What follows belongs to an exercise in optimizing a design on an open flow for small area; a production flow would make more cautious choices. Only simulation tests tie the RTL to the original design; equivalence was not proved. Not every run is shown, and edits may drop behaviour that the tests do not exercise. Power and IR drop assume default switching activity.

### design/flow/run.sh
#!/bin/bash
# synth_recipe.tcl (not shown) runs the flow's synth.tcl, then flattens the netlist and writes it again
# the make line also repeats each setting of config.mk as NAME=value (left out here)
make -C /OpenROAD-flow-scripts/flow DESIGN_CONFIG=/design/flow/config.mk WORK_HOME=/design/flow/orfs CLKGATE_MAP_FILE= SYNTH_SCRIPT=/design/flow/synth_recipe.tcl finish
### design/flow/config.mk
export PLATFORM = sky130hd
export DESIGN_NAME = tron_top
export DESIGN_NICKNAME = tron_top
export VERILOG_FILES = /design/flow/design.v
export SDC_FILE = /design/flow/constraint.sdc
export NUM_CORES = 4
export LEC_CHECK = 0
export CAP_MARGIN = 20
export CORE_MARGIN = 2
export CORE_UTILIZATION = 40
export SLEW_MARGIN = 20
### design/flow/constraint.sdc
create_clock -name core_clock -period 22.0 [get_ports {clk}]
set_input_delay 4.4000 -clock core_clock [delete_from_list [all_inputs] [get_ports {clk}]]
set_output_delay 4.4000 -clock core_clock [all_outputs]
set_load 0.01 [all_outputs]
### design/flow/design.v
`timescale 1ns / 1ps
module Reg_32bit(clk, en, d, q);
    input clk, en;
    input [31:0] d;
    output reg [31:0] q;
    always @(posedge clk) begin  
        if (en)
           q <= d;    
        else
           q <= q;
    end
endmodule
`timescale 1ns / 1ps
module RegFile_32bit
(
	clk, rst, RegWrite, Read_Reg_1, Read_Reg_2, 
	Read_Reg_1_en, Read_Reg_2_en,
	Write_Reg, Write_Bus_in,
	Read_Bus_1, Read_Bus_2
);
  input clk, rst;
  input RegWrite;  
  input Read_Reg_1_en;
  input Read_Reg_2_en; 
  input [4:0] Read_Reg_1;
  input [4:0] Read_Reg_2;
  input [4:0] Write_Reg;
  input [31:0] Write_Bus_in;
  output reg [31:0] Read_Bus_1;
  output reg [31:0] Read_Bus_2;
  localparam   REG_0     =    5'b00000;
  localparam   REG_1     =    5'b00001;
  localparam   REG_2     =    5'b00010;
  localparam   REG_3     =    5'b00011;
  localparam   REG_4     =    5'b00100;
  localparam   REG_5     =    5'b00101;
  localparam   REG_6     =    5'b00110;
  localparam   REG_7     =    5'b00111;
  localparam   REG_8     =    5'b01000;
  localparam   REG_9     =    5'b01001;
  localparam   REG_10    =    5'b01010;
  localparam   REG_11    =    5'b01011;
  localparam   REG_12    =    5'b01100;
  localparam   REG_13    =    5'b01101;
  localparam   REG_14    =    5'b01110;
  localparam   REG_15    =    5'b01111;
  localparam   REG_16    =    5'b10000;
  localparam   REG_17    =    5'b10001;
  localparam   REG_18    =    5'b10010;
  localparam   REG_19    =    5'b10011;
  localparam   REG_20    =    5'b10100;
  localparam   REG_21    =    5'b10101;
  localparam   REG_22    =    5'b10110;
  localparam   REG_23    =    5'b10111;
  localparam   REG_24    =    5'b11000;
  localparam   REG_25    =    5'b11001;
  localparam   REG_26    =    5'b11010;
  localparam   REG_27    =    5'b11011;
  localparam   REG_28    =    5'b11100;
  localparam   REG_29    =    5'b11101;
  localparam   REG_30    =    5'b11110;
  localparam   REG_31    =    5'b11111;
  wire [31:0] 	out1,out2,out3,out4,
              	out5,out6,out7,out8,
              	out9,out10,out11,out12,
              	out13,out14,out15,out16,
					out17,out18,out19,out20,
					out21,out22,out23,out24,
					out25,out26,out27,out28,
					out29,out30,out31;
	wire [31:0] Write_Bus;
	wire [31:0] zero,at,v0,v1,a0,a1,a2,a3,t0,t1,t2,t3,t4,t5,t6,t7,s0,s1,s2,s3,s4,s5,s6,s7,t8,t9,t10,au,idr,sp,epc,ra;
	assign zero = 32'h00000000;
	assign at = out1;
	assign v0 = out2;
	assign v1 = out3;
	assign a0 = out4;
	assign a1 = out5;
	assign a2 = out6;
	assign a3 = out7;
	assign t0 = out8;
	assign t1 = out9;
	assign t2 = out10;
	assign t3 = out11;
	assign t4 = out12;
	assign t5 = out13;
	assign t6 = out14;
	assign t7 = out15;
	assign s0 = out16;
	assign s1 = out17;
	assign s2 = out18;
	assign s3 = out19;
	assign s4 = out20;
	assign s5 = out21;
	assign s6 = out22;
	assign s7 = out23;
	assign t8 = out24;
	assign t9 = out25;
	assign t10 = out26;
	assign au = out27;
	assign idr = out28;
	assign sp = out29;
	assign epc = out30;
	assign ra = out31;
	assign Write_Bus = (rst) ? 32'h00000000 : Write_Bus_in;
  reg [30:0] RegWriteSel;
  Reg_32bit Assembler_Temp(.clk(clk), .en(RegWriteSel[0]), .d(Write_Bus), .q(out1));	 
  Reg_32bit Func_Result_1(.clk(clk), .en(RegWriteSel[1]), .d(Write_Bus), .q(out2));		 
  Reg_32bit Func_Result_2(.clk(clk), .en(RegWriteSel[2]), .d(Write_Bus), .q(out3));		 
  Reg_32bit Arg_Reg_1(.clk(clk), .en(RegWriteSel[3]), .d(Write_Bus), .q(out4));			 
  Reg_32bit Arg_Reg_2(.clk(clk), .en(RegWriteSel[4]), .d(Write_Bus), .q(out5));			 
  Reg_32bit Arg_Reg_3(.clk(clk), .en(RegWriteSel[5]), .d(Write_Bus), .q(out6));			 
  Reg_32bit Arg_Reg_4(.clk(clk), .en(RegWriteSel[6]), .d(Write_Bus), .q(out7));			 
  Reg_32bit Temp_Reg_1(.clk(clk), .en(RegWriteSel[7]), .d(Write_Bus), .q(out8));		 
  Reg_32bit Temp_Reg_2(.clk(clk), .en(RegWriteSel[8]), .d(Write_Bus), .q(out9));		 
  Reg_32bit Temp_Reg_3(.clk(clk), .en(RegWriteSel[9]), .d(Write_Bus), .q(out10));		 
  Reg_32bit Temp_Reg_4(.clk(clk), .en(RegWriteSel[10]), .d(Write_Bus), .q(out11));		 
  Reg_32bit Temp_Reg_5(.clk(clk), .en(RegWriteSel[11]), .d(Write_Bus), .q(out12));		 
  Reg_32bit Temp_Reg_6(.clk(clk), .en(RegWriteSel[12]), .d(Write_Bus), .q(out13));		 
  Reg_32bit Temp_Reg_7(.clk(clk), .en(RegWriteSel[13]), .d(Write_Bus), .q(out14));		 
  Reg_32bit Temp_Reg_8(.clk(clk), .en(RegWriteSel[14]), .d(Write_Bus), .q(out15));		 
  Reg_32bit Temp_Reg_9(.clk(clk), .en(RegWriteSel[15]), .d(Write_Bus), .q(out16));		 
  Reg_32bit Temp_Reg_10(.clk(clk), .en(RegWriteSel[16]), .d(Write_Bus), .q(out17));		 
  Reg_32bit Temp_Reg_11(.clk(clk), .en(RegWriteSel[17]), .d(Write_Bus), .q(out18));		 
  Reg_32bit Saved_Temp_Reg_1(.clk(clk), .en(RegWriteSel[18]), .d(Write_Bus), .q(out19));	 
  Reg_32bit Saved_Temp_Reg_2(.clk(clk), .en(RegWriteSel[19]), .d(Write_Bus), .q(out20));	 
  Reg_32bit Saved_Temp_Reg_3(.clk(clk), .en(RegWriteSel[20]), .d(Write_Bus), .q(out21));	 
  Reg_32bit Saved_Temp_Reg_4(.clk(clk), .en(RegWriteSel[21]), .d(Write_Bus), .q(out22));	 
  Reg_32bit Saved_Temp_Reg_5(.clk(clk), .en(RegWriteSel[22]), .d(Write_Bus), .q(out23));	 
  Reg_32bit Saved_Temp_Reg_6(.clk(clk), .en(RegWriteSel[23]), .d(Write_Bus), .q(out24));	 
  Reg_32bit Saved_Temp_Reg_7(.clk(clk), .en(RegWriteSel[24]), .d(Write_Bus), .q(out25));	 
  Reg_32bit Saved_Temp_Reg_8(.clk(clk), .en(RegWriteSel[25]), .d(Write_Bus), .q(out26));	 
  Reg_32bit Audio_Address(.clk(clk), .en(RegWriteSel[26]), .d(Write_Bus), .q(out27));		 
  Reg_32bit Global_Pointer(.clk(clk), .en(RegWriteSel[27]), .d(Write_Bus), .q(out28));		 
  Reg_32bit Stack_Pointer(.clk(clk), .en(RegWriteSel[28]), .d(Write_Bus_in), .q(out29));		 
  Reg_32bit Frame_Pointer(.clk(clk), .en(RegWriteSel[29]), .d(Write_Bus), .q(out30));		 
  Reg_32bit Return_Address(.clk(clk), .en(RegWriteSel[30]), .d(Write_Bus), .q(out31));		 
always @(negedge clk) begin
	if (Read_Reg_1_en) begin
		case(Read_Reg_1)
			REG_0 : Read_Bus_1 <= 32'h00000000;
			REG_1 : Read_Bus_1 <= out1;
			REG_2 : Read_Bus_1 <= out2;
			REG_3 : Read_Bus_1 <= out3;
			REG_4 : Read_Bus_1 <= out4;
			REG_5 : Read_Bus_1 <= out5;
			REG_6 : Read_Bus_1 <= out6;
			REG_7 : Read_Bus_1 <= out7;
			REG_8 : Read_Bus_1 <= out8;
			REG_9 : Read_Bus_1 <= out9;
			REG_10 : Read_Bus_1 <= out10;
			REG_11 : Read_Bus_1 <= out11;
			REG_12 : Read_Bus_1 <= out12;
			REG_13 : Read_Bus_1 <= out13;
			REG_14 : Read_Bus_1 <= out14;
			REG_15 : Read_Bus_1 <= out15;
			REG_16 : Read_Bus_1 <= out16;
			REG_17 : Read_Bus_1 <= out17;
			REG_18 : Read_Bus_1 <= out18;
			REG_19 : Read_Bus_1 <= out19;
			REG_20 : Read_Bus_1 <= out20;
			REG_21 : Read_Bus_1 <= out21;
			REG_22 : Read_Bus_1 <= out22;
			REG_23 : Read_Bus_1 <= out23;
			REG_24 : Read_Bus_1 <= out24;
			REG_25 : Read_Bus_1 <= out25;
			REG_26 : Read_Bus_1 <= out26;
			REG_27 : Read_Bus_1 <= out27;
			REG_28 : Read_Bus_1 <= out28;
			REG_29 : Read_Bus_1 <= out29;
			REG_30 : Read_Bus_1 <= out30;
			REG_31 : Read_Bus_1 <= out31;
		endcase
	end
	else begin
		Read_Bus_1 <= 32'h00000000;
	end
	if (Read_Reg_2_en) begin
		case(Read_Reg_2)
			REG_0 : Read_Bus_2 <= 32'h00000000;
			REG_1 : Read_Bus_2 <= out1;
			REG_2 : Read_Bus_2 <= out2;
			REG_3 : Read_Bus_2 <= out3;
			REG_4 : Read_Bus_2 <= out4;
			REG_5 : Read_Bus_2 <= out5;
			REG_6 : Read_Bus_2 <= out6;
			REG_7 : Read_Bus_2 <= out7;
			REG_8 : Read_Bus_2 <= out8;
			REG_9 : Read_Bus_2 <= out9;
			REG_10 : Read_Bus_2 <= out10;
			REG_11 : Read_Bus_2 <= out11;
			REG_12 : Read_Bus_2 <= out12;
			REG_13 : Read_Bus_2 <= out13;
			REG_14 : Read_Bus_2 <= out14;
			REG_15 : Read_Bus_2 <= out15;
			REG_16 : Read_Bus_2 <= out16;
			REG_17 : Read_Bus_2 <= out17;
			REG_18 : Read_Bus_2 <= out18;
			REG_19 : Read_Bus_2 <= out19;
			REG_20 : Read_Bus_2 <= out20;
			REG_21 : Read_Bus_2 <= out21;
			REG_22 : Read_Bus_2 <= out22;
			REG_23 : Read_Bus_2 <= out23;
			REG_24 : Read_Bus_2 <= out24;
			REG_25 : Read_Bus_2 <= out25;
			REG_26 : Read_Bus_2 <= out26;
			REG_27 : Read_Bus_2 <= out27;
			REG_28 : Read_Bus_2 <= out28;
			REG_29 : Read_Bus_2 <= out29;
			REG_30 : Read_Bus_2 <= out30;
			REG_31 : Read_Bus_2 <= out31;
		endcase
	end
	else begin
		Read_Bus_2 <= 32'h00000000;
	end
end
always @(negedge clk) begin
	if (rst) begin
			RegWriteSel 	<= 31'h7FFFFFFF;
	end
	else if (RegWrite) begin
		case(Write_Reg)
			REG_1 : RegWriteSel 	<= 31'h00000001;
			REG_2 : RegWriteSel 	<= 31'h00000002;
			REG_3 : RegWriteSel 	<= 31'h00000004;
			REG_4 : RegWriteSel 	<= 31'h00000008;
			REG_5 : RegWriteSel 	<= 31'h00000010;
			REG_6 : RegWriteSel 	<= 31'h00000020;
			REG_7 : RegWriteSel 	<= 31'h00000040;
			REG_8 : RegWriteSel 	<= 31'h00000080;
			REG_9 : RegWriteSel 	<= 31'h00000100;
			REG_10 : RegWriteSel 	<= 31'h00000200;
			REG_11 : RegWriteSel 	<= 31'h00000400;
			REG_12 : RegWriteSel 	<= 31'h00000800;
			REG_13 : RegWriteSel 	<= 31'h00001000;
			REG_14 : RegWriteSel 	<= 31'h00002000;
			REG_15 : RegWriteSel 	<= 31'h00004000;
			REG_16 : RegWriteSel 	<= 31'h00008000;
			REG_17 : RegWriteSel 	<= 31'h00010000;
			REG_18 : RegWriteSel 	<= 31'h00020000;
			REG_19 : RegWriteSel 	<= 31'h00040000;
			REG_20 : RegWriteSel 	<= 31'h00080000;
			REG_21 : RegWriteSel 	<= 31'h00100000;
			REG_22 : RegWriteSel 	<= 31'h00200000;
			REG_23 : RegWriteSel 	<= 31'h00400000;
			REG_24 : RegWriteSel 	<= 31'h00800000;
			REG_25 : RegWriteSel 	<= 31'h01000000;
			REG_26 : RegWriteSel 	<= 31'h02000000;
			REG_27 : RegWriteSel 	<= 31'h04000000;
			REG_28 : RegWriteSel 	<= 31'h08000000;
			REG_29 : RegWriteSel 	<= 31'h10000000;
			REG_30 : RegWriteSel 	<= 31'h20000000;
			REG_31 : RegWriteSel 	<= 31'h40000000;
			default : RegWriteSel	<= 31'h00000000;
		endcase
	end
	else begin
		RegWriteSel <= 31'h00000000;
	end
end
endmodule
`timescale 1ns / 1ps
module ALU(clk, N, Z, V, ALU_in1, ALU_in2, ALU_out, opcode, ALU_done);
   input [31:0] ALU_in1, ALU_in2;  
   input [4:0] opcode;
   input clk;
   reg V_hold;
   always @(posedge clk) V_hold <= V;
   output reg N, Z, V, ALU_done;
   output reg [31:0] ALU_out;
	localparam ADD		= 5'h00;
	localparam ADDI	= 5'h01;
	localparam SUB		= 5'h02;
	localparam NAND	= 5'h03;
	localparam AND		= 5'h04;
	localparam ANDI	= 5'h05;
	localparam SRL		= 5'h06; 
	localparam SLL		= 5'h07;
	localparam XOR		= 5'h08;
	localparam OR		= 5'h0A; 
	localparam NO_OP	= 5'h1F;
always@(*) begin
	case(opcode)
		ADD: begin
			{V, ALU_out} = ALU_in1 + ALU_in2;
			ALU_done = 1;
			if((ALU_out & 32'h8000_0000) > 0)
				N = 1;
			else
				N = 0;
			if((ALU_out | 32'h0000_0000) == 0)
				Z = 1;
			else
				Z = 0;
		end
		ADDI: begin
			{V, ALU_out} = ALU_in1 + ALU_in2;
			ALU_done = 1;      
			if((ALU_out & 32'h8000_0000) > 0)
				N = 1;
			else
				N = 0;
			if((ALU_out | 32'h0000_0000) == 0)
				Z = 1;
			else
				Z = 0;
		end
		SUB: begin
			{V, ALU_out} = (ALU_in1 - ALU_in2);  
			ALU_done = 1;
			if((ALU_out & 32'h8000_0000) > 0)
				N = 1;
			else
				N = 0;
			if((ALU_out | 32'h0000_0000) == 0)
				Z = 1;
			else
				Z = 0;
		end
		AND: begin
			ALU_out = (ALU_in1 & ALU_in2);
			ALU_done = 1;
			V = 0;
			if((ALU_out & 32'h8000_0000) > 0)
				N = 1;
			else
				N = 0;
			if((ALU_out | 32'h0000_0000) == 0)
				Z = 1;
			else
				Z = 0;
		end
		ANDI: begin
			V = 0;
			ALU_out = (ALU_in1 & ALU_in2);
			ALU_done = 1;
			if((ALU_out & 32'h8000_0000) > 0)
				N = 1;
			else
				N = 0;
			if((ALU_out | 32'h0000_0000) == 0)
				Z = 1;
			else
				Z = 0;
		end
		SLL: begin
			ALU_out = (ALU_in1 << ALU_in2);
			ALU_done = 1;
			V = V_hold;
			if((ALU_out & 32'h8000_0000) > 0)
				N = 1;
			else
				N = 0;
			if((ALU_out | 32'h0000_0000) == 0)
				Z = 1;
			else
				Z = 0;
		end
		SRL: begin
			ALU_out = (ALU_in1 >> ALU_in2);
			ALU_done = 1;
			V = V_hold;
			if((ALU_out & 32'h8000_0000) > 0)
				N = 1;
			else
				N = 0;
			if((ALU_out | 32'h0000_0000) == 0)
				Z = 1;
			else
				Z = 0;
		end
		NAND: begin
			ALU_out = ~(ALU_in1 & ALU_in2);
			ALU_done = 1;
			V = 0;
			if((ALU_out & 32'h8000_0000) > 0)
				N = 1;
			else
				N = 0;
			if((ALU_out | 32'h0000_0000) == 0)
				Z = 1;
			else
				Z = 0;
		end
		XOR: begin
			ALU_out = (ALU_in1 ^ ALU_in2);
			ALU_done = 1;
			V = 0;
			if((ALU_out & 32'h8000_0000) > 0)
				N = 1;
			else
				N = 0;
			if((ALU_out | 32'h0000_0000) == 0)
				Z = 1;
			else
				Z = 0;
		end   
		OR: begin
			ALU_out = (ALU_in1 | ALU_in2);
			ALU_done = 1;
			V = 0;
			if((ALU_out & 32'h8000_0000) > 0)
				N = 1;
			else
				N = 0;
			if((ALU_out | 32'h0000_0000) == 0)
				Z = 1;
			else
				Z = 0;
		end		
		NO_OP: begin 
			N = 0;
			Z = 0;
			V = 0;
			ALU_done = 0;
			ALU_out = 32'h00000000;
		end 
		default: begin
			N = 0;
			Z = 0;
			V = 0;
			ALU_done = 0;
			ALU_out = 32'h00000000;
		end
	endcase
end
endmodule
`timescale 1ns / 1ps
module Flags_reg(clk, en, d, q, rst);
    input clk, en, rst;
    input [2:0] d;
    output reg [2:0] q;
    always @(posedge clk, posedge rst) begin  
        if(rst)
			  q <= 3'b000;
		  else if (en)
           q <= d;    
        else
           q <= q;
    end
endmodule
`timescale 1ns / 1ps
module IF_Unit
(	
	clk, rst, 								 
	data_hazard, PC_hazard,				 
	keyboard_hazard, pop_haz,	
	PC_control, PC_src,					 
	instruction_in,						 
	ld_idr, ld_epc,						 
	branch_to_keyboard_ISR,
	branch_to_gametick_ISR,
	branch_to_stackoverflow_ISR,
	idr_data, EPC,
	jreg_noRead,
	stack_overflow_hazard,
	game_tick_hazard,
	PC_plus_1, PC_curr,	PC_IM,	 
	keep_flags, instr_en,
	instruction_out						 
);
input				clk, rst;
input 			PC_src;
input [31:0]	PC_control;
input				PC_hazard;
input				data_hazard;
input				pop_haz;
input 			ld_idr;
input				ld_epc;
input				branch_to_keyboard_ISR;
input				branch_to_stackoverflow_ISR;
input				branch_to_gametick_ISR;
input [7:0]		idr_data;
input [31:0]	EPC;
input				keyboard_hazard;
input				game_tick_hazard;
input				stack_overflow_hazard;
input				jreg_noRead;
input [31:0]	instruction_in;
output 					keep_flags;
output reg 	[31:0]	PC_plus_1;
output reg	[31:0]	PC_curr;		 
output		[31:0]	PC_IM;		 
output					instr_en;
output 		[31:0]	instruction_out;
wire						interrupt_hazard;
reg [31:0]				PC_update;
assign instr_en 			= !(data_hazard | PC_hazard | pop_haz);
assign cond_jreg 			= (jreg_noRead & !rst);
assign interrupt_hazard = (game_tick_hazard | stack_overflow_hazard | keyboard_hazard);
assign interrupt_branch = (branch_to_keyboard_ISR | branch_to_stackoverflow_ISR | branch_to_gametick_ISR);
assign PC_IM				=	(branch_to_keyboard_ISR) 			? 32'h0000_03FE:  
									(branch_to_gametick_ISR) 			? 32'h0000_03FD:
									(branch_to_stackoverflow_ISR) 	? 32'h0000_03FF:
									PC_curr;
assign instruction_out	=	(ld_epc) 																			? {16'b001001_11110_00000, EPC[15:0]}:				 
									(ld_idr) 																			? {24'b001001_11100_00000_00000000, idr_data}:	 
									((interrupt_hazard&~interrupt_branch&~ld_idr&~ld_epc)|cond_jreg)	?	32'hFFFF_FFFF:	
									instruction_in;
assign keep_flags = (ld_epc | ld_idr); 
always @(negedge clk, posedge rst) begin
	if(rst) begin
		PC_plus_1 <= 32'h0000_0001;
	end
	else if(!PC_hazard) begin
		PC_plus_1 <= PC_IM + 1;
	end
	else begin
		PC_plus_1 <= PC_plus_1;
	end
end
always @(*) begin
	if (PC_src) begin
		PC_update = PC_control;
	end
	else begin
		PC_update = PC_plus_1;
	end
end
always @(posedge clk) begin
	if (rst) begin
		PC_curr <= 32'h00000000;
	end
	else if (!data_hazard & !pop_haz) begin
		PC_curr <= PC_update;
	end
	else begin
		PC_curr <= PC_curr;
	end
end
endmodule
`timescale 1ns / 1ps
module IFID_reg
(
	clk, rst, keep_flags_in,
	data_hazard, PC_hazard, pop_haz,
	instruction_in, PC_in, 
	PC_out, instruction_out,
	pop_haz_out, keep_flags_out
);
input clk, rst, data_hazard, PC_hazard, pop_haz, keep_flags_in;
input [31:0] instruction_in;   		 
input [31:0] PC_in;         			 
output reg [31:0] PC_out;        	 
output reg [31:0] instruction_out;	 
output reg	  		pop_haz_out;
output reg 			keep_flags_out;
always @(posedge clk) begin
	if (rst) begin
		instruction_out	<= 32'hFC000000;
		PC_out 				<= 32'h00000000;
		pop_haz_out			<= 1'b0;
		keep_flags_out		<= 1'b0;
	end
   else if (!data_hazard & !PC_hazard & !pop_haz) begin
		instruction_out 	<= instruction_in;
		PC_out 				<= PC_in;
		pop_haz_out			<= pop_haz;
		keep_flags_out		<= keep_flags_in;
   end
   else begin
		instruction_out	<= instruction_out;
		PC_out 				<= PC_out;
		pop_haz_out			<= pop_haz;
		keep_flags_out		<= keep_flags_in;
   end
end
endmodule
`timescale 1ns / 1ps
module ID_Unit
(
	clk, rst, data_hazard,
	call, ret, branch, push, jreg,				 
	pop, reg_2_sel, sign_ext_sel,
	alu_src, Read_Reg_1_en, Read_Reg_2_en,
	RegWrite_in,										 
	RegWrite_Reg_in,	
	RegWrite_Data_in,
	instruction_in, PC_in,							 
	ID_forward_src_in1, ID_forward_src_in2,	 
	opcode,												 
	DestReg, J_type_imm_out, 						 
	ALU_input1_mux_out, ALU_input2_mux_out,
	PC_out,
	Read_Reg_1_out, Read_Reg_2_out,
	Read_Reg_1_en_haz, Read_Reg_2_en_haz,
	MemWrite_data, intr_return,
	S_type_index, S_type_value						 
);
input 			clk, rst, data_hazard;
input 			call, ret, branch, push, jreg,
					pop, reg_2_sel, sign_ext_sel,
					Read_Reg_1_en, Read_Reg_2_en;
input [1:0] 	alu_src;				 
input 			RegWrite_in;
input [4:0]		RegWrite_Reg_in;	 
input [31:0] 	RegWrite_Data_in;	 
input [31:0]	instruction_in;	 
input [31:0] 	PC_in;        		 
input 			ID_forward_src_in1;
input 			ID_forward_src_in2;
output 		[5:0] 	opcode;					 
output reg	[4:0]		DestReg;					 
output reg	[4:0]		Read_Reg_1_out;		 
output reg	[4:0]		Read_Reg_2_out;		 
output		[25:0] 	J_type_imm_out;		 
output 		[31:0] 	PC_out;					 
output		[31:0] 	ALU_input1_mux_out;	 
output		[31:0] 	ALU_input2_mux_out;	 
output		[31:0] 	MemWrite_data;			 
output 					Read_Reg_1_en_haz;
output 					Read_Reg_2_en_haz;
output					intr_return;			 
output 		[9:0]		S_type_index;	
output 		[31:0]	S_type_value;	
wire	[4:0] 	R_I_A_type_rd;	 
wire	[4:0] 	R_I_type_rs;	 
wire	[4:0] 	R_type_rt;		 
wire	[4:0] 	R_type_shamt;	 
wire	[15:0] 	I_type_imm;		 
wire	[25:0] 	J_type_imm;		 
wire	[20:0] 	A_type_imm;		 
reg 				RegWrite;
reg	[4:0]		RegWrite_Reg;	 
reg	[31:0] 	RegWrite_Data;	 
wire	[31:0] 	Read_Bus_1;		 
wire	[31:0] 	Read_Bus_2;		 
reg 	[31:0] 	sign_ext;		 
wire 				SP_update;		 
reg 	[31:0] 	ALU_input_1;	
reg 	[31:0] 	ALU_input_2;
assign SP_update 				= (call | ret | push | pop);
assign PC_out					= PC_in;
assign J_type_imm_out 		= J_type_imm;
assign Read_Reg_1_en_haz 	= (Read_Reg_1_en & (~data_hazard));
assign Read_Reg_2_en_haz 	= (Read_Reg_2_en & (~data_hazard));
assign intr_return 			=	1'b1 ? (jreg & (Read_Reg_1_out == 5'h1E)):
										1'b0;
assign opcode 			= instruction_in[31:26];																				
assign R_I_A_type_rd = instruction_in[25:21];																				
assign R_I_type_rs 	= instruction_in[20:16];																				
assign R_type_rt 		= instruction_in[15:11];																				
assign R_type_shamt 	= instruction_in[10:6];																					
assign I_type_imm 	= instruction_in[15:0];																					
assign J_type_imm 	= instruction_in[25:0];																					
assign S_type_value 	= (ID_forward_src_in1 == 1'b1) ? RegWrite_Data_in: Read_Bus_1;								
assign S_type_index 	= ((ID_forward_src_in2 == 1'b1)&&(~SP_update)) ? RegWrite_Data_in: Read_Bus_2[9:0];	
assign A_type_imm 	= instruction_in[20:0];																					
RegFile_32bit RegFile
( 	
	.clk(clk), .rst(rst),
	.RegWrite(RegWrite),
	.Read_Reg_1(Read_Reg_1_out),
	.Read_Reg_2(Read_Reg_2_out),
	.Read_Reg_1_en(Read_Reg_1_en_haz),
	.Read_Reg_2_en(Read_Reg_2_en_haz),
	.Write_Reg(RegWrite_Reg),
	.Write_Bus_in(RegWrite_Data),
	.Read_Bus_1(Read_Bus_1),
	.Read_Bus_2(Read_Bus_2)
);
always @(*) begin
	case (alu_src)
		2'b00 :	begin
			ALU_input_1 = Read_Bus_1;
			ALU_input_2 = Read_Bus_2;
		end
		2'b01 :	begin
			if (branch) begin
				ALU_input_1 = PC_in; 
			end
			else begin
				ALU_input_1 = Read_Bus_1;
			end
			ALU_input_2 = sign_ext;
		end
		2'b10 :	begin
			ALU_input_1 = Read_Bus_1;
			if (SP_update) begin
				ALU_input_2 = 32'h0001;
			end
			else begin
				ALU_input_2 = {26'h0000000, R_type_shamt};
			end
		end
		2'b11 :	begin
			ALU_input_1 = 32'h00000000;
			ALU_input_2 = 32'h00000000;
		end
	endcase
end
assign ALU_input1_mux_out 	= (ID_forward_src_in1 == 1'b1) ? RegWrite_Data_in: ALU_input_1;
assign ALU_input2_mux_out 	= ((ID_forward_src_in2 == 1'b1)&&(~SP_update)) ? RegWrite_Data_in: ALU_input_2;
assign MemWrite_data	  		= (ID_forward_src_in2 == 1'b1) ? RegWrite_Data_in: Read_Bus_2;
always @(*) begin
	if (SP_update) begin
		Read_Reg_1_out = 5'b11101;
	end
	else if (jreg) begin
		Read_Reg_1_out = 5'h1E;
	end
	else begin
		Read_Reg_1_out = R_I_type_rs;
	end
end
always @(*) begin
	if (reg_2_sel) begin
		Read_Reg_2_out = R_type_rt;
	end
	else begin
		Read_Reg_2_out = R_I_A_type_rd;
	end
end
always @(*) begin
	if (sign_ext_sel) begin
		sign_ext = {{6{J_type_imm[25]}}, J_type_imm};
	end
	else begin
 		sign_ext = {{16{I_type_imm[15]}}, I_type_imm};
	end
end
always @(*) begin
	if (call | ret | push) begin
		DestReg = 5'h1D;
	end
	else begin
 		DestReg = R_I_A_type_rd;
	end
end
always @(*) begin
	if (rst) begin
		RegWrite  		= 1'b1;       		 
		RegWrite_Reg  	= 5'b11101;  		 
		RegWrite_Data 	= 32'h00000FFF; 	 
	end
	else begin
		RegWrite  		= RegWrite_in;
		RegWrite_Reg  	= RegWrite_Reg_in;
		RegWrite_Data 	= RegWrite_Data_in;
	end
end
endmodule
`timescale 1ns / 1ps
module CPU_control
(
	rst, opcode_in,
	call, ret, branch, branch_cond, push, pop, jreg,
	reg_2_sel, mem_to_reg, mem_src, sign_ext_sel,
	load_imm, alu_src, RegWrite, MemWrite, MemRead,
	OAMWrite, Read_Reg_1_en, Read_Reg_2_en, opcode_out
);
input					rst;
input [5:0]  		opcode_in; 	 
output reg			call;				 
output reg			ret;				 
output reg			branch;			 
output reg [1:0]	branch_cond;	 
output reg			push;				 
output reg			pop;				 
output reg			jreg;				 
output reg			Read_Reg_1_en;	 
output reg			Read_Reg_2_en;
output reg			reg_2_sel;		 
output reg			mem_to_reg;		 
output reg			mem_src;			
output reg			load_imm;		 
output reg			sign_ext_sel;	
output reg [1:0] 	alu_src;			 
output reg			RegWrite;		 
output reg			MemWrite;		 
output reg			OAMWrite;		 
output reg			MemRead;			 
output reg [4:0] 	opcode_out;		 
always @(rst, opcode_in) begin
	if (rst | &opcode_in) begin
		call				= 1'b0;
		ret				= 1'b0;
		branch			= 1'b0;
		branch_cond		= 2'b11;
		push				= 1'b0;
		pop				= 1'b0;
		jreg				= 1'b0;
		reg_2_sel		= 1'b0;
		mem_to_reg		= 1'b0;
		mem_src			= 1'b0;
		load_imm 		= 1'b0;
		sign_ext_sel 	= 1'b0;
		alu_src 			= 2'b11;
		RegWrite			= 1'b0;
		MemWrite			= 1'b0;
		OAMWrite			= 1'b0;
		MemRead			= 1'b0;
		Read_Reg_1_en	= 1'b0;
		Read_Reg_2_en	= 1'b0;
		opcode_out		= opcode_in[4:0]; 
	end
	else if (opcode_in[5]) begin
		call				= 1'b0;
		ret				= 1'b0;
		branch			= 1'b0;
		branch_cond		= 2'b11;
		push				= 1'b0;
		pop				= 1'b0;
		jreg				= 1'b0;
		reg_2_sel		= 1'b1;
		mem_to_reg		= 1'b0;
		mem_src			= 1'b0;
		load_imm 		= 1'b0;
		sign_ext_sel 	= 1'b0;
		RegWrite			= 1'b1;
		MemWrite			= 1'b0;
		OAMWrite			= 1'b0;
		MemRead			= 1'b0;
		opcode_out	= opcode_in[4:0];
		if (!opcode_in[1]) begin
			if (opcode_in[0]) begin
				alu_src			= 2'b01;
				Read_Reg_1_en	= 1'b1;
				Read_Reg_2_en	= 1'b0;
			end
			else begin
				alu_src 			= 2'b00;
				Read_Reg_1_en	= 1'b1;
				Read_Reg_2_en	= 1'b1;
			end
		end
		else begin
			if (opcode_in[2]) begin
				alu_src 			= 2'b10;
				Read_Reg_1_en	= 1'b1;
				Read_Reg_2_en	= 1'b0;
			end
			else begin
				alu_src 			= 2'b00;
				Read_Reg_1_en	= 1'b1;
				Read_Reg_2_en	= 1'b1;
			end
		end
	end
	else if (~(|opcode_in[5:3])) begin
		OAMWrite			= 1'b0;
		load_imm 		= 1'b0;
		sign_ext_sel 	= 1'b1;
		push				= 1'b0;
		pop				= 1'b0;
		reg_2_sel		= 1'b0;
		Read_Reg_2_en	= 1'b0;
		if (!opcode_in[2]) begin
			call				= 1'b0;
			ret				= 1'b0;
			branch			= 1'b1;
			jreg				= 1'b0;
			branch_cond		= opcode_in[1:0];
			mem_to_reg		= 1'b0;
			mem_src			= 1'b0;
			RegWrite			= 1'b0;
			MemWrite			= 1'b0;
			MemRead			= 1'b0;
			alu_src 			= 2'b01;
			Read_Reg_1_en	= 1'b0;
			opcode_out	= 5'b00000;
		end
		else if (opcode_in[1]) begin
			call				= 1'b0;
			ret				= 1'b0;
			branch			= 1'b0;
			jreg 				= 1'b1;
			branch_cond		= 2'b11;
			mem_to_reg		= 1'b0;
			mem_src			= 1'b0;
			RegWrite			= 1'b0;
			MemWrite			= 1'b0;
			MemRead			= 1'b0;
			alu_src			= 2'b00;
			Read_Reg_1_en	= 1'b1;
			opcode_out	= 5'b00000;
		end
		else begin
			branch			= 1'b0;
			jreg 				= 1'b0;
			branch_cond		= 2'b11;
			RegWrite			= 1'b1;
			alu_src 			= 2'b10;
			mem_to_reg		= 1'b0;
			Read_Reg_1_en	= 1'b1;
			if (!opcode_in[0]) begin
				call			= 1'b1;
				ret			= 1'b0;
				mem_src		= 1'b1;
				MemWrite		= 1'b1;
				MemRead		= 1'b0;
				opcode_out	= 5'b00010;
			end
			else begin
				call			= 1'b0;
				ret			= 1'b1;
				mem_src		= 1'b0;
				MemWrite		= 1'b0;
				MemRead		= 1'b1;
				opcode_out	= 5'b00000;
			end
		end
	end
	else if (~(|opcode_in[5:4])) begin
		call				= 1'b0;
		ret				= 1'b0;
		branch			= 1'b0;
		jreg 				= 1'b0;
		branch_cond		= 2'b11;
		OAMWrite			= 1'b0;
		sign_ext_sel 	= 1'b0;
		Read_Reg_1_en	= 1'b1;
		if (!(opcode_in[2])) begin
			mem_to_reg		= !(opcode_in[0]);
			mem_src			= 1'b0;
			load_imm 		= opcode_in[0];
			push				= 1'b0;
			RegWrite			= 1'b1;
			MemWrite			= 1'b0;
			MemRead			= !(opcode_in[0]);
			reg_2_sel		= 1'b1;
			Read_Reg_2_en	= 1'b0;
			opcode_out		= 5'b00000;
			if (opcode_in[1]) begin
				alu_src		= 2'b10;
				pop			= 1'b1;
			end
			else begin
				alu_src		= 2'b01;
				pop			= 1'b0;
			end
		end
		else begin
			mem_to_reg	= 1'b0;
			load_imm 	= 1'b0;
			pop		= 1'b0;
			RegWrite	= opcode_in[1];
			MemWrite	= 1'b1;
			MemRead		= 1'b0;
			reg_2_sel	= 1'b0;
			Read_Reg_2_en	= 1'b1;
			if (opcode_in[1]) begin
				alu_src		= 2'b10;
				push		= 1'b1;
				mem_src		= 1'b1;
				opcode_out	= 5'b00010;
			end
			else begin
				alu_src		= 2'b01;
				push		= 1'b0;
				mem_src		= 1'b0;
				opcode_out	= 5'b00000;
			end
		end
	end
	else if (opcode_in[4]) begin
		call				= 1'b0;
		ret				= 1'b0;
		branch			= 1'b0;
		jreg 				= 1'b0;
		branch_cond		= 2'b11;
		push				= 1'b0;
		pop				= 1'b0;
		reg_2_sel		= 1'b0;
		mem_to_reg		= 1'b0;
		mem_src			= 1'b0;
		load_imm 		= 1'b0;
		sign_ext_sel 	= 1'b0;
		alu_src 			= 2'b11;
		RegWrite			= 1'b0;
		MemWrite			= 1'b0;
		OAMWrite			= 1'b1;
		MemRead			= 1'b0;
		Read_Reg_1_en	= 1'b1;
		Read_Reg_2_en	= 1'b1;
		opcode_out		= 5'b00000;
	end
	else begin
		call				= 1'b0;
		ret				= 1'b0;
		branch			= 1'b0;
		jreg 				= 1'b0;
		branch_cond		= 2'b11;
		push				= 1'b0;
		pop				= 1'b0;
		reg_2_sel		= 1'b0;
		mem_to_reg		= 1'b0;
		mem_src			= 1'b0;
		load_imm 		= 1'b0;
		sign_ext_sel 	= 1'b0;
		alu_src 			= 2'b11;
		RegWrite			= 1'b0;
		MemWrite			= 1'b0;
		OAMWrite			= 1'b0;
		MemRead			= 1'b0;
		Read_Reg_1_en	= 1'b0;
		Read_Reg_2_en	= 1'b0;
		opcode_out		= 5'b00000; 
	end
  end
endmodule
`timescale 1ns / 1ps
module Hazard_Detect
(
	clk, rst, Read_Reg_1, Read_Reg_2,
	Read_Reg_1_en, Read_Reg_2_en,
	IDEX_reg_rd,
	IDEX_RegWrite, EXMEM_RegWrite, MEMWB_RegWrite,
	call, ret, branch, PC_update, ID_MemToReg,
	pop, PC_src, PC_branch_ff,
	jreg, keyboard_hazard,
	data_hazard, PC_hazard, pop_haz
);
input clk, rst, call, ret, branch, PC_update;
input [4:0] Read_Reg_1;		 
input [4:0] Read_Reg_2;
input Read_Reg_1_en;
input Read_Reg_2_en;
input [4:0] IDEX_reg_rd;  	 
input IDEX_RegWrite;
input EXMEM_RegWrite;
input MEMWB_RegWrite;
input ID_MemToReg;
input pop;
input PC_src;
input PC_branch_ff;
input jreg;
input keyboard_hazard;
output reg 	data_hazard;
reg			data_hazard_hold;
always @(posedge clk) data_hazard_hold <= data_hazard;
output	 	PC_hazard;
output 		pop_haz;
reg 			pop_square;
reg			POPPER;
reg 			PC_hazard_initial;	 
assign PC_hazard = PC_hazard_initial;
always @(*) begin
	if (rst) begin
		data_hazard			= 1'b0;
	end
   else if (PC_update | PC_branch_ff) begin
		if (	!IDEX_RegWrite &
				!EXMEM_RegWrite &
				!MEMWB_RegWrite) begin
			data_hazard = 1'b0;
		end
		else begin
			data_hazard = data_hazard_hold;
		end
   end
	else if (branch | jreg) begin
		data_hazard 		= 1'b0; 
	end
	else begin
		if ((Read_Reg_1_en & IDEX_RegWrite & ID_MemToReg)&(&(Read_Reg_1 ~^ IDEX_reg_rd))) begin
				data_hazard = 1'b1;
		end
		else if ((Read_Reg_2_en & IDEX_RegWrite & ID_MemToReg)&(&(Read_Reg_2 ~^ IDEX_reg_rd))) begin
				data_hazard = 1'b1;
		end
		else begin
				data_hazard = 1'b0;
		end
	end
end
always @(*) begin
	PC_hazard_initial	= 1'b0;
	if (rst) begin
		PC_hazard_initial	= 1'b0;
	end
   else if (PC_update | PC_branch_ff) begin
		PC_hazard_initial = 1'b0;
   end
	else if (branch | jreg) begin
		PC_hazard_initial = 1'b1; 
	end
	else if (call | ret) begin
		PC_hazard_initial = !data_hazard;
	end
end
always @(posedge clk) begin
	if (rst) begin
		pop_square <= 1'b0;
	end
	else if (pop & ~PC_src) begin
		pop_square <= ~pop_square; 
	end
	else begin
		pop_square <= 1'b0;
	end
end
always @(rst, pop) begin
	if (rst)
		POPPER = 1'b0;
	else if (pop)
		POPPER = 1'b1;
	else
		POPPER = 1'b0;
end
assign pop_haz = (~PC_src & ~rst) ? (POPPER & ~pop_square) : 1'b0;
endmodule
`timescale 1ns / 1ps
module PC_control
(
	clk, PC_in, PC_stack_pointer, ALU_result, flags,
	J_type_imm, branch, branch_cond, call, ret, data_hazard,
	reg_1_data, jreg, rst,
	PC_update, PC_src,
	clr_branch_hazard_ff,
	clr_call_hazard_ff,
	clr_ret_hazard_ff,
	clr_jreg_hazard_ff
);
input				clk, rst;
input				branch;
input [1:0]		branch_cond;
input				data_hazard;
input				call;
input 			jreg;
input [25:0]	J_type_imm;
input [5:0]		PC_in;
input [31:0]	reg_1_data;
input [31:0]	ALU_result;
input [2:0]		flags;           
input				ret;              
input [31:0]	PC_stack_pointer;
output reg		clr_branch_hazard_ff;
output reg		clr_call_hazard_ff;
output reg		clr_ret_hazard_ff;
output reg		clr_jreg_hazard_ff;
output reg [31:0] 	PC_update;
output reg        	PC_src;
reg		clr_branch_hazard;
reg		clr_call_hazard;
reg		clr_ret_hazard;
reg		clr_jreg_hazard;
reg		clr_branch_hazard_ff_2;
wire branch_en;
assign branch_en = !(clr_branch_hazard_ff | clr_branch_hazard_ff_2);
localparam EQ	= 2'b00;
localparam NE	= 2'b01;
localparam LT	= 2'b10;
always @(*) begin
	if (branch && branch_en) begin
		PC_update = ALU_result;
		case(branch_cond)
			EQ : begin
				if (flags[2])
					PC_src = 1;
				else
					PC_src = 0;
			end
			NE : begin
				if (!flags[2])
					PC_src = 1;
				else
					PC_src = 0;
			end
			LT : begin
				if (flags[0] & !flags[1])
					PC_src = 1;
				else
					PC_src = 0;
			end
			default : begin
				PC_src = 1;
			end
		endcase  
		clr_branch_hazard 	= 1;	 
		clr_call_hazard 		= 0;
		clr_ret_hazard 		= 0;
		clr_jreg_hazard		= 0;
	end  
	else if (call & !data_hazard) begin
		PC_update	= {PC_in, J_type_imm};
		PC_src		= 1;
		clr_call_hazard		= 1;	 
		clr_branch_hazard 	= 0;
		clr_ret_hazard 		= 0;
		clr_jreg_hazard		= 0;
	end
	else if (ret & !data_hazard) begin
		PC_update	= PC_stack_pointer;
		PC_src		= ~clr_ret_hazard_ff;
		clr_call_hazard		= 0;
		clr_branch_hazard 	= 0;
		clr_ret_hazard 		= 1;	 
		clr_jreg_hazard		= 0;
	end
	else if (jreg & !data_hazard) begin
		PC_update	= reg_1_data;
		PC_src		= 1'b1;
		clr_call_hazard		= 0;
		clr_branch_hazard 	= 0;
		clr_ret_hazard 		= 0;
		clr_jreg_hazard		= 1;	 
	end 
	else begin
		PC_update	= 32'h00000000;
		PC_src		= 0;
		clr_call_hazard		= 0;
		clr_branch_hazard 	= 0;
		clr_ret_hazard 		= 0;
		clr_jreg_hazard		= 0;
	end
end
always @(posedge clk, posedge rst) begin
if(rst) begin
	clr_branch_hazard_ff		<= 1'b0;
	clr_call_hazard_ff		<= 1'b0;
	clr_ret_hazard_ff			<= 1'b0;
	clr_jreg_hazard_ff		<= 1'b0;
	clr_branch_hazard_ff_2	<= 1'b0;
end
else begin
	clr_branch_hazard_ff		<= clr_branch_hazard;
	clr_call_hazard_ff		<= clr_call_hazard;
	clr_ret_hazard_ff			<= clr_ret_hazard;
	clr_jreg_hazard_ff		<= clr_jreg_hazard;
	clr_branch_hazard_ff_2	<= clr_branch_hazard_ff;
end
end
endmodule
`timescale 1ns / 1ps
module IDEX_reg
(
	clk, rst, alu_src_in,		 
	branch_in, call_in, ret_in,		
	MemToReg_in, MemSrc_in,
	load_imm_in, RegWrite_in,
	MemWrite_in, MemRead_in,
	opcode_in, branch_cond_in,
	data_hazard,					 
	PC_hazard,
	pop_haz_in,
	DestReg_in,						 
	ALU_input_1_in,
	ALU_input_2_in,
	PC_in, MemWrite_data_in,
	Read_Reg_1_en_in,
	Read_Reg_2_en_in,
	reg_read_addr1_in,
	reg_read_addr2_in,
	jreg_in,
	clr_ret_hazard,				 
	push_in,
	branch_out, branch_cond_out, call_out,
	ret_out, MemToReg_out, MemSrc_out,
	load_imm_out, RegWrite_out, MemWrite_out,
	MemRead_out, DestReg_out, opcode_out,
	ALU_input_1_out, ALU_input_2_out,
	PC_out, MemWrite_data_out,
	alu_src_out,
	Read_Reg_1_en_out,			 
	Read_Reg_2_en_out,
	reg_read_addr1_out,
	reg_read_addr2_out,
	pop_haz_out,
	jreg_out,
	push_out
);
input				clk, rst,
					branch_in,
					call_in,
					ret_in,
					jreg_in,
					MemToReg_in, MemSrc_in, 
					load_imm_in, RegWrite_in,
					MemWrite_in, MemRead_in,
					push_in;
input				data_hazard, PC_hazard, pop_haz_in;
input [1:0]		branch_cond_in, alu_src_in;
input [4:0]		DestReg_in;
input [4:0] 	opcode_in;
input [31:0] 	ALU_input_1_in;
input [31:0] 	ALU_input_2_in;
input [31:0]	PC_in;
input [31:0]	MemWrite_data_in;
input [4:0] 	reg_read_addr1_in;
input [4:0]		reg_read_addr2_in;
input				Read_Reg_1_en_in;
input				Read_Reg_2_en_in;
input				clr_ret_hazard;
output reg		branch_out,
					call_out,
					ret_out, 
					jreg_out,
					MemToReg_out, MemSrc_out,
					load_imm_out, RegWrite_out,
					MemWrite_out, MemRead_out,
					push_out;
output reg [1:0]	branch_cond_out, alu_src_out;
output reg [4:0]	DestReg_out;
output reg [4:0] 	opcode_out;  
output reg [31:0] ALU_input_1_out;
output reg [31:0] ALU_input_2_out;
output reg [31:0]	PC_out;
output reg [31:0]	MemWrite_data_out;
output reg [4:0]	reg_read_addr1_out;
output reg [4:0]	reg_read_addr2_out;
output reg			Read_Reg_1_en_out;
output reg			Read_Reg_2_en_out;
output reg			pop_haz_out;
always @(posedge clk) begin
	if (rst) begin
		MemToReg_out			<= 0;
		MemSrc_out				<= 0;
		load_imm_out			<= 0;
		RegWrite_out			<= 0;
		MemWrite_out			<= 0;
		MemRead_out				<= 0;
		DestReg_out				<= 0;
		branch_out				<= 0;
		branch_cond_out		<= 0;
		alu_src_out				<= 0;
		call_out					<= 0;
		ret_out					<= 0;
		jreg_out					<= 0;
		opcode_out				<= 0;
		ALU_input_1_out		<= 0;
		ALU_input_2_out		<= 0;
		PC_out					<= 0;
		MemWrite_data_out 	<= 0;
		reg_read_addr1_out	<= 0;
		reg_read_addr2_out	<= 0;
		Read_Reg_1_en_out		<= 0;
		Read_Reg_2_en_out		<= 0;
		pop_haz_out				<= 0;
		push_out 				<= 0;
	end
	else if (!data_hazard & !PC_hazard & !pop_haz_in) begin
		MemToReg_out			<= MemToReg_in;
		MemSrc_out				<= MemSrc_in;
		load_imm_out			<= load_imm_in;
		RegWrite_out			<= RegWrite_in;
		MemWrite_out			<= MemWrite_in;
		MemRead_out				<= MemRead_in;
		DestReg_out				<= DestReg_in;
		branch_out				<= branch_in;
		branch_cond_out		<= branch_cond_in;
		alu_src_out				<= alu_src_in;
		call_out					<= call_in;
		ret_out					<= ret_in & ~clr_ret_hazard;
		jreg_out					<= jreg_in;
		opcode_out				<= opcode_in;
		ALU_input_1_out		<= ALU_input_1_in;
		ALU_input_2_out		<= ALU_input_2_in;
		PC_out					<= PC_in;
		MemWrite_data_out 	<= MemWrite_data_in;
		reg_read_addr1_out	<= reg_read_addr1_in;
		reg_read_addr2_out	<= reg_read_addr2_in;
		Read_Reg_1_en_out		<= Read_Reg_1_en_in;
		Read_Reg_2_en_out		<= Read_Reg_2_en_in;
		pop_haz_out				<= pop_haz_in;
		push_out 				<= push_in;
	end
	else begin
		MemToReg_out			<= 1'b0;
		MemSrc_out				<= 1'b0;
		load_imm_out			<= 1'b0;
		RegWrite_out			<= 1'b0;
		MemWrite_out			<= 1'b0;
		MemRead_out				<= 1'b0;
		if (PC_hazard)
			DestReg_out			<= 5'b00000;
		else
			DestReg_out			<= DestReg_in;
		branch_out				<= branch_in;
		branch_cond_out		<= branch_cond_in;
		alu_src_out				<= alu_src_in;
		call_out					<= call_in;
		ret_out					<= ret_in & ~clr_ret_hazard;
		jreg_out					<= jreg_in;
		opcode_out				<= opcode_in;
		ALU_input_1_out		<= ALU_input_1_in;
		ALU_input_2_out		<= ALU_input_2_in;
		PC_out					<= PC_in;
		MemWrite_data_out 	<= MemWrite_data_in;
		reg_read_addr1_out	<= reg_read_addr1_in;
		reg_read_addr2_out	<= reg_read_addr2_in;
		Read_Reg_1_en_out		<= Read_Reg_1_en_in;
		Read_Reg_2_en_out		<= Read_Reg_2_en_in;
		pop_haz_out				<= pop_haz_in;
		push_out 				<= push_in;
	end
end
endmodule
`timescale 1ns / 1ps
module EX_Unit
(
	clk, opcode,
	RegWrite_in, MemWrite_in, MemRead_in,
	MemToReg_in, MemSrc_in, DestReg_in,
	ALU_input_1, ALU_input_2, branch_in,
	call_in, ret_in, pop_haz_in,
	load_imm, MemWrite_data_in,
	EX_forward_src_in1,
	EX_forward_src_in2,
	MEM_ALUfrwd_data,
	WB_ALUfrwd_data,
	MEM_Memfrwd_data,
	EXMEM_ALU_addr,
	push, alu_src,
	RegWrite_out, MemWrite_out, MemRead_out,
	MemToReg_out, MemSrc_out, DestReg_out,
	MemWrite_data_out, ALU_addr, NON_ALU_addr,
	reg_1_data, PC_in, branch_out, ret_out,
	N_out, Z_out, V_out,
	ALU_done, call_out
);
input			clk;
input [4:0] opcode;			 
input			branch_in;		 
input			call_in;			 
input			ret_in;
input 		pop_haz_in;
input			load_imm;		 
input			RegWrite_in;	 
input			MemWrite_in;
input			MemRead_in;
input			MemToReg_in;
input			MemSrc_in;
input 		push;
input	[1:0]	alu_src;
input [4:0]		DestReg_in;			 
input [31:0] 	PC_in;				 
input [31:0] 	ALU_input_1;		 
input [31:0] 	ALU_input_2;		 
input [31:0]	MemWrite_data_in;	 
input [1:0] 	EX_forward_src_in1; 
input [1:0]		EX_forward_src_in2;
input [31:0]	MEM_ALUfrwd_data;
input [31:0]	WB_ALUfrwd_data;
input [31:0]	MEM_Memfrwd_data;
input [31:0]	EXMEM_ALU_addr;
output			RegWrite_out;	 
output			MemWrite_out;
output			MemRead_out;
output			MemToReg_out;
output			MemSrc_out;
output			ret_out;
output			call_out;
output			ALU_done;
output [4:0] 			DestReg_out;		 
output reg 	[31:0] 	ALU_addr;			 
output 		[31:0]	NON_ALU_addr;		 
output	 	[31:0] 	MemWrite_data_out;
output		[31:0]	reg_1_data;
output			branch_out;					 
output 			N_out, Z_out, V_out;		 
wire				ALU_mux_in2_src;
wire [31:0]		ALU_out;
wire [31:0]		ALU_mux_in1, ALU_mux_in2;
wire [31:0]		ALU_mux_in2_push;
assign reg_1_data		= ALU_mux_in1;
assign NON_ALU_addr	= ALU_mux_in1; 
assign MemWrite_out 	= MemWrite_in;
assign MemRead_out 	= MemRead_in;
assign MemToReg_out 	= MemToReg_in;
assign MemSrc_out 	= MemSrc_in;
assign branch_out		= branch_in;
assign call_out		= call_in;
assign ret_out			= ret_in;
assign ALU_mux_in1 		= 	(EX_forward_src_in1 == 2'b01) ? MEM_ALUfrwd_data:
									(EX_forward_src_in1 == 2'b10) ? WB_ALUfrwd_data:
									(EX_forward_src_in1 == 2'b11) ? MEM_Memfrwd_data:
									ALU_input_1;
assign ALU_mux_in2 		= 	(EX_forward_src_in2 == 2'b01) ? MEM_ALUfrwd_data:
									(EX_forward_src_in2 == 2'b10) ? WB_ALUfrwd_data:
									(EX_forward_src_in2 == 2'b11) ? MEM_Memfrwd_data:
									ALU_input_2;
assign ALU_mux_in2_src	= 	(alu_src == 2'b01) ? 1'b1:
									(alu_src == 2'b10) ? 1'b1:
									1'b0;
assign ALU_mux_in2_push = (push | ALU_mux_in2_src) ? ALU_input_2: ALU_mux_in2;
assign MemWrite_data_out = (call_in) ? PC_in:
									(EX_forward_src_in2 == 2'b01) ? MEM_ALUfrwd_data:
									(EX_forward_src_in2 == 2'b10) ? WB_ALUfrwd_data:
									(EX_forward_src_in2 == 2'b11) ? MEM_Memfrwd_data:
									MemWrite_data_in;
assign DestReg_out	= (pop_haz_in) ? 5'b11101 : DestReg_in;
assign RegWrite_out	= (pop_haz_in) ? 1'b1 : RegWrite_in;
ALU ALU1(.clk(clk), .N(N_out), .Z(Z_out), .V(V_out), .ALU_in1(ALU_mux_in1), .ALU_in2(ALU_mux_in2_push), .ALU_out(ALU_out), .opcode(opcode), .ALU_done(ALU_done));
always @(*) begin
	if (load_imm) begin
		ALU_addr = ALU_input_2;  
	end
	else if(pop_haz_in)begin
		ALU_addr = EXMEM_ALU_addr;
	end
	else begin
		ALU_addr = ALU_out;
	end
end
endmodule
`timescale 1ns / 1ps
module EXMEM_reg
(
	clk, rst, RegWrite_in, MemWrite_in, MemRead_in, 
	MemToReg_in, MemSrc_in, DestReg_in, ALU_addr_in,
	NON_ALU_addr_in, MemWrite_data_in, call_in, ret_in,
	clr_ret_hazard,
	RegWrite_out, MemWrite_out, MemRead_out,
	MemToReg_out, MemSrc_out, DestReg_out,
	ALU_addr_out, NON_ALU_addr_out,
	MemWrite_data_out, call_out, ret_out
);
input			clk;
input			rst;
input			RegWrite_in;
input			MemWrite_in;
input			MemRead_in;
input			MemToReg_in;
input			MemSrc_in;
input			call_in;
input			ret_in;
input 		clr_ret_hazard;
input [4:0] 		DestReg_in;
input [31:0] 		ALU_addr_in;
input [31:0] 		NON_ALU_addr_in;
input [31:0] 		MemWrite_data_in;
output reg		RegWrite_out;
output reg		MemWrite_out;
output reg		MemRead_out;
output reg		MemToReg_out;
output reg		MemSrc_out;
output reg		call_out;
output reg		ret_out;
output reg [4:0] 		DestReg_out;
output reg [31:0] 	ALU_addr_out;
output reg [31:0] 	NON_ALU_addr_out;
output reg [31:0] 	MemWrite_data_out;
always @(posedge clk) begin
	if (rst) begin
		RegWrite_out		<= 1'b0;
		MemWrite_out		<= 1'b0;
		MemRead_out			<= 1'b0;
		MemToReg_out		<= 1'b0;
		MemSrc_out			<= 1'b0;
		call_out				<= 1'b0;
		ret_out				<= 1'b0;
		DestReg_out			<= 0;
		ALU_addr_out		<= 0;
		NON_ALU_addr_out	<= 0;
		MemWrite_data_out	<= 0;
	end
	else begin
		RegWrite_out		<= RegWrite_in;
		MemWrite_out		<= MemWrite_in;
		MemRead_out			<= MemRead_in;
		MemToReg_out		<= MemToReg_in;
		MemSrc_out			<= MemSrc_in;
		call_out				<= call_in;
		ret_out				<= ret_in & ~clr_ret_hazard;
		DestReg_out			<= DestReg_in;
		ALU_addr_out		<= ALU_addr_in;
		NON_ALU_addr_out	<= NON_ALU_addr_in;
		MemWrite_data_out	<= MemWrite_data_in;
	end
end
endmodule
`timescale 1ns / 1ps
module MEM_Unit
(
	RegWrite_in, MemWrite, 					 
	MemRead, MemToReg_in, MemSrc,
	DestReg_in, ALU_addr, NON_ALU_addr,
	MemWrite_data, call_in, ret_in,
	MemRead_data_frm_MemCtrl,				 
	RegWrite_out,								 
	MemToReg_out,
	DestReg_out,
	ALU_result_out,
	MemRead_data,
	ret_out,
	MemAddr_to_MemCtrl,						 
	MemRead_to_MemCtrl,
	MemWrite_to_MemCtrl,
	MemWrite_data_to_MemCtrl
);
input 		call_in;
input 		ret_in;
input 		RegWrite_in;		
input 		MemWrite;			 
input 		MemRead;				 
input 		MemSrc;				 
input 		MemToReg_in;		 
input [4:0]  	DestReg_in;		 
input [31:0] 	ALU_addr;		 
input [31:0] 	NON_ALU_addr;	 
input [31:0] 	MemWrite_data;	 
input [31:0] 	MemRead_data_frm_MemCtrl;
output				ret_out;
output 				RegWrite_out;
output 				MemToReg_out;
output [4:0] 		DestReg_out;
output [31:0] 		ALU_result_out;
output [31:0] 		MemRead_data;
output 				MemRead_to_MemCtrl;
output 				MemWrite_to_MemCtrl;
output [31:0] 		MemWrite_data_to_MemCtrl;
output reg [31:0] MemAddr_to_MemCtrl;
assign ALU_result_out 	= ALU_addr;
assign DestReg_out 		= DestReg_in;
assign RegWrite_out 		= RegWrite_in;
assign MemToReg_out 		= MemToReg_in;
assign ret_out 			= ret_in;
assign MemRead_to_MemCtrl 			= (MemRead | ret_in);
assign MemWrite_to_MemCtrl 		= (MemWrite | call_in);
assign MemWrite_data_to_MemCtrl 	= MemWrite_data;
assign MemRead_data	= MemRead_data_frm_MemCtrl;
always @(*) begin
	if (MemSrc | call_in) begin
		MemAddr_to_MemCtrl = NON_ALU_addr;
	end
	else begin
		MemAddr_to_MemCtrl = ALU_addr; 
	end
end
endmodule
`timescale 1ns / 1ps
module MEMWB_reg
(
	clk, rst, RegWrite_in, MemToReg_in,
	DestReg_in, ALU_result_in, MemRead_data_in,
	RegWrite_out, MemToReg_out, DestReg_out,
	ALU_result_out, MemRead_data_out
);
input 			clk;
input				rst;
input 			RegWrite_in;
input 			MemToReg_in;
input [4:0]		DestReg_in;
input [31:0] 	ALU_result_in;
input [31:0] 	MemRead_data_in;
output reg 				RegWrite_out;
output reg 				MemToReg_out;
output reg [4:0]		DestReg_out;
output reg [31:0] 	ALU_result_out;
output reg [31:0] 	MemRead_data_out;
always @(posedge clk) begin
	if (rst) begin
		RegWrite_out		<= 1'b0;
		MemToReg_out		<= 1'b0;
		DestReg_out			<= 0;
		ALU_result_out		<= 0;
		MemRead_data_out	<= 0;
	end
	else begin
		RegWrite_out		<= RegWrite_in;
		MemToReg_out		<= MemToReg_in;
		DestReg_out			<= DestReg_in;
		ALU_result_out		<= ALU_result_in;
		MemRead_data_out	<= MemRead_data_in;
	end
end
endmodule
`timescale 1ns / 1ps
module WB_Unit
(
	MemToReg, MemRead_data, ALU_result, 
	DestReg_in, RegWrite_in,
	DestReg_out, RegWrite_out,
	RegWrite_data
);
input 			RegWrite_in;
input 			MemToReg;
input [4:0]		DestReg_in;
input [31:0] 	ALU_result;
input [31:0] 	MemRead_data;
output					RegWrite_out;
output 		[4:0]		DestReg_out;
output reg 	[31:0] 	RegWrite_data;
assign DestReg_out	= DestReg_in;
assign RegWrite_out	= RegWrite_in;
always @(MemRead_data, ALU_result, MemToReg) begin
	if (MemToReg) begin
		RegWrite_data = MemRead_data;
	end
	else begin
		RegWrite_data = ALU_result;
	end
end
endmodule
`timescale 1ns / 1ps
module Data_Forward
(
	reg_addr_MEM,
	reg_write_MEM,
	reg_addr_WB,
	reg_write_WB,
	reg_addr_ALUin1,
	reg_addr_ALUin2,
	regfile_addr1,
	regfile_addr2,
	MemtoReg_MEM,
	MemtoReg_WB,
	reg_read1_ID,
	reg_read2_ID,
	reg_read1_EX,
	reg_read2_EX,
	ID_forward_src_in1,
	ID_forward_src_in2,
	EX_forward_src_in1,
	EX_forward_src_in2
);
input [4:0] reg_addr_MEM;
input 		reg_write_MEM;
input [4:0] reg_addr_WB;
input 		reg_write_WB;
input 		MemtoReg_MEM, MemtoReg_WB;
input 		reg_read1_ID, reg_read2_ID;
input 		reg_read1_EX, reg_read2_EX;
input [4:0] reg_addr_ALUin1;
input [4:0] reg_addr_ALUin2;
input [4:0] regfile_addr1;
input [4:0] regfile_addr2;
output [1:0] EX_forward_src_in1; 
output [1:0] EX_forward_src_in2;
output  ID_forward_src_in1; 
output  ID_forward_src_in2; 
	wire en_ALUforward_frm_MEM; 
	wire en_ALUforward_frm_WB;  
	wire en_Memforward_frm_WB;  
	assign en_ALUforward_frm_MEM = (reg_write_MEM & ~MemtoReg_MEM);
	assign en_ALUforward_frm_WB = (reg_write_WB & ~MemtoReg_WB);
	assign en_Memforward_frm_WB = (reg_write_WB & MemtoReg_WB);
	assign EX_forward_src_in1 = 	((reg_addr_MEM == reg_addr_ALUin1) && reg_read1_EX && en_ALUforward_frm_MEM)? 2'b01:	 
											((reg_addr_WB == reg_addr_ALUin1) && reg_read1_EX && en_ALUforward_frm_WB) 	? 2'b10:	 
											((reg_addr_WB == reg_addr_ALUin1) && reg_read1_EX && en_Memforward_frm_WB) 	? 2'b11:	 
				   						2'b00;	 
	assign EX_forward_src_in2 = 	((reg_addr_MEM == reg_addr_ALUin2) && reg_read2_EX && en_ALUforward_frm_MEM)? 2'b01:	 
											((reg_addr_WB == reg_addr_ALUin2) && reg_read2_EX && en_ALUforward_frm_WB) 	? 2'b10:
											((reg_addr_WB == reg_addr_ALUin2) && reg_read2_EX && en_Memforward_frm_WB) 	? 2'b11:	 
				   						2'b00;	 
	assign ID_forward_src_in1 = ((reg_addr_WB == regfile_addr1) && reg_read1_ID && reg_write_WB);
	assign ID_forward_src_in2 = ((reg_addr_WB == regfile_addr2) && reg_read2_ID && reg_write_WB); 
endmodule 
`timescale 1ns / 1ps
module Trap_Handler
(
	clk,
	rst,
	data_hazard, 
	control_hazard,
	pop_hazard,
	keyboard_intr,
	game_tick_intr,
	stack_overflow_intr,
	keyboard_data_in,
	IF_PC,
	keyboard_hazard,
	game_tick_hazard,
	stack_overflow_hazard,
	keyboard_data_out,
	ld_idr,
	ld_epc,
	branch_to_keyboard_ISR,
	branch_to_gametick_ISR,
	branch_to_stackoverflow_ISR,
	EPC
);
input 			clk, rst;
input				data_hazard;
input				control_hazard;
input				pop_hazard;
input				keyboard_intr;
input				game_tick_intr;
input				stack_overflow_intr;
input [7:0]		keyboard_data_in;
input [31:0]	IF_PC;
output reg [7:0]	keyboard_data_out;
output reg [31:0] EPC;
output reg			ld_idr, ld_epc;
output reg			branch_to_keyboard_ISR;
output reg			branch_to_gametick_ISR;
output reg			branch_to_stackoverflow_ISR;
output reg 			keyboard_hazard;
output reg			game_tick_hazard;
output reg			stack_overflow_hazard;
reg [1:0]	cnt;
reg [3:0]	state, next_state;
reg			game_tick_intr_ff;
reg			stack_overflow_intr_ff;
reg			keyboard_intr_ff;
reg			clr_game_tick_intr;
reg			clr_stack_overflow_intr;
reg			clr_keyboard_intr;
wire 			hazard;
reg 			save_keyboard_data;
reg 			get_EPC;
reg 			clr_cnt;
localparam IDLE 									= 4'b0000;
localparam HOLD_KEYBOARD_INTERRUPT			= 4'b0001;
localparam HOLD_GAMETICK_INTERRUPT			= 4'b0010;
localparam HOLD_STACKOVERFLOW_INTERRUPT	= 4'b0011;
localparam EX_KEYBOARD_INTERRUPT 			= 4'b0100;
localparam EX_GAMETICK_INTERRUPT 			= 4'b0101;
localparam EX_STACKOVERFLOW_INTERRUPT		= 4'b0111;
assign hazard = (control_hazard | pop_hazard | data_hazard);
always@(posedge clk, posedge rst) begin
	if(rst)
		state <= IDLE;
	else
		state <= next_state;
end
always@(posedge clk, posedge rst) begin
	if(rst)
		keyboard_data_out <= 8'h00;
	else if(keyboard_intr)
		keyboard_data_out <= keyboard_data_in;
	else
		keyboard_data_out <= keyboard_data_out;
end
always@(posedge clk, posedge rst) begin
	if(rst)
		EPC <= 32'h00000000;
	else if(get_EPC)
		EPC <= IF_PC;
end
always@(posedge clk, posedge rst) begin
	if(rst) 
		cnt <= 2'b00;
	else if(clr_cnt)
		cnt <= 2'b00;
	else 
		cnt <= cnt + 1; 
end
always@(posedge clk, posedge rst) begin
	if(rst) 
		keyboard_intr_ff <= 1'b0;
	else if(keyboard_intr)
		keyboard_intr_ff <= 1'b1;
	else if(clr_keyboard_intr)
		keyboard_intr_ff <= 1'b0;
	else
		keyboard_intr_ff <= keyboard_intr_ff;
end
always@(posedge clk, posedge rst) begin
	if(rst) 
		stack_overflow_intr_ff <= 1'b0;
	else if(stack_overflow_intr)
		stack_overflow_intr_ff <= 1'b1;
	else if(clr_stack_overflow_intr)
		stack_overflow_intr_ff <= 1'b0;
	else
		stack_overflow_intr_ff <= stack_overflow_intr_ff;
end
always@(posedge clk, posedge rst) begin
	if(rst) 
		game_tick_intr_ff <= 1'b0;
	else if(game_tick_intr)
		game_tick_intr_ff <= 1'b1;
	else if(clr_game_tick_intr)
		game_tick_intr_ff <= 1'b0;
	else
		game_tick_intr_ff <= game_tick_intr_ff;
end
always@(*) begin	
keyboard_hazard					= 1'b1;		 
game_tick_hazard					= 1'b1;
stack_overflow_hazard			= 1'b1;
save_keyboard_data				= 1'b0;
clr_cnt								= 1'b0;
get_EPC								= 1'b0;
ld_idr								= 1'b0;
ld_epc								= 1'b0;
branch_to_keyboard_ISR			= 1'b0;
branch_to_gametick_ISR			= 1'b0;
branch_to_stackoverflow_ISR	= 1'b0;
clr_game_tick_intr				= 1'b0;
clr_keyboard_intr					= 1'b0;
clr_stack_overflow_intr			= 1'b0;
case(state)
	IDLE:begin
		keyboard_hazard = 1'b0;
		game_tick_hazard = 1'b0;
		stack_overflow_hazard = 1'b0;
		if(keyboard_intr & hazard) begin		 
			save_keyboard_data = 1'b1;
			next_state = HOLD_KEYBOARD_INTERRUPT;	
			keyboard_hazard = 1'b1;
		end
		else if(keyboard_intr & ~hazard) begin
			save_keyboard_data = 1'b1;
			get_EPC = 1'b1;
			next_state = EX_KEYBOARD_INTERRUPT;
			keyboard_hazard = 1'b1;
			clr_cnt = 1'b1;
		end
		else if(game_tick_intr & hazard) begin
			game_tick_hazard = 1'b1;
			next_state = HOLD_GAMETICK_INTERRUPT;			
		end
		else if(game_tick_intr & ~hazard) begin
			get_EPC = 1'b1;
			game_tick_hazard = 1'b1;
			next_state = EX_GAMETICK_INTERRUPT;	
			clr_cnt = 1'b1;		
		end
		else if(stack_overflow_intr & hazard) begin
			stack_overflow_hazard = 1'b1;
			next_state = HOLD_STACKOVERFLOW_INTERRUPT;			
		end
		else if(stack_overflow_intr & ~hazard) begin
			get_EPC = 1'b1;
			stack_overflow_hazard = 1'b1;
			next_state = EX_STACKOVERFLOW_INTERRUPT;	
			clr_cnt = 1'b1;		
		end
		else begin
			next_state = IDLE;
		end		
	end
	HOLD_KEYBOARD_INTERRUPT: begin
		get_EPC = 1'b1;
		game_tick_hazard = 1'b0;
		stack_overflow_hazard = 1'b0;
		if(hazard) begin
			next_state = HOLD_KEYBOARD_INTERRUPT;
		end
		else begin
			next_state = EX_KEYBOARD_INTERRUPT;
			clr_cnt = 1'b1;
		end
	end
	EX_KEYBOARD_INTERRUPT: begin
		game_tick_hazard = 1'b0;
		stack_overflow_hazard = 1'b0;
		if(cnt[1]) begin			 
			branch_to_keyboard_ISR = 1'b1;   
			next_state = IDLE;
			clr_keyboard_intr = 1'b1;
		end
		else begin
			ld_idr = ~cnt[0]; 		 
			ld_epc = cnt[0];		 
			next_state = EX_KEYBOARD_INTERRUPT;
		end
	end
	HOLD_GAMETICK_INTERRUPT: begin
		keyboard_hazard = 1'b0;
		stack_overflow_hazard = 1'b0;
		get_EPC = 1'b1;		
		if(hazard) begin
			next_state = HOLD_GAMETICK_INTERRUPT;
		end
		else begin
			next_state = EX_GAMETICK_INTERRUPT;
			clr_cnt = 1'b1;
		end
	end
	EX_GAMETICK_INTERRUPT: begin
		stack_overflow_hazard = 1'b0;
		keyboard_hazard = 1'b0;
		if(cnt[0]) begin
			branch_to_gametick_ISR = 1'b1;
			next_state = IDLE;
			clr_game_tick_intr = 1'b1;
		end
		else begin
			ld_epc = ~cnt[0];
			next_state = EX_GAMETICK_INTERRUPT;
		end
	end
	HOLD_STACKOVERFLOW_INTERRUPT: begin
		keyboard_hazard = 1'b0;
		game_tick_hazard = 1'b0;
		get_EPC = 1'b1;
		if(hazard)begin
			next_state = HOLD_STACKOVERFLOW_INTERRUPT;
		end
		else begin
			next_state = EX_STACKOVERFLOW_INTERRUPT;
			clr_cnt = 1'b1;
		end
	end
	EX_STACKOVERFLOW_INTERRUPT: begin
		keyboard_hazard = 1'b0;
		game_tick_hazard = 1'b0;
		if(cnt[0]) begin
			branch_to_stackoverflow_ISR = 1'b1;
			next_state = IDLE;	
			clr_stack_overflow_intr = 1'b1;
		end
		else begin
			next_state = EX_STACKOVERFLOW_INTERRUPT;
			ld_epc = ~cnt[0];
		end
	end
	default: begin
		next_state = IDLE;
	end
endcase
end
endmodule 
`timescale 1ns / 1ps
module CPU
(
	clk, rst,
	keyboard_intr, keyboard_data,
	game_tick_intr, stack_overflow_intr,
	imem_rdata, dmem_rdata,
	imem_en, imem_addr,
	dmem_en, dmem_we, dmem_addr, dmem_wdata,
	S_type_index, S_type_value,
	PPU_en, opcode,
	interrupt_return,
	EX_forward_src_in1,
	EX_forward_src_in2,
	MEM_ALUfrwd_data,
	WB_ALUfrwd_data,
	MEM_Memfrwd_data
);
input 		clk;
input 		rst;				 
input 		keyboard_intr;
input 		game_tick_intr;
input 		stack_overflow_intr;
input [7:0]	keyboard_data;			 
input [31:0]	imem_rdata;
input [31:0]	dmem_rdata;
output			imem_en;
output [11:0]	imem_addr;
output			dmem_en;
output			dmem_we;
output [11:0]	dmem_addr;
output [31:0]	dmem_wdata;
output 			PPU_en;
output [5:0]	opcode;
output [9:0]  	S_type_index;
output [31:0] 	S_type_value;
output			interrupt_return;
output [1:0]	EX_forward_src_in1;
output [1:0]	EX_forward_src_in2;
output [31:0]	MEM_ALUfrwd_data;
output [31:0]	WB_ALUfrwd_data;
output [31:0]	MEM_Memfrwd_data;
wire [31:0]	IFU_PC_IM;
wire [31:0] IFU_PC_curr;
wire [31:0]	IFU_PC_plus_1;
wire [31:0]	IFU_instruction_out;
wire			IFU_instr_en;
wire			IFU_keep_flags;
wire [31:0] IFID_PC_out;
wire [31:0] IFID_instruction_out;
wire			IFID_pop_haz;
wire			IFID_keep_flags;
wire			CPU_cntrl_call;
wire			CPU_cntrl_ret;
wire			CPU_cntrl_branch;
wire			CPU_cntrl_jreg;
wire [1:0]	CPU_cntrl_branch_cond;
wire			CPU_cntrl_push;
wire			CPU_cntrl_pop;
wire			CPU_cntrl_reg_2_sel;
wire			CPU_cntrl_mem_to_reg;
wire			CPU_cntrl_mem_src;
wire			CPU_cntrl_load_imm;
wire			CPU_cntrl_sign_ext_sel;
wire [1:0] 	CPU_cntrl_alu_src;
wire			CPU_cntrl_RegWrite;
wire			CPU_cntrl_MemWrite;
wire			CPU_cntrl_OAMWrite;
wire			CPU_cntrl_MemRead;
wire			CPU_cntrl_Read_Reg_1_en;
wire			CPU_cntrl_Read_Reg_2_en;
wire [4:0] 	CPU_cntrl_opcode_out;
wire 			data_hazard;
wire 			PC_hazard;
wire			pop_haz;
wire			clr_branch_hazard;
wire			clr_call_hazard;
wire			clr_ret_hazard;
wire 			clr_jreg_hazard;
wire [31:0] PC_cntrl_PC_update;
wire        PC_cntrl_PC_src;
reg 			PC_branch_ff;
wire [2:0]	Flags_in;
wire [2:0]	Flags_reg_flags;
wire [2:0]	Flags_reg_flags_hold;
wire [5:0]	IDU_opcode;
wire [4:0]	IDU_DestReg;
wire [4:0]	IDU_Read_Reg_1_out;
wire [4:0]	IDU_Read_Reg_2_out;
wire [25:0] IDU_J_type_imm;
wire [31:0]	IDU_PC_out;
wire [31:0] IDU_ALU_input_1;
wire [31:0] IDU_ALU_input_2;
wire [31:0]	IDU_MemWrite_data;
wire			IDU_Read_Reg_1_en;
wire			IDU_Read_Reg_2_en;
wire [9:0] 	IDU_S_type_index;
wire [31:0] IDU_S_type_value;
wire			IDEX_branch_out;
wire [1:0]	IDEX_branch_cond_out;
wire			IDEX_call_out;
wire			IDEX_ret_out;
wire			IDEX_jreg;
wire			IDEX_pop_haz;
wire			IDEX_MemToReg_out;
wire			IDEX_MemSrc_out;
wire			IDEX_load_imm_out;
wire			IDEX_RegWrite_out;
wire			IDEX_MemWrite_out;
wire			IDEX_MemRead_out;
wire			IDEX_Read_Reg_1_en;
wire			IDEX_Read_Reg_2_en;
wire [4:0]	IDEX_DestReg_out;
wire [4:0] 	IDEX_opcode_out;
wire [4:0]	IDEX_reg_read_addr1;
wire [4:0]	IDEX_reg_read_addr2;
wire [31:0] IDEX_ALU_input_1_out;
wire [31:0] IDEX_ALU_input_2_out;
wire [31:0]	IDEX_PC_out;
wire [31:0]	IDEX_MemWrite_data_out;
wire			IDEX_push;
wire [1:0]	IDEX_alu_src_out;
wire			EXU_RegWrite_out;
wire			EXU_MemWrite_out;
wire			EXU_MemRead_out;
wire			EXU_MemToReg_out;
wire			EXU_MemSrc_out;
wire			EXU_branch_out;
wire			EXU_ret_out;
wire			EXU_call_out;
wire [4:0] 	EXU_DestReg_out;
wire [31:0]	EXU_ALU_addr;
wire [31:0]	EXU_ALU_mux_in1;
wire [31:0]	EXU_NON_ALU_addr;
wire [31:0]	EXU_MemWrite_data_out;
wire 			N_flag, Z_flag, V_flag;
wire			EXU_ALU_done;
wire			EXMEM_RegWrite_out;
wire			EXMEM_MemWrite_out;
wire			EXMEM_MemRead_out;
wire			EXMEM_MemToReg_out;
wire			EXMEM_ret_out;
wire			EXMEM_call_out;
wire			EXMEM_MemSrc_out;
wire [4:0] 	EXMEM_DestReg_out;
wire [31:0] EXMEM_ALU_addr_out;
wire [31:0]	EXMEM_NON_ALU_addr_out;
wire [31:0] EXMEM_MemWrite_data_out;
wire 			MEM_RegWrite_out;
wire 			MEM_MemToReg_out;
wire			MEM_ret_out;
wire [4:0]	MEM_DestReg_out;
wire [31:0] MEM_ALU_result_out;
wire [31:0] MEM_MemRead_data_out;
wire [31:0]	MEM_MemAddr;
wire			MEM_MemRead;
wire			MEM_MemWrite;
wire [31:0]	MEM_MemWrite_data;
wire [31:0] MemRead_data_frm_MemCtrl;
wire [31:0] instr_frm_MemCtrl;
wire 			MEMWB_RegWrite_out;
wire 			MEMWB_MemToReg_out;
wire [4:0]	MEMWB_DestReg_out;
wire [31:0] MEMWB_ALU_result_out;
wire [31:0] MEMWB_MemRead_data_out;
wire			WBU_RegWrite_out;
wire [4:0]	WBU_DestReg_out;
wire [31:0] WBU_RegWrite_data;
wire 			ID_forward_src_in1;
wire 			ID_forward_src_in2;
wire [7:0] 	TH_keyboard_data_trap;
wire			TH_ld_idr;
wire			TH_ld_epc;
wire [31:0]	TH_EPC;	
wire			TH_keyboard_hazard;
wire			TH_branch_to_keyboard_ISR;
wire			TH_stack_overflow_hazard;
wire			TH_game_tick_hazard;
wire			TH_branch_to_stackoverflow_ISR;
wire			TH_branch_to_gametick_ISR;
assign S_type_index	= IDU_S_type_index;
assign S_type_value	= IDU_S_type_value;
assign PPU_en			= CPU_cntrl_OAMWrite;
assign opcode			= IDU_opcode;
assign MEM_ALUfrwd_data = EXMEM_ALU_addr_out;
assign WB_ALUfrwd_data	= MEMWB_ALU_result_out;
assign MEM_Memfrwd_data = MEM_MemRead_data_out;
IF_Unit IFU 
(	
		.clk(clk),
		.rst(rst),	 	
		.data_hazard(data_hazard),
		.PC_hazard(PC_hazard),
		.pop_haz(pop_haz),
		.PC_control(PC_cntrl_PC_update),
		.PC_src(PC_cntrl_PC_src),
		.instruction_in(instr_frm_MemCtrl),
		.keyboard_hazard(TH_keyboard_hazard),
		.game_tick_hazard(TH_game_tick_hazard),
		.stack_overflow_hazard(TH_stack_overflow_hazard),
		.ld_idr(TH_ld_idr),
		.ld_epc(TH_ld_epc),
		.EPC(TH_EPC),
		.idr_data(TH_keyboard_data_trap),
		.branch_to_keyboard_ISR(TH_branch_to_keyboard_ISR),
		.branch_to_gametick_ISR(TH_branch_to_gametick_ISR),
		.branch_to_stackoverflow_ISR(TH_branch_to_stackoverflow_ISR),
		.jreg_noRead(CPU_cntrl_jreg),
		.PC_curr(IFU_PC_curr),
		.PC_IM(IFU_PC_IM),
		.PC_plus_1(IFU_PC_plus_1),
		.instruction_out(IFU_instruction_out),
		.instr_en(IFU_instr_en),
		.keep_flags(IFU_keep_flags)
);
IFID_reg IFID
(
		.clk(clk),
		.rst(rst),		
		.data_hazard(data_hazard),
		.PC_hazard(PC_hazard),
		.instruction_in(IFU_instruction_out),
		.PC_in(IFU_PC_plus_1),
		.pop_haz(pop_haz),
		.keep_flags_in(IFU_keep_flags),
		.instruction_out(IFID_instruction_out),
		.PC_out(IFID_PC_out),
		.pop_haz_out(IFID_pop_haz),
		.keep_flags_out(IFID_keep_flags)
);
ID_Unit IDU
(
		.clk(clk), .rst(rst),
		.data_hazard(data_hazard),
		.call(CPU_cntrl_call),
		.ret(CPU_cntrl_ret),
		.branch(CPU_cntrl_branch),
		.jreg(CPU_cntrl_jreg),
		.push(CPU_cntrl_push),
		.pop(CPU_cntrl_pop), 
		.reg_2_sel(CPU_cntrl_reg_2_sel),
		.sign_ext_sel(CPU_cntrl_sign_ext_sel),
		.alu_src(CPU_cntrl_alu_src),
		.RegWrite_in(WBU_RegWrite_out), 
		.RegWrite_Reg_in(WBU_DestReg_out),
		.RegWrite_Data_in(WBU_RegWrite_data),
		.Read_Reg_1_en(CPU_cntrl_Read_Reg_1_en),
		.Read_Reg_2_en(CPU_cntrl_Read_Reg_2_en),
		.ID_forward_src_in1(ID_forward_src_in1),
		.ID_forward_src_in2(ID_forward_src_in2),
		.instruction_in(IFID_instruction_out),
		.PC_in(IFID_PC_out),
		.opcode(IDU_opcode),
		.J_type_imm_out(IDU_J_type_imm),
		.ALU_input1_mux_out(IDU_ALU_input_1),
		.ALU_input2_mux_out(IDU_ALU_input_2),
		.Read_Reg_1_out(IDU_Read_Reg_1_out),
		.Read_Reg_2_out(IDU_Read_Reg_2_out),
		.DestReg(IDU_DestReg),
		.PC_out(IDU_PC_out),
		.MemWrite_data(IDU_MemWrite_data),
		.Read_Reg_1_en_haz(IDU_Read_Reg_1_en),
		.Read_Reg_2_en_haz(IDU_Read_Reg_2_en),
		.intr_return(interrupt_return),
		.S_type_index(IDU_S_type_index),
		.S_type_value(IDU_S_type_value)
);
CPU_control CPU_cntrl
(
		.rst(rst),
		.opcode_in(IDU_opcode),
		.call(CPU_cntrl_call),
		.ret(CPU_cntrl_ret),
		.branch(CPU_cntrl_branch),
		.jreg(CPU_cntrl_jreg),
		.branch_cond(CPU_cntrl_branch_cond),
		.push(CPU_cntrl_push),
		.pop(CPU_cntrl_pop),
		.reg_2_sel(CPU_cntrl_reg_2_sel),
		.mem_to_reg(CPU_cntrl_mem_to_reg),
		.mem_src(CPU_cntrl_mem_src),
		.sign_ext_sel(CPU_cntrl_sign_ext_sel),
		.load_imm(CPU_cntrl_load_imm),
		.alu_src(CPU_cntrl_alu_src),
		.opcode_out(CPU_cntrl_opcode_out),
		.RegWrite(CPU_cntrl_RegWrite),
		.MemWrite(CPU_cntrl_MemWrite),
		.MemRead(CPU_cntrl_MemRead), 
		.OAMWrite(CPU_cntrl_OAMWrite),
		.Read_Reg_1_en(CPU_cntrl_Read_Reg_1_en),
		.Read_Reg_2_en(CPU_cntrl_Read_Reg_2_en)
);
always @(posedge clk) begin
	PC_branch_ff <= clr_branch_hazard;
end
Hazard_Detect Hazard_Detect
(
		.clk(clk),
		.rst(rst),
		.Read_Reg_1(IDU_Read_Reg_1_out),
		.Read_Reg_2(IDU_Read_Reg_2_out),
		.Read_Reg_1_en(CPU_cntrl_Read_Reg_1_en),
		.Read_Reg_2_en(CPU_cntrl_Read_Reg_2_en),
		.IDEX_reg_rd(IDEX_DestReg_out),
		.IDEX_RegWrite(IDEX_RegWrite_out),
		.EXMEM_RegWrite(EXMEM_RegWrite_out),
		.MEMWB_RegWrite(MEMWB_RegWrite_out),
		.call(CPU_cntrl_call),
		.ret(CPU_cntrl_ret),
		.branch(CPU_cntrl_branch),
		.PC_update(clr_branch_hazard|clr_call_hazard|clr_ret_hazard|clr_jreg_hazard),
		.PC_branch_ff(PC_branch_ff),
		.ID_MemToReg(IDEX_MemToReg_out),
		.pop(CPU_cntrl_pop),
		.PC_src(PC_cntrl_PC_src),
		.jreg(CPU_cntrl_jreg),
		.keyboard_hazard(TH_keyboard_hazard),		
		.data_hazard(data_hazard),
		.PC_hazard(PC_hazard),
		.pop_haz(pop_haz)
);
PC_control PC_cntrl
(
		.clk(clk),
		.rst(rst),
		.PC_in(IFID_PC_out[31:26]),
		.PC_stack_pointer(MEM_MemRead_data_out),
		.ALU_result(EXU_ALU_addr),
		.flags(Flags_reg_flags),
		.J_type_imm(IDU_J_type_imm),
		.branch(EXU_branch_out),
		.branch_cond(IDEX_branch_cond_out),
		.data_hazard(data_hazard),
		.call(CPU_cntrl_call),
		.ret(MEM_ret_out), 
		.jreg(IDEX_jreg),
		.reg_1_data(EXU_ALU_mux_in1),
		.PC_update(PC_cntrl_PC_update),
		.PC_src(PC_cntrl_PC_src),
		.clr_branch_hazard_ff(clr_branch_hazard),
		.clr_call_hazard_ff(clr_call_hazard),
		.clr_ret_hazard_ff(clr_ret_hazard),
		.clr_jreg_hazard_ff(clr_jreg_hazard)
);
assign Flags_in = (interrupt_return) ? Flags_reg_flags_hold : {Z_flag,V_flag,N_flag};
Flags_reg flags
(
		.clk(clk),
		.rst(rst),
		.en((EXU_ALU_done & !EXU_MemWrite_out & !EXU_MemRead_out & !EXU_branch_out & !IFID_keep_flags) | interrupt_return),
		.d(Flags_in),
		.q(Flags_reg_flags)
);
Flags_reg flags_hold
(
		.clk(clk),
		.rst(rst),
		.en(IFID_keep_flags),
		.d(Flags_reg_flags),
		.q(Flags_reg_flags_hold)
);
IDEX_reg IDEX
(
		.clk(clk),
		.rst(rst),
		.branch_in(CPU_cntrl_branch),
		.branch_cond_in(CPU_cntrl_branch_cond),
		.alu_src_in(CPU_cntrl_alu_src),
		.call_in(CPU_cntrl_call),
		.ret_in(CPU_cntrl_ret),
		.jreg_in(CPU_cntrl_jreg),
		.clr_ret_hazard(clr_ret_hazard),
		.MemToReg_in(CPU_cntrl_mem_to_reg),
		.MemSrc_in(CPU_cntrl_mem_src), 
		.load_imm_in(CPU_cntrl_load_imm),
		.RegWrite_in(CPU_cntrl_RegWrite),
		.MemWrite_in(CPU_cntrl_MemWrite),
		.MemRead_in(CPU_cntrl_MemRead),
		.opcode_in(CPU_cntrl_opcode_out),
		.data_hazard(data_hazard),
		.PC_hazard(PC_hazard),
		.ALU_input_1_in(IDU_ALU_input_1),
		.ALU_input_2_in(IDU_ALU_input_2),
		.DestReg_in(IDU_DestReg),
		.PC_in(IDU_PC_out),
		.MemWrite_data_in(IDU_MemWrite_data),
		.reg_read_addr1_in(IDU_Read_Reg_1_out),	
		.reg_read_addr2_in(IDU_Read_Reg_2_out),
		.Read_Reg_1_en_in(IDU_Read_Reg_1_en),
		.Read_Reg_2_en_in(IDU_Read_Reg_2_en),
		.pop_haz_in(IFID_pop_haz),
		.push_in(CPU_cntrl_push),
		.branch_out(IDEX_branch_out),
		.branch_cond_out(IDEX_branch_cond_out),
		.alu_src_out(IDEX_alu_src_out),
		.call_out(IDEX_call_out),
		.ret_out(IDEX_ret_out),
		.jreg_out(IDEX_jreg),
		.MemToReg_out(IDEX_MemToReg_out),
		.MemSrc_out(IDEX_MemSrc_out), 
		.load_imm_out(IDEX_load_imm_out),
		.RegWrite_out(IDEX_RegWrite_out),
		.MemWrite_out(IDEX_MemWrite_out),
		.MemRead_out(IDEX_MemRead_out),
		.opcode_out(IDEX_opcode_out),
		.ALU_input_1_out(IDEX_ALU_input_1_out),
		.ALU_input_2_out(IDEX_ALU_input_2_out),
		.DestReg_out(IDEX_DestReg_out),
		.PC_out(IDEX_PC_out),
		.MemWrite_data_out(IDEX_MemWrite_data_out),
		.reg_read_addr1_out(IDEX_reg_read_addr1),	
		.reg_read_addr2_out(IDEX_reg_read_addr2),
		.Read_Reg_1_en_out(IDEX_Read_Reg_1_en),
		.Read_Reg_2_en_out(IDEX_Read_Reg_2_en),
		.pop_haz_out(IDEX_pop_haz),
		.push_out(IDEX_push)
);
EX_Unit EXU
(
		.clk(clk),
		.opcode(IDEX_opcode_out), 
		.RegWrite_in(IDEX_RegWrite_out),
		.MemWrite_in(IDEX_MemWrite_out),
		.MemRead_in(IDEX_MemRead_out),
		.MemToReg_in(IDEX_MemToReg_out),
		.MemSrc_in(IDEX_MemSrc_out),
		.DestReg_in(IDEX_DestReg_out),
		.ALU_input_1(IDEX_ALU_input_1_out),
		.ALU_input_2(IDEX_ALU_input_2_out), 
		.MemWrite_data_in(IDEX_MemWrite_data_out),
		.branch_in(IDEX_branch_out),
		.call_in(IDEX_call_out),
		.ret_in(IDEX_ret_out),
		.load_imm(IDEX_load_imm_out),
		.PC_in(IDEX_PC_out),
		.EX_forward_src_in1(EX_forward_src_in1),
		.EX_forward_src_in2(EX_forward_src_in2),
		.MEM_ALUfrwd_data(EXMEM_ALU_addr_out),
		.WB_ALUfrwd_data(MEMWB_ALU_result_out),
		.MEM_Memfrwd_data(MEM_MemRead_data_out),
		.pop_haz_in(IDEX_pop_haz),
		.EXMEM_ALU_addr(EXMEM_ALU_addr_out),
		.push(IDEX_push),
		.alu_src(IDEX_alu_src_out),
		.RegWrite_out(EXU_RegWrite_out),
		.MemWrite_out(EXU_MemWrite_out),
		.MemRead_out(EXU_MemRead_out),
		.MemToReg_out(EXU_MemToReg_out),
		.MemSrc_out(EXU_MemSrc_out),
		.call_out(EXU_call_out),
		.ret_out(EXU_ret_out),
		.DestReg_out(EXU_DestReg_out),
		.ALU_addr(EXU_ALU_addr),
		.NON_ALU_addr(EXU_NON_ALU_addr),
		.reg_1_data(EXU_ALU_mux_in1),
		.MemWrite_data_out(EXU_MemWrite_data_out),
		.branch_out(EXU_branch_out),
		.N_out(N_flag), .Z_out(Z_flag), .V_out(V_flag),
		.ALU_done(EXU_ALU_done)
);
EXMEM_reg EXMEM
(
		.clk(clk),
		.rst(rst),
		.RegWrite_in(EXU_RegWrite_out),
		.MemWrite_in(EXU_MemWrite_out),
		.MemRead_in(EXU_MemRead_out), 
		.MemToReg_in(EXU_MemToReg_out),
		.MemSrc_in(EXU_MemSrc_out),
		.call_in(EXU_call_out),
		.ret_in(EXU_ret_out),
		.clr_ret_hazard(clr_ret_hazard),
		.DestReg_in(EXU_DestReg_out),
		.ALU_addr_in(EXU_ALU_addr),
		.NON_ALU_addr_in(EXU_NON_ALU_addr),
		.MemWrite_data_in(EXU_MemWrite_data_out),
		.RegWrite_out(EXMEM_RegWrite_out),
		.MemWrite_out(EXMEM_MemWrite_out),
		.MemRead_out(EXMEM_MemRead_out),
		.MemToReg_out(EXMEM_MemToReg_out),
		.MemSrc_out(EXMEM_MemSrc_out),
		.call_out(EXMEM_call_out),
		.ret_out(EXMEM_ret_out),
		.DestReg_out(EXMEM_DestReg_out),
		.ALU_addr_out(EXMEM_ALU_addr_out),
		.NON_ALU_addr_out(EXMEM_NON_ALU_addr_out),
		.MemWrite_data_out(EXMEM_MemWrite_data_out)
);
MEM_Unit MEMU
(
		.RegWrite_in(EXMEM_RegWrite_out),
		.MemWrite(EXMEM_MemWrite_out),
		.MemRead(EXMEM_MemRead_out),
		.MemToReg_in(EXMEM_MemToReg_out),
		.MemSrc(EXMEM_MemSrc_out),
		.call_in(EXMEM_call_out),
		.ret_in(EXMEM_ret_out),
		.DestReg_in(EXMEM_DestReg_out),
		.ALU_addr(EXMEM_ALU_addr_out),
		.NON_ALU_addr(EXMEM_NON_ALU_addr_out),
		.MemWrite_data(EXMEM_MemWrite_data_out),
		.MemRead_data_frm_MemCtrl(MemRead_data_frm_MemCtrl),
		.RegWrite_out(MEM_RegWrite_out),
		.MemToReg_out(MEM_MemToReg_out),
		.DestReg_out(MEM_DestReg_out),
		.ALU_result_out(MEM_ALU_result_out),
		.MemRead_data(MEM_MemRead_data_out),
		.ret_out(MEM_ret_out),
		.MemAddr_to_MemCtrl(MEM_MemAddr),
		.MemRead_to_MemCtrl(MEM_MemRead),
		.MemWrite_to_MemCtrl(MEM_MemWrite),
		.MemWrite_data_to_MemCtrl(MEM_MemWrite_data)
);
assign imem_en		= (IFU_PC_IM < 32'h00000400) ? IFU_instr_en : 1'b0;
assign imem_addr	= IFU_PC_IM[11:0];
assign dmem_en		= (MEM_MemAddr > 32'h00000400) ? (MEM_MemWrite | MEM_MemRead) : 1'b0;
assign dmem_we		= MEM_MemWrite;
assign dmem_addr	= MEM_MemAddr[11:0];
assign dmem_wdata	= MEM_MemWrite_data;
assign instr_frm_MemCtrl			= imem_rdata;
assign MemRead_data_frm_MemCtrl	= dmem_rdata;
MEMWB_reg MEMWB
(
		.clk(clk),
		.rst(rst),
		.RegWrite_in(MEM_RegWrite_out),
		.MemToReg_in(MEM_MemToReg_out),
		.DestReg_in(MEM_DestReg_out),
		.ALU_result_in(MEM_ALU_result_out),
		.MemRead_data_in(MEM_MemRead_data_out),
		.RegWrite_out(MEMWB_RegWrite_out),
		.MemToReg_out(MEMWB_MemToReg_out),
		.DestReg_out(MEMWB_DestReg_out),
		.ALU_result_out(MEMWB_ALU_result_out),
		.MemRead_data_out(MEMWB_MemRead_data_out)
);
WB_Unit WBU
(
		.RegWrite_in(MEMWB_RegWrite_out),
		.MemToReg(MEMWB_MemToReg_out),
		.DestReg_in(MEMWB_DestReg_out),
		.ALU_result(MEMWB_ALU_result_out), 
		.MemRead_data(MEMWB_MemRead_data_out),
		.RegWrite_out(WBU_RegWrite_out),
		.DestReg_out(WBU_DestReg_out),
		.RegWrite_data(WBU_RegWrite_data)
);
Data_Forward DataForward
(
		.reg_addr_MEM(EXMEM_DestReg_out),
		.reg_write_MEM(EXMEM_RegWrite_out),
		.reg_addr_WB(MEMWB_DestReg_out),
		.reg_write_WB(MEMWB_RegWrite_out),
		.reg_addr_ALUin1(IDEX_reg_read_addr1),
		.reg_addr_ALUin2(IDEX_reg_read_addr2),
		.MemtoReg_MEM(EXMEM_MemToReg_out),
		.MemtoReg_WB(MEMWB_MemToReg_out),
		.reg_read1_EX(IDEX_Read_Reg_1_en),
		.reg_read2_EX(IDEX_Read_Reg_2_en),
		.reg_read1_ID(IDU_Read_Reg_1_en),
		.reg_read2_ID(IDU_Read_Reg_2_en),
		.regfile_addr1(IDU_Read_Reg_1_out),
		.regfile_addr2(IDU_Read_Reg_2_out),
		.EX_forward_src_in1(EX_forward_src_in1),
		.EX_forward_src_in2(EX_forward_src_in2),	
		.ID_forward_src_in1(ID_forward_src_in1),
		.ID_forward_src_in2(ID_forward_src_in2)
);
Trap_Handler TrapHandler
(
	  	   .clk(clk),
		   .rst(rst),
		   .data_hazard(data_hazard),
		   .control_hazard(PC_hazard),
		   .pop_hazard(pop_haz),
		   .keyboard_intr(keyboard_intr),
		   .game_tick_intr(game_tick_intr),						 
		   .stack_overflow_intr(stack_overflow_intr),		 
		   .keyboard_data_in(keyboard_data),
		   .IF_PC(IFU_PC_curr),
		   .keyboard_hazard(TH_keyboard_hazard),
		   .game_tick_hazard(TH_game_tick_hazard),
		   .stack_overflow_hazard(TH_stack_overflow_hazard),
		   .keyboard_data_out(TH_keyboard_data_trap),
		   .ld_idr(TH_ld_idr),
		   .ld_epc(TH_ld_epc),
		   .branch_to_keyboard_ISR(TH_branch_to_keyboard_ISR),
		   .branch_to_stackoverflow_ISR(TH_branch_to_stackoverflow_ISR),
		   .branch_to_gametick_ISR(TH_branch_to_gametick_ISR),
		   .EPC(TH_EPC)
);
endmodule
`timescale 1ns / 1ps
module CPU_PPU_Interface
(
	clk,
	rst,
	enable,
	opcode,
	S_type_index,
	S_type_value,
	EX_forward_src_in1,
	EX_forward_src_in2,
	MEM_ALUfrwd_data,
	WB_ALUfrwd_data,
	MEM_Memfrwd_data,
	BGTTWrite,
	BGATWrite,
	BGWrite_addr,
	BGWrite_data,
	OAMWrite,
	OAMWrite_addr,
	OAMWrite_data
);
input clk;
input rst;
input 			enable;			 
input [3:0] 	opcode;			 
input [9:0]		S_type_index;	
input [31:0]	S_type_value;
input	[1:0]		EX_forward_src_in1;
input	[1:0]		EX_forward_src_in2;
input [31:0]	MEM_ALUfrwd_data;
input [31:0]	WB_ALUfrwd_data;
input [31:0]	MEM_Memfrwd_data;
output reg			BGTTWrite;
output reg			BGATWrite;
output reg [9:0]	BGWrite_addr;
output reg [7:0]	BGWrite_data;
output reg [3:0]	OAMWrite;
output reg [5:0]	OAMWrite_addr;
output reg [31:0]	OAMWrite_data;
localparam SRM		= 4'h1;
localparam SSL		= 4'h2;
localparam SLD		= 4'h3;
localparam SFT		= 4'h4;
localparam SBT		= 4'h5;
localparam SFA		= 4'h6;
localparam SBA		= 4'h7;
reg 					enable_ff;
reg [3:0]			opcode_ff;
reg [9:0]			S_type_index_ff;
reg [31:0]			S_type_value_ff;
wire [9:0] 			S_type_index_mux;
wire [31:0] 		S_type_value_mux;
always@(posedge clk, posedge rst) begin
	if(rst) begin
		enable_ff 			<= 1'b0;
		opcode_ff 			<= 4'h0;
		S_type_index_ff	<= 10'h000;
		S_type_value_ff	<= 32'h0000_0000;
	end
	else begin
		enable_ff			<= enable;
		opcode_ff 			<= opcode;
		S_type_index_ff	<= S_type_index;
		S_type_value_ff	<= S_type_value;
	end
end
assign S_type_value_mux = 	(EX_forward_src_in1 == 2'b01) ? MEM_ALUfrwd_data:
									(EX_forward_src_in1 == 2'b10) ? WB_ALUfrwd_data:
									(EX_forward_src_in1 == 2'b11) ? MEM_Memfrwd_data:
																				S_type_value_ff;
assign S_type_index_mux = 	(EX_forward_src_in2 == 2'b01) ? MEM_ALUfrwd_data[9:0]:
									(EX_forward_src_in2 == 2'b10) ? WB_ALUfrwd_data[9:0]:
									(EX_forward_src_in2 == 2'b11) ? MEM_Memfrwd_data[9:0]:
																				S_type_index_ff;
always @(*) begin
	if (enable_ff) begin
		BGWrite_addr = S_type_index_mux;
		BGWrite_data = S_type_value_mux[7:0];
		OAMWrite_addr = S_type_index_mux[5:0];
		case (opcode_ff)
			SRM : begin
				BGTTWrite = 1'b0;
				BGATWrite = 1'b0;
				OAMWrite = 4'b1111;
				OAMWrite_data = 32'hFFFFFFFF;
			end
			SSL : begin
				BGTTWrite = 1'b0;
				BGATWrite = 1'b0;
				OAMWrite = 4'b1001;
				OAMWrite_data = {S_type_value_mux[15:8], 8'd0, 8'd0, S_type_value_mux[7:0]};
			end
			SLD : begin
				BGTTWrite = 1'b0;
				BGATWrite = 1'b0;
				OAMWrite = 4'b1111;
				OAMWrite_data = S_type_value_mux; 
			end
			SFT : begin
				BGTTWrite = 1'b0;
				BGATWrite = 1'b0;
				OAMWrite = 4'b0010;
				OAMWrite_data = {8'd0, 0, S_type_value_mux[7:0], 8'd0};
			end
			SBT : begin
				BGTTWrite = 1'b1;
				BGATWrite = 1'b0;
				OAMWrite = 4'b0000;
				OAMWrite_data = 32'h00000000;
			end
			SFA : begin
				BGTTWrite = 1'b0;
				BGATWrite = 1'b0;
				OAMWrite = 4'b0100;
				OAMWrite_data = {8'd0, S_type_value_mux[7:0], 8'd0, 8'd0};
			end
			SBA : begin
				BGTTWrite = 1'b0;
				BGATWrite = 1'b1;
				OAMWrite = 4'b0000;
				OAMWrite_data = 32'h00000000;
			end
			default : begin  
				BGTTWrite = 1'b0;
				BGATWrite = 1'b0;
				OAMWrite = 4'h0;
				OAMWrite_addr = 6'd0;
				OAMWrite_data = 32'd0;
			end
		endcase
	end
	else begin
			BGWrite_addr = 10'd0;
			BGWrite_data = 10'd0;
			BGTTWrite = 1'b0;
			BGATWrite = 1'b0;
			OAMWrite = 4'h0;
			OAMWrite_addr = 6'd0;
			OAMWrite_data = 32'd0;
	end
end
endmodule
`timescale 1ns / 1ps
module tron_top
(
	input				clk,
	input				rst,
	input				keyboard_intr,
	input [7:0]		keyboard_data,
	input				game_tick_intr,
	input				stack_overflow_intr,
	output			imem_en,
	output [11:0]	imem_addr,
	input [31:0]	imem_rdata,
	output			dmem_en,
	output			dmem_we,
	output [11:0]	dmem_addr,
	output [31:0]	dmem_wdata,
	input [31:0]	dmem_rdata,
	output			BGTTWrite,
	output			BGATWrite,
	output [9:0]	BGWrite_addr,
	output [7:0]	BGWrite_data,
	output [3:0]	OAMWrite,
	output [5:0]	OAMWrite_addr,
	output [31:0]	OAMWrite_data,
	output			interrupt_return
);
wire			PPU_en;
wire [5:0]	S_opcode;
wire [9:0]	S_type_index;
wire [31:0]	S_type_value;
wire [1:0]	EX_forward_src_in1;
wire [1:0]	EX_forward_src_in2;
wire [31:0]	MEM_ALUfrwd_data;
wire [31:0]	WB_ALUfrwd_data;
wire [31:0]	MEM_Memfrwd_data;
CPU CPU
(
	.clk(clk),
	.rst(rst),
	.keyboard_intr(keyboard_intr),
	.keyboard_data(keyboard_data),
	.game_tick_intr(game_tick_intr),
	.stack_overflow_intr(stack_overflow_intr),
	.imem_rdata(imem_rdata),
	.dmem_rdata(dmem_rdata),
	.imem_en(imem_en),
	.imem_addr(imem_addr),
	.dmem_en(dmem_en),
	.dmem_we(dmem_we),
	.dmem_addr(dmem_addr),
	.dmem_wdata(dmem_wdata),
	.S_type_index(S_type_index),
	.S_type_value(S_type_value),
	.PPU_en(PPU_en),
	.opcode(S_opcode),
	.interrupt_return(interrupt_return),
	.EX_forward_src_in1(EX_forward_src_in1),
	.EX_forward_src_in2(EX_forward_src_in2),
	.MEM_ALUfrwd_data(MEM_ALUfrwd_data),
	.WB_ALUfrwd_data(WB_ALUfrwd_data),
	.MEM_Memfrwd_data(MEM_Memfrwd_data)
);
CPU_PPU_Interface Interface
(
	.clk(clk),
	.rst(rst),
	.enable(PPU_en),
	.opcode(S_opcode[3:0]),
	.S_type_index(S_type_index),
	.S_type_value(S_type_value),
	.EX_forward_src_in1(EX_forward_src_in1),
	.EX_forward_src_in2(EX_forward_src_in2),
	.MEM_ALUfrwd_data(MEM_ALUfrwd_data),
	.WB_ALUfrwd_data(WB_ALUfrwd_data),
	.MEM_Memfrwd_data(MEM_Memfrwd_data),
	.BGTTWrite(BGTTWrite),
	.BGATWrite(BGATWrite),
	.BGWrite_addr(BGWrite_addr),
	.BGWrite_data(BGWrite_data),
	.OAMWrite(OAMWrite),
	.OAMWrite_addr(OAMWrite_addr),
	.OAMWrite_data(OAMWrite_data)
);
endmodule
Fig. 1: run 1, clock wires, drivers and flops
Scale: 1 px per um.
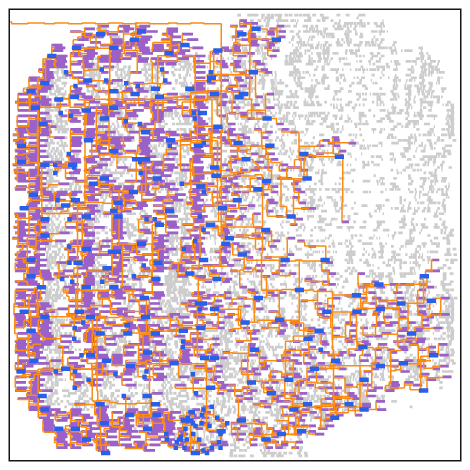
[orange] clock wires | length: 21.2 mm
[blue] clock-net drivers | count: 270
[purple] flip-flops | count: 1,653
flops lie: widely spread
routed clock nets: 271

Fig. 2: run 1, congestion heat map
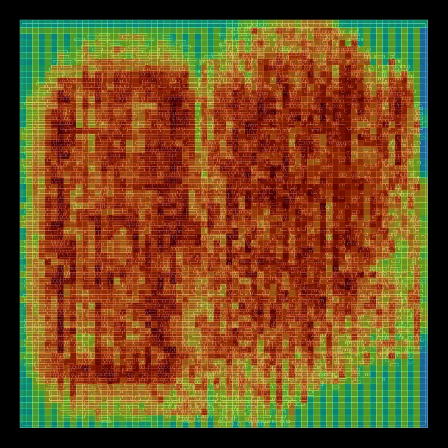
GRT Util Overall: 43.84%
routed len/inst: 43.68 um

Fig. 3: run 1, supply network
Scale: 1 px per um. Pins as bars on the die edge. Tap cells in grey.
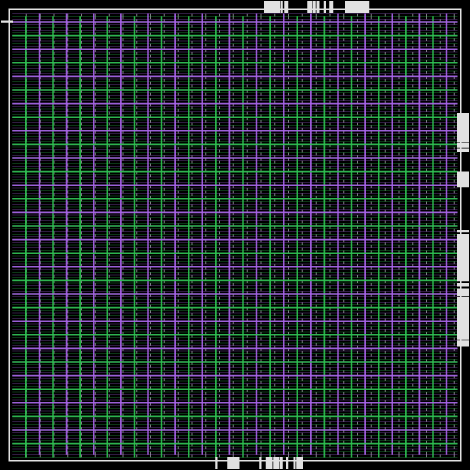
| colour | net |
|---|---|
| green | VSS |
| purple | VDD |
met4 straps: 32
rows: 163
signal pins: 199

Fig. 4: run 1, metal layers overlaid
Scale: 1 px per um. Only two layers are drawn.
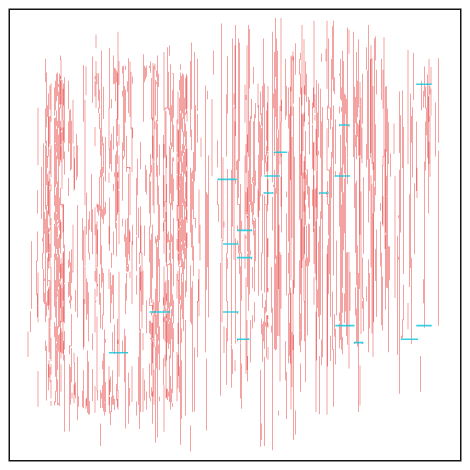
| colour | layer | wire length |
|---|---|---|
| red | M4 | 47.2 mm |
| cyan | M5 | 255 um |

[run 1: cells in the final DEF, fill, tap and decap left out, types with 126 or more instances in the layout]
master / instances
a21oi_1: 413
clkdlybuf4s50_1: 197
a221oi_1: 306
edfxtp_1: 992
dfxtp_1: 509
nor2b_1: 126
a22o_1: 272
nand2_1: 528
buf_4: 315
nor3_1: 170
nor2_1: 576
inv_1: 279
o21ai_0: 309
mux2i_1: 167
clkbuf_16: 181
nand4_1: 146
nand3_1: 205
a22oi_1: 444
[run 1: final timing paths]
| check | startpoint | endpoint | slack (ns) | cells past startpoint |
|---|---|---|---|---|
| worst max register to register | CPU.IFID.instruction_out[27] | CPU.IDU.RegFile.Read_Bus_2[1] | 5.51 | 11 |
| worst min-delay path | CPU.PC_cntrl.clr_branch_hazard_ff | CPU.PC_branch_ff | 0.43 | 0 |
| worst max-delay path | rst | CPU.IDU.RegFile.Read_Bus_1[1] | 2.79 | 13 |
| max in group asynchronous | rst | CPU.IFU.PC_plus_1[7] | 5.57 | 4 |
| worst min register to register | CPU.PC_cntrl.clr_branch_hazard_ff | CPU.PC_branch_ff | 0.43 | 0 |
| min in group asynchronous | rst | Interface.S_type_value_ff[29] | 3.58 | 2 |
==> key figures, run 1 <==
Finish
  – Multi-input logic portion of the cell area: 36.34%
  – FF+latch area: 43,660 sq um
  – Finished Cell Area: 92,430 sq um
  – Final Net Count: 7,887
  – Antenna diodes: 18
  – Multi-input comb cells: 5,070
  – Largest class: registers
  – Inverters: between 150 and 200
  – Seq area share: 47.24%
  – Buffer share of cell area: 5.002%
  – Clkbuf count: around 230
  – Filler Cell Count: 18,315

Pwr
  – Power Dens Cells: 136.9 nW/um^2
  – Cell internal pwr: 7019 uW
  – Main power group: combinational logic
  – Switching power: 5637 uW
  – P_seq: 4200 uW
  – Switch share: 44.54%
  – Combinational power: 5210 uW
  – Clock power frac: 25.7%
  – Clock group: 3250 uW
  – Max IR drop VDD: ~0.000092 V

STA
  – Worst hold slack: ~0.43 ns
  – Final setup violation count: 0
  – Worst rel slew slack: 8.862%
  – Slew Limit Fails: 0
  – RSZ-0062 raised after global routing: no
  – Clock Skew: 0.1315 ns
  – Worst-Margin Slew: 1.353 ns
  – Final-report hold violation count: 0

Yosys
  – Synth Register Bits: 1,653
  – Top-area cell type share of the netlist area: a little under two fifths
  – Avg Inst Size Synth: between 10 and 15 sq um
  – Area contributors post-synth: edfxtp_1, dfxtp_1, a22oi_1
  – Post-Synth Adder-Cell Area: 1.620%
  – Main combinational cell family by area after synthesis: compound AO/OA/AOI/OAI gates
  – Seq/Total Area, Yosys: 54.84%
  – Area leader, netlist: edfxtp_1
  – Yosys cell types: 110
  – Post-synth EDFFs: 992
  – Most common cell in the synthesized netlist: edfxtp_1
  – Async SR Flop Fraction: just over 7%
  – Syn nets: 7,661
  – Synth cell count leaders: edfxtp_1, nor2_1, dfxtp_1

Routing
  – Initial DRC count: 15,753
  – # DRC: 0
  – Metal-1 WL: between 150,000 and 200,000 um
  – Met2 WL: roughly 190,000 um
  – Initial DRT Pass Iterations: 12

Setup path
  – CP arrival: 8.92 ns
  – Startpoint types: primary input
  – CP top delay family: simple AND/OR/NAND/NOR gates
  – Slowest cell on crit path: nor2_4
  – Crit end category: flip-flop
  – CP cell instances: buf_8, nor3_1, nand3_1, clkinv_1, o21ai_0, buf_4, nor2_4, buf_4, a22o_1, a221oi_1, nand3_1, nor3_1, a21oi_1
  – Worst path bufs/invs: 4
  – CP required: 11.71 ns

Die
  – Rows: 163
  – Die Y-Extent: roughly 450 um
  – Core area: 197,400 sq um

CTS
  – CTS tree: done
  – Clock latency (worst-skew pair): about 0.9 ns
  – CTS root buf: clkbuf_16
  – Post-CTS sizing: 0
  – Hold Buf Count CTS: 0
  – Clock slew at reported path FFs: roughly 0.060 ns

Global routing
  – GRT Residual Overflow: 0
  – Grt met2 use: 63.41%
  – Initial antenna violation count: 42
  – Vias in the first global route: 70,777
  – M1 GR Usage: between 50% and 60%
  – First-pass GRT wire length: 614,700 um

Flow run
  – # Max-Cap Violations: 0

Min path
  – Hold Path Class: flip-flop to flip-flop

Run status
  – Status: finished clean

Placed design
  – Placed Area: 85,790 sq um
  – Worst slack, placed: between 2 and 2.5 ns
==> run 2: a larger rewrite; changed files in full <==
==> design/flow/design.v <==
`timescale 1ns / 1ps
module RegFile_32bit
(
	clk, rst, RegWrite, Read_Reg_1, Read_Reg_2,
	Read_Reg_1_en, Read_Reg_2_en,
	Write_Reg, Write_Bus_in,
	Read_Bus_1, Read_Bus_2
);
input clk, rst;
input RegWrite;
input Read_Reg_1_en;
input Read_Reg_2_en;
input [4:0] Read_Reg_1;
input [4:0] Read_Reg_2;
input [4:0] Write_Reg;
input [31:0] Write_Bus_in;
output reg [31:0] Read_Bus_1;
output [31:0] Read_Bus_2;
wire [31:0] Write_Bus = rst ? 32'h00000000 : Write_Bus_in;
wire [31:0] Write_Bus_sp = rst ? 32'h00000FFF : Write_Bus_in;
wire [31:0] regs [0:31];
assign regs[0] = 32'h00000000;
genvar i;
generate
	for (i = 1; i < 32; i = i + 1) begin : r
		reg [31:0] q;
		always @(posedge clk) begin
			if (rst | (RegWrite & (Write_Reg == i)))
				q <= (i == 29) ? Write_Bus_sp : Write_Bus;
		end
		assign regs[i] = q;
	end
endgenerate
reg ph_pos, ph_neg;
always @(posedge clk) ph_pos <= rst ? 1'b0 : ~ph_pos;
always @(negedge clk) ph_neg <= rst ? 1'b1 : ph_pos;
wire first_half = ph_pos ^ ph_neg;
wire [4:0] rd_addr = first_half ? (Read_Reg_1 & {5{Read_Reg_1_en}})
                                : (Read_Reg_2 & {5{Read_Reg_2_en}});
wire [31:0] rd_data = regs[rd_addr];
always @(negedge clk) Read_Bus_1 <= rd_data;
assign Read_Bus_2 = rd_data;
endmodule
`timescale 1ns / 1ps
module ALU(clk, N, Z, V, ALU_in1, ALU_in2, ALU_out, opcode, ALU_done);
   input [31:0] ALU_in1, ALU_in2;
   input [4:0] opcode;
   input clk;
   output N, Z, V, ALU_done;
   output [31:0] ALU_out;
   reg V_hold;
   always @(posedge clk) V_hold <= V;
   wire op_add   = (opcode == 5'h00) | (opcode == 5'h01);
   wire op_sub   = (opcode == 5'h02);
   wire op_nand  = (opcode == 5'h03);
   wire op_and   = (opcode == 5'h04) | (opcode == 5'h05);
   wire op_srl   = (opcode == 5'h06);
   wire op_sll   = (opcode == 5'h07);
   wire op_xor   = (opcode == 5'h08);
   wire op_or    = (opcode == 5'h0A);
   wire op_arith = op_add | op_sub;
   wire op_shift = op_srl | op_sll;
   wire [32:0] sum = {1'b0, ALU_in1} + {1'b0, ALU_in2 ^ {32{op_sub}}} + {32'd0, op_sub};
   wire        carry = sum[32] ^ op_sub;
   function [31:0] rev(input [31:0] x);
      integer k;
      for (k = 0; k < 32; k = k + 1) rev[k] = x[31-k];
   endfunction
   wire [31:0] sh_in  = op_sll ? ALU_in1 : rev(ALU_in1);
   wire [31:0] sh_l   = sh_in << ALU_in2[4:0];
   wire [31:0] sh_out = op_sll ? sh_l : rev(sh_l);
   assign ALU_out = ({32{op_arith}} & sum[31:0])
                  | ({32{op_and}}   & (ALU_in1 & ALU_in2))
                  | ({32{op_nand}}  & ~(ALU_in1 & ALU_in2))
                  | ({32{op_xor}}   & (ALU_in1 ^ ALU_in2))
                  | ({32{op_or}}    & (ALU_in1 | ALU_in2))
                  | ({32{op_shift}} & sh_out);
   assign ALU_done = op_arith | op_and | op_nand | op_xor | op_or | op_shift;
   assign N = ALU_out[31];
   assign Z = ALU_done & (ALU_out == 32'd0);
   assign V = (op_arith & carry) | (op_shift & V_hold);
endmodule
`timescale 1ns / 1ps
module Flags_reg(clk, en, d, q, rst);
    input clk, en, rst;
    input [2:0] d;
    output reg [2:0] q;
    always @(posedge clk, posedge rst) begin  
        if(rst)
			  q <= 3'b000;
		  else if (en)
           q <= d;    
        else
           q <= q;
    end
endmodule
`timescale 1ns / 1ps
module IF_Unit
(	
	clk, rst, 								 
	data_hazard, PC_hazard,				 
	keyboard_hazard, pop_haz,	
	PC_control, PC_src,					 
	instruction_in,						 
	ld_idr, ld_epc,						 
	branch_to_keyboard_ISR,
	branch_to_gametick_ISR,
	branch_to_stackoverflow_ISR,
	idr_data, EPC,
	jreg_noRead,
	stack_overflow_hazard,
	game_tick_hazard,
	PC_plus_1, PC_curr,	PC_IM,	 
	keep_flags, instr_en,
	instruction_out						 
);
input				clk, rst;
input 			PC_src;
input [31:0]	PC_control;
input				PC_hazard;
input				data_hazard;
input				pop_haz;
input 			ld_idr;
input				ld_epc;
input				branch_to_keyboard_ISR;
input				branch_to_stackoverflow_ISR;
input				branch_to_gametick_ISR;
input [7:0]		idr_data;
input [31:0]	EPC;
input				keyboard_hazard;
input				game_tick_hazard;
input				stack_overflow_hazard;
input				jreg_noRead;
input [31:0]	instruction_in;
output 					keep_flags;
output reg 	[31:0]	PC_plus_1;
output reg	[31:0]	PC_curr;		 
output		[31:0]	PC_IM;		 
output					instr_en;
output 		[31:0]	instruction_out;
wire						interrupt_hazard;
reg [31:0]				PC_update;
assign instr_en 			= !(data_hazard | PC_hazard | pop_haz);
assign cond_jreg 			= (jreg_noRead & !rst);
assign interrupt_hazard = (game_tick_hazard | stack_overflow_hazard | keyboard_hazard);
assign interrupt_branch = (branch_to_keyboard_ISR | branch_to_stackoverflow_ISR | branch_to_gametick_ISR);
assign PC_IM				=	(branch_to_keyboard_ISR) 			? 32'h0000_03FE:  
									(branch_to_gametick_ISR) 			? 32'h0000_03FD:
									(branch_to_stackoverflow_ISR) 	? 32'h0000_03FF:
									PC_curr;
assign instruction_out	=	(ld_epc) 																			? {16'b001001_11110_00000, EPC[15:0]}:				 
									(ld_idr) 																			? {24'b001001_11100_00000_00000000, idr_data}:	 
									((interrupt_hazard&~interrupt_branch&~ld_idr&~ld_epc)|cond_jreg)	?	32'hFFFF_FFFF:	
									instruction_in;
assign keep_flags = (ld_epc | ld_idr); 
always @(negedge clk, posedge rst) begin
	if(rst) begin
		PC_plus_1 <= 32'h0000_0001;
	end
	else if(!PC_hazard) begin
		PC_plus_1 <= PC_IM + 1;
	end
	else begin
		PC_plus_1 <= PC_plus_1;
	end
end
always @(*) begin
	if (PC_src) begin
		PC_update = PC_control;
	end
	else begin
		PC_update = PC_plus_1;
	end
end
always @(posedge clk) begin
	if (rst) begin
		PC_curr <= 32'h00000000;
	end
	else if (!data_hazard & !pop_haz) begin
		PC_curr <= PC_update;
	end
	else begin
		PC_curr <= PC_curr;
	end
end
endmodule
`timescale 1ns / 1ps
module IFID_reg
(
	clk, rst, keep_flags_in,
	data_hazard, PC_hazard, pop_haz,
	instruction_in, PC_in, 
	PC_out, instruction_out,
	pop_haz_out, keep_flags_out
);
input clk, rst, data_hazard, PC_hazard, pop_haz, keep_flags_in;
input [31:0] instruction_in;   		 
input [31:0] PC_in;         			 
output reg [31:0] PC_out;        	 
output reg [31:0] instruction_out;	 
output reg	  		pop_haz_out;
output reg 			keep_flags_out;
always @(posedge clk) begin
	if (rst) begin
		instruction_out	<= 32'hFC000000;
		PC_out 				<= 32'h00000000;
		pop_haz_out			<= 1'b0;
		keep_flags_out		<= 1'b0;
	end
   else if (!data_hazard & !PC_hazard & !pop_haz) begin
		instruction_out 	<= instruction_in;
		PC_out 				<= PC_in;
		pop_haz_out			<= pop_haz;
		keep_flags_out		<= keep_flags_in;
   end
   else begin
		instruction_out	<= instruction_out;
		PC_out 				<= PC_out;
		pop_haz_out			<= pop_haz;
		keep_flags_out		<= keep_flags_in;
   end
end
endmodule
`timescale 1ns / 1ps
module ID_Unit
(
	clk, rst, data_hazard,
	call, ret, branch, push, jreg,				 
	pop, reg_2_sel, sign_ext_sel,
	alu_src, Read_Reg_1_en, Read_Reg_2_en,
	RegWrite_in,										 
	RegWrite_Reg_in,	
	RegWrite_Data_in,
	instruction_in, PC_in,							 
	ID_forward_src_in1, ID_forward_src_in2,	 
	opcode,												 
	DestReg, J_type_imm_out, 						 
	ALU_input1_mux_out, ALU_input2_mux_out,
	PC_out,
	Read_Reg_1_out, Read_Reg_2_out,
	Read_Reg_1_en_haz, Read_Reg_2_en_haz,
	MemWrite_data, intr_return,
	zero_in1
);
input 			clk, rst, data_hazard;
input 			call, ret, branch, push, jreg,
					pop, reg_2_sel, sign_ext_sel,
					Read_Reg_1_en, Read_Reg_2_en;
input [1:0] 	alu_src;				 
input 			RegWrite_in;
input [4:0]		RegWrite_Reg_in;	 
input [31:0] 	RegWrite_Data_in;	 
input [31:0]	instruction_in;	 
input [31:0] 	PC_in;        		 
input 			ID_forward_src_in1;
input 			ID_forward_src_in2;
output 		[5:0] 	opcode;					 
output reg	[4:0]		DestReg;					 
output reg	[4:0]		Read_Reg_1_out;		 
output reg	[4:0]		Read_Reg_2_out;		 
output		[25:0] 	J_type_imm_out;		 
output 		[31:0] 	PC_out;					 
output		[31:0] 	ALU_input1_mux_out;	 
output		[31:0] 	ALU_input2_mux_out;	 
output		[31:0] 	MemWrite_data;			 
output 					Read_Reg_1_en_haz;
output 					Read_Reg_2_en_haz;
output					intr_return;			 
output					zero_in1;
wire	[4:0] 	R_I_A_type_rd;	 
wire	[4:0] 	R_I_type_rs;	 
wire	[4:0] 	R_type_rt;		 
wire	[4:0] 	R_type_shamt;	 
wire	[15:0] 	I_type_imm;		 
wire	[25:0] 	J_type_imm;		 
wire	[20:0] 	A_type_imm;		 
reg 				RegWrite;
reg	[4:0]		RegWrite_Reg;	 
reg	[31:0] 	RegWrite_Data;	 
wire	[31:0] 	Read_Bus_1;		 
wire	[31:0] 	Read_Bus_2;		 
reg 	[31:0] 	sign_ext;		 
wire 				SP_update;		 
reg 	[31:0] 	ALU_input_1;	
reg 	[31:0] 	ALU_input_2;
assign SP_update 				= (call | ret | push | pop);
assign PC_out					= PC_in;
assign J_type_imm_out 		= J_type_imm;
assign Read_Reg_1_en_haz 	= (Read_Reg_1_en & (~data_hazard));
assign Read_Reg_2_en_haz 	= (Read_Reg_2_en & (~data_hazard));
assign intr_return 			=	1'b1 ? (jreg & (Read_Reg_1_out == 5'h1E)):
										1'b0;
assign opcode 			= instruction_in[31:26];																				
assign R_I_A_type_rd = instruction_in[25:21];																				
assign R_I_type_rs 	= instruction_in[20:16];																				
assign R_type_rt 		= instruction_in[15:11];																				
assign R_type_shamt 	= instruction_in[10:6];																					
assign I_type_imm 	= instruction_in[15:0];																					
assign J_type_imm 	= instruction_in[25:0];																					
assign A_type_imm 	= instruction_in[20:0];																					
RegFile_32bit RegFile
( 	
	.clk(clk), .rst(rst),
	.RegWrite(RegWrite),
	.Read_Reg_1(Read_Reg_1_out),
	.Read_Reg_2(Read_Reg_2_out),
	.Read_Reg_1_en(Read_Reg_1_en_haz),
	.Read_Reg_2_en(Read_Reg_2_en_haz),
	.Write_Reg(RegWrite_Reg),
	.Write_Bus_in(RegWrite_Data),
	.Read_Bus_1(Read_Bus_1),
	.Read_Bus_2(Read_Bus_2)
);
always @(*) begin
	ALU_input_1 = branch ? PC_in : Read_Bus_1;	 
	case (alu_src)
		2'b00 :	ALU_input_2 = Read_Bus_2;
		2'b01 :	ALU_input_2 = sign_ext;
		2'b10 :	ALU_input_2 = SP_update ? 32'h00000001 : {27'h0000000, R_type_shamt};
		2'b11 :	ALU_input_2 = 32'h00000000;
	endcase
end
assign zero_in1 = (alu_src == 2'b11) & ~ID_forward_src_in1;
assign ALU_input1_mux_out 	= (ID_forward_src_in1 == 1'b1) ? RegWrite_Data_in: ALU_input_1;
assign ALU_input2_mux_out 	= ((ID_forward_src_in2 == 1'b1)&&(~SP_update)) ? RegWrite_Data_in: ALU_input_2;
assign MemWrite_data	  		= ((ID_forward_src_in2 == 1'b1) ? RegWrite_Data_in: Read_Bus_2) | (call ? PC_in : 32'h00000000);
always @(*) begin
	if (SP_update) begin
		Read_Reg_1_out = 5'b11101;
	end
	else if (jreg) begin
		Read_Reg_1_out = 5'h1E;
	end
	else begin
		Read_Reg_1_out = R_I_type_rs;
	end
end
always @(*) begin
	if (reg_2_sel) begin
		Read_Reg_2_out = R_type_rt;
	end
	else begin
		Read_Reg_2_out = R_I_A_type_rd;
	end
end
always @(*) begin
	if (sign_ext_sel) begin
		sign_ext = {{6{J_type_imm[25]}}, J_type_imm};
	end
	else begin
 		sign_ext = {{16{I_type_imm[15]}}, I_type_imm};
	end
end
always @(*) begin
	if (call | ret | push) begin
		DestReg = 5'h1D;
	end
	else begin
 		DestReg = R_I_A_type_rd;
	end
end
always @(*) begin
	if (rst) begin
		RegWrite  		= 1'b1;       		 
		RegWrite_Reg  	= 5'b11101;  		 
		RegWrite_Data 	= 32'h00000FFF; 	 
	end
	else begin
		RegWrite  		= RegWrite_in;
		RegWrite_Reg  	= RegWrite_Reg_in;
		RegWrite_Data 	= RegWrite_Data_in;
	end
end
endmodule
`timescale 1ns / 1ps
module CPU_control
(
	rst, opcode_in,
	call, ret, branch, branch_cond, push, pop, jreg,
	reg_2_sel, mem_to_reg, mem_src, sign_ext_sel,
	load_imm, alu_src, RegWrite, MemWrite, MemRead,
	OAMWrite, Read_Reg_1_en, Read_Reg_2_en, opcode_out
);
input					rst;
input [5:0]  		opcode_in; 	 
output reg			call;				 
output reg			ret;				 
output reg			branch;			 
output reg [1:0]	branch_cond;	 
output reg			push;				 
output reg			pop;				 
output reg			jreg;				 
output reg			Read_Reg_1_en;	 
output reg			Read_Reg_2_en;
output reg			reg_2_sel;		 
output reg			mem_to_reg;		 
output reg			mem_src;			
output reg			load_imm;		 
output reg			sign_ext_sel;	
output reg [1:0] 	alu_src;			 
output reg			RegWrite;		 
output reg			MemWrite;		 
output reg			OAMWrite;		 
output reg			MemRead;			 
output reg [4:0] 	opcode_out;		 
always @(rst, opcode_in) begin
	if (rst | &opcode_in) begin
		call				= 1'b0;
		ret				= 1'b0;
		branch			= 1'b0;
		branch_cond		= 2'b11;
		push				= 1'b0;
		pop				= 1'b0;
		jreg				= 1'b0;
		reg_2_sel		= 1'b0;
		mem_to_reg		= 1'b0;
		mem_src			= 1'b0;
		load_imm 		= 1'b0;
		sign_ext_sel 	= 1'b0;
		alu_src 			= 2'b11;
		RegWrite			= 1'b0;
		MemWrite			= 1'b0;
		OAMWrite			= 1'b0;
		MemRead			= 1'b0;
		Read_Reg_1_en	= 1'b0;
		Read_Reg_2_en	= 1'b0;
		opcode_out		= opcode_in[4:0]; 
	end
	else if (opcode_in[5]) begin
		call				= 1'b0;
		ret				= 1'b0;
		branch			= 1'b0;
		branch_cond		= 2'b11;
		push				= 1'b0;
		pop				= 1'b0;
		jreg				= 1'b0;
		reg_2_sel		= 1'b1;
		mem_to_reg		= 1'b0;
		mem_src			= 1'b0;
		load_imm 		= 1'b0;
		sign_ext_sel 	= 1'b0;
		RegWrite			= 1'b1;
		MemWrite			= 1'b0;
		OAMWrite			= 1'b0;
		MemRead			= 1'b0;
		opcode_out	= opcode_in[4:0];
		if (!opcode_in[1]) begin
			if (opcode_in[0]) begin
				alu_src			= 2'b01;
				Read_Reg_1_en	= 1'b1;
				Read_Reg_2_en	= 1'b0;
			end
			else begin
				alu_src 			= 2'b00;
				Read_Reg_1_en	= 1'b1;
				Read_Reg_2_en	= 1'b1;
			end
		end
		else begin
			if (opcode_in[2]) begin
				alu_src 			= 2'b10;
				Read_Reg_1_en	= 1'b1;
				Read_Reg_2_en	= 1'b0;
			end
			else begin
				alu_src 			= 2'b00;
				Read_Reg_1_en	= 1'b1;
				Read_Reg_2_en	= 1'b1;
			end
		end
	end
	else if (~(|opcode_in[5:3])) begin
		OAMWrite			= 1'b0;
		load_imm 		= 1'b0;
		sign_ext_sel 	= 1'b1;
		push				= 1'b0;
		pop				= 1'b0;
		reg_2_sel		= 1'b0;
		Read_Reg_2_en	= 1'b0;
		if (!opcode_in[2]) begin
			call				= 1'b0;
			ret				= 1'b0;
			branch			= 1'b1;
			jreg				= 1'b0;
			branch_cond		= opcode_in[1:0];
			mem_to_reg		= 1'b0;
			mem_src			= 1'b0;
			RegWrite			= 1'b0;
			MemWrite			= 1'b0;
			MemRead			= 1'b0;
			alu_src 			= 2'b01;
			Read_Reg_1_en	= 1'b0;
			opcode_out	= 5'b00000;
		end
		else if (opcode_in[1]) begin
			call				= 1'b0;
			ret				= 1'b0;
			branch			= 1'b0;
			jreg 				= 1'b1;
			branch_cond		= 2'b11;
			mem_to_reg		= 1'b0;
			mem_src			= 1'b0;
			RegWrite			= 1'b0;
			MemWrite			= 1'b0;
			MemRead			= 1'b0;
			alu_src			= 2'b00;
			Read_Reg_1_en	= 1'b1;
			opcode_out	= 5'b00000;
		end
		else begin
			branch			= 1'b0;
			jreg 				= 1'b0;
			branch_cond		= 2'b11;
			RegWrite			= 1'b1;
			alu_src 			= 2'b10;
			mem_to_reg		= 1'b0;
			Read_Reg_1_en	= 1'b1;
			if (!opcode_in[0]) begin
				call			= 1'b1;
				ret			= 1'b0;
				mem_src		= 1'b1;
				MemWrite		= 1'b1;
				MemRead		= 1'b0;
				opcode_out	= 5'b00010;
			end
			else begin
				call			= 1'b0;
				ret			= 1'b1;
				mem_src		= 1'b0;
				MemWrite		= 1'b0;
				MemRead		= 1'b1;
				opcode_out	= 5'b00000;
			end
		end
	end
	else if (~(|opcode_in[5:4])) begin
		call				= 1'b0;
		ret				= 1'b0;
		branch			= 1'b0;
		jreg 				= 1'b0;
		branch_cond		= 2'b11;
		OAMWrite			= 1'b0;
		sign_ext_sel 	= 1'b0;
		Read_Reg_1_en	= 1'b1;
		if (!(opcode_in[2])) begin
			mem_to_reg		= !(opcode_in[0]);
			mem_src			= 1'b0;
			load_imm 		= opcode_in[0];
			push				= 1'b0;
			RegWrite			= 1'b1;
			MemWrite			= 1'b0;
			MemRead			= !(opcode_in[0]);
			reg_2_sel		= 1'b1;
			Read_Reg_2_en	= 1'b0;
			opcode_out		= 5'b00000;
			if (opcode_in[1]) begin
				alu_src		= 2'b10;
				pop			= 1'b1;
			end
			else begin
				alu_src		= 2'b01;
				pop			= 1'b0;
			end
		end
		else begin
			mem_to_reg	= 1'b0;
			load_imm 	= 1'b0;
			pop		= 1'b0;
			RegWrite	= opcode_in[1];
			MemWrite	= 1'b1;
			MemRead		= 1'b0;
			reg_2_sel	= 1'b0;
			Read_Reg_2_en	= 1'b1;
			if (opcode_in[1]) begin
				alu_src		= 2'b10;
				push		= 1'b1;
				mem_src		= 1'b1;
				opcode_out	= 5'b00010;
			end
			else begin
				alu_src		= 2'b01;
				push		= 1'b0;
				mem_src		= 1'b0;
				opcode_out	= 5'b00000;
			end
		end
	end
	else if (opcode_in[4]) begin
		call				= 1'b0;
		ret				= 1'b0;
		branch			= 1'b0;
		jreg 				= 1'b0;
		branch_cond		= 2'b11;
		push				= 1'b0;
		pop				= 1'b0;
		reg_2_sel		= 1'b0;
		mem_to_reg		= 1'b0;
		mem_src			= 1'b0;
		load_imm 		= 1'b0;
		sign_ext_sel 	= 1'b0;
		alu_src 			= 2'b11;
		RegWrite			= 1'b0;
		MemWrite			= 1'b0;
		OAMWrite			= 1'b1;
		MemRead			= 1'b0;
		Read_Reg_1_en	= 1'b1;
		Read_Reg_2_en	= 1'b1;
		opcode_out		= 5'b00000;
	end
	else begin
		call				= 1'b0;
		ret				= 1'b0;
		branch			= 1'b0;
		jreg 				= 1'b0;
		branch_cond		= 2'b11;
		push				= 1'b0;
		pop				= 1'b0;
		reg_2_sel		= 1'b0;
		mem_to_reg		= 1'b0;
		mem_src			= 1'b0;
		load_imm 		= 1'b0;
		sign_ext_sel 	= 1'b0;
		alu_src 			= 2'b11;
		RegWrite			= 1'b0;
		MemWrite			= 1'b0;
		OAMWrite			= 1'b0;
		MemRead			= 1'b0;
		Read_Reg_1_en	= 1'b0;
		Read_Reg_2_en	= 1'b0;
		opcode_out		= 5'b00000; 
	end
  end
endmodule
`timescale 1ns / 1ps
module Hazard_Detect
(
	clk, rst, Read_Reg_1, Read_Reg_2,
	Read_Reg_1_en, Read_Reg_2_en,
	IDEX_reg_rd,
	IDEX_RegWrite, EXMEM_RegWrite, MEMWB_RegWrite,
	call, ret, branch, PC_update, ID_MemToReg,
	pop, PC_src, PC_branch_ff,
	jreg, keyboard_hazard,
	data_hazard, PC_hazard, pop_haz
);
input clk, rst, call, ret, branch, PC_update;
input [4:0] Read_Reg_1;		 
input [4:0] Read_Reg_2;
input Read_Reg_1_en;
input Read_Reg_2_en;
input [4:0] IDEX_reg_rd;  	 
input IDEX_RegWrite;
input EXMEM_RegWrite;
input MEMWB_RegWrite;
input ID_MemToReg;
input pop;
input PC_src;
input PC_branch_ff;
input jreg;
input keyboard_hazard;
output reg 	data_hazard;
reg			data_hazard_hold;
always @(posedge clk) data_hazard_hold <= data_hazard;
output	 	PC_hazard;
output 		pop_haz;
reg 			pop_square;
reg			POPPER;
reg 			PC_hazard_initial;	 
assign PC_hazard = PC_hazard_initial;
always @(*) begin
	if (rst) begin
		data_hazard			= 1'b0;
	end
   else if (PC_update | PC_branch_ff) begin
		if (	!IDEX_RegWrite &
				!EXMEM_RegWrite &
				!MEMWB_RegWrite) begin
			data_hazard = 1'b0;
		end
		else begin
			data_hazard = data_hazard_hold;
		end
   end
	else if (branch | jreg) begin
		data_hazard 		= 1'b0; 
	end
	else begin
		if ((Read_Reg_1_en & IDEX_RegWrite & ID_MemToReg)&(&(Read_Reg_1 ~^ IDEX_reg_rd))) begin
				data_hazard = 1'b1;
		end
		else if ((Read_Reg_2_en & IDEX_RegWrite & ID_MemToReg)&(&(Read_Reg_2 ~^ IDEX_reg_rd))) begin
				data_hazard = 1'b1;
		end
		else begin
				data_hazard = 1'b0;
		end
	end
end
always @(*) begin
	PC_hazard_initial	= 1'b0;
	if (rst) begin
		PC_hazard_initial	= 1'b0;
	end
   else if (PC_update | PC_branch_ff) begin
		PC_hazard_initial = 1'b0;
   end
	else if (branch | jreg) begin
		PC_hazard_initial = 1'b1; 
	end
	else if (call | ret) begin
		PC_hazard_initial = !data_hazard;
	end
end
always @(posedge clk) begin
	if (rst) begin
		pop_square <= 1'b0;
	end
	else if (pop & ~PC_src) begin
		pop_square <= ~pop_square; 
	end
	else begin
		pop_square <= 1'b0;
	end
end
always @(rst, pop) begin
	if (rst)
		POPPER = 1'b0;
	else if (pop)
		POPPER = 1'b1;
	else
		POPPER = 1'b0;
end
assign pop_haz = (~PC_src & ~rst) ? (POPPER & ~pop_square) : 1'b0;
endmodule
`timescale 1ns / 1ps
module PC_control
(
	clk, PC_in, PC_stack_pointer, ALU_result, flags,
	J_type_imm, branch, branch_cond, call, ret, data_hazard,
	reg_1_data, jreg, rst,
	PC_update, PC_src,
	clr_branch_hazard_ff,
	clr_call_hazard_ff,
	clr_ret_hazard_ff,
	clr_jreg_hazard_ff
);
input				clk, rst;
input				branch;
input [1:0]		branch_cond;
input				data_hazard;
input				call;
input 			jreg;
input [25:0]	J_type_imm;
input [5:0]		PC_in;
input [31:0]	reg_1_data;
input [31:0]	ALU_result;
input [2:0]		flags;           
input				ret;              
input [31:0]	PC_stack_pointer;
output reg		clr_branch_hazard_ff;
output reg		clr_call_hazard_ff;
output reg		clr_ret_hazard_ff;
output reg		clr_jreg_hazard_ff;
output reg [31:0] 	PC_update;
output reg        	PC_src;
reg		clr_branch_hazard;
reg		clr_call_hazard;
reg		clr_ret_hazard;
reg		clr_jreg_hazard;
reg		clr_branch_hazard_ff_2;
wire branch_en;
assign branch_en = !(clr_branch_hazard_ff | clr_branch_hazard_ff_2);
localparam EQ	= 2'b00;
localparam NE	= 2'b01;
localparam LT	= 2'b10;
always @(*) begin
	if (branch && branch_en) begin
		PC_update = ALU_result;
		case(branch_cond)
			EQ : begin
				if (flags[2])
					PC_src = 1;
				else
					PC_src = 0;
			end
			NE : begin
				if (!flags[2])
					PC_src = 1;
				else
					PC_src = 0;
			end
			LT : begin
				if (flags[0] & !flags[1])
					PC_src = 1;
				else
					PC_src = 0;
			end
			default : begin
				PC_src = 1;
			end
		endcase  
		clr_branch_hazard 	= 1;	 
		clr_call_hazard 		= 0;
		clr_ret_hazard 		= 0;
		clr_jreg_hazard		= 0;
	end  
	else if (call & !data_hazard) begin
		PC_update	= {PC_in, J_type_imm};
		PC_src		= 1;
		clr_call_hazard		= 1;	 
		clr_branch_hazard 	= 0;
		clr_ret_hazard 		= 0;
		clr_jreg_hazard		= 0;
	end
	else if (ret & !data_hazard) begin
		PC_update	= PC_stack_pointer;
		PC_src		= ~clr_ret_hazard_ff;
		clr_call_hazard		= 0;
		clr_branch_hazard 	= 0;
		clr_ret_hazard 		= 1;	 
		clr_jreg_hazard		= 0;
	end
	else if (jreg & !data_hazard) begin
		PC_update	= reg_1_data;
		PC_src		= 1'b1;
		clr_call_hazard		= 0;
		clr_branch_hazard 	= 0;
		clr_ret_hazard 		= 0;
		clr_jreg_hazard		= 1;	 
	end 
	else begin
		PC_update	= 32'h00000000;
		PC_src		= 0;
		clr_call_hazard		= 0;
		clr_branch_hazard 	= 0;
		clr_ret_hazard 		= 0;
		clr_jreg_hazard		= 0;
	end
end
always @(posedge clk, posedge rst) begin
if(rst) begin
	clr_branch_hazard_ff		<= 1'b0;
	clr_call_hazard_ff		<= 1'b0;
	clr_ret_hazard_ff			<= 1'b0;
	clr_jreg_hazard_ff		<= 1'b0;
	clr_branch_hazard_ff_2	<= 1'b0;
end
else begin
	clr_branch_hazard_ff		<= clr_branch_hazard;
	clr_call_hazard_ff		<= clr_call_hazard;
	clr_ret_hazard_ff			<= clr_ret_hazard;
	clr_jreg_hazard_ff		<= clr_jreg_hazard;
	clr_branch_hazard_ff_2	<= clr_branch_hazard_ff;
end
end
endmodule
`timescale 1ns / 1ps
module IDEX_reg
(
	clk, rst, alu_src_in,		 
	branch_in, call_in, ret_in,		
	MemToReg_in, MemSrc_in,
	load_imm_in, RegWrite_in,
	MemWrite_in, MemRead_in,
	opcode_in, branch_cond_in,
	data_hazard,					 
	PC_hazard,
	pop_haz_in,
	DestReg_in,						 
	ALU_input_1_in,
	ALU_input_2_in,
	zero_in1_in, MemWrite_data_in,
	Read_Reg_1_en_in,
	Read_Reg_2_en_in,
	reg_read_addr1_in,
	reg_read_addr2_in,
	jreg_in,
	clr_ret_hazard,				 
	push_in,
	branch_out, branch_cond_out, call_out,
	ret_out, MemToReg_out, MemSrc_out,
	load_imm_out, RegWrite_out, MemWrite_out,
	MemRead_out, DestReg_out, opcode_out,
	ALU_input_1_out, ALU_input_2_out,
	zero_in1_out, MemWrite_data_out,
	alu_src_out,
	Read_Reg_1_en_out,			 
	Read_Reg_2_en_out,
	reg_read_addr1_out,
	reg_read_addr2_out,
	pop_haz_out,
	jreg_out,
	push_out
);
input				clk, rst,
					branch_in,
					call_in,
					ret_in,
					jreg_in,
					MemToReg_in, MemSrc_in, 
					load_imm_in, RegWrite_in,
					MemWrite_in, MemRead_in,
					push_in;
input				data_hazard, PC_hazard, pop_haz_in;
input [1:0]		branch_cond_in, alu_src_in;
input [4:0]		DestReg_in;
input [4:0] 	opcode_in;
input [31:0] 	ALU_input_1_in;
input [31:0] 	ALU_input_2_in;
input			zero_in1_in;
input [31:0]	MemWrite_data_in;
input [4:0] 	reg_read_addr1_in;
input [4:0]		reg_read_addr2_in;
input				Read_Reg_1_en_in;
input				Read_Reg_2_en_in;
input				clr_ret_hazard;
output reg		branch_out,
					call_out,
					ret_out, 
					jreg_out,
					MemToReg_out, MemSrc_out,
					load_imm_out, RegWrite_out,
					MemWrite_out, MemRead_out,
					push_out;
output reg [1:0]	branch_cond_out, alu_src_out;
output reg [4:0]	DestReg_out;
output reg [4:0] 	opcode_out;  
output reg [31:0] ALU_input_1_out;
output reg [31:0] ALU_input_2_out;
output reg			zero_in1_out;
output reg [31:0]	MemWrite_data_out;
output reg [4:0]	reg_read_addr1_out;
output reg [4:0]	reg_read_addr2_out;
output reg			Read_Reg_1_en_out;
output reg			Read_Reg_2_en_out;
output reg			pop_haz_out;
always @(posedge clk) begin
	if (rst) begin
		MemToReg_out			<= 0;
		MemSrc_out				<= 0;
		load_imm_out			<= 0;
		RegWrite_out			<= 0;
		MemWrite_out			<= 0;
		MemRead_out				<= 0;
		DestReg_out				<= 0;
		branch_out				<= 0;
		branch_cond_out		<= 0;
		alu_src_out				<= 0;
		call_out					<= 0;
		ret_out					<= 0;
		jreg_out					<= 0;
		opcode_out				<= 0;
		ALU_input_1_out		<= 0;
		ALU_input_2_out		<= 0;
		zero_in1_out			<= 0;
		MemWrite_data_out 	<= 0;
		reg_read_addr1_out	<= 0;
		reg_read_addr2_out	<= 0;
		Read_Reg_1_en_out		<= 0;
		Read_Reg_2_en_out		<= 0;
		pop_haz_out				<= 0;
		push_out 				<= 0;
	end
	else if (!data_hazard & !PC_hazard & !pop_haz_in) begin
		MemToReg_out			<= MemToReg_in;
		MemSrc_out				<= MemSrc_in;
		load_imm_out			<= load_imm_in;
		RegWrite_out			<= RegWrite_in;
		MemWrite_out			<= MemWrite_in;
		MemRead_out				<= MemRead_in;
		DestReg_out				<= DestReg_in;
		branch_out				<= branch_in;
		branch_cond_out		<= branch_cond_in;
		alu_src_out				<= alu_src_in;
		call_out					<= call_in;
		ret_out					<= ret_in & ~clr_ret_hazard;
		jreg_out					<= jreg_in;
		opcode_out				<= opcode_in;
		ALU_input_1_out		<= ALU_input_1_in;
		ALU_input_2_out		<= ALU_input_2_in;
		zero_in1_out			<= zero_in1_in;
		MemWrite_data_out 	<= MemWrite_data_in;
		reg_read_addr1_out	<= reg_read_addr1_in;
		reg_read_addr2_out	<= reg_read_addr2_in;
		Read_Reg_1_en_out		<= Read_Reg_1_en_in;
		Read_Reg_2_en_out		<= Read_Reg_2_en_in;
		pop_haz_out				<= pop_haz_in;
		push_out 				<= push_in;
	end
	else begin
		MemToReg_out			<= 1'b0;
		MemSrc_out				<= 1'b0;
		load_imm_out			<= 1'b0;
		RegWrite_out			<= 1'b0;
		MemWrite_out			<= 1'b0;
		MemRead_out				<= 1'b0;
		if (PC_hazard)
			DestReg_out			<= 5'b00000;
		else
			DestReg_out			<= DestReg_in;
		branch_out				<= branch_in;
		branch_cond_out		<= branch_cond_in;
		alu_src_out				<= alu_src_in;
		call_out					<= call_in;
		ret_out					<= ret_in & ~clr_ret_hazard;
		jreg_out					<= jreg_in;
		opcode_out				<= opcode_in;
		ALU_input_1_out		<= ALU_input_1_in;
		ALU_input_2_out		<= ALU_input_2_in;
		zero_in1_out			<= zero_in1_in;
		MemWrite_data_out 	<= MemWrite_data_in;
		reg_read_addr1_out	<= reg_read_addr1_in;
		reg_read_addr2_out	<= reg_read_addr2_in;
		Read_Reg_1_en_out		<= Read_Reg_1_en_in;
		Read_Reg_2_en_out		<= Read_Reg_2_en_in;
		pop_haz_out				<= pop_haz_in;
		push_out 				<= push_in;
	end
end
endmodule
`timescale 1ns / 1ps
module EX_Unit
(
	clk, opcode,
	RegWrite_in, MemWrite_in, MemRead_in,
	MemToReg_in, MemSrc_in, DestReg_in,
	ALU_input_1, ALU_input_2, branch_in,
	call_in, ret_in, pop_haz_in,
	load_imm, MemWrite_data_in,
	zero_in1,
	EX_forward_src_in1,
	EX_forward_src_in2,
	MEM_ALUfrwd_data,
	WB_ALUfrwd_data,
	MEM_Memfrwd_data,
	EXMEM_ALU_addr,
	push, alu_src,
	clr_ret_hazard,
	RegWrite_out, MemToReg_out, DestReg_out,
	MemWrite_data_out, ALU_addr,
	reg_1_data, branch_out, ret_out,
	MemAddr_out, MemAddr_high, MemEn_out, MemWe_out,
	N_out, Z_out, V_out,
	ALU_done
);
input			clk;
input [4:0] opcode;
input			branch_in;
input			call_in;
input			ret_in;
input 		pop_haz_in;
input			load_imm;
input			RegWrite_in;
input			MemWrite_in;
input			MemRead_in;
input			MemToReg_in;
input			MemSrc_in;
input 		push;
input	[1:0]	alu_src;
input			zero_in1;		 
input			clr_ret_hazard;
input [4:0]		DestReg_in;
input [31:0] 	ALU_input_1;
input [31:0] 	ALU_input_2;
input [31:0]	MemWrite_data_in;	 
input [1:0] 	EX_forward_src_in1;
input [1:0]		EX_forward_src_in2;
input [31:0]	MEM_ALUfrwd_data;
input [31:0]	WB_ALUfrwd_data;
input [31:0]	MEM_Memfrwd_data;
input [31:0]	EXMEM_ALU_addr;
output			RegWrite_out;
output			MemToReg_out;
output			ret_out;
output			ALU_done;
output [4:0] 	DestReg_out;
output reg 	[31:0] 	ALU_addr;
output	 	[31:0] 	MemWrite_data_out;
output		[31:0]	reg_1_data;		 
output			branch_out;
output 			N_out, Z_out, V_out;
output [11:0]	MemAddr_out;		 
output			MemAddr_high;		 
output			MemEn_out;			 
output			MemWe_out;			 
wire [31:0]		ALU_out;
wire [31:0]		fwd1, fwd2;
wire [31:0]		ALU_mux_in1, ALU_in2;
assign MemToReg_out 	= MemToReg_in;
assign branch_out		= branch_in;
assign ret_out			= ret_in;
assign fwd1 = 	(EX_forward_src_in1 == 2'b01) ? MEM_ALUfrwd_data:
					(EX_forward_src_in1 == 2'b10) ? WB_ALUfrwd_data:
					MEM_Memfrwd_data;
assign fwd2 = 	(EX_forward_src_in2 == 2'b01) ? MEM_ALUfrwd_data:
					(EX_forward_src_in2 == 2'b10) ? WB_ALUfrwd_data:
					MEM_Memfrwd_data;
assign reg_1_data = (|EX_forward_src_in1) ? fwd1 : ALU_input_1;
assign ALU_mux_in1 = (|EX_forward_src_in1) ? fwd1 : (ALU_input_1 & {32{~zero_in1}});
assign ALU_in2 = ((|EX_forward_src_in2) & ~push & (alu_src[1] ~^ alu_src[0])) ? fwd2 : ALU_input_2;
assign MemWrite_data_out = (|EX_forward_src_in2) ? fwd2 : MemWrite_data_in;
assign DestReg_out	= (pop_haz_in) ? 5'b11101 : DestReg_in;
assign RegWrite_out	= (pop_haz_in) ? 1'b1 : RegWrite_in;
ALU ALU1(.clk(clk), .N(N_out), .Z(Z_out), .V(V_out), .ALU_in1(ALU_mux_in1), .ALU_in2(ALU_in2), .ALU_out(ALU_out), .opcode(opcode), .ALU_done(ALU_done));
always @(*) begin
	if (load_imm)
		ALU_addr = ALU_input_2;
	else if (pop_haz_in)
		ALU_addr = EXMEM_ALU_addr;
	else
		ALU_addr = ALU_out;
end
wire [31:0] MemAddr_full = (MemSrc_in | call_in) ? reg_1_data : ALU_addr;
assign MemAddr_out  = MemAddr_full[11:0];
assign MemAddr_high = (MemAddr_full > 32'h00000400);
assign MemWe_out    = MemWrite_in | call_in;
assign MemEn_out    = MemWrite_in | call_in | MemRead_in | (ret_in & ~clr_ret_hazard);
endmodule
`timescale 1ns / 1ps
module EXMEM_reg
(
	clk, rst, RegWrite_in, MemToReg_in, ret_in, clr_ret_hazard,
	DestReg_in, ALU_addr_in, MemWrite_data_in,
	MemAddr_in, MemAddr_high_in, MemEn_in, MemWe_in,
	RegWrite_out, MemToReg_out, ret_out,
	DestReg_out, ALU_addr_out, MemWrite_data_out,
	MemAddr_out, MemEn_out, MemWe_out
);
input			clk;
input			rst;
input			RegWrite_in;
input			MemToReg_in;
input			ret_in;
input 		clr_ret_hazard;
input [4:0] 		DestReg_in;
input [31:0] 		ALU_addr_in;
input [31:0] 		MemWrite_data_in;
input [11:0]		MemAddr_in;
input				MemAddr_high_in;
input				MemEn_in;
input				MemWe_in;
output reg		RegWrite_out;
output reg		MemToReg_out;
output reg		ret_out;
output reg [4:0] 		DestReg_out;
output reg [31:0] 	ALU_addr_out;
output reg [31:0] 	MemWrite_data_out;
output reg [11:0]		MemAddr_out;
output reg				MemEn_out;
output reg				MemWe_out;
always @(posedge clk) begin
	if (rst) begin
		RegWrite_out		<= 1'b0;
		MemToReg_out		<= 1'b0;
		ret_out				<= 1'b0;
		DestReg_out			<= 0;
		ALU_addr_out		<= 0;
		MemWrite_data_out	<= 0;
		MemAddr_out			<= 0;
		MemEn_out			<= 1'b0;
		MemWe_out			<= 1'b0;
	end
	else begin
		RegWrite_out		<= RegWrite_in;
		MemToReg_out		<= MemToReg_in;
		ret_out				<= ret_in & ~clr_ret_hazard;
		DestReg_out			<= DestReg_in;
		ALU_addr_out		<= ALU_addr_in;
		MemWrite_data_out	<= MemWrite_data_in;
		MemAddr_out			<= MemAddr_in;
		MemEn_out			<= MemEn_in & MemAddr_high_in;
		MemWe_out			<= MemWe_in;
	end
end
endmodule
`timescale 1ns / 1ps
module MEMWB_reg
(
	clk, rst, RegWrite_in, MemToReg_in,
	DestReg_in, ALU_result_in, MemRead_data_in,
	RegWrite_out, MemToReg_out, DestReg_out,
	RegWrite_data_out
);
input 			clk;
input				rst;
input 			RegWrite_in;
input 			MemToReg_in;
input [4:0]		DestReg_in;
input [31:0] 	ALU_result_in;
input [31:0] 	MemRead_data_in;
output reg 				RegWrite_out;
output reg 				MemToReg_out;
output reg [4:0]		DestReg_out;
output reg [31:0] 	RegWrite_data_out;
always @(posedge clk) begin
	if (rst) begin
		RegWrite_out		<= 1'b0;
		MemToReg_out		<= 1'b0;
		DestReg_out			<= 0;
		RegWrite_data_out	<= 0;
	end
	else begin
		RegWrite_out		<= RegWrite_in;
		MemToReg_out		<= MemToReg_in;
		DestReg_out			<= DestReg_in;
		RegWrite_data_out	<= MemToReg_in ? MemRead_data_in : ALU_result_in;
	end
end
endmodule
`timescale 1ns / 1ps
module Data_Forward
(
	reg_addr_MEM,
	reg_write_MEM,
	reg_addr_WB,
	reg_write_WB,
	reg_addr_ALUin1,
	reg_addr_ALUin2,
	regfile_addr1,
	regfile_addr2,
	MemtoReg_MEM,
	MemtoReg_WB,
	reg_read1_ID,
	reg_read2_ID,
	reg_read1_EX,
	reg_read2_EX,
	ID_forward_src_in1,
	ID_forward_src_in2,
	EX_forward_src_in1,
	EX_forward_src_in2
);
input [4:0] reg_addr_MEM;
input 		reg_write_MEM;
input [4:0] reg_addr_WB;
input 		reg_write_WB;
input 		MemtoReg_MEM, MemtoReg_WB;
input 		reg_read1_ID, reg_read2_ID;
input 		reg_read1_EX, reg_read2_EX;
input [4:0] reg_addr_ALUin1;
input [4:0] reg_addr_ALUin2;
input [4:0] regfile_addr1;
input [4:0] regfile_addr2;
output [1:0] EX_forward_src_in1; 
output [1:0] EX_forward_src_in2;
output  ID_forward_src_in1; 
output  ID_forward_src_in2; 
	wire en_ALUforward_frm_MEM; 
	wire en_ALUforward_frm_WB;  
	wire en_Memforward_frm_WB;  
	assign en_ALUforward_frm_MEM = (reg_write_MEM & ~MemtoReg_MEM);
	assign en_ALUforward_frm_WB = (reg_write_WB & ~MemtoReg_WB);
	assign en_Memforward_frm_WB = (reg_write_WB & MemtoReg_WB);
	assign EX_forward_src_in1 = 	((reg_addr_MEM == reg_addr_ALUin1) && reg_read1_EX && en_ALUforward_frm_MEM)? 2'b01:	 
											((reg_addr_WB == reg_addr_ALUin1) && reg_read1_EX && en_ALUforward_frm_WB) 	? 2'b10:	 
											((reg_addr_WB == reg_addr_ALUin1) && reg_read1_EX && en_Memforward_frm_WB) 	? 2'b11:	 
				   						2'b00;	 
	assign EX_forward_src_in2 = 	((reg_addr_MEM == reg_addr_ALUin2) && reg_read2_EX && en_ALUforward_frm_MEM)? 2'b01:	 
											((reg_addr_WB == reg_addr_ALUin2) && reg_read2_EX && en_ALUforward_frm_WB) 	? 2'b10:
											((reg_addr_WB == reg_addr_ALUin2) && reg_read2_EX && en_Memforward_frm_WB) 	? 2'b11:	 
				   						2'b00;	 
	assign ID_forward_src_in1 = ((reg_addr_WB == regfile_addr1) && reg_read1_ID && reg_write_WB);
	assign ID_forward_src_in2 = ((reg_addr_WB == regfile_addr2) && reg_read2_ID && reg_write_WB); 
endmodule 
`timescale 1ns / 1ps
module Trap_Handler
(
	clk,
	rst,
	data_hazard, 
	control_hazard,
	pop_hazard,
	keyboard_intr,
	game_tick_intr,
	stack_overflow_intr,
	keyboard_data_in,
	IF_PC,
	keyboard_hazard,
	game_tick_hazard,
	stack_overflow_hazard,
	keyboard_data_out,
	ld_idr,
	ld_epc,
	branch_to_keyboard_ISR,
	branch_to_gametick_ISR,
	branch_to_stackoverflow_ISR,
	EPC
);
input 			clk, rst;
input				data_hazard;
input				control_hazard;
input				pop_hazard;
input				keyboard_intr;
input				game_tick_intr;
input				stack_overflow_intr;
input [7:0]		keyboard_data_in;
input [31:0]	IF_PC;
output reg [7:0]	keyboard_data_out;
output reg [31:0] EPC;
output reg			ld_idr, ld_epc;
output reg			branch_to_keyboard_ISR;
output reg			branch_to_gametick_ISR;
output reg			branch_to_stackoverflow_ISR;
output reg 			keyboard_hazard;
output reg			game_tick_hazard;
output reg			stack_overflow_hazard;
reg [1:0]	cnt;
reg [3:0]	state, next_state;
reg			game_tick_intr_ff;
reg			stack_overflow_intr_ff;
reg			keyboard_intr_ff;
reg			clr_game_tick_intr;
reg			clr_stack_overflow_intr;
reg			clr_keyboard_intr;
wire 			hazard;
reg 			save_keyboard_data;
reg 			get_EPC;
reg 			clr_cnt;
localparam IDLE 									= 4'b0000;
localparam HOLD_KEYBOARD_INTERRUPT			= 4'b0001;
localparam HOLD_GAMETICK_INTERRUPT			= 4'b0010;
localparam HOLD_STACKOVERFLOW_INTERRUPT	= 4'b0011;
localparam EX_KEYBOARD_INTERRUPT 			= 4'b0100;
localparam EX_GAMETICK_INTERRUPT 			= 4'b0101;
localparam EX_STACKOVERFLOW_INTERRUPT		= 4'b0111;
assign hazard = (control_hazard | pop_hazard | data_hazard);
always@(posedge clk, posedge rst) begin
	if(rst)
		state <= IDLE;
	else
		state <= next_state;
end
always@(posedge clk, posedge rst) begin
	if(rst)
		keyboard_data_out <= 8'h00;
	else if(keyboard_intr)
		keyboard_data_out <= keyboard_data_in;
	else
		keyboard_data_out <= keyboard_data_out;
end
always@(posedge clk, posedge rst) begin
	if(rst)
		EPC <= 32'h00000000;
	else if(get_EPC)
		EPC <= IF_PC;
end
always@(posedge clk, posedge rst) begin
	if(rst) 
		cnt <= 2'b00;
	else if(clr_cnt)
		cnt <= 2'b00;
	else 
		cnt <= cnt + 1; 
end
always@(posedge clk, posedge rst) begin
	if(rst) 
		keyboard_intr_ff <= 1'b0;
	else if(keyboard_intr)
		keyboard_intr_ff <= 1'b1;
	else if(clr_keyboard_intr)
		keyboard_intr_ff <= 1'b0;
	else
		keyboard_intr_ff <= keyboard_intr_ff;
end
always@(posedge clk, posedge rst) begin
	if(rst) 
		stack_overflow_intr_ff <= 1'b0;
	else if(stack_overflow_intr)
		stack_overflow_intr_ff <= 1'b1;
	else if(clr_stack_overflow_intr)
		stack_overflow_intr_ff <= 1'b0;
	else
		stack_overflow_intr_ff <= stack_overflow_intr_ff;
end
always@(posedge clk, posedge rst) begin
	if(rst) 
		game_tick_intr_ff <= 1'b0;
	else if(game_tick_intr)
		game_tick_intr_ff <= 1'b1;
	else if(clr_game_tick_intr)
		game_tick_intr_ff <= 1'b0;
	else
		game_tick_intr_ff <= game_tick_intr_ff;
end
always@(*) begin	
keyboard_hazard					= 1'b1;		 
game_tick_hazard					= 1'b1;
stack_overflow_hazard			= 1'b1;
save_keyboard_data				= 1'b0;
clr_cnt								= 1'b0;
get_EPC								= 1'b0;
ld_idr								= 1'b0;
ld_epc								= 1'b0;
branch_to_keyboard_ISR			= 1'b0;
branch_to_gametick_ISR			= 1'b0;
branch_to_stackoverflow_ISR	= 1'b0;
clr_game_tick_intr				= 1'b0;
clr_keyboard_intr					= 1'b0;
clr_stack_overflow_intr			= 1'b0;
case(state)
	IDLE:begin
		keyboard_hazard = 1'b0;
		game_tick_hazard = 1'b0;
		stack_overflow_hazard = 1'b0;
		if(keyboard_intr & hazard) begin		 
			save_keyboard_data = 1'b1;
			next_state = HOLD_KEYBOARD_INTERRUPT;	
			keyboard_hazard = 1'b1;
		end
		else if(keyboard_intr & ~hazard) begin
			save_keyboard_data = 1'b1;
			get_EPC = 1'b1;
			next_state = EX_KEYBOARD_INTERRUPT;
			keyboard_hazard = 1'b1;
			clr_cnt = 1'b1;
		end
		else if(game_tick_intr & hazard) begin
			game_tick_hazard = 1'b1;
			next_state = HOLD_GAMETICK_INTERRUPT;			
		end
		else if(game_tick_intr & ~hazard) begin
			get_EPC = 1'b1;
			game_tick_hazard = 1'b1;
			next_state = EX_GAMETICK_INTERRUPT;	
			clr_cnt = 1'b1;		
		end
		else if(stack_overflow_intr & hazard) begin
			stack_overflow_hazard = 1'b1;
			next_state = HOLD_STACKOVERFLOW_INTERRUPT;			
		end
		else if(stack_overflow_intr & ~hazard) begin
			get_EPC = 1'b1;
			stack_overflow_hazard = 1'b1;
			next_state = EX_STACKOVERFLOW_INTERRUPT;	
			clr_cnt = 1'b1;		
		end
		else begin
			next_state = IDLE;
		end		
	end
	HOLD_KEYBOARD_INTERRUPT: begin
		get_EPC = 1'b1;
		game_tick_hazard = 1'b0;
		stack_overflow_hazard = 1'b0;
		if(hazard) begin
			next_state = HOLD_KEYBOARD_INTERRUPT;
		end
		else begin
			next_state = EX_KEYBOARD_INTERRUPT;
			clr_cnt = 1'b1;
		end
	end
	EX_KEYBOARD_INTERRUPT: begin
		game_tick_hazard = 1'b0;
		stack_overflow_hazard = 1'b0;
		if(cnt[1]) begin			 
			branch_to_keyboard_ISR = 1'b1;   
			next_state = IDLE;
			clr_keyboard_intr = 1'b1;
		end
		else begin
			ld_idr = ~cnt[0]; 		 
			ld_epc = cnt[0];		 
			next_state = EX_KEYBOARD_INTERRUPT;
		end
	end
	HOLD_GAMETICK_INTERRUPT: begin
		keyboard_hazard = 1'b0;
		stack_overflow_hazard = 1'b0;
		get_EPC = 1'b1;		
		if(hazard) begin
			next_state = HOLD_GAMETICK_INTERRUPT;
		end
		else begin
			next_state = EX_GAMETICK_INTERRUPT;
			clr_cnt = 1'b1;
		end
	end
	EX_GAMETICK_INTERRUPT: begin
		stack_overflow_hazard = 1'b0;
		keyboard_hazard = 1'b0;
		if(cnt[0]) begin
			branch_to_gametick_ISR = 1'b1;
			next_state = IDLE;
			clr_game_tick_intr = 1'b1;
		end
		else begin
			ld_epc = ~cnt[0];
			next_state = EX_GAMETICK_INTERRUPT;
		end
	end
	HOLD_STACKOVERFLOW_INTERRUPT: begin
		keyboard_hazard = 1'b0;
		game_tick_hazard = 1'b0;
		get_EPC = 1'b1;
		if(hazard)begin
			next_state = HOLD_STACKOVERFLOW_INTERRUPT;
		end
		else begin
			next_state = EX_STACKOVERFLOW_INTERRUPT;
			clr_cnt = 1'b1;
		end
	end
	EX_STACKOVERFLOW_INTERRUPT: begin
		keyboard_hazard = 1'b0;
		game_tick_hazard = 1'b0;
		if(cnt[0]) begin
			branch_to_stackoverflow_ISR = 1'b1;
			next_state = IDLE;	
			clr_stack_overflow_intr = 1'b1;
		end
		else begin
			next_state = EX_STACKOVERFLOW_INTERRUPT;
			ld_epc = ~cnt[0];
		end
	end
	default: begin
		next_state = IDLE;
	end
endcase
end
endmodule 
`timescale 1ns / 1ps
module CPU
(
	clk, rst,
	keyboard_intr, keyboard_data,
	game_tick_intr, stack_overflow_intr,
	imem_rdata, dmem_rdata,
	imem_en, imem_addr,
	dmem_en, dmem_we, dmem_addr, dmem_wdata,
	S_type_index, S_type_value,
	PPU_en, opcode,
	interrupt_return
);
input 		clk;
input 		rst;				 
input 		keyboard_intr;
input 		game_tick_intr;
input 		stack_overflow_intr;
input [7:0]	keyboard_data;			 
input [31:0]	imem_rdata;
input [31:0]	dmem_rdata;
output			imem_en;
output [11:0]	imem_addr;
output			dmem_en;
output			dmem_we;
output [11:0]	dmem_addr;
output [31:0]	dmem_wdata;
output 			PPU_en;
output [5:0]	opcode;
output [9:0]  	S_type_index;
output [31:0] 	S_type_value;
output			interrupt_return;
wire [1:0]	EX_forward_src_in1;
wire [1:0]	EX_forward_src_in2;
wire [31:0]	IFU_PC_IM;
wire [31:0] IFU_PC_curr;
wire [31:0]	IFU_PC_plus_1;
wire [31:0]	IFU_instruction_out;
wire			IFU_instr_en;
wire			IFU_keep_flags;
wire [31:0] IFID_PC_out;
wire [31:0] IFID_instruction_out;
wire			IFID_pop_haz;
wire			IFID_keep_flags;
wire			CPU_cntrl_call;
wire			CPU_cntrl_ret;
wire			CPU_cntrl_branch;
wire			CPU_cntrl_jreg;
wire [1:0]	CPU_cntrl_branch_cond;
wire			CPU_cntrl_push;
wire			CPU_cntrl_pop;
wire			CPU_cntrl_reg_2_sel;
wire			CPU_cntrl_mem_to_reg;
wire			CPU_cntrl_mem_src;
wire			CPU_cntrl_load_imm;
wire			CPU_cntrl_sign_ext_sel;
wire [1:0] 	CPU_cntrl_alu_src;
wire			CPU_cntrl_RegWrite;
wire			CPU_cntrl_MemWrite;
wire			CPU_cntrl_OAMWrite;
wire			CPU_cntrl_MemRead;
wire			CPU_cntrl_Read_Reg_1_en;
wire			CPU_cntrl_Read_Reg_2_en;
wire [4:0] 	CPU_cntrl_opcode_out;
wire 			data_hazard;
wire 			PC_hazard;
wire			pop_haz;
wire			clr_branch_hazard;
wire			clr_call_hazard;
wire			clr_ret_hazard;
wire 			clr_jreg_hazard;
wire [31:0] PC_cntrl_PC_update;
wire        PC_cntrl_PC_src;
reg 			PC_branch_ff;
wire [2:0]	Flags_in;
wire [2:0]	Flags_reg_flags;
wire [2:0]	Flags_reg_flags_hold;
wire [5:0]	IDU_opcode;
wire [4:0]	IDU_DestReg;
wire [4:0]	IDU_Read_Reg_1_out;
wire [4:0]	IDU_Read_Reg_2_out;
wire [25:0] IDU_J_type_imm;
wire [31:0]	IDU_PC_out;
wire [31:0] IDU_ALU_input_1;
wire [31:0] IDU_ALU_input_2;
wire [31:0]	IDU_MemWrite_data;
wire			IDU_Read_Reg_1_en;
wire			IDU_Read_Reg_2_en;
wire [9:0] 	IDU_S_type_index;
wire [31:0] IDU_S_type_value;
wire			IDEX_branch_out;
wire [1:0]	IDEX_branch_cond_out;
wire			IDEX_call_out;
wire			IDEX_ret_out;
wire			IDEX_jreg;
wire			IDEX_pop_haz;
wire			IDEX_MemToReg_out;
wire			IDEX_MemSrc_out;
wire			IDEX_load_imm_out;
wire			IDEX_RegWrite_out;
wire			IDEX_MemWrite_out;
wire			IDEX_MemRead_out;
wire			IDEX_Read_Reg_1_en;
wire			IDEX_Read_Reg_2_en;
wire [4:0]	IDEX_DestReg_out;
wire [4:0] 	IDEX_opcode_out;
wire [4:0]	IDEX_reg_read_addr1;
wire [4:0]	IDEX_reg_read_addr2;
wire [31:0] IDEX_ALU_input_1_out;
wire [31:0] IDEX_ALU_input_2_out;
wire [31:0]	IDEX_PC_out;
wire [31:0]	IDEX_MemWrite_data_out;
wire			IDEX_push;
wire [1:0]	IDEX_alu_src_out;
wire			EXU_RegWrite_out;
wire			EXU_MemWrite_out;
wire			EXU_MemRead_out;
wire			EXU_MemToReg_out;
wire			EXU_MemSrc_out;
wire			EXU_branch_out;
wire			EXU_ret_out;
wire			EXU_call_out;
wire [4:0] 	EXU_DestReg_out;
wire [31:0]	EXU_ALU_addr;
wire [31:0]	EXU_ALU_mux_in1;
wire [31:0]	EXU_NON_ALU_addr;
wire [31:0]	EXU_MemWrite_data_out;
wire 			N_flag, Z_flag, V_flag;
wire			EXU_ALU_done;
wire			EXMEM_RegWrite_out;
wire			EXMEM_MemWrite_out;
wire			EXMEM_MemRead_out;
wire			EXMEM_MemToReg_out;
wire			EXMEM_ret_out;
wire			EXMEM_call_out;
wire			EXMEM_MemSrc_out;
wire [4:0] 	EXMEM_DestReg_out;
wire [31:0] EXMEM_ALU_addr_out;
wire [31:0]	EXMEM_NON_ALU_addr_out;
wire [31:0] EXMEM_MemWrite_data_out;
wire 			MEM_RegWrite_out;
wire 			MEM_MemToReg_out;
wire			MEM_ret_out;
wire [4:0]	MEM_DestReg_out;
wire [31:0] MEM_ALU_result_out;
wire [31:0] MEM_MemRead_data_out;
wire [31:0]	MEM_MemAddr;
wire			MEM_MemRead;
wire			MEM_MemWrite;
wire [31:0]	MEM_MemWrite_data;
wire [31:0] MemRead_data_frm_MemCtrl;
wire [31:0] instr_frm_MemCtrl;
wire 			MEMWB_RegWrite_out;
wire 			MEMWB_MemToReg_out;
wire [4:0]	MEMWB_DestReg_out;
wire [31:0] MEMWB_ALU_result_out;
wire [31:0]	MEMWB_RegWrite_data_out;
wire			IDU_zero_in1;
wire			IDEX_zero_in1;
wire [11:0]	EXU_MemAddr;
wire			EXU_MemAddr_high;
wire			EXU_MemEn;
wire			EXU_MemWe;
wire [11:0]	EXMEM_MemAddr;
wire			EXMEM_MemEn;
wire			EXMEM_MemWe;
wire			WBU_RegWrite_out;
wire [4:0]	WBU_DestReg_out;
wire [31:0] WBU_RegWrite_data;
wire 			ID_forward_src_in1;
wire 			ID_forward_src_in2;
wire [7:0] 	TH_keyboard_data_trap;
wire			TH_ld_idr;
wire			TH_ld_epc;
wire [31:0]	TH_EPC;	
wire			TH_keyboard_hazard;
wire			TH_branch_to_keyboard_ISR;
wire			TH_stack_overflow_hazard;
wire			TH_game_tick_hazard;
wire			TH_branch_to_stackoverflow_ISR;
wire			TH_branch_to_gametick_ISR;
assign S_type_index	= EXU_MemWrite_data_out[9:0];
assign S_type_value	= EXU_ALU_mux_in1;
assign PPU_en			= CPU_cntrl_OAMWrite;
assign opcode			= IDU_opcode;
IF_Unit IFU 
(	
		.clk(clk),
		.rst(rst),	 	
		.data_hazard(data_hazard),
		.PC_hazard(PC_hazard),
		.pop_haz(pop_haz),
		.PC_control(PC_cntrl_PC_update),
		.PC_src(PC_cntrl_PC_src),
		.instruction_in(instr_frm_MemCtrl),
		.keyboard_hazard(TH_keyboard_hazard),
		.game_tick_hazard(TH_game_tick_hazard),
		.stack_overflow_hazard(TH_stack_overflow_hazard),
		.ld_idr(TH_ld_idr),
		.ld_epc(TH_ld_epc),
		.EPC(TH_EPC),
		.idr_data(TH_keyboard_data_trap),
		.branch_to_keyboard_ISR(TH_branch_to_keyboard_ISR),
		.branch_to_gametick_ISR(TH_branch_to_gametick_ISR),
		.branch_to_stackoverflow_ISR(TH_branch_to_stackoverflow_ISR),
		.jreg_noRead(CPU_cntrl_jreg),
		.PC_curr(IFU_PC_curr),
		.PC_IM(IFU_PC_IM),
		.PC_plus_1(IFU_PC_plus_1),
		.instruction_out(IFU_instruction_out),
		.instr_en(IFU_instr_en),
		.keep_flags(IFU_keep_flags)
);
IFID_reg IFID
(
		.clk(clk),
		.rst(rst),		
		.data_hazard(data_hazard),
		.PC_hazard(PC_hazard),
		.instruction_in(IFU_instruction_out),
		.PC_in(IFU_PC_plus_1),
		.pop_haz(pop_haz),
		.keep_flags_in(IFU_keep_flags),
		.instruction_out(IFID_instruction_out),
		.PC_out(IFID_PC_out),
		.pop_haz_out(IFID_pop_haz),
		.keep_flags_out(IFID_keep_flags)
);
ID_Unit IDU
(
		.clk(clk), .rst(rst),
		.data_hazard(data_hazard),
		.call(CPU_cntrl_call),
		.ret(CPU_cntrl_ret),
		.branch(CPU_cntrl_branch),
		.jreg(CPU_cntrl_jreg),
		.push(CPU_cntrl_push),
		.pop(CPU_cntrl_pop), 
		.reg_2_sel(CPU_cntrl_reg_2_sel),
		.sign_ext_sel(CPU_cntrl_sign_ext_sel),
		.alu_src(CPU_cntrl_alu_src),
		.RegWrite_in(WBU_RegWrite_out), 
		.RegWrite_Reg_in(WBU_DestReg_out),
		.RegWrite_Data_in(WBU_RegWrite_data),
		.Read_Reg_1_en(CPU_cntrl_Read_Reg_1_en),
		.Read_Reg_2_en(CPU_cntrl_Read_Reg_2_en),
		.ID_forward_src_in1(ID_forward_src_in1),
		.ID_forward_src_in2(ID_forward_src_in2),
		.instruction_in(IFID_instruction_out),
		.PC_in(IFID_PC_out),
		.opcode(IDU_opcode),
		.J_type_imm_out(IDU_J_type_imm),
		.ALU_input1_mux_out(IDU_ALU_input_1),
		.ALU_input2_mux_out(IDU_ALU_input_2),
		.Read_Reg_1_out(IDU_Read_Reg_1_out),
		.Read_Reg_2_out(IDU_Read_Reg_2_out),
		.DestReg(IDU_DestReg),
		.PC_out(IDU_PC_out),
		.MemWrite_data(IDU_MemWrite_data),
		.Read_Reg_1_en_haz(IDU_Read_Reg_1_en),
		.Read_Reg_2_en_haz(IDU_Read_Reg_2_en),
		.intr_return(interrupt_return),
		.zero_in1(IDU_zero_in1)
);
CPU_control CPU_cntrl
(
		.rst(rst),
		.opcode_in(IDU_opcode),
		.call(CPU_cntrl_call),
		.ret(CPU_cntrl_ret),
		.branch(CPU_cntrl_branch),
		.jreg(CPU_cntrl_jreg),
		.branch_cond(CPU_cntrl_branch_cond),
		.push(CPU_cntrl_push),
		.pop(CPU_cntrl_pop),
		.reg_2_sel(CPU_cntrl_reg_2_sel),
		.mem_to_reg(CPU_cntrl_mem_to_reg),
		.mem_src(CPU_cntrl_mem_src),
		.sign_ext_sel(CPU_cntrl_sign_ext_sel),
		.load_imm(CPU_cntrl_load_imm),
		.alu_src(CPU_cntrl_alu_src),
		.opcode_out(CPU_cntrl_opcode_out),
		.RegWrite(CPU_cntrl_RegWrite),
		.MemWrite(CPU_cntrl_MemWrite),
		.MemRead(CPU_cntrl_MemRead), 
		.OAMWrite(CPU_cntrl_OAMWrite),
		.Read_Reg_1_en(CPU_cntrl_Read_Reg_1_en),
		.Read_Reg_2_en(CPU_cntrl_Read_Reg_2_en)
);
always @(posedge clk) begin
	PC_branch_ff <= clr_branch_hazard;
end
Hazard_Detect Hazard_Detect
(
		.clk(clk),
		.rst(rst),
		.Read_Reg_1(IDU_Read_Reg_1_out),
		.Read_Reg_2(IDU_Read_Reg_2_out),
		.Read_Reg_1_en(CPU_cntrl_Read_Reg_1_en),
		.Read_Reg_2_en(CPU_cntrl_Read_Reg_2_en),
		.IDEX_reg_rd(IDEX_DestReg_out),
		.IDEX_RegWrite(IDEX_RegWrite_out),
		.EXMEM_RegWrite(EXMEM_RegWrite_out),
		.MEMWB_RegWrite(MEMWB_RegWrite_out),
		.call(CPU_cntrl_call),
		.ret(CPU_cntrl_ret),
		.branch(CPU_cntrl_branch),
		.PC_update(clr_branch_hazard|clr_call_hazard|clr_ret_hazard|clr_jreg_hazard),
		.PC_branch_ff(PC_branch_ff),
		.ID_MemToReg(IDEX_MemToReg_out),
		.pop(CPU_cntrl_pop),
		.PC_src(PC_cntrl_PC_src),
		.jreg(CPU_cntrl_jreg),
		.keyboard_hazard(TH_keyboard_hazard),		
		.data_hazard(data_hazard),
		.PC_hazard(PC_hazard),
		.pop_haz(pop_haz)
);
PC_control PC_cntrl
(
		.clk(clk),
		.rst(rst),
		.PC_in(IFID_PC_out[31:26]),
		.PC_stack_pointer(dmem_rdata),
		.ALU_result(EXU_ALU_addr),
		.flags(Flags_reg_flags),
		.J_type_imm(IDU_J_type_imm),
		.branch(EXU_branch_out),
		.branch_cond(IDEX_branch_cond_out),
		.data_hazard(data_hazard),
		.call(CPU_cntrl_call),
		.ret(EXMEM_ret_out), 
		.jreg(IDEX_jreg),
		.reg_1_data(EXU_ALU_mux_in1),
		.PC_update(PC_cntrl_PC_update),
		.PC_src(PC_cntrl_PC_src),
		.clr_branch_hazard_ff(clr_branch_hazard),
		.clr_call_hazard_ff(clr_call_hazard),
		.clr_ret_hazard_ff(clr_ret_hazard),
		.clr_jreg_hazard_ff(clr_jreg_hazard)
);
assign Flags_in = (interrupt_return) ? Flags_reg_flags_hold : {Z_flag,V_flag,N_flag};
Flags_reg flags
(
		.clk(clk),
		.rst(rst),
		.en((EXU_ALU_done & !IDEX_MemWrite_out & !IDEX_MemRead_out & !IDEX_branch_out & !IFID_keep_flags) | interrupt_return),
		.d(Flags_in),
		.q(Flags_reg_flags)
);
Flags_reg flags_hold
(
		.clk(clk),
		.rst(rst),
		.en(IFID_keep_flags),
		.d(Flags_reg_flags),
		.q(Flags_reg_flags_hold)
);
IDEX_reg IDEX
(
		.clk(clk),
		.rst(rst),
		.branch_in(CPU_cntrl_branch),
		.branch_cond_in(CPU_cntrl_branch_cond),
		.alu_src_in(CPU_cntrl_alu_src),
		.call_in(CPU_cntrl_call),
		.ret_in(CPU_cntrl_ret),
		.jreg_in(CPU_cntrl_jreg),
		.clr_ret_hazard(clr_ret_hazard),
		.MemToReg_in(CPU_cntrl_mem_to_reg),
		.MemSrc_in(CPU_cntrl_mem_src), 
		.load_imm_in(CPU_cntrl_load_imm),
		.RegWrite_in(CPU_cntrl_RegWrite),
		.MemWrite_in(CPU_cntrl_MemWrite),
		.MemRead_in(CPU_cntrl_MemRead),
		.opcode_in(CPU_cntrl_opcode_out),
		.data_hazard(data_hazard),
		.PC_hazard(PC_hazard),
		.ALU_input_1_in(IDU_ALU_input_1),
		.ALU_input_2_in(IDU_ALU_input_2),
		.DestReg_in(IDU_DestReg),
		.zero_in1_in(IDU_zero_in1),
		.MemWrite_data_in(IDU_MemWrite_data),
		.reg_read_addr1_in(IDU_Read_Reg_1_out),	
		.reg_read_addr2_in(IDU_Read_Reg_2_out),
		.Read_Reg_1_en_in(IDU_Read_Reg_1_en),
		.Read_Reg_2_en_in(IDU_Read_Reg_2_en),
		.pop_haz_in(IFID_pop_haz),
		.push_in(CPU_cntrl_push),
		.branch_out(IDEX_branch_out),
		.branch_cond_out(IDEX_branch_cond_out),
		.alu_src_out(IDEX_alu_src_out),
		.call_out(IDEX_call_out),
		.ret_out(IDEX_ret_out),
		.jreg_out(IDEX_jreg),
		.MemToReg_out(IDEX_MemToReg_out),
		.MemSrc_out(IDEX_MemSrc_out), 
		.load_imm_out(IDEX_load_imm_out),
		.RegWrite_out(IDEX_RegWrite_out),
		.MemWrite_out(IDEX_MemWrite_out),
		.MemRead_out(IDEX_MemRead_out),
		.opcode_out(IDEX_opcode_out),
		.ALU_input_1_out(IDEX_ALU_input_1_out),
		.ALU_input_2_out(IDEX_ALU_input_2_out),
		.DestReg_out(IDEX_DestReg_out),
		.zero_in1_out(IDEX_zero_in1),
		.MemWrite_data_out(IDEX_MemWrite_data_out),
		.reg_read_addr1_out(IDEX_reg_read_addr1),	
		.reg_read_addr2_out(IDEX_reg_read_addr2),
		.Read_Reg_1_en_out(IDEX_Read_Reg_1_en),
		.Read_Reg_2_en_out(IDEX_Read_Reg_2_en),
		.pop_haz_out(IDEX_pop_haz),
		.push_out(IDEX_push)
);
EX_Unit EXU
(
		.clk(clk),
		.opcode(IDEX_opcode_out), 
		.RegWrite_in(IDEX_RegWrite_out),
		.MemWrite_in(IDEX_MemWrite_out),
		.MemRead_in(IDEX_MemRead_out),
		.MemToReg_in(IDEX_MemToReg_out),
		.MemSrc_in(IDEX_MemSrc_out),
		.DestReg_in(IDEX_DestReg_out),
		.ALU_input_1(IDEX_ALU_input_1_out),
		.ALU_input_2(IDEX_ALU_input_2_out), 
		.MemWrite_data_in(IDEX_MemWrite_data_out),
		.branch_in(IDEX_branch_out),
		.call_in(IDEX_call_out),
		.ret_in(IDEX_ret_out),
		.load_imm(IDEX_load_imm_out),
		.zero_in1(IDEX_zero_in1),
		.EX_forward_src_in1(EX_forward_src_in1),
		.EX_forward_src_in2(EX_forward_src_in2),
		.MEM_ALUfrwd_data(EXMEM_ALU_addr_out),
		.WB_ALUfrwd_data(MEMWB_RegWrite_data_out),
		.MEM_Memfrwd_data(dmem_rdata),
		.pop_haz_in(IDEX_pop_haz),
		.EXMEM_ALU_addr(EXMEM_ALU_addr_out),
		.push(IDEX_push),
		.alu_src(IDEX_alu_src_out),
		.clr_ret_hazard(clr_ret_hazard),
		.RegWrite_out(EXU_RegWrite_out),
		.MemToReg_out(EXU_MemToReg_out),
		.ret_out(EXU_ret_out),
		.DestReg_out(EXU_DestReg_out),
		.ALU_addr(EXU_ALU_addr),
		.reg_1_data(EXU_ALU_mux_in1),
		.MemWrite_data_out(EXU_MemWrite_data_out),
		.branch_out(EXU_branch_out),
		.MemAddr_out(EXU_MemAddr),
		.MemAddr_high(EXU_MemAddr_high),
		.MemEn_out(EXU_MemEn),
		.MemWe_out(EXU_MemWe),
		.N_out(N_flag), .Z_out(Z_flag), .V_out(V_flag),
		.ALU_done(EXU_ALU_done)
);
EXMEM_reg EXMEM
(
		.clk(clk),
		.rst(rst),
		.RegWrite_in(EXU_RegWrite_out),
		.MemToReg_in(EXU_MemToReg_out),
		.ret_in(EXU_ret_out),
		.clr_ret_hazard(clr_ret_hazard),
		.DestReg_in(EXU_DestReg_out),
		.ALU_addr_in(EXU_ALU_addr),
		.MemWrite_data_in(EXU_MemWrite_data_out),
		.MemAddr_in(EXU_MemAddr),
		.MemAddr_high_in(EXU_MemAddr_high),
		.MemEn_in(EXU_MemEn),
		.MemWe_in(EXU_MemWe),
		.RegWrite_out(EXMEM_RegWrite_out),
		.MemToReg_out(EXMEM_MemToReg_out),
		.ret_out(EXMEM_ret_out),
		.DestReg_out(EXMEM_DestReg_out),
		.ALU_addr_out(EXMEM_ALU_addr_out),
		.MemWrite_data_out(EXMEM_MemWrite_data_out),
		.MemAddr_out(EXMEM_MemAddr),
		.MemEn_out(EXMEM_MemEn),
		.MemWe_out(EXMEM_MemWe)
);
assign imem_en		= (IFU_PC_IM < 32'h00000400) ? IFU_instr_en : 1'b0;
assign imem_addr	= IFU_PC_IM[11:0];
assign dmem_en		= EXMEM_MemEn;
assign dmem_we		= EXMEM_MemWe;
assign dmem_addr	= EXMEM_MemAddr;
assign dmem_wdata	= EXMEM_MemWrite_data_out;
assign instr_frm_MemCtrl			= imem_rdata;
MEMWB_reg MEMWB
(
		.clk(clk),
		.rst(rst),
		.RegWrite_in(EXMEM_RegWrite_out),
		.MemToReg_in(EXMEM_MemToReg_out),
		.DestReg_in(EXMEM_DestReg_out),
		.ALU_result_in(EXMEM_ALU_addr_out),
		.MemRead_data_in(dmem_rdata),
		.RegWrite_out(MEMWB_RegWrite_out),
		.MemToReg_out(MEMWB_MemToReg_out),
		.DestReg_out(MEMWB_DestReg_out),
		.RegWrite_data_out(MEMWB_RegWrite_data_out)
);
assign WBU_RegWrite_out	= MEMWB_RegWrite_out;
assign WBU_DestReg_out	= MEMWB_DestReg_out;
assign WBU_RegWrite_data	= MEMWB_RegWrite_data_out;
Data_Forward DataForward
(
		.reg_addr_MEM(EXMEM_DestReg_out),
		.reg_write_MEM(EXMEM_RegWrite_out),
		.reg_addr_WB(MEMWB_DestReg_out),
		.reg_write_WB(MEMWB_RegWrite_out),
		.reg_addr_ALUin1(IDEX_reg_read_addr1),
		.reg_addr_ALUin2(IDEX_reg_read_addr2),
		.MemtoReg_MEM(EXMEM_MemToReg_out),
		.MemtoReg_WB(MEMWB_MemToReg_out),
		.reg_read1_EX(IDEX_Read_Reg_1_en),
		.reg_read2_EX(IDEX_Read_Reg_2_en),
		.reg_read1_ID(IDU_Read_Reg_1_en),
		.reg_read2_ID(IDU_Read_Reg_2_en),
		.regfile_addr1(IDU_Read_Reg_1_out),
		.regfile_addr2(IDU_Read_Reg_2_out),
		.EX_forward_src_in1(EX_forward_src_in1),
		.EX_forward_src_in2(EX_forward_src_in2),	
		.ID_forward_src_in1(ID_forward_src_in1),
		.ID_forward_src_in2(ID_forward_src_in2)
);
Trap_Handler TrapHandler
(
	  	   .clk(clk),
		   .rst(rst),
		   .data_hazard(data_hazard),
		   .control_hazard(PC_hazard),
		   .pop_hazard(pop_haz),
		   .keyboard_intr(keyboard_intr),
		   .game_tick_intr(game_tick_intr),						 
		   .stack_overflow_intr(stack_overflow_intr),		 
		   .keyboard_data_in(keyboard_data),
		   .IF_PC(IFU_PC_curr),
		   .keyboard_hazard(TH_keyboard_hazard),
		   .game_tick_hazard(TH_game_tick_hazard),
		   .stack_overflow_hazard(TH_stack_overflow_hazard),
		   .keyboard_data_out(TH_keyboard_data_trap),
		   .ld_idr(TH_ld_idr),
		   .ld_epc(TH_ld_epc),
		   .branch_to_keyboard_ISR(TH_branch_to_keyboard_ISR),
		   .branch_to_stackoverflow_ISR(TH_branch_to_stackoverflow_ISR),
		   .branch_to_gametick_ISR(TH_branch_to_gametick_ISR),
		   .EPC(TH_EPC)
);
endmodule
`timescale 1ns / 1ps
module CPU_PPU_Interface
(
	clk,
	rst,
	enable,
	opcode,
	S_type_index,
	S_type_value,
	BGTTWrite,
	BGATWrite,
	BGWrite_addr,
	BGWrite_data,
	OAMWrite,
	OAMWrite_addr,
	OAMWrite_data
);
input clk;
input rst;
input 			enable;			 
input [3:0] 	opcode;			 
input [9:0]		S_type_index;	 
input [31:0]	S_type_value;	 
output			BGTTWrite;
output			BGATWrite;
output [9:0]	BGWrite_addr;
output [7:0]	BGWrite_data;
output [3:0]	OAMWrite;
output [5:0]	OAMWrite_addr;
output [31:0]	OAMWrite_data;
localparam SRM		= 3'h1;
localparam SSL		= 3'h2;
localparam SLD		= 3'h3;
localparam SFT		= 3'h4;
localparam SBT		= 3'h5;
localparam SFA		= 3'h6;
localparam SBA		= 3'h7;
reg 			enable_ff;
reg [2:0]	opcode_ff;
always@(posedge clk, posedge rst) begin
	if(rst) begin
		enable_ff 			<= 1'b0;
		opcode_ff 			<= 3'h0;
	end
	else begin
		enable_ff			<= enable & ~opcode[3];
		opcode_ff 			<= opcode[2:0];
	end
end
wire [31:0] v = S_type_value;
assign BGTTWrite = enable_ff & (opcode_ff == SBT);
assign BGATWrite = enable_ff & (opcode_ff == SBA);
assign BGWrite_addr = S_type_index;
assign BGWrite_data = v[7:0];
assign OAMWrite[0] = enable_ff & ((opcode_ff == SRM) | (opcode_ff == SSL) | (opcode_ff == SLD));
assign OAMWrite[1] = enable_ff & ((opcode_ff == SRM) | (opcode_ff == SLD) | (opcode_ff == SFT));
assign OAMWrite[2] = enable_ff & ((opcode_ff == SRM) | (opcode_ff == SLD) | (opcode_ff == SFA));
assign OAMWrite[3] = enable_ff & ((opcode_ff == SRM) | (opcode_ff == SSL) | (opcode_ff == SLD));
assign OAMWrite_addr = S_type_index[5:0];
wire srm = (opcode_ff == SRM);
wire sld = (opcode_ff == SLD);
assign OAMWrite_data[7:0]   = srm ? 8'hFF : v[7:0];
assign OAMWrite_data[15:8]  = srm ? 8'hFF : sld ? v[15:8]  : v[7:0];
assign OAMWrite_data[23:16] = srm ? 8'hFF : sld ? v[23:16] : v[7:0];
assign OAMWrite_data[31:24] = srm ? 8'hFF : sld ? v[31:24] : v[15:8];
endmodule
`timescale 1ns / 1ps
module tron_top
(
	input				clk,
	input				rst,
	input				keyboard_intr,
	input [7:0]		keyboard_data,
	input				game_tick_intr,
	input				stack_overflow_intr,
	output			imem_en,
	output [11:0]	imem_addr,
	input [31:0]	imem_rdata,
	output			dmem_en,
	output			dmem_we,
	output [11:0]	dmem_addr,
	output [31:0]	dmem_wdata,
	input [31:0]	dmem_rdata,
	output			BGTTWrite,
	output			BGATWrite,
	output [9:0]	BGWrite_addr,
	output [7:0]	BGWrite_data,
	output [3:0]	OAMWrite,
	output [5:0]	OAMWrite_addr,
	output [31:0]	OAMWrite_data,
	output			interrupt_return
);
wire			PPU_en;
wire [5:0]	S_opcode;
wire [9:0]	S_type_index;
wire [31:0]	S_type_value;
CPU CPU
(
	.clk(clk),
	.rst(rst),
	.keyboard_intr(keyboard_intr),
	.keyboard_data(keyboard_data),
	.game_tick_intr(game_tick_intr),
	.stack_overflow_intr(stack_overflow_intr),
	.imem_rdata(imem_rdata),
	.dmem_rdata(dmem_rdata),
	.imem_en(imem_en),
	.imem_addr(imem_addr),
	.dmem_en(dmem_en),
	.dmem_we(dmem_we),
	.dmem_addr(dmem_addr),
	.dmem_wdata(dmem_wdata),
	.S_type_index(S_type_index),
	.S_type_value(S_type_value),
	.PPU_en(PPU_en),
	.opcode(S_opcode),
	.interrupt_return(interrupt_return)
);
CPU_PPU_Interface Interface
(
	.clk(clk),
	.rst(rst),
	.enable(PPU_en),
	.opcode(S_opcode[3:0]),
	.S_type_index(S_type_index),
	.S_type_value(S_type_value),
	.BGTTWrite(BGTTWrite),
	.BGATWrite(BGATWrite),
	.BGWrite_addr(BGWrite_addr),
	.BGWrite_data(BGWrite_data),
	.OAMWrite(OAMWrite),
	.OAMWrite_addr(OAMWrite_addr),
	.OAMWrite_data(OAMWrite_data)
);
endmodule
Fig. 5: run 2, supply network
Scale: 1 px per um. Pins as bars on the die edge. Tap cells in grey.
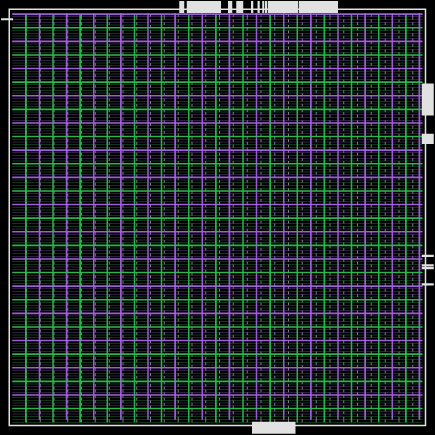
| colour | net |
|---|---|
| green | VSS |
| purple | VDD |
met4 straps: 30
rows: 150
tap cells: 2,204
signal pins: 199
met1 rails: 151

Fig. 6: run 2, clock wires, drivers and flops
Scale: 1.5 px per um.
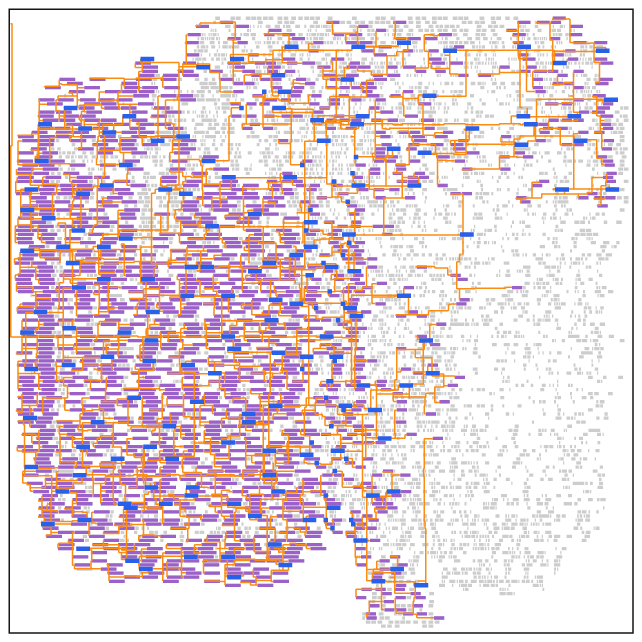
[purple] flip-flops | count: 1,464
[orange] clock wires | length: 17,900 um
[blue] clock-net drivers | count: 187
routed clock nets: 188

==> key figures, run 2 <==
Run status
  – Status: finished clean (unchanged)

Setup path
  – Worst reg2reg path depth: 16 (was 11)
  – Worst R2R Setup Slack: 4.89 ns (was 5.51 ns)
  – Worst path bufs/invs: 4 (unchanged)
  – CP Capture Point: CPU.IDU.RegFile.Read_Bus_1[17] (was CPU.IDU.RegFile.Read_Bus_1[1])
  – Slowest cell on crit path: o21ai_0 (was nor2_4)
  – Startpoint types: primary input (unchanged)
  – Crit path launch: rst (unchanged)
  – CP top delay family: compound AO/OA/AOI/OAI gates (was simple AND/OR/NAND/NOR gates)
  – Critical path depth: 17 (was 13)
  – Worst reg2reg path endpoint: CPU.IDU.RegFile.Read_Bus_1[17] (was CPU.IDU.RegFile.Read_Bus_2[1])
  – R2R Path Start: CPU.IFID.instruction_out[29] (was CPU.IFID.instruction_out[27])
  – CP arrival: 9.56 ns (was 8.92 ns)
  – CP cell instances: buf_8, nor2b_1, nand2_1, inv_2, o21ai_0, a32oi_1, a2bb2oi_1, a211o_1, a21oi_4, buf_4, nor4_2, buf_4, a22o_1, a221oi_1, nand3_1, nor2_1, nand4_1 (was buf_8, nor3_1, nand3_1, clkinv_1, o21ai_0, buf_4, nor2_4, buf_4, a22o_1, a221oi_1, nand3_1, nor3_1, a21oi_1)
  – Crit end category: flip-flop (unchanged)
  – CP required: 11.56 ns (was 11.71 ns)

Die
  – Starting density of the core: 40.33% (was 40.29%)
  – Rows: 150 (was 163)
  – Die Y-Extent: 414.9 um (was 449.9 um)
  – Core area: 167,400 sq um (was 197,400 sq um)
  – Die W: 414.9 um (was 449.9 um)

Yosys
  – Post-Synth Adder-Cell Area: 1.846% (was 1.620%)
  – Post-synth EDFFs: 992 (unchanged)
  – Synth Warn #: 18 (was 21)
  – Most common cell in the synthesized netlist: edfxtp_1 (unchanged)
  – Seq/Total Area, Yosys: 58.68% (was 54.84%)
  – Cell area after synthesis: 67,520 sq um (was 79,530 sq um)
  – Avg Inst Size Synth: 11.12 sq um (was 10.63 sq um)
  – Yosys cell types: 112 (was 110)
  – Area contributors post-synth: edfxtp_1, dfxtp_1, nand2_1 (was edfxtp_1, dfxtp_1, a22oi_1)
  – Area leader, netlist: edfxtp_1 (unchanged)
  – Top-area cell type share of the netlist area: 44.12% (was 37.45%)
  – Synth Instances: 6,073 (was 7,483)
  – Synth cell count leaders: edfxtp_1, nand2_1, nor2_1 (was edfxtp_1, nor2_1, dfxtp_1)
  – Main combinational cell family by area after synthesis: compound AO/OA/AOI/OAI gates (unchanged)
  – Async SR Flop Fraction: 5.191% (was 7.199%)
  – Synth Register Bits: 1,464 (was 1,653)
  – Syn nets: 6,249 (was 7,661)
  – Ys flop type: edfxtp_1 (unchanged)

Pwr
  – Main power group: sequential cells (was combinational logic)
  – Switching power: 3579 uW (was 5637 uW)
  – Clock power frac: 28.9% (was 25.7%)
  – Combinational share of power: 31.9% (was 41.2%)
  – Clock group: 2710 uW (was 3250 uW)
  – P_seq: 3670 uW (was 4200 uW)
  – Cell internal pwr: 5783 uW (was 7019 uW)
  – Combinational power: 2980 uW (was 5210 uW)
  – Power Dens Cells: 119.1 nW/um^2 (was 136.9 nW/um^2)
  – Switch share: 38.23% (was 44.54%)
  – Max IR drop VDD: 0.00007897 V (was 0.00009197 V)

CTS
  – Clock slew at reported path FFs: 0.06 ns (about the same)
  – Hold Buf Count CTS: 0 (unchanged)
  – CTS root buf: clkbuf_16 (unchanged)
  – Post-CTS sizing: 0 (unchanged)
  – Clock sinks: 1,464 (was 1,653)
  – Clock latency (worst-skew pair): 0.80 ns (was 0.89 ns)
  – Clock buffer depth: 3 (unchanged)
  – CTS tree: done (unchanged)

Placed design
  – Final HPWL DP: 220,900 um (was 303,200 um)
  – RD Place Congestion: 1.092 (was 1.090)

STA
  – Clock Skew: 0.09273 ns (was 0.1315 ns)
  – Worst hold slack: 0.4251 ns (was 0.4346 ns)
  – Slew Limit Fails: 0 (unchanged)
  – Setup TNS: 0 ns (unchanged)
  – Worst rel slew slack: 11.53% (was 8.862%)
  – Worst-Margin Slew: 1.316 ns (was 1.353 ns)
  – Final setup violation count: 0 (unchanged)
  – RSZ-0062 raised after global routing: no (unchanged)
  – Final-report hold violation count: 0 (unchanged)

Global routing
  – GRT Util Overall: 36.45% (was 43.84%)
  – Initial antenna violation count: 18 (was 42)
  – GRT Residual Overflow: 0 (unchanged)
  – Vias in the first global route: 52,895 (was 70,777)
  – First-pass GRT wire length: 440,300 um (was 614,700 um)

Min path
  – Hold path start: CPU.PC_cntrl.clr_branch_hazard_ff (unchanged)
  – Min-Delay Path Depth: 0 (unchanged)
  – Hold endpoint: CPU.PC_branch_ff (unchanged)
  – Hold Path Class: flip-flop to flip-flop (unchanged)

Routing
  – Routed len/inst: 37.47 um (was 43.68 um)
  – Initial DRC count: 8,387 (was 15,753)
  – Initial DRT Pass Iterations: 10 (was 12)
  – # DRC: 0 (unchanged)

Finish
  – Final Net Count: 6,464 (was 7,887)
  – Most frequent cells in the layout: edfxtp_1, nand2_1, nor2_1 (was edfxtp_1, nor2_1, nand2_1)
  – Commonest non-fill, non-tap cell in the layout: edfxtp_1 (unchanged)
  – Share of layout cells above drive strength 1: 12.05% (was 11.38%)

Flow run
  – # Max-Cap Violations: 0 (unchanged)
-- run 2: changes by cell type after synthesis, sizes merged, moves of 62 or more --
cell,delta
nand4,-80
dfxtp,-146
a221oi,-181
a22oi,-181
o21ai,-62
clkbuf,-115
nor2,-99
nor3,-87
a22o,-179
-- run 2: routing by layer --
layer	up-vias	track usage, %	share of wire (%)
met5	-	0	0.032
met4	16	25.49	8.6
met3	954	8.753	10
met2	3857	56.36	45
met1	28502	44.94	36
li1	23578	-	-
-- run 2: layout make-up --
class                           instances  area (sq um)
Antenna cell                            6         15.01
Clock buffer                          204          4250
Clock inverter                        110          1072
Fill cell                           15258         88780
Inverter                              145         549.3
Multi-Input combinational cell       4035         26410
Sequential cell                      1464         39620
Tap cell                             2204          2758
Timing Repair Buffer                  455          3956
-- run 2: through the flow --
stage	cells	power (uW)	worst slack (ns)	utilization [%]	cell area, sq um
6_report	8623	9362	2.005	46.97	78630
2_1_floorplan	6073	5058	2.811	-	67520
3_3_place_gp	8298	6562	1.587	43.68	73130
3_5_place_dp	8298	6561	1.465	43.70	73170
4_1_cts	8611	9231	2.257	46.88	78480
5_1_grt	8617	9587	1.863	46.96	78620
==> inputs of run 3 (changes only) <==
--- a/design/flow/design.v
+++ b/design/flow/design.v
@@ -3,7 +3,7 @@
 (
 	clk, rst, RegWrite, Read_Reg_1, Read_Reg_2,
 	Read_Reg_1_en, Read_Reg_2_en,
-	Write_Reg, Write_Bus_in,
+	Write_Reg, Write_Bus_in, Reg0_data,
 	Read_Bus_1, Read_Bus_2
 );
 input clk, rst;
@@ -14,12 +14,14 @@
 input [4:0] Read_Reg_2;
 input [4:0] Write_Reg;
 input [31:0] Write_Bus_in;
+input [31:0] Reg0_data;		 
 output reg [31:0] Read_Bus_1;
 output [31:0] Read_Bus_2;
 wire [31:0] Write_Bus = rst ? 32'h00000000 : Write_Bus_in;
 wire [31:0] Write_Bus_sp = rst ? 32'h00000FFF : Write_Bus_in;
 wire [31:0] regs [0:31];
-assign regs[0] = 32'h00000000;
+wire rd_en;
+assign regs[0] = Reg0_data & {32{rd_en}};
 genvar i;
 generate
 	for (i = 1; i < 32; i = i + 1) begin : r
@@ -35,8 +37,8 @@
 always @(posedge clk) ph_pos <= rst ? 1'b0 : ~ph_pos;
 always @(negedge clk) ph_neg <= rst ? 1'b1 : ph_pos;
 wire first_half = ph_pos ^ ph_neg;
-wire [4:0] rd_addr = first_half ? (Read_Reg_1 & {5{Read_Reg_1_en}})
-                                : (Read_Reg_2 & {5{Read_Reg_2_en}});
+assign rd_en = first_half ? Read_Reg_1_en : Read_Reg_2_en;
+wire [4:0] rd_addr = (first_half ? Read_Reg_1 : Read_Reg_2) & {5{rd_en}};
 wire [31:0] rd_data = regs[rd_addr];
 always @(negedge clk) Read_Bus_1 <= rd_data;
 assign Read_Bus_2 = rd_data;
@@ -60,8 +62,18 @@
    wire op_or    = (opcode == 5'h0A);
    wire op_arith = op_add | op_sub;
    wire op_shift = op_srl | op_sll;
-   wire [32:0] sum = {1'b0, ALU_in1} + {1'b0, ALU_in2 ^ {32{op_sub}}} + {32'd0, op_sub};
-   wire        carry = sum[32] ^ op_sub;
+   wire [31:0] b = ALU_in2 ^ {32{op_sub}};
+   wire [32:0] c;
+   wire [31:0] sum;
+   assign c[0] = op_sub;
+   genvar i;
+   generate
+      for (i = 0; i < 32; i = i + 1) begin : add
+         assign sum[i]   = ALU_in1[i] ^ b[i] ^ c[i];
+         assign c[i+1]   = (ALU_in1[i] & b[i]) | (c[i] & (ALU_in1[i] ^ b[i]));
+      end
+   endgenerate
+   wire        carry = c[32] ^ op_sub;
    function [31:0] rev(input [31:0] x);
       integer k;
       for (k = 0; k < 32; k = k + 1) rev[k] = x[31-k];
@@ -200,25 +212,23 @@
 output reg [31:0] instruction_out;	 
 output reg	  		pop_haz_out;
 output reg 			keep_flags_out;
+wire load = !data_hazard & !PC_hazard & !pop_haz;
 always @(posedge clk) begin
 	if (rst) begin
 		instruction_out	<= 32'hFC000000;
-		PC_out 				<= 32'h00000000;
 		pop_haz_out			<= 1'b0;
 		keep_flags_out		<= 1'b0;
 	end
-   else if (!data_hazard & !PC_hazard & !pop_haz) begin
-		instruction_out 	<= instruction_in;
-		PC_out 				<= PC_in;
-		pop_haz_out			<= pop_haz;
-		keep_flags_out		<= keep_flags_in;
-   end
-   else begin
-		instruction_out	<= instruction_out;
-		PC_out 				<= PC_out;
+	else begin
+		if (load)
+			instruction_out 	<= instruction_in;
 		pop_haz_out			<= pop_haz;
 		keep_flags_out		<= keep_flags_in;
-   end
+	end
+end
+always @(posedge clk) begin
+	if (load)
+		PC_out 				<= PC_in;
 end
 endmodule
 `timescale 1ns / 1ps
@@ -231,6 +241,7 @@
 	RegWrite_in,										 
 	RegWrite_Reg_in,	
 	RegWrite_Data_in,
+	MEM_RegWrite, MEM_DestReg, MEM_Result,			 
 	instruction_in, PC_in,							 
 	ID_forward_src_in1, ID_forward_src_in2,	 
 	opcode,												 
@@ -250,6 +261,9 @@
 input 			RegWrite_in;
 input [4:0]		RegWrite_Reg_in;	 
 input [31:0] 	RegWrite_Data_in;	 
+input 			MEM_RegWrite;
+input [4:0]		MEM_DestReg;
+input [31:0] 	MEM_Result;
 input [31:0]	instruction_in;	 
 input [31:0] 	PC_in;        		 
 input 			ID_forward_src_in1;
@@ -274,9 +288,6 @@
 wire	[15:0] 	I_type_imm;		 
 wire	[25:0] 	J_type_imm;		 
 wire	[20:0] 	A_type_imm;		 
-reg 				RegWrite;
-reg	[4:0]		RegWrite_Reg;	 
-reg	[31:0] 	RegWrite_Data;	 
 wire	[31:0] 	Read_Bus_1;		 
 wire	[31:0] 	Read_Bus_2;		 
 reg 	[31:0] 	sign_ext;		 
@@ -301,13 +312,14 @@
 RegFile_32bit RegFile
 ( 	
 	.clk(clk), .rst(rst),
-	.RegWrite(RegWrite),
+	.RegWrite(MEM_RegWrite),
 	.Read_Reg_1(Read_Reg_1_out),
 	.Read_Reg_2(Read_Reg_2_out),
 	.Read_Reg_1_en(Read_Reg_1_en_haz),
 	.Read_Reg_2_en(Read_Reg_2_en_haz),
-	.Write_Reg(RegWrite_Reg),
-	.Write_Bus_in(RegWrite_Data),
+	.Write_Reg(MEM_DestReg),
+	.Write_Bus_in(MEM_Result),
+	.Reg0_data(Reg0_data),
 	.Read_Bus_1(Read_Bus_1),
 	.Read_Bus_2(Read_Bus_2)
 );
@@ -321,9 +333,10 @@
 	endcase
 end
 assign zero_in1 = (alu_src == 2'b11) & ~ID_forward_src_in1;
-assign ALU_input1_mux_out 	= (ID_forward_src_in1 == 1'b1) ? RegWrite_Data_in: ALU_input_1;
-assign ALU_input2_mux_out 	= ((ID_forward_src_in2 == 1'b1)&&(~SP_update)) ? RegWrite_Data_in: ALU_input_2;
-assign MemWrite_data	  		= ((ID_forward_src_in2 == 1'b1) ? RegWrite_Data_in: Read_Bus_2) | (call ? PC_in : 32'h00000000);
+wire [31:0] Reg0_data = (RegWrite_in & (RegWrite_Reg_in == 5'd0)) ? RegWrite_Data_in : 32'h00000000;
+assign ALU_input1_mux_out 	= ALU_input_1;
+assign ALU_input2_mux_out 	= ((ID_forward_src_in2 == 1'b1) && (~SP_update) && alu_src[0]) ? RegWrite_Data_in: ALU_input_2;
+assign MemWrite_data	  		= Read_Bus_2 | (call ? PC_in : 32'h00000000);
 always @(*) begin
 	if (SP_update) begin
 		Read_Reg_1_out = 5'b11101;
@@ -359,18 +372,6 @@
  		DestReg = R_I_A_type_rd;
 	end
 end
-always @(*) begin
-	if (rst) begin
-		RegWrite  		= 1'b1;       		 
-		RegWrite_Reg  	= 5'b11101;  		 
-		RegWrite_Data 	= 32'h00000FFF; 	 
-	end
-	else begin
-		RegWrite  		= RegWrite_in;
-		RegWrite_Reg  	= RegWrite_Reg_in;
-		RegWrite_Data 	= RegWrite_Data_in;
-	end
-end
 endmodule
 `timescale 1ns / 1ps
 module CPU_control
@@ -934,6 +935,7 @@
 output reg			Read_Reg_1_en_out;
 output reg			Read_Reg_2_en_out;
 output reg			pop_haz_out;
+wire stall = data_hazard | PC_hazard | pop_haz_in;
 always @(posedge clk) begin
 	if (rst) begin
 		MemToReg_out			<= 0;
@@ -942,7 +944,6 @@
 		RegWrite_out			<= 0;
 		MemWrite_out			<= 0;
 		MemRead_out				<= 0;
-		DestReg_out				<= 0;
 		branch_out				<= 0;
 		branch_cond_out		<= 0;
 		alu_src_out				<= 0;
@@ -950,54 +951,19 @@
 		ret_out					<= 0;
 		jreg_out					<= 0;
 		opcode_out				<= 0;
-		ALU_input_1_out		<= 0;
-		ALU_input_2_out		<= 0;
 		zero_in1_out			<= 0;
-		MemWrite_data_out 	<= 0;
-		reg_read_addr1_out	<= 0;
-		reg_read_addr2_out	<= 0;
 		Read_Reg_1_en_out		<= 0;
 		Read_Reg_2_en_out		<= 0;
 		pop_haz_out				<= 0;
 		push_out 				<= 0;
 	end
-	else if (!data_hazard & !PC_hazard & !pop_haz_in) begin
-		MemToReg_out			<= MemToReg_in;
-		MemSrc_out				<= MemSrc_in;
-		load_imm_out			<= load_imm_in;
-		RegWrite_out			<= RegWrite_in;
-		MemWrite_out			<= MemWrite_in;
-		MemRead_out				<= MemRead_in;
-		DestReg_out				<= DestReg_in;
-		branch_out				<= branch_in;
-		branch_cond_out		<= branch_cond_in;
-		alu_src_out				<= alu_src_in;
-		call_out					<= call_in;
-		ret_out					<= ret_in & ~clr_ret_hazard;
-		jreg_out					<= jreg_in;
-		opcode_out				<= opcode_in;
-		ALU_input_1_out		<= ALU_input_1_in;
-		ALU_input_2_out		<= ALU_input_2_in;
-		zero_in1_out			<= zero_in1_in;
-		MemWrite_data_out 	<= MemWrite_data_in;
-		reg_read_addr1_out	<= reg_read_addr1_in;
-		reg_read_addr2_out	<= reg_read_addr2_in;
-		Read_Reg_1_en_out		<= Read_Reg_1_en_in;
-		Read_Reg_2_en_out		<= Read_Reg_2_en_in;
-		pop_haz_out				<= pop_haz_in;
-		push_out 				<= push_in;
-	end
 	else begin
-		MemToReg_out			<= 1'b0;
-		MemSrc_out				<= 1'b0;
-		load_imm_out			<= 1'b0;
-		RegWrite_out			<= 1'b0;
-		MemWrite_out			<= 1'b0;
-		MemRead_out				<= 1'b0;
-		if (PC_hazard)
-			DestReg_out			<= 5'b00000;
-		else
-			DestReg_out			<= DestReg_in;
+		MemToReg_out			<= MemToReg_in & ~stall;
+		MemSrc_out				<= MemSrc_in & ~stall;
+		load_imm_out			<= load_imm_in & ~stall;
+		RegWrite_out			<= RegWrite_in & ~stall;
+		MemWrite_out			<= MemWrite_in & ~stall;
+		MemRead_out				<= MemRead_in & ~stall;
 		branch_out				<= branch_in;
 		branch_cond_out		<= branch_cond_in;
 		alu_src_out				<= alu_src_in;
@@ -1005,18 +971,21 @@
 		ret_out					<= ret_in & ~clr_ret_hazard;
 		jreg_out					<= jreg_in;
 		opcode_out				<= opcode_in;
-		ALU_input_1_out		<= ALU_input_1_in;
-		ALU_input_2_out		<= ALU_input_2_in;
 		zero_in1_out			<= zero_in1_in;
-		MemWrite_data_out 	<= MemWrite_data_in;
-		reg_read_addr1_out	<= reg_read_addr1_in;
-		reg_read_addr2_out	<= reg_read_addr2_in;
 		Read_Reg_1_en_out		<= Read_Reg_1_en_in;
 		Read_Reg_2_en_out		<= Read_Reg_2_en_in;
 		pop_haz_out				<= pop_haz_in;
 		push_out 				<= push_in;
 	end
 end
+always @(posedge clk) begin
+	DestReg_out				<= PC_hazard ? 5'b00000 : DestReg_in;
+	ALU_input_1_out		<= ALU_input_1_in;
+	ALU_input_2_out		<= ALU_input_2_in;
+	MemWrite_data_out 	<= MemWrite_data_in;
+	reg_read_addr1_out	<= reg_read_addr1_in;
+	reg_read_addr2_out	<= reg_read_addr2_in;
+end
 endmodule
 `timescale 1ns / 1ps
 module EX_Unit
@@ -1153,25 +1122,22 @@
 		RegWrite_out		<= 1'b0;
 		MemToReg_out		<= 1'b0;
 		ret_out				<= 1'b0;
-		DestReg_out			<= 0;
-		ALU_addr_out		<= 0;
-		MemWrite_data_out	<= 0;
-		MemAddr_out			<= 0;
 		MemEn_out			<= 1'b0;
-		MemWe_out			<= 1'b0;
 	end
 	else begin
 		RegWrite_out		<= RegWrite_in;
 		MemToReg_out		<= MemToReg_in;
 		ret_out				<= ret_in & ~clr_ret_hazard;
-		DestReg_out			<= DestReg_in;
-		ALU_addr_out		<= ALU_addr_in;
-		MemWrite_data_out	<= MemWrite_data_in;
-		MemAddr_out			<= MemAddr_in;
 		MemEn_out			<= MemEn_in & MemAddr_high_in;
-		MemWe_out			<= MemWe_in;
 	end
 end
+always @(posedge clk) begin
+	DestReg_out			<= DestReg_in;
+	ALU_addr_out		<= ALU_addr_in;
+	MemWrite_data_out	<= MemWrite_data_in;
+	MemAddr_out			<= MemAddr_in;
+	MemWe_out			<= MemWe_in;
+end
 endmodule
 `timescale 1ns / 1ps
 module MEMWB_reg
@@ -1196,16 +1162,16 @@
 	if (rst) begin
 		RegWrite_out		<= 1'b0;
 		MemToReg_out		<= 1'b0;
-		DestReg_out			<= 0;
-		RegWrite_data_out	<= 0;
 	end
 	else begin
 		RegWrite_out		<= RegWrite_in;
 		MemToReg_out		<= MemToReg_in;
-		DestReg_out			<= DestReg_in;
-		RegWrite_data_out	<= MemToReg_in ? MemRead_data_in : ALU_result_in;
 	end
 end
+always @(posedge clk) begin
+	DestReg_out			<= DestReg_in;
+	RegWrite_data_out	<= MemToReg_in ? MemRead_data_in : ALU_result_in;
+end
 endmodule
 `timescale 1ns / 1ps
 module Data_Forward
@@ -1763,6 +1729,9 @@
 		.RegWrite_in(WBU_RegWrite_out), 
 		.RegWrite_Reg_in(WBU_DestReg_out),
 		.RegWrite_Data_in(WBU_RegWrite_data),
+		.MEM_RegWrite(EXMEM_RegWrite_out),
+		.MEM_DestReg(EXMEM_DestReg_out),
+		.MEM_Result(EXMEM_MemToReg_out ? dmem_rdata : EXMEM_ALU_addr_out),
 		.Read_Reg_1_en(CPU_cntrl_Read_Reg_1_en),
 		.Read_Reg_2_en(CPU_cntrl_Read_Reg_2_en),
 		.ID_forward_src_in1(ID_forward_src_in1),
==> design/flow/flow/run.sh (new file) <==
#!/bin/bash
# The standard layout (standard.sh), with two settings changed:
#  - each port gets the smallest buffer cell (buf_1) instead of clkdlybuf4s50_1;
#  - the clock tree uses clkbuf_8 buffers, clusters of up to 14 sinks within
#    70 um, and no dummy loads.
# The full output of the layout goes to standard.log in the work folder; the
# ORFS logs of each step are under orfs/logs/.
set -euo pipefail
cd "$(dirname "$0")/.."
export BUFFER_PORTS_ARGS="-buffer_cell sky130_fd_sc_hd__buf_1"
export CTS_ARGS="-sink_clustering_enable -repair_clock_nets -dont_use_dummy_load -buf_list sky130_fd_sc_hd__clkbuf_8 -sink_clustering_size 14 -sink_clustering_max_diameter 70"
bash standard.sh finish > standard.log 2>&1
==> design/flow/standard.sh (new file) <==
#!/bin/bash
# synth_recipe.tcl (not shown) runs the flow's synth.tcl, then flattens the netlist and writes it again
# the make line also repeats each setting of config.mk as NAME=value (left out here)
make -C /OpenROAD-flow-scripts/flow DESIGN_CONFIG=/design/flow/config.mk WORK_HOME=/design/flow/orfs CLKGATE_MAP_FILE= SYNTH_SCRIPT=/design/flow/synth_recipe.tcl "${@:-finish}"
--- a/design/flow/config.mk
+++ b/design/flow/config.mk
@@ -7,5 +7,5 @@
 export LEC_CHECK = 0
 export CAP_MARGIN = 20
 export CORE_MARGIN = 2
-export CORE_UTILIZATION = 40
+export CORE_UTILIZATION = 60
 export SLEW_MARGIN = 20
removed: design/flow/run.sh
Fig. 7: run 3, clock wires, drivers and flops
Scale: 1.5 px per um.
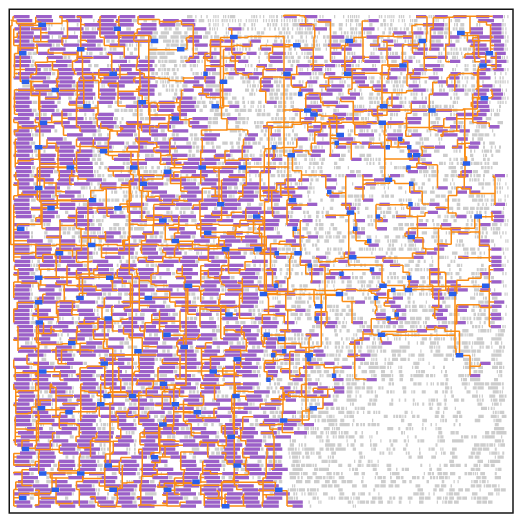
[blue] clock-net drivers | count: 152
[orange] clock wires | length: 15,800 um
[purple] flip-flops | count: 1,464
flops lie: widely spread

Fig. 8: run 3, cells by drive strength
Scale: 1.5 px per um.
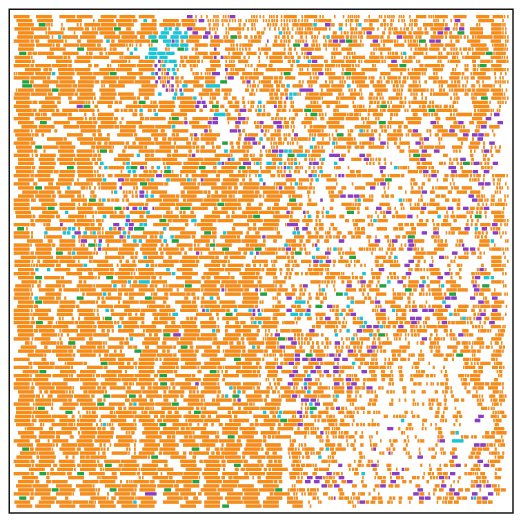
| colour | size | cells | most used |
|---|---|---|---|
| green | x6 and larger | 125 | clkbuf_8 |
| cyan | x3 and x4 | 228 | buf_4 |
| purple | x2 | 344 | mux2_2 |
| orange | x1 and smaller | 4,960 | edfxtp_1 |

==> key figures, run 3 <==
Run status
  – Status: finished clean (unchanged)

Pwr
  – P_seq: 3800 uW (was 3670 uW)
  – Switch share: 41.81% (was 38.23%)
  – Power Dens Cells: 117.0 nW/um^2 (was 119.1 nW/um^2)
  – Combinational share of power: 37.3% (was 31.9%)
  – Clock group: 1370 uW (was 2710 uW)
  – Cell internal pwr: 4796 uW (was 5783 uW)
  – Power Total: 8241 uW (was 9362 uW)
  – Max IR drop VDD: 0.00006953 V (was 0.00007897 V)
  – Main power group: sequential cells (unchanged)
  – Switching power: 3445 uW (was 3579 uW)

Finish
  – Antenna diodes: 14 (was 6)
  – Buffer share of cell area: 3.312% (was 5.032%)
  – Commonest non-fill, non-tap cell in the layout: edfxtp_1 (unchanged)
  – Clock-cell share: 2.488% (was 6.769%)
  – Clkbuf count: 118 (was 204)
  – Core Util, Final: 64.78% (was 46.97%)
  – Non-clock buffer count: 402 (was 455)
  – Largest class: registers (unchanged)
  – Multi-input logic portion of the cell area: 34.14% (was 33.58%)
  – Inverters: 143 (was 145)
  – FF+latch area: 39,940 sq um (was 39,620 sq um)
  – Multi-input logic area: 24,040 sq um (was 26,410 sq um)
  – Seq area share: 56.72% (was 50.39%)
  – Multi-input comb cells: 3,496 (was 4,035)
  – Seq_cells: 1,464 (unchanged)
  – Share of layout cells above drive strength 1: 12.32% (was 12.05%)

CTS
  – Hold Buf Count CTS: 0 (unchanged)
  – Clock sinks: 1,464 (unchanged)
  – Clock latency (worst-skew pair): 0.90 ns (was 0.80 ns)
  – Clock buffer depth: 3 (unchanged)
  – Post-CTS sizing: 0 (unchanged)
  – Clock slew at reported path FFs: 0.10 ns (was 0.06 ns)
  – CTS root buf: clkbuf_8 (was clkbuf_16)

Global routing
  – GR peak layer: met2 (unchanged)
  – GRT Residual Overflow: 0 (unchanged)
  – First-pass GRT wire length: 369,000 um (was 440,300 um)
  – Met3 usage: 12.43% (was 8.753%)
  – Initial antenna violation count: 14 (was 18)
  – GRT Util Overall: 46.91% (was 36.45%)
  – Vias in the first global route: 47,710 (was 52,895)
  – Grt met2 use: 70.63% (was 56.36%)

STA
  – Worst hold slack: 0.4282 ns (was 0.4251 ns)
  – RSZ-0062 raised after global routing: no (unchanged)
  – Final setup violation count: 0 (unchanged)
  – Clock Skew: 0.1564 ns (was 0.09273 ns)
  – Final-report hold violation count: 0 (unchanged)
  – PnR worst setup slack: 1.350 ns (was 2.005 ns)
  – Worst rel slew slack: 11.15% (was 11.53%)
  – Setup TNS: 0 ns (unchanged)

Routing
  – Initial DRC count: 9,421 (was 8,387)
  – Initial DRT Pass Iterations: 10 (unchanged)
  – DR top layer: met5 (unchanged)
  – Metal-1 WL: 91,630 um (was 117,800 um)
  – Met2 WL: 116,700 um (was 144,500 um)
  – Routed len/inst: 37.72 um (was 37.47 um)
  – # DRC: 0 (unchanged)

Yosys
  – Synth Instances: 5,494 (was 6,073)
  – Seq/Total Area, Yosys: 60.80% (was 58.68%)
  – Main combinational cell family by area after synthesis: compound AO/OA/AOI/OAI gates (unchanged)
  – Synth Warn #: 18 (unchanged)
  – Syn nets: 5,669 (was 6,249)
  – Area leader, netlist: edfxtp_1 (unchanged)
  – Async SR Flop Fraction: 5.191% (unchanged)
  – Post-synth EDFFs: 1,024 (was 992)
  – Synth Register Bits: 1,464 (unchanged)
  – Yosys cell types: 111 (was 112)
  – Ys flop type: edfxtp_1 (unchanged)
  – Top-area cell type share of the netlist area: 46.81% (was 44.12%)
  – Avg Inst Size Synth: 11.96 sq um (was 11.12 sq um)
  – Synth cell count leaders: edfxtp_1, nand2_1, dfxtp_1 (was edfxtp_1, nand2_1, nor2_1)
  – Area contributors post-synth: edfxtp_1, dfxtp_1, mux2_2 (was edfxtp_1, dfxtp_1, nand2_1)
  – Cell area after synthesis: 65,690 sq um (was 67,520 sq um)

Die
  – Tap Cells: 1,414 (was 2,204)
  – Die Y-Extent: 334.9 um (was 414.9 um)
  – Rows: 121 (was 150)
  – Core area: 108,700 sq um (was 167,400 sq um)
  – Starting density of the core: 60.43% (was 40.33%)
  – Die W: 334.9 um (was 414.9 um)

Placed design
  – Worst slack, placed: 0.9736 ns (was 1.465 ns)
  – Final HPWL DP: 183,200 um (was 220,900 um)
  – Placed Area: 68,570 sq um (was 73,170 sq um)
  – Placed cells: 6,917 (was 8,298)

Setup path
  – Startpoint types: primary input (unchanged)
  – R2R Path Start: CPU.EXMEM.DestReg_out[3] (was CPU.IFID.instruction_out[29])
  – Worst reg2reg path endpoint: CPU.IFU.PC_curr[31] (was CPU.IDU.RegFile.Read_Bus_1[17])
  – Worst R2R Setup Slack: 3.66 ns (was 4.89 ns)

Min path
  – Hold path start: CPU.PC_cntrl.clr_branch_hazard_ff (unchanged)
[run 3: worst max path at each step]
stage / startpoint / to / slack, ns / depth (start not counted)
6_report: rst / CPU.IDU.RegFile.Read_Bus_1[14] / 1.35 / 18
5_1_grt: rst / CPU.IDU.RegFile.Read_Bus_1[13] / 1.43 / 18
4_1_cts: rst / CPU.IDU.RegFile.Read_Bus_1[13] / 1.74 / 18
3_5_place_dp: rst / CPU.IDU.RegFile.Read_Bus_1[13] / 0.97 / 18
3_3_place_gp: rst / CPU.IDU.RegFile.Read_Bus_1[13] / 1.04 / 18
2_1_floorplan: rst / CPU.IFU.PC_plus_1[10] / 3.02 / 4
[run 3: critical path, stage by stage]
cell       delay, ns
clkbuf_4        0.42
or3_1           0.46
nor2_2          0.17
nor2_1          0.43
a22oi_1         0.19
a2111oi_2       0.38
a31oi_1         0.14
o41ai_2         0.59
nand2_2         0.31
buf_4           0.29
inv_2           0.23
buf_4           0.29
nor4_4          0.08
buf_4           0.23
a22o_1          0.19
a2111oi_0       0.68
nand4_1         0.47
a21o_1          0.32
==> inputs of run 4 (changes only) <==
==> design/flow/run.sh (new file) <==
#!/bin/bash
# synth_recipe.tcl (not shown) runs the flow's synth.tcl, then flattens the netlist and writes it again
# the make line also repeats each setting of config.mk as NAME=value (left out here)
make -C /OpenROAD-flow-scripts/flow DESIGN_CONFIG=/design/flow/config.mk WORK_HOME=/design/flow/orfs CLKGATE_MAP_FILE= SYNTH_SCRIPT=/design/flow/synth_recipe.tcl finish
--- a/design/flow/config.mk
+++ b/design/flow/config.mk
@@ -8,4 +8,5 @@
 export CAP_MARGIN = 20
 export CORE_MARGIN = 2
 export CORE_UTILIZATION = 60
+export CTS_BUF_LIST = sky130_fd_sc_hd__clkbuf_8
 export SLEW_MARGIN = 20
removed: design/flow/flow/run.sh
removed: design/flow/standard.sh
Fig. 9: run 4, supply network
Scale: 1.5 px per um. Pins as bars on the die edge. Tap cells in grey.
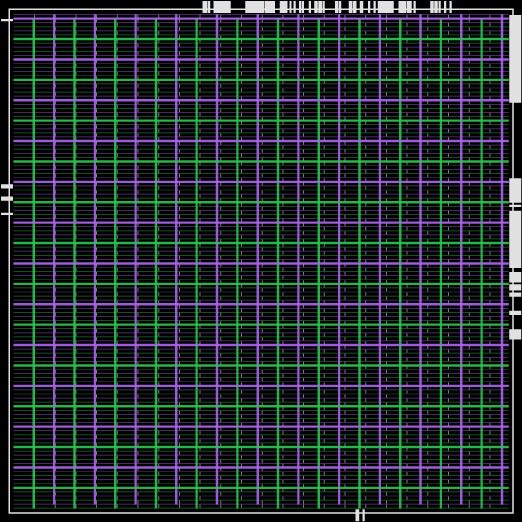
| colour | net |
|---|---|
| purple | VDD |
| green | VSS |
met1 rails: 122
signal pins: 199
met5 straps: 24

Fig. 10: run 4, clock wires, drivers and flops
Scale: 1.5 px per um.
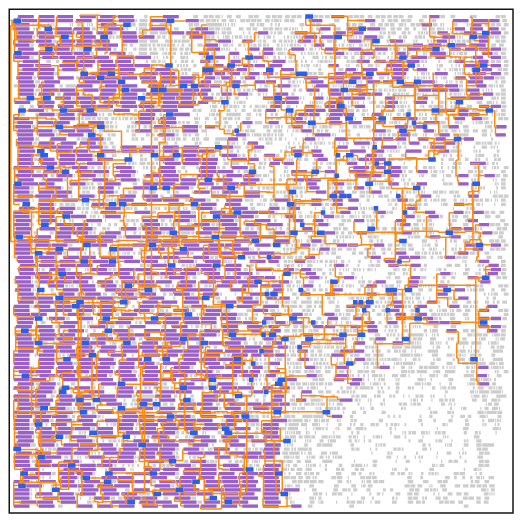
[blue] clock-net drivers | count: 256
[purple] flip-flops | count: 1,464
[orange] clock wires | length: 17,500 um
flops lie: widely spread
routed clock nets: 257

==> key figures, run 4 <==
Run status
  – Status: finished clean (unchanged)

Routing
  – Metal-1 WL: 91,530 um (was 91,630 um)
  – DR top layer: met5 (unchanged)

Finish
  – Clkbuf count: 243 (was 118)
  – Seq_cells: 1,464 (unchanged)
  – Largest class: registers (unchanged)
  – Multi-input logic area: 24,080 sq um (was 24,040 sq um)
  – Non-clock buffer count: 410 (was 402)
  – Most frequent cells in the layout: edfxtp_1, nand2_1, dfxtp_1 (unchanged)
  – Clock-cell share: 6.083% (was 2.488%)
  – Antenna diodes: 23 (was 14)
  – Core Util, Final: 68.60% (was 64.78%)
  – FF+latch area: 39,940 sq um (unchanged)
  – Seq area share: 53.57% (was 56.72%)

Min path
  – Hold Path Class: flip-flop to flip-flop (unchanged)

Placed design
  – Placed cells: 6,925 (was 6,917)
  – Final HPWL DP: 183,600 um (was 183,200 um)

CTS
  – Clock sinks: 1,464 (unchanged)
  – CTS root buf: clkbuf_8 (unchanged)

Global routing
  – Met3 usage: 14.93% (was 12.43%)
  – GRT Residual Overflow: 0 (unchanged)
  – Grt met2 use: 70.60% (was 70.63%)
  – Initial antenna violation count: 20 (was 14)
  – M1 GR Usage: 59.92% (was 60.14%)

STA
  – Slew Limit Fails: 0 (unchanged)
  – Final-report hold violation count: 0 (unchanged)
  – Worst-Margin Slew: 1.251 ns (was 1.319 ns)
  – PnR worst setup slack: 1.469 ns (was 1.350 ns)

Pwr
  – Max IR drop VDD: 0.00007069 V (was 0.00006953 V)
  – Power Dens Cells: 124.3 nW/um^2 (was 117.0 nW/um^2)

Die
  – Core area: 108,700 sq um (unchanged)
  – Tap Cells: 1,414 (unchanged)
  – Rows: 121 (unchanged)
  – Starting density of the core: 60.43% (unchanged)

Yosys
  – Post-synth EDFFs: 1,024 (unchanged)
  – Ys flop type: edfxtp_1 (unchanged)
  – Avg Inst Size Synth: 11.96 sq um (unchanged)
  – Synth Warn #: 18 (unchanged)
  – Synth Instances: 5,494 (unchanged)

Setup path
  – Worst reg2reg path depth: 50 (unchanged)
  – Worst reg2reg path endpoint: CPU.IFU.PC_curr[30] (was CPU.IFU.PC_curr[31])
  – Startpoint types: primary input (unchanged)

Flow run
  – # Max-Cap Violations: 0 (unchanged)
-- run 4: cell types whose count changed in the layout (fill, tap and decap cells not counted), moves of 5 or more --
cell,previous run,this run
buf_1,197,0
clkdlybuf4s50_1,0,197
clkbuf_8,118,243
inv_1,170,241
clkinv_1,0,47
clkinv_2,0,27
buf_4,197,206
bufinv_16,0,9
diode_2,14,23
clkinvlp_2,0,5
-- run 4: cells by family after synthesis --
kind of cell,share of synthesized area [%]
compound gates,15.94
xor+xnor,1.265
fa+ha+maj,2.221
buf+inv,3.379
flops,60.80
mux,5.996
simple gates,10.40
-- run 4: worst max-delay path, stage by stage --
cell and delay (ns):
buf_4 0.43, inv_8 0.30, o221ai_2 0.25, mux2i_1 0.61, xnor2_1 0.13, nor4_1 0.24, a31oi_1 0.18, o41ai_2 0.61
a21oi_1 0.15, buf_4 0.25, and3_1 0.45, a221o_1 0.48, a221oi_1 0.28, nand4_1 0.20, a211oi_1 0.69, a21boi_1 0.30
buf_4 0.18, inv_1 0.04
-- run 4: where the power goes --
part / switching (uW) / total, uW / internal (uW)
combinational: 2200 / 3190 / 988
clock: 1140 / 2280 / 1140
sequential: 375 / 3800 / 3430
total: 3710 / 9270 / 5560
==> inputs of run 5 (changes only) <==
--- a/design/flow/design.v
+++ b/design/flow/design.v
@@ -162,7 +162,7 @@
 									PC_curr;
 assign instruction_out	=	(ld_epc) 																			? {16'b001001_11110_00000, EPC[15:0]}:				 
 									(ld_idr) 																			? {24'b001001_11100_00000_00000000, idr_data}:	 
-									((interrupt_hazard&~interrupt_branch&~ld_idr&~ld_epc)|cond_jreg)	?	32'hFFFF_FFFF:	
+									((interrupt_hazard&~interrupt_branch&~ld_idr&~ld_epc)|cond_jreg|rst)	?	32'hFFFF_FFFF:	 
 									instruction_in;
 assign keep_flags = (ld_epc | ld_idr); 
 always @(negedge clk, posedge rst) begin
@@ -177,12 +177,7 @@
 	end
 end
 always @(*) begin
-	if (PC_src) begin
-		PC_update = PC_control;
-	end
-	else begin
-		PC_update = PC_plus_1;
-	end
+	PC_update = PC_control | ({32{~PC_src}} & PC_plus_1);
 end
 always @(posedge clk) begin
 	if (rst) begin
@@ -215,16 +210,15 @@
 wire load = !data_hazard & !PC_hazard & !pop_haz;
 always @(posedge clk) begin
 	if (rst) begin
-		instruction_out	<= 32'hFC000000;
 		pop_haz_out			<= 1'b0;
 		keep_flags_out		<= 1'b0;
 	end
 	else begin
-		if (load)
-			instruction_out 	<= instruction_in;
 		pop_haz_out			<= pop_haz;
 		keep_flags_out		<= keep_flags_in;
 	end
+	if (load)
+		instruction_out 	<= instruction_in;
 end
 always @(posedge clk) begin
 	if (load)
@@ -774,69 +768,31 @@
 localparam EQ	= 2'b00;
 localparam NE	= 2'b01;
 localparam LT	= 2'b10;
+wire branch_act = branch & branch_en;
+reg  branch_taken;
 always @(*) begin
-	if (branch && branch_en) begin
-		PC_update = ALU_result;
-		case(branch_cond)
-			EQ : begin
-				if (flags[2])
-					PC_src = 1;
-				else
-					PC_src = 0;
-			end
-			NE : begin
-				if (!flags[2])
-					PC_src = 1;
-				else
-					PC_src = 0;
-			end
-			LT : begin
-				if (flags[0] & !flags[1])
-					PC_src = 1;
-				else
-					PC_src = 0;
-			end
-			default : begin
-				PC_src = 1;
-			end
-		endcase  
-		clr_branch_hazard 	= 1;	 
-		clr_call_hazard 		= 0;
-		clr_ret_hazard 		= 0;
-		clr_jreg_hazard		= 0;
-	end  
-	else if (call & !data_hazard) begin
-		PC_update	= {PC_in, J_type_imm};
-		PC_src		= 1;
-		clr_call_hazard		= 1;	 
-		clr_branch_hazard 	= 0;
-		clr_ret_hazard 		= 0;
-		clr_jreg_hazard		= 0;
-	end
-	else if (ret & !data_hazard) begin
-		PC_update	= PC_stack_pointer;
-		PC_src		= ~clr_ret_hazard_ff;
-		clr_call_hazard		= 0;
-		clr_branch_hazard 	= 0;
-		clr_ret_hazard 		= 1;	 
-		clr_jreg_hazard		= 0;
-	end
-	else if (jreg & !data_hazard) begin
-		PC_update	= reg_1_data;
-		PC_src		= 1'b1;
-		clr_call_hazard		= 0;
-		clr_branch_hazard 	= 0;
-		clr_ret_hazard 		= 0;
-		clr_jreg_hazard		= 1;	 
-	end 
-	else begin
-		PC_update	= 32'h00000000;
-		PC_src		= 0;
-		clr_call_hazard		= 0;
-		clr_branch_hazard 	= 0;
-		clr_ret_hazard 		= 0;
-		clr_jreg_hazard		= 0;
-	end
+	case (branch_cond)
+		EQ :		branch_taken = flags[2];
+		NE :		branch_taken = !flags[2];
+		LT :		branch_taken = flags[0] & !flags[1];
+		default :	branch_taken = 1'b1;
+	endcase
+end
+wire call_act = ~branch_act & call & ~data_hazard;
+wire ret_act  = ~branch_act & ~(call & ~data_hazard) & ret & ~data_hazard;
+wire jreg_act = ~branch_act & ~(call & ~data_hazard) & ~(ret & ~data_hazard) & jreg & ~data_hazard;
+wire sel_branch = branch_act & branch_taken;
+wire sel_ret    = ret_act & ~clr_ret_hazard_ff;
+always @(*) begin
+	PC_src = sel_branch | call_act | sel_ret | jreg_act;
+	PC_update = ({32{sel_branch}} & ALU_result)
+	          | ({32{call_act}}   & {PC_in, J_type_imm})
+	          | ({32{sel_ret}}    & PC_stack_pointer)
+	          | ({32{jreg_act}}   & reg_1_data);
+	clr_branch_hazard	= branch_act;
+	clr_call_hazard	= call_act;
+	clr_ret_hazard		= ret_act;
+	clr_jreg_hazard	= jreg_act;
 end
 always @(posedge clk, posedge rst) begin
 if(rst) begin
@@ -1295,18 +1251,12 @@
 	else
 		state <= next_state;
 end
-always@(posedge clk, posedge rst) begin
-	if(rst)
-		keyboard_data_out <= 8'h00;
-	else if(keyboard_intr)
+always@(posedge clk) begin
+	if(keyboard_intr)
 		keyboard_data_out <= keyboard_data_in;
-	else
-		keyboard_data_out <= keyboard_data_out;
 end
-always@(posedge clk, posedge rst) begin
-	if(rst)
-		EPC <= 32'h00000000;
-	else if(get_EPC)
+always@(posedge clk) begin
+	if(get_EPC)
 		EPC <= IF_PC;
 end
 always@(posedge clk, posedge rst) begin
==> design/flow/flow/run.sh (new file) <==
#!/bin/bash
# The standard layout (standard.sh), with these changes:
#  - synthesis maps the logic with an area-oriented ABC script (flow/synth.tcl,
#    flow/abc_area.script); otherwise it is synth_recipe.tcl unchanged;
#  - each port gets the smallest buffer cell (buf_1) instead of clkdlybuf4s50_1;
#  - the clock tree uses clkbuf_8 buffers, clusters of up to 14 sinks within
#    70 um, and no dummy loads.
# The full output of the layout goes to standard.log in the work folder; the
# ORFS logs of each step are under orfs/logs/.
set -euo pipefail
cd "$(dirname "$0")/.."
WORK=$(pwd)
export FLOW_SYNTH_TCL="$WORK/synth_recipe.tcl"
export FLOW_ABC_SCRIPT="$WORK/flow/abc_area.script"
export BUFFER_PORTS_ARGS="-buffer_cell sky130_fd_sc_hd__buf_1"
export CTS_ARGS="-sink_clustering_enable -repair_clock_nets -dont_use_dummy_load -buf_list sky130_fd_sc_hd__clkbuf_8 -sink_clustering_size 14 -sink_clustering_max_diameter 70"
# standard.sh with only its synthesis script replaced
sed "s|SYNTH_SCRIPT=[^ ]*|SYNTH_SCRIPT=$WORK/flow/synth.tcl|" standard.sh > own_standard.sh
grep -q "SYNTH_SCRIPT=$WORK/flow/synth.tcl" own_standard.sh
bash own_standard.sh finish > standard.log 2>&1
==> design/flow/flow/abc_area.script (new file) <==
strash
dc2
&get -n
&dch -f
&nf -R 1000
&put
==> design/flow/flow/synth.tcl (new file) <==
# The standard flow's synthesis script (synth_recipe.tcl in the work folder), with ABC run
# on an area-oriented script (flow/abc_area.script) instead of ORFS's speed
# script. ABC only maps the combinational logic, so the registers are the
# standard synthesis's.
proc abc {args} {
  set i [lsearch -exact $args -script]
  if {$i >= 0} { lset args [expr {$i + 1}] $::env(FLOW_ABC_SCRIPT) }
  yosys abc {*}$args
}
source $::env(FLOW_SYNTH_TCL)
==> design/flow/standard.sh (new file) <==
#!/bin/bash
# synth_recipe.tcl (not shown) runs the flow's synth.tcl, then flattens the netlist and writes it again
# the make line also repeats each setting of config.mk as NAME=value (left out here)
make -C /OpenROAD-flow-scripts/flow DESIGN_CONFIG=/design/flow/config.mk WORK_HOME=/design/flow/orfs CLKGATE_MAP_FILE= SYNTH_SCRIPT=/design/flow/synth_recipe.tcl "${@:-finish}"
--- a/design/flow/config.mk
+++ b/design/flow/config.mk
@@ -8,5 +8,4 @@
 export CAP_MARGIN = 20
 export CORE_MARGIN = 2
 export CORE_UTILIZATION = 60
-export CTS_BUF_LIST = sky130_fd_sc_hd__clkbuf_8
 export SLEW_MARGIN = 20
removed: design/flow/run.sh
Fig. 11: run 5, congestion heat map
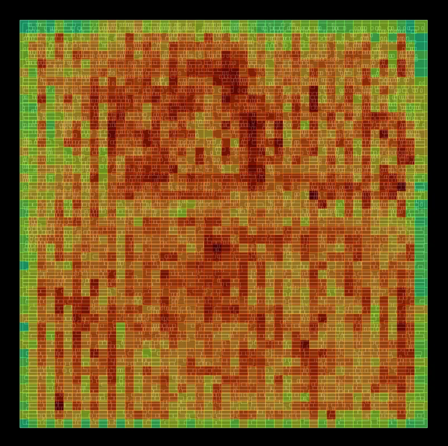
GRT Util Overall: 44.49%
GR peak layer: met2
M1 GR Usage: 64.04%
grt met2 use: 64.25%
met3 usage: 12.55%

Fig. 12: run 5, cells by drive strength
Scale: 2 px per um.
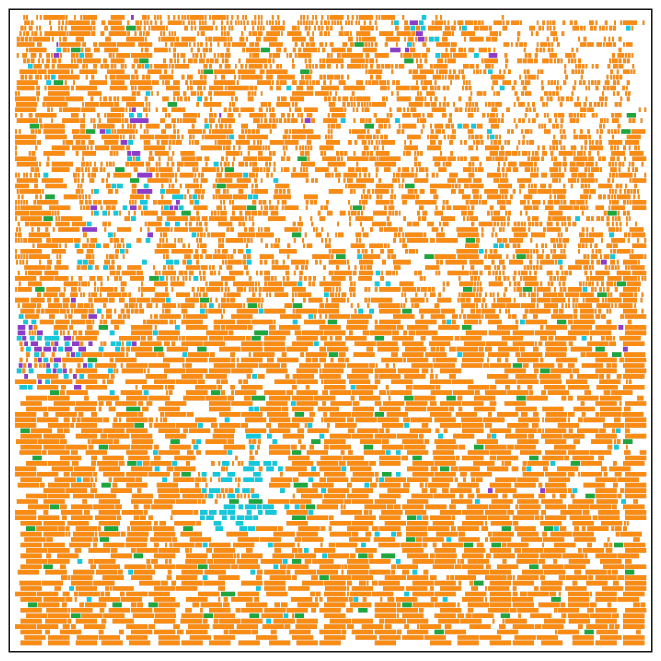
| colour | size | cells | most used |
|---|---|---|---|
| orange | x1 and smaller | 4,889 | edfxtp_1 |
| green | x6 and larger | 126 | clkbuf_8 |
| purple | x2 | 63 | nand2_2 |
| cyan | x3 and x4 | 264 | buf_4 |

==> key figures, run 5 <==
Run status
  – Status: finished clean (unchanged)

Yosys
  – Top-area cell type share of the netlist area: 53.95% (was 46.81%)
  – Xor-xnor portion of the synthesized cell area: 1.238% (was 1.265%)
  – Area contributors post-synth: edfxtp_1, dfxtp_1, nand2_1 (was edfxtp_1, dfxtp_1, mux2_2)
  – Post-synthesis mux area share: 1.299% (was 5.996%)
  – Synth Register Bits: 1,464 (unchanged)
  – Seq/Total Area, Yosys: 67.17% (was 60.80%)
  – Area leader, netlist: edfxtp_1 (unchanged)
  – Syn nets: 4,951 (was 5,669)
  – Synth Area in Compound Gates: 15.77% (was 15.94%)
  – Avg Inst Size Synth: 12.59 sq um (was 11.96 sq um)
  – Ys flop type: edfxtp_1 (unchanged)
  – Synth cell count leaders: edfxtp_1, nand2_1, nor2_1 (was edfxtp_1, nand2_1, dfxtp_1)
  – Yosys cell types: 62 (was 111)
  – Synth Instances: 4,776 (was 5,494)
  – Synth Warn #: 18 (unchanged)
  – Most common cell in the synthesized netlist: edfxtp_1 (unchanged)
  – Async SR Flop Fraction: 3.552% (was 5.191%)
  – Cell area after synthesis: 60,120 sq um (was 65,690 sq um)
  – Synth Area in Simple Gates: 10.72% (was 10.40%)
  – Post-Synth Adder-Cell Area: 2.427% (was 2.221%)
  – Main combinational cell family by area after synthesis: compound AO/OA/AOI/OAI gates (unchanged)
  – Post-synth EDFFs: 1,080 (was 1,024)

Finish
  – Commonest non-fill, non-tap cell in the layout: edfxtp_1 (unchanged)
  – Share of layout cells above drive strength 1: 8.480% (was 14.89%)
  – Most frequent cells in the layout: edfxtp_1, nand2_1, nor2_1 (was edfxtp_1, nand2_1, dfxtp_1)
  – Final Net Count: 5,519 (was 5,946)
  – Filler Cell Count: 7,506 (was 8,009)
  – Final std cells w/o fill: 6,647 (was 7,401)
  – Multi-input logic area: 19,390 sq um (was 24,080 sq um)
  – FF+latch area: 40,380 sq um (was 39,940 sq um)
  – Core Util, Final: 66.67% (was 68.60%)
  – Finished Cell Area: 66,480 sq um (was 74,560 sq um)

CTS
  – Clock buffer count from CTS: 117 (was 222)
  – CTS root buf: clkbuf_8 (unchanged)
  – Clock buffer depth: 3 (unchanged)
  – Clock sinks: 1,464 (unchanged)
  – Hold Buf Count CTS: 0 (unchanged)
  – Clock slew at reported path FFs: 0.10 ns (was 0.07 ns)
  – CTS H-tree lvls: 3 (was 4)
  – CTS tree: done (unchanged)
  – Post-CTS sizing: 0 (unchanged)
  – Clock latency (worst-skew pair): 0.89 ns (was 0.97 ns)

Placed design
  – Placed cells: 6,490 (was 6,925)
  – Placed Area: 64,710 sq um (was 69,860 sq um)
  – RD Place Congestion: 1.013 (was 1.083)
  – Final HPWL DP: 149,500 um (was 183,600 um)
  – Worst slack, placed: 0.2024 ns (was 1.090 ns)

Setup path
  – R2R Path Start: CPU.EXMEM.DestReg_out[0] (was CPU.EXMEM.MemToReg_out)
  – Crit path launch: rst (unchanged)
  – Worst reg2reg path endpoint: CPU.EXMEM.MemEn_out (was CPU.IFU.PC_curr[30])
  – Cell mode on critical path: buf_4 (unchanged)
  – Worst reg2reg path depth: 54 (was 50)
  – CP required: 11.62 ns (was 11.74 ns)
  – CP max stage delay: 0.54 ns (was 0.69 ns)
  – Crit end category: flip-flop (unchanged)
  – Startpoint types: primary input (unchanged)
  – CP arrival: 10.76 ns (was 10.27 ns)
  – Slowest cell on crit path: a21oi_1 (was a211oi_1)
  – WS Path Type: primary input to flip-flop (unchanged)
  – Worst R2R Setup Slack: 2.81 ns (was 3.98 ns)
  – CP Capture Point: CPU.IDU.RegFile.Read_Bus_1[5] (was CPU.IDU.RegFile.Read_Bus_1[13])

STA
  – Worst hold slack: 0.4360 ns (was 0.4556 ns)
  – Final setup violation count: 0 (unchanged)
  – PnR worst setup slack: 0.8631 ns (was 1.469 ns)
  – Setup TNS: 0 ns (unchanged)
  – Slew Limit Fails: 0 (unchanged)
  – Clock Skew: 0.1832 ns (was 0.1653 ns)
  – Final-report hold violation count: 0 (unchanged)
  – RSZ-0062 raised after global routing: no (unchanged)
  – Worst rel slew slack: 18.41% (was 16.62%)
  – Worst-Margin Slew: 1.224 ns (was 1.251 ns)

Pwr
  – Power Dens Cells: 136.1 nW/um^2 (was 124.3 nW/um^2)
  – Max IR drop VDD: 0.0001278 V (was 0.00007069 V)
  – Power Total: 9049 uW (was 9265 uW)

Global routing
  – GRT Residual Overflow: 0 (unchanged)
  – Vias in the first global route: 43,857 (was 49,101)
  – Initial antenna violation count: 12 (was 20)
  – First-pass GRT wire length: 322,100 um (was 375,400 um)

Routing
  – Metal-1 WL: 84,530 um (was 91,530 um)
  – Routed len/inst: 34.77 um (was 36.53 um)
  – Initial DRT Pass Iterations: 9 (was 7)
  – DR top layer: met5 (unchanged)
  – Met3 WL: 37,150 um (was 38,510 um)
  – Met2 WL: 97,950 um (was 116,800 um)
  – # DRC: 0 (unchanged)
  – Initial DRC count: 9,808 (was 9,895)

Die
  – Starting density of the core: 60.29% (was 60.43%)
  – Die W: 320.5 um (was 334.9 um)
  – Rows: 116 (was 121)
  – Core area: 99,710 sq um (was 108,700 sq um)
  – Die Y-Extent: 320.5 um (was 334.9 um)
  – Io pins: 199 (unchanged)

Min path
  – Hold endpoint: CPU.Hazard_Detect.pop_square (was CPU.PC_branch_ff)
  – Hold path start: CPU.Hazard_Detect.pop_square (was CPU.PC_cntrl.clr_branch_hazard_ff)
  – Min-Delay Path Depth: 1 (was 0)
  – Hold Path Class: flip-flop to flip-flop (unchanged)

Flow run
  – # Max-Cap Violations: 0 (unchanged)
==> run 5: cell types whose count changed after synthesis, moves of 84 or more <==
cell | before | now
a222oi_1 | 53 | 193
clkbuf_1 | 260 | 0
clkinv_1 | 1 | 186
inv_1 | 138 | 0
mux2_2 | 206 | 0
mux2i_1 | 153 | 69
nand2_1 | 507 | 641
==> run 5: area by class of cell <==
type,instances,share of cell area [%]
sequential,1464,60.75
multi-input combinational,3109,29.17
timing repair buffer,433,3.943
tap,1298,2.443
clock buffer,117,2.422
inverter,185,1.052
clock inverter,34,0.1920
antenna,7,0.02635
==> run 5: power breakdown <==
| group | internal (uW) | switching, uW |
|---|---|---|
| clock network | 481 | 876 |
| registers | 3680 | 372 |
| logic | 1050 | 2590 |
| total | 5210 | 3840 |
==> run 5: critical path: cells and delay by family <==
| family | cells | cell delay, ns |
|---|---|---|
| buf+inv | 7 | 1.45 |
| xor+xnor | 1 | 0.15 |
| compound gates | 8 | 2.62 |
| simple gates | 10 | 1.84 |
| mux | 1 | 0.28 |
==> inputs of run 6 (changes only) <==
--- a/design/flow/design.v
+++ b/design/flow/design.v
@@ -62,31 +62,26 @@
    wire op_or    = (opcode == 5'h0A);
    wire op_arith = op_add | op_sub;
    wire op_shift = op_srl | op_sll;
+   wire [31:0] a = ALU_in1;
    wire [31:0] b = ALU_in2 ^ {32{op_sub}};
+   wire [31:0] p = a ^ b;
+   wire [31:0] g = a & b;
    wire [32:0] c;
-   wire [31:0] sum;
    assign c[0] = op_sub;
    genvar i;
-   generate
-      for (i = 0; i < 32; i = i + 1) begin : add
-         assign sum[i]   = ALU_in1[i] ^ b[i] ^ c[i];
-         assign c[i+1]   = (ALU_in1[i] & b[i]) | (c[i] & (ALU_in1[i] ^ b[i]));
-      end
-   endgenerate
-   wire        carry = c[32] ^ op_sub;
+   generate for (i = 0; i < 32; i = i + 1) begin : add
+      assign c[i+1] = g[i] | (c[i] & p[i]);
+   end endgenerate
+   wire carry = c[32] ^ op_sub;
    function [31:0] rev(input [31:0] x);
       integer k;
       for (k = 0; k < 32; k = k + 1) rev[k] = x[31-k];
    endfunction
    wire [31:0] sh_in  = op_sll ? ALU_in1 : rev(ALU_in1);
    wire [31:0] sh_l   = sh_in << ALU_in2[4:0];
-   wire [31:0] sh_out = op_sll ? sh_l : rev(sh_l);
-   assign ALU_out = ({32{op_arith}} & sum[31:0])
-                  | ({32{op_and}}   & (ALU_in1 & ALU_in2))
-                  | ({32{op_nand}}  & ~(ALU_in1 & ALU_in2))
-                  | ({32{op_xor}}   & (ALU_in1 ^ ALU_in2))
-                  | ({32{op_or}}    & (ALU_in1 | ALU_in2))
-                  | ({32{op_shift}} & sh_out);
+   wire [31:0] t = p ^ (c[31:0] & {32{op_arith}});
+   assign ALU_out = ({32{op_arith|op_xor}} & t) | ({32{op_and}} & g) | ({32{op_nand}} & ~g) | ({32{op_or}} & (p|g))
+                  | ({32{op_sll}} & sh_l) | ({32{op_srl}} & rev(sh_l));
    assign ALU_done = op_arith | op_and | op_nand | op_xor | op_or | op_shift;
    assign N = ALU_out[31];
    assign Z = ALU_done & (ALU_out == 32'd0);
@@ -318,7 +313,7 @@
 	.Read_Bus_2(Read_Bus_2)
 );
 always @(*) begin
-	ALU_input_1 = branch ? PC_in : Read_Bus_1;	 
+	ALU_input_1 = Read_Bus_1 | ({32{branch}} & PC_in);	 
 	case (alu_src)
 		2'b00 :	ALU_input_2 = Read_Bus_2;
 		2'b01 :	ALU_input_2 = sign_ext;
@@ -958,6 +953,7 @@
 	MEM_ALUfrwd_data,
 	WB_ALUfrwd_data,
 	MEM_Memfrwd_data,
+	WB_MemToReg,
 	EXMEM_ALU_addr,
 	push, alu_src,
 	clr_ret_hazard,
@@ -993,6 +989,7 @@
 input [31:0]	MEM_ALUfrwd_data;
 input [31:0]	WB_ALUfrwd_data;
 input [31:0]	MEM_Memfrwd_data;
+input			WB_MemToReg;		 
 input [31:0]	EXMEM_ALU_addr;
 output			RegWrite_out;
 output			MemToReg_out;
@@ -1014,12 +1011,9 @@
 assign MemToReg_out 	= MemToReg_in;
 assign branch_out		= branch_in;
 assign ret_out			= ret_in;
-assign fwd1 = 	(EX_forward_src_in1 == 2'b01) ? MEM_ALUfrwd_data:
-					(EX_forward_src_in1 == 2'b10) ? WB_ALUfrwd_data:
-					MEM_Memfrwd_data;
-assign fwd2 = 	(EX_forward_src_in2 == 2'b01) ? MEM_ALUfrwd_data:
-					(EX_forward_src_in2 == 2'b10) ? WB_ALUfrwd_data:
-					MEM_Memfrwd_data;
+wire [31:0] wb_fwd = WB_MemToReg ? MEM_Memfrwd_data : WB_ALUfrwd_data;
+assign fwd1 = (EX_forward_src_in1 == 2'b01) ? MEM_ALUfrwd_data : wb_fwd;
+assign fwd2 = (EX_forward_src_in2 == 2'b01) ? MEM_ALUfrwd_data : wb_fwd;
 assign reg_1_data = (|EX_forward_src_in1) ? fwd1 : ALU_input_1;
 assign ALU_mux_in1 = (|EX_forward_src_in1) ? fwd1 : (ALU_input_1 & {32{~zero_in1}});
 assign ALU_in2 = ((|EX_forward_src_in2) & ~push & (alu_src[1] ~^ alu_src[0])) ? fwd2 : ALU_input_2;
@@ -1035,9 +1029,9 @@
 	else
 		ALU_addr = ALU_out;
 end
-wire [31:0] MemAddr_full = (MemSrc_in | call_in) ? reg_1_data : ALU_addr;
-assign MemAddr_out  = MemAddr_full[11:0];
-assign MemAddr_high = (MemAddr_full > 32'h00000400);
+wire addr_sp = push | call_in;
+assign MemAddr_out  = addr_sp ? reg_1_data[11:0] : ALU_addr[11:0];
+assign MemAddr_high = addr_sp ? (reg_1_data > 32'h00000400) : (ALU_addr > 32'h00000400);
 assign MemWe_out    = MemWrite_in | call_in;
 assign MemEn_out    = MemWrite_in | call_in | MemRead_in | (ret_in & ~clr_ret_hazard);
 endmodule
@@ -1875,6 +1869,7 @@
 		.MEM_ALUfrwd_data(EXMEM_ALU_addr_out),
 		.WB_ALUfrwd_data(MEMWB_RegWrite_data_out),
 		.MEM_Memfrwd_data(dmem_rdata),
+		.WB_MemToReg(MEMWB_MemToReg_out),
 		.pop_haz_in(IDEX_pop_haz),
 		.EXMEM_ALU_addr(EXMEM_ALU_addr_out),
 		.push(IDEX_push),
Fig. 13: run 6, clock wires, drivers and flops
Scale: 2 px per um.
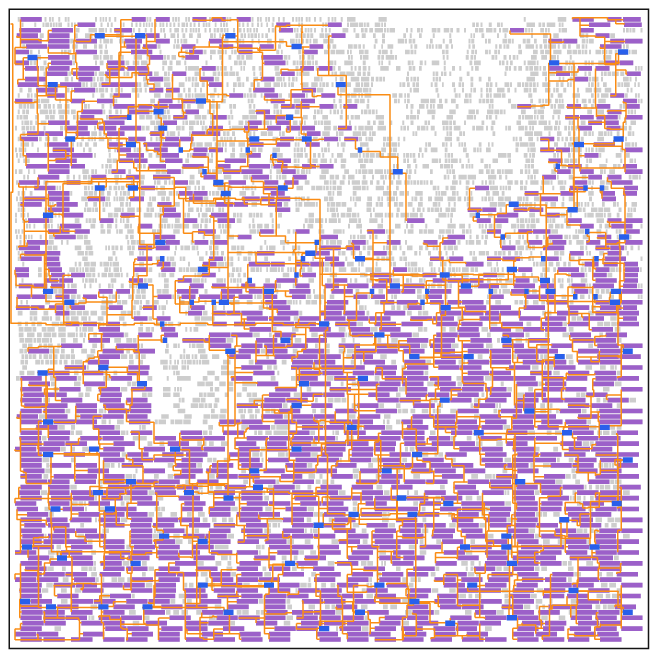
[blue] clock-net drivers | count: 151
[purple] flip-flops | count: 1,463
[orange] clock wires | length: 15,500 um
routed clock nets: 152

Fig. 14: run 6, cells by drive strength
Scale: 2 px per um.
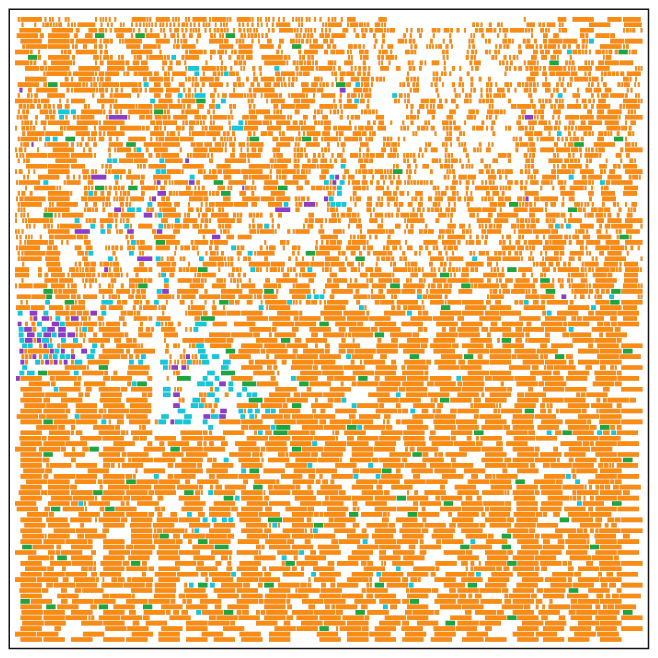
| colour | size | cells | most used |
|---|---|---|---|
| green | x6 and larger | 127 | clkbuf_8 |
| purple | x2 | 66 | nand2_2 |
| cyan | x3 and x4 | 229 | buf_4 |
| orange | x1 and smaller | 4,757 | edfxtp_1 |

==> key figures, run 6 <==
Finish
  – Antenna diodes: 8 (was 7)
  – Non-clock buffer count: 403 (was 433)
  – Seq_cells: 1,463 (was 1,464)
  – Most frequent cells in the layout: edfxtp_1, nand2_1, nor2_1 (unchanged)
  – Final Net Count: 5,325 (was 5,519)
  – FF+latch area: 40,370 sq um (was 40,380 sq um)
  – Share of layout cells above drive strength 1: 8.148% (was 8.480%)
  – Commonest non-fill, non-tap cell in the layout: edfxtp_1 (unchanged)
  – Largest class: registers (unchanged)
  – Clkbuf count: 117 (unchanged)
  – Seq area share: 61.58% (was 60.75%)
  – Multi-input logic area: 18,840 sq um (was 19,390 sq um)

Flow run
  – # Max-Cap Violations: 0 (unchanged)

Setup path
  – CP required: 11.62 ns (about the same)
  – CP arrival: 10.94 ns (was 10.76 ns)
  – Crit end category: flip-flop (unchanged)
  – Worst reg2reg path depth: 21 (was 54)
  – WS Path Type: primary input to flip-flop (unchanged)
  – Startpoint types: primary input (unchanged)
  – Crit path launch: rst (unchanged)
  – R2R Path Start: CPU.IFID.instruction_out[31] (was CPU.EXMEM.DestReg_out[0])

Run status
  – Status: finished clean (unchanged)

STA
  – Final setup violation count: 0 (unchanged)
  – Worst-Margin Slew: 1.215 ns (was 1.224 ns)
  – Slew Limit Fails: 0 (unchanged)
  – Setup TNS: 0 ns (unchanged)
  – PnR worst setup slack: 0.6827 ns (was 0.8631 ns)
  – RSZ-0062 raised after global routing: no (unchanged)

Routing
  – Initial DRT Pass Iterations: 9 (unchanged)
  – Initial DRC count: 9,203 (was 9,808)
  – # DRC: 0 (unchanged)

CTS
  – CTS H-tree lvls: 3 (unchanged)
  – Clock latency (worst-skew pair): 0.86 ns (was 0.89 ns)
  – Clock buffer count from CTS: 117 (unchanged)
  – Hold Buf Count CTS: 0 (unchanged)
  – Clock slew at reported path FFs: 0.09 ns (was 0.10 ns)

Global routing
  – Vias in the first global route: 42,772 (was 43,857)
  – First-pass GRT wire length: 312,200 um (was 322,100 um)
  – Grt met2 use: 62.31% (was 64.25%)
  – M1 GR Usage: 61.44% (was 64.04%)
  – Met3 usage: 12.40% (was 12.55%)

Yosys
  – Cell area after synthesis: 59,470 sq um (was 60,120 sq um)
  – Async SR Flop Fraction: 3.554% (was 3.552%)
  – Xor-xnor portion of the synthesized cell area: 1.222% (was 1.238%)
  – Most common cell in the synthesized netlist: edfxtp_1 (unchanged)
  – Top-area cell type share of the netlist area: 54.53% (was 53.95%)
  – Syn nets: 4,787 (was 4,951)
  – Synth Area in Compound Gates: 16.13% (was 15.77%)
  – Synth Instances: 4,643 (was 4,776)
  – Avg Inst Size Synth: 12.81 sq um (was 12.59 sq um)
  – Synth Register Bits: 1,463 (was 1,464)
  – Area contributors post-synth: edfxtp_1, dfxtp_1, a222oi_1 (was edfxtp_1, dfxtp_1, nand2_1)
  – Area leader, netlist: edfxtp_1 (unchanged)
  – Post-synth EDFFs: 1,080 (unchanged)
  – Yosys cell types: 62 (unchanged)
  – Post-synthesis mux area share: 2.110% (was 1.299%)

Placed design
  – RD Place Congestion: 1.020 (was 1.013)

Die
  – Die W: 318.8 um (was 320.5 um)
  – Core area: 98,280 sq um (was 99,710 sq um)
  – Rows: 115 (was 116)
  – Die Y-Extent: 318.8 um (was 320.5 um)
  – Starting density of the core: 60.52% (was 60.29%)

Pwr
  – Clock power frac: 16.0% (was 15.0%)
  – Switch share: 40.56% (was 42.39%)
  – Combinational share of power: 36.8% (was 40.3%)
  – Combinational power: 3140 uW (was 3640 uW)
  – Power Total: 8509 uW (was 9049 uW)
  – Clock group: 1360 uW (about the same)

Min path
  – Hold path start: CPU.IFID.PC_out[21] (was CPU.Hazard_Detect.pop_square)
  – Min-Delay Path Depth: 1 (unchanged)
[run 6: cell types whose count changed in the layout (fill, tap and decap cells not counted), moves of 35 or more]
cell     change
a31oi_1     +35
nand2_1    -170
a21o_1      +74
nor2_1      +71
a22oi_1     -35
o21ai_0     -43
mux2_1      +35
[run 6: worst paths after layout]
path                       slack, ns                             end
setup / recovery                0.68  CPU.IDU.RegFile.Read_Bus_1[28]
hold / removal                  0.43  CPU.IDEX.MemWrite_data_out[21]
setup reg to reg                3.46  CPU.IDU.RegFile.Read_Bus_1[28]
hold reg to reg                 0.43  CPU.IDEX.MemWrite_data_out[21]
max in group asynchronous       5.22           CPU.IFU.PC_plus_1[14]
min in group asynchronous       5.17        CPU.TrapHandler.state[0]
[run 6: critical path, delay by kind of cell]
| family | cells | cell delay, ns |
|---|---|---|
| AOI/OAI and AO/OA | 8 | 2.85 |
| muxes | 1 | 0.51 |
| buffers and inverters | 3 | 0.75 |
| and+or+nand+nor | 9 | 2.37 |
[run 6: per-layer routing]
metal  vias to the layer above  share of wire [%]
met5                         -              0.013
met4                         6                5.3
met3                       594                 16
met2                      3930                 42
met1                     22553                 37
li1                      19278                  -
## Run 7: large edit since run 6, in outline
design/flow/design.v: 2121 -> 2087 lines; modules unchanged: 13
  IF_Unit: edited, 84 -> 78 lines
  IDEX_reg: edited, 131 -> 121 lines
  Data_Forward: edited, 53 -> 41 lines
  CPU: edited, 554 -> 549 lines
  CPU_PPU_Interface: edited, 65 -> 64 lines
==> module IF_Unit as of run 7 <==
module IF_Unit
(	
	clk, rst, 								 
	data_hazard, PC_hazard,				 
	keyboard_hazard, pop_haz,	
	PC_control, PC_src,					 
	instruction_in,						 
	ld_idr, ld_epc,						 
	branch_to_keyboard_ISR,
	branch_to_gametick_ISR,
	branch_to_stackoverflow_ISR,
	idr_data, EPC,
	jreg_noRead,
	stack_overflow_hazard,
	game_tick_hazard,
	PC_plus_1, PC_curr,	PC_IM,	 
	keep_flags, instr_en,
	instruction_out						 
);
input				clk, rst;
input 			PC_src;
input [31:0]	PC_control;
input				PC_hazard;
input				data_hazard;
input				pop_haz;
input 			ld_idr;
input				ld_epc;
input				branch_to_keyboard_ISR;
input				branch_to_stackoverflow_ISR;
input				branch_to_gametick_ISR;
input [7:0]		idr_data;
input [31:0]	EPC;
input				keyboard_hazard;
input				game_tick_hazard;
input				stack_overflow_hazard;
input				jreg_noRead;
input [31:0]	instruction_in;
output 					keep_flags;
output reg 	[31:0]	PC_plus_1;
output reg	[31:0]	PC_curr;		 
output		[31:0]	PC_IM;		 
output					instr_en;
output 		[31:0]	instruction_out;
wire						interrupt_hazard;
reg [31:0]				PC_update;
assign instr_en 			= !(data_hazard | PC_hazard | pop_haz);
assign cond_jreg 			= (jreg_noRead & !rst);
assign interrupt_hazard = (game_tick_hazard | stack_overflow_hazard | keyboard_hazard);
assign interrupt_branch = (branch_to_keyboard_ISR | branch_to_stackoverflow_ISR | branch_to_gametick_ISR);
assign PC_IM				=	(branch_to_keyboard_ISR) 			? 32'h0000_03FE:  
									(branch_to_gametick_ISR) 			? 32'h0000_03FD:
									(branch_to_stackoverflow_ISR) 	? 32'h0000_03FF:
									PC_curr;
assign instruction_out	=	(ld_epc) 																			? {16'b001001_11110_00000, EPC[15:0]}:				 
									(ld_idr) 																			? {24'b001001_11100_00000_00000000, idr_data}:	 
									((interrupt_hazard&~interrupt_branch&~ld_idr&~ld_epc)|cond_jreg|rst)	?	32'hFFFF_FFFF:	 
									instruction_in;
assign keep_flags = (ld_epc | ld_idr); 
always @(negedge clk) begin
	if(!PC_hazard) begin
		PC_plus_1 <= PC_IM + 1;
	end
end
always @(*) begin
	PC_update = PC_control | ({32{~PC_src}} & PC_plus_1);
end
always @(posedge clk) begin
	if (rst) begin
		PC_curr <= 32'h00000000;
	end
	else if (!data_hazard & !pop_haz) begin
		PC_curr <= PC_update;
	end
	else begin
		PC_curr <= PC_curr;
	end
end
endmodule
Fig. 15: run 7, congestion heat map
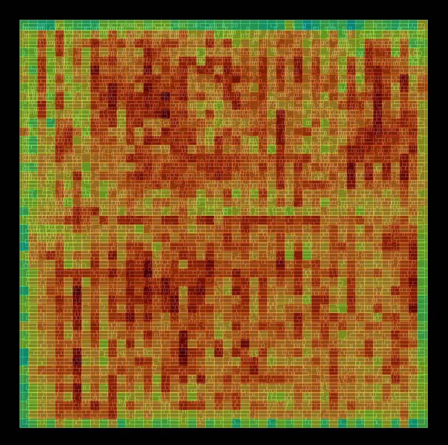
met3 usage: 11.48%
M1 GR Usage: 60.73%
grt met2 use: 61.17%
routed len/inst: 34.22 um
GRT Util Overall: 42.73%

Fig. 16: run 7, cells by drive strength
Scale: 2 px per um.
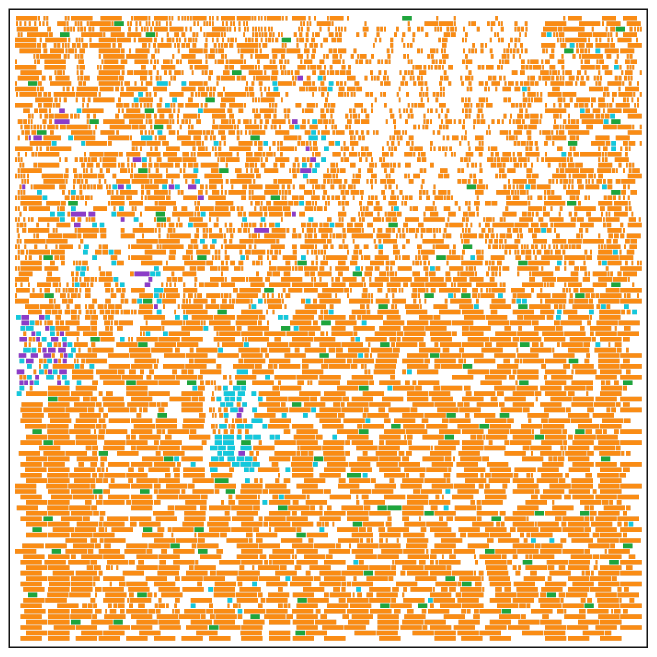
| colour | size | cells | most used |
|---|---|---|---|
| orange | x1 and smaller | 4,721 | edfxtp_1 |
| cyan | x3 and x4 | 247 | buf_4 |
| green | x6 and larger | 119 | clkbuf_8 |
| purple | x2 | 56 | nand2_2 |

==> key figures, run 7 <==
Run status
  – Status: finished clean (unchanged)

Routing
  – Met3 WL: 34,540 um (was 35,000 um)
  – # DRC: 0 (unchanged)
  – Metal-1 WL: 80,180 um (was 81,990 um)
  – DR top layer: met5 (unchanged)

Global routing
  – Vias in the first global route: 42,883 (was 42,772)
  – Initial antenna violation count: 15 (was 11)
  – First-pass GRT wire length: 308,900 um (was 312,200 um)

Pwr
  – Combinational power: 3280 uW (was 3140 uW)
  – Switch share: 41.22% (was 40.56%)
  – Clock power frac: 15.8% (was 16.0%)
  – Switching power: 3561 uW (was 3451 uW)
  – Combinational share of power: 37.9% (was 36.8%)
  – Power Dens Cells: 132.0 nW/um^2 (was 129.8 nW/um^2)

Yosys
  – Post-synthesis mux area share: 1.982% (was 2.110%)
  – Synth Area in Compound Gates: 15.87% (was 16.13%)
  – Seq/Total Area, Yosys: 68.08% (was 67.86%)
  – Post-Synth Adder-Cell Area: 1.415% (was 1.410%)
  – Async SR Flop Fraction: 1.168% (was 3.554%)
  – Main combinational cell family by area after synthesis: compound AO/OA/AOI/OAI gates (unchanged)
  – Area contributors post-synth: edfxtp_1, dfxtp_1, nand2_1 (was edfxtp_1, dfxtp_1, a222oi_1)
  – Syn nets: 4,714 (was 4,787)
  – Most common cell in the synthesized netlist: edfxtp_1 (unchanged)
  – Avg Inst Size Synth: 12.97 sq um (was 12.81 sq um)
  – Yosys cell types: 61 (was 62)
  – Synth Instances: 4,570 (was 4,643)

CTS
  – Post-CTS sizing: 0 (unchanged)
  – Hold Buf Count CTS: 0 (unchanged)
  – CTS tree: done (unchanged)
  – Clock latency (worst-skew pair): 0.86 ns (about the same)
  – CTS root buf: clkbuf_8 (unchanged)

Setup path
  – CP required: 11.60 ns (was 11.62 ns)
  – Startpoint types: primary input (unchanged)

Finish
  – Filler Cell Count: 7,388 (was 7,383)
  – Share of layout cells above drive strength 1: 8.205% (was 8.148%)
  – Clock-cell share: 2.813% (was 2.651%)
  – Inverters: 175 (was 154)
  – Finished Cell Area: 65,430 sq um (was 65,550 sq um)
  – Commonest non-fill, non-tap cell in the layout: edfxtp_1 (unchanged)
  – Buffer share of cell area: 3.628% (was 3.652%)
  – Non-clock buffer count: 410 (was 403)

Placed design
  – RD Place Congestion: 1.027 (was 1.020)
  – Worst slack, placed: 0.04096 ns (was 0.1543 ns)
  – Placed Area: 63,570 sq um (was 63,780 sq um)
  – Final HPWL DP: 140,400 um (was 140,700 um)

STA
  – Clock Skew: 0.1447 ns (was 0.1691 ns)
  – PnR worst setup slack: 0.4962 ns (was 0.6827 ns)
  – Slew Limit Fails: 0 (unchanged)
  – Worst rel slew slack: 14.84% (was 17.96%)
  – Final setup violation count: 0 (unchanged)
  – Final-report hold violation count: 0 (unchanged)
  – Worst-Margin Slew: 1.266 ns (was 1.215 ns)
  – Worst hold slack: 0.4281 ns (was 0.4274 ns)

Die
  – Die Y-Extent: 318.3 um (was 318.8 um)
  – Io pins: 199 (unchanged)
==> run 7: worst max-delay path: stages <==
cell       delay (ns)
clkbuf_2         0.12
a41o_1           0.31
or2_0            0.32
nor2_1           0.29
nor3_1           0.09
buf_4            0.18
xnor2_1          0.12
a2111oi_0        0.08
a31oi_1          0.17
nor2_1           0.07
a21oi_1          0.15
a211oi_1         0.08
or2_0            0.28
mux2i_1          0.76
nand2_1          0.34
nand2_1          0.27
or2_0            0.32
nor2_4           0.19
buf_4            0.31
a222oi_1         0.38
nand4_1          0.16
nor4_1           0.70
buf_4            0.23
nand4_1          0.25
a21oi_1          0.41
clkinv_1         0.10
==> run 7: path summary, 6_finish.rpt <==
path,startpoint,end,depth (start not counted)
hold reg to reg,CPU.Hazard_Detect.pop_square,CPU.Hazard_Detect.pop_square,1
setup / recovery,rst,CPU.IDU.RegFile.Read_Bus_1[3],26
max in group asynchronous,rst,CPU.flags_hold.q[2],4
hold / removal,CPU.Hazard_Detect.pop_square,CPU.Hazard_Detect.pop_square,1
min in group asynchronous,rst,CPU.TrapHandler.state[2],3
setup reg to reg,CPU.IFID.instruction_out[28],CPU.IDU.RegFile.Read_Bus_1[3],26

==> gallery <==
Metal layers overlaid.
Scale: 1 px per um. Only two layers are drawn.
Plate I
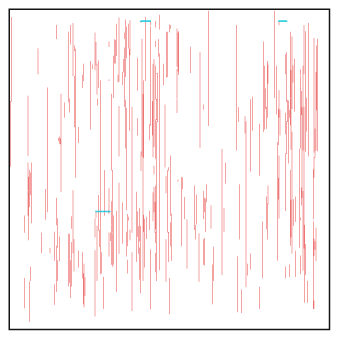
Plate II
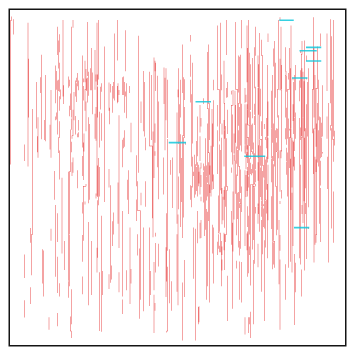
Plate III
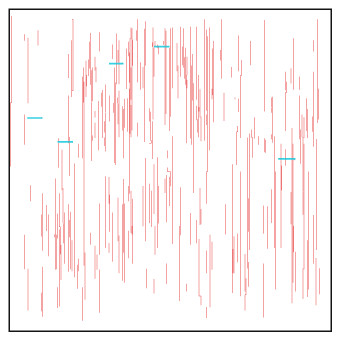
Plate IV
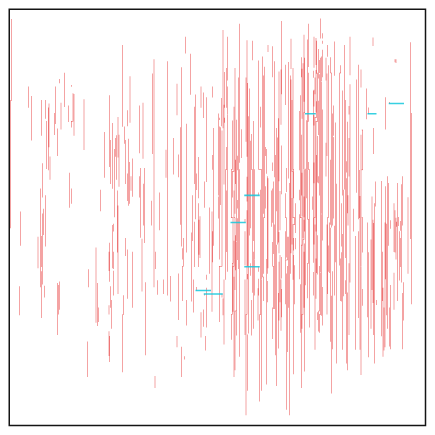
Plate V
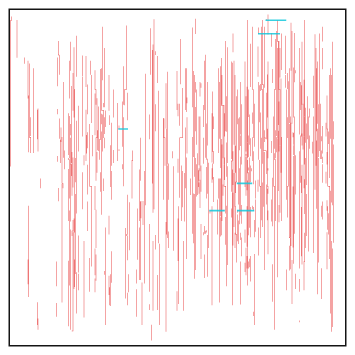
Plate I -> run 6
Plate II -> run 4
Plate III -> run 5
Plate V -> run 3
Plate IV -> run 2
- most wire: Plate IV
- largest die: Plate IV


==> screenshots <==
Congestion heat map.
picture 1
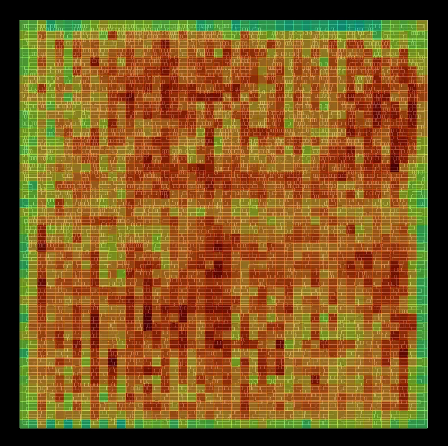
picture 2
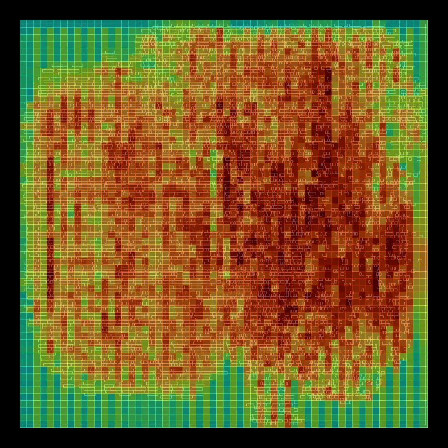
picture 3
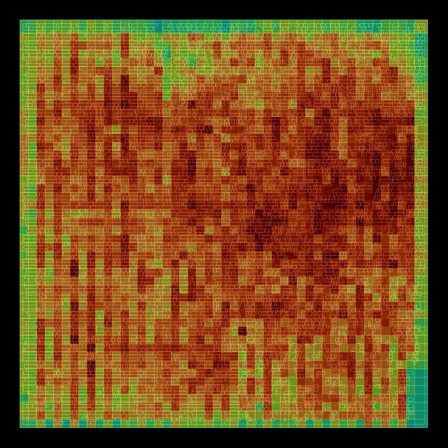
For run 2, see picture 2.
For run 6, see picture 1.
For run 4, see picture 3.
The one with the lowest track usage is picture 2.
The one with the lowest utilization is picture 2.

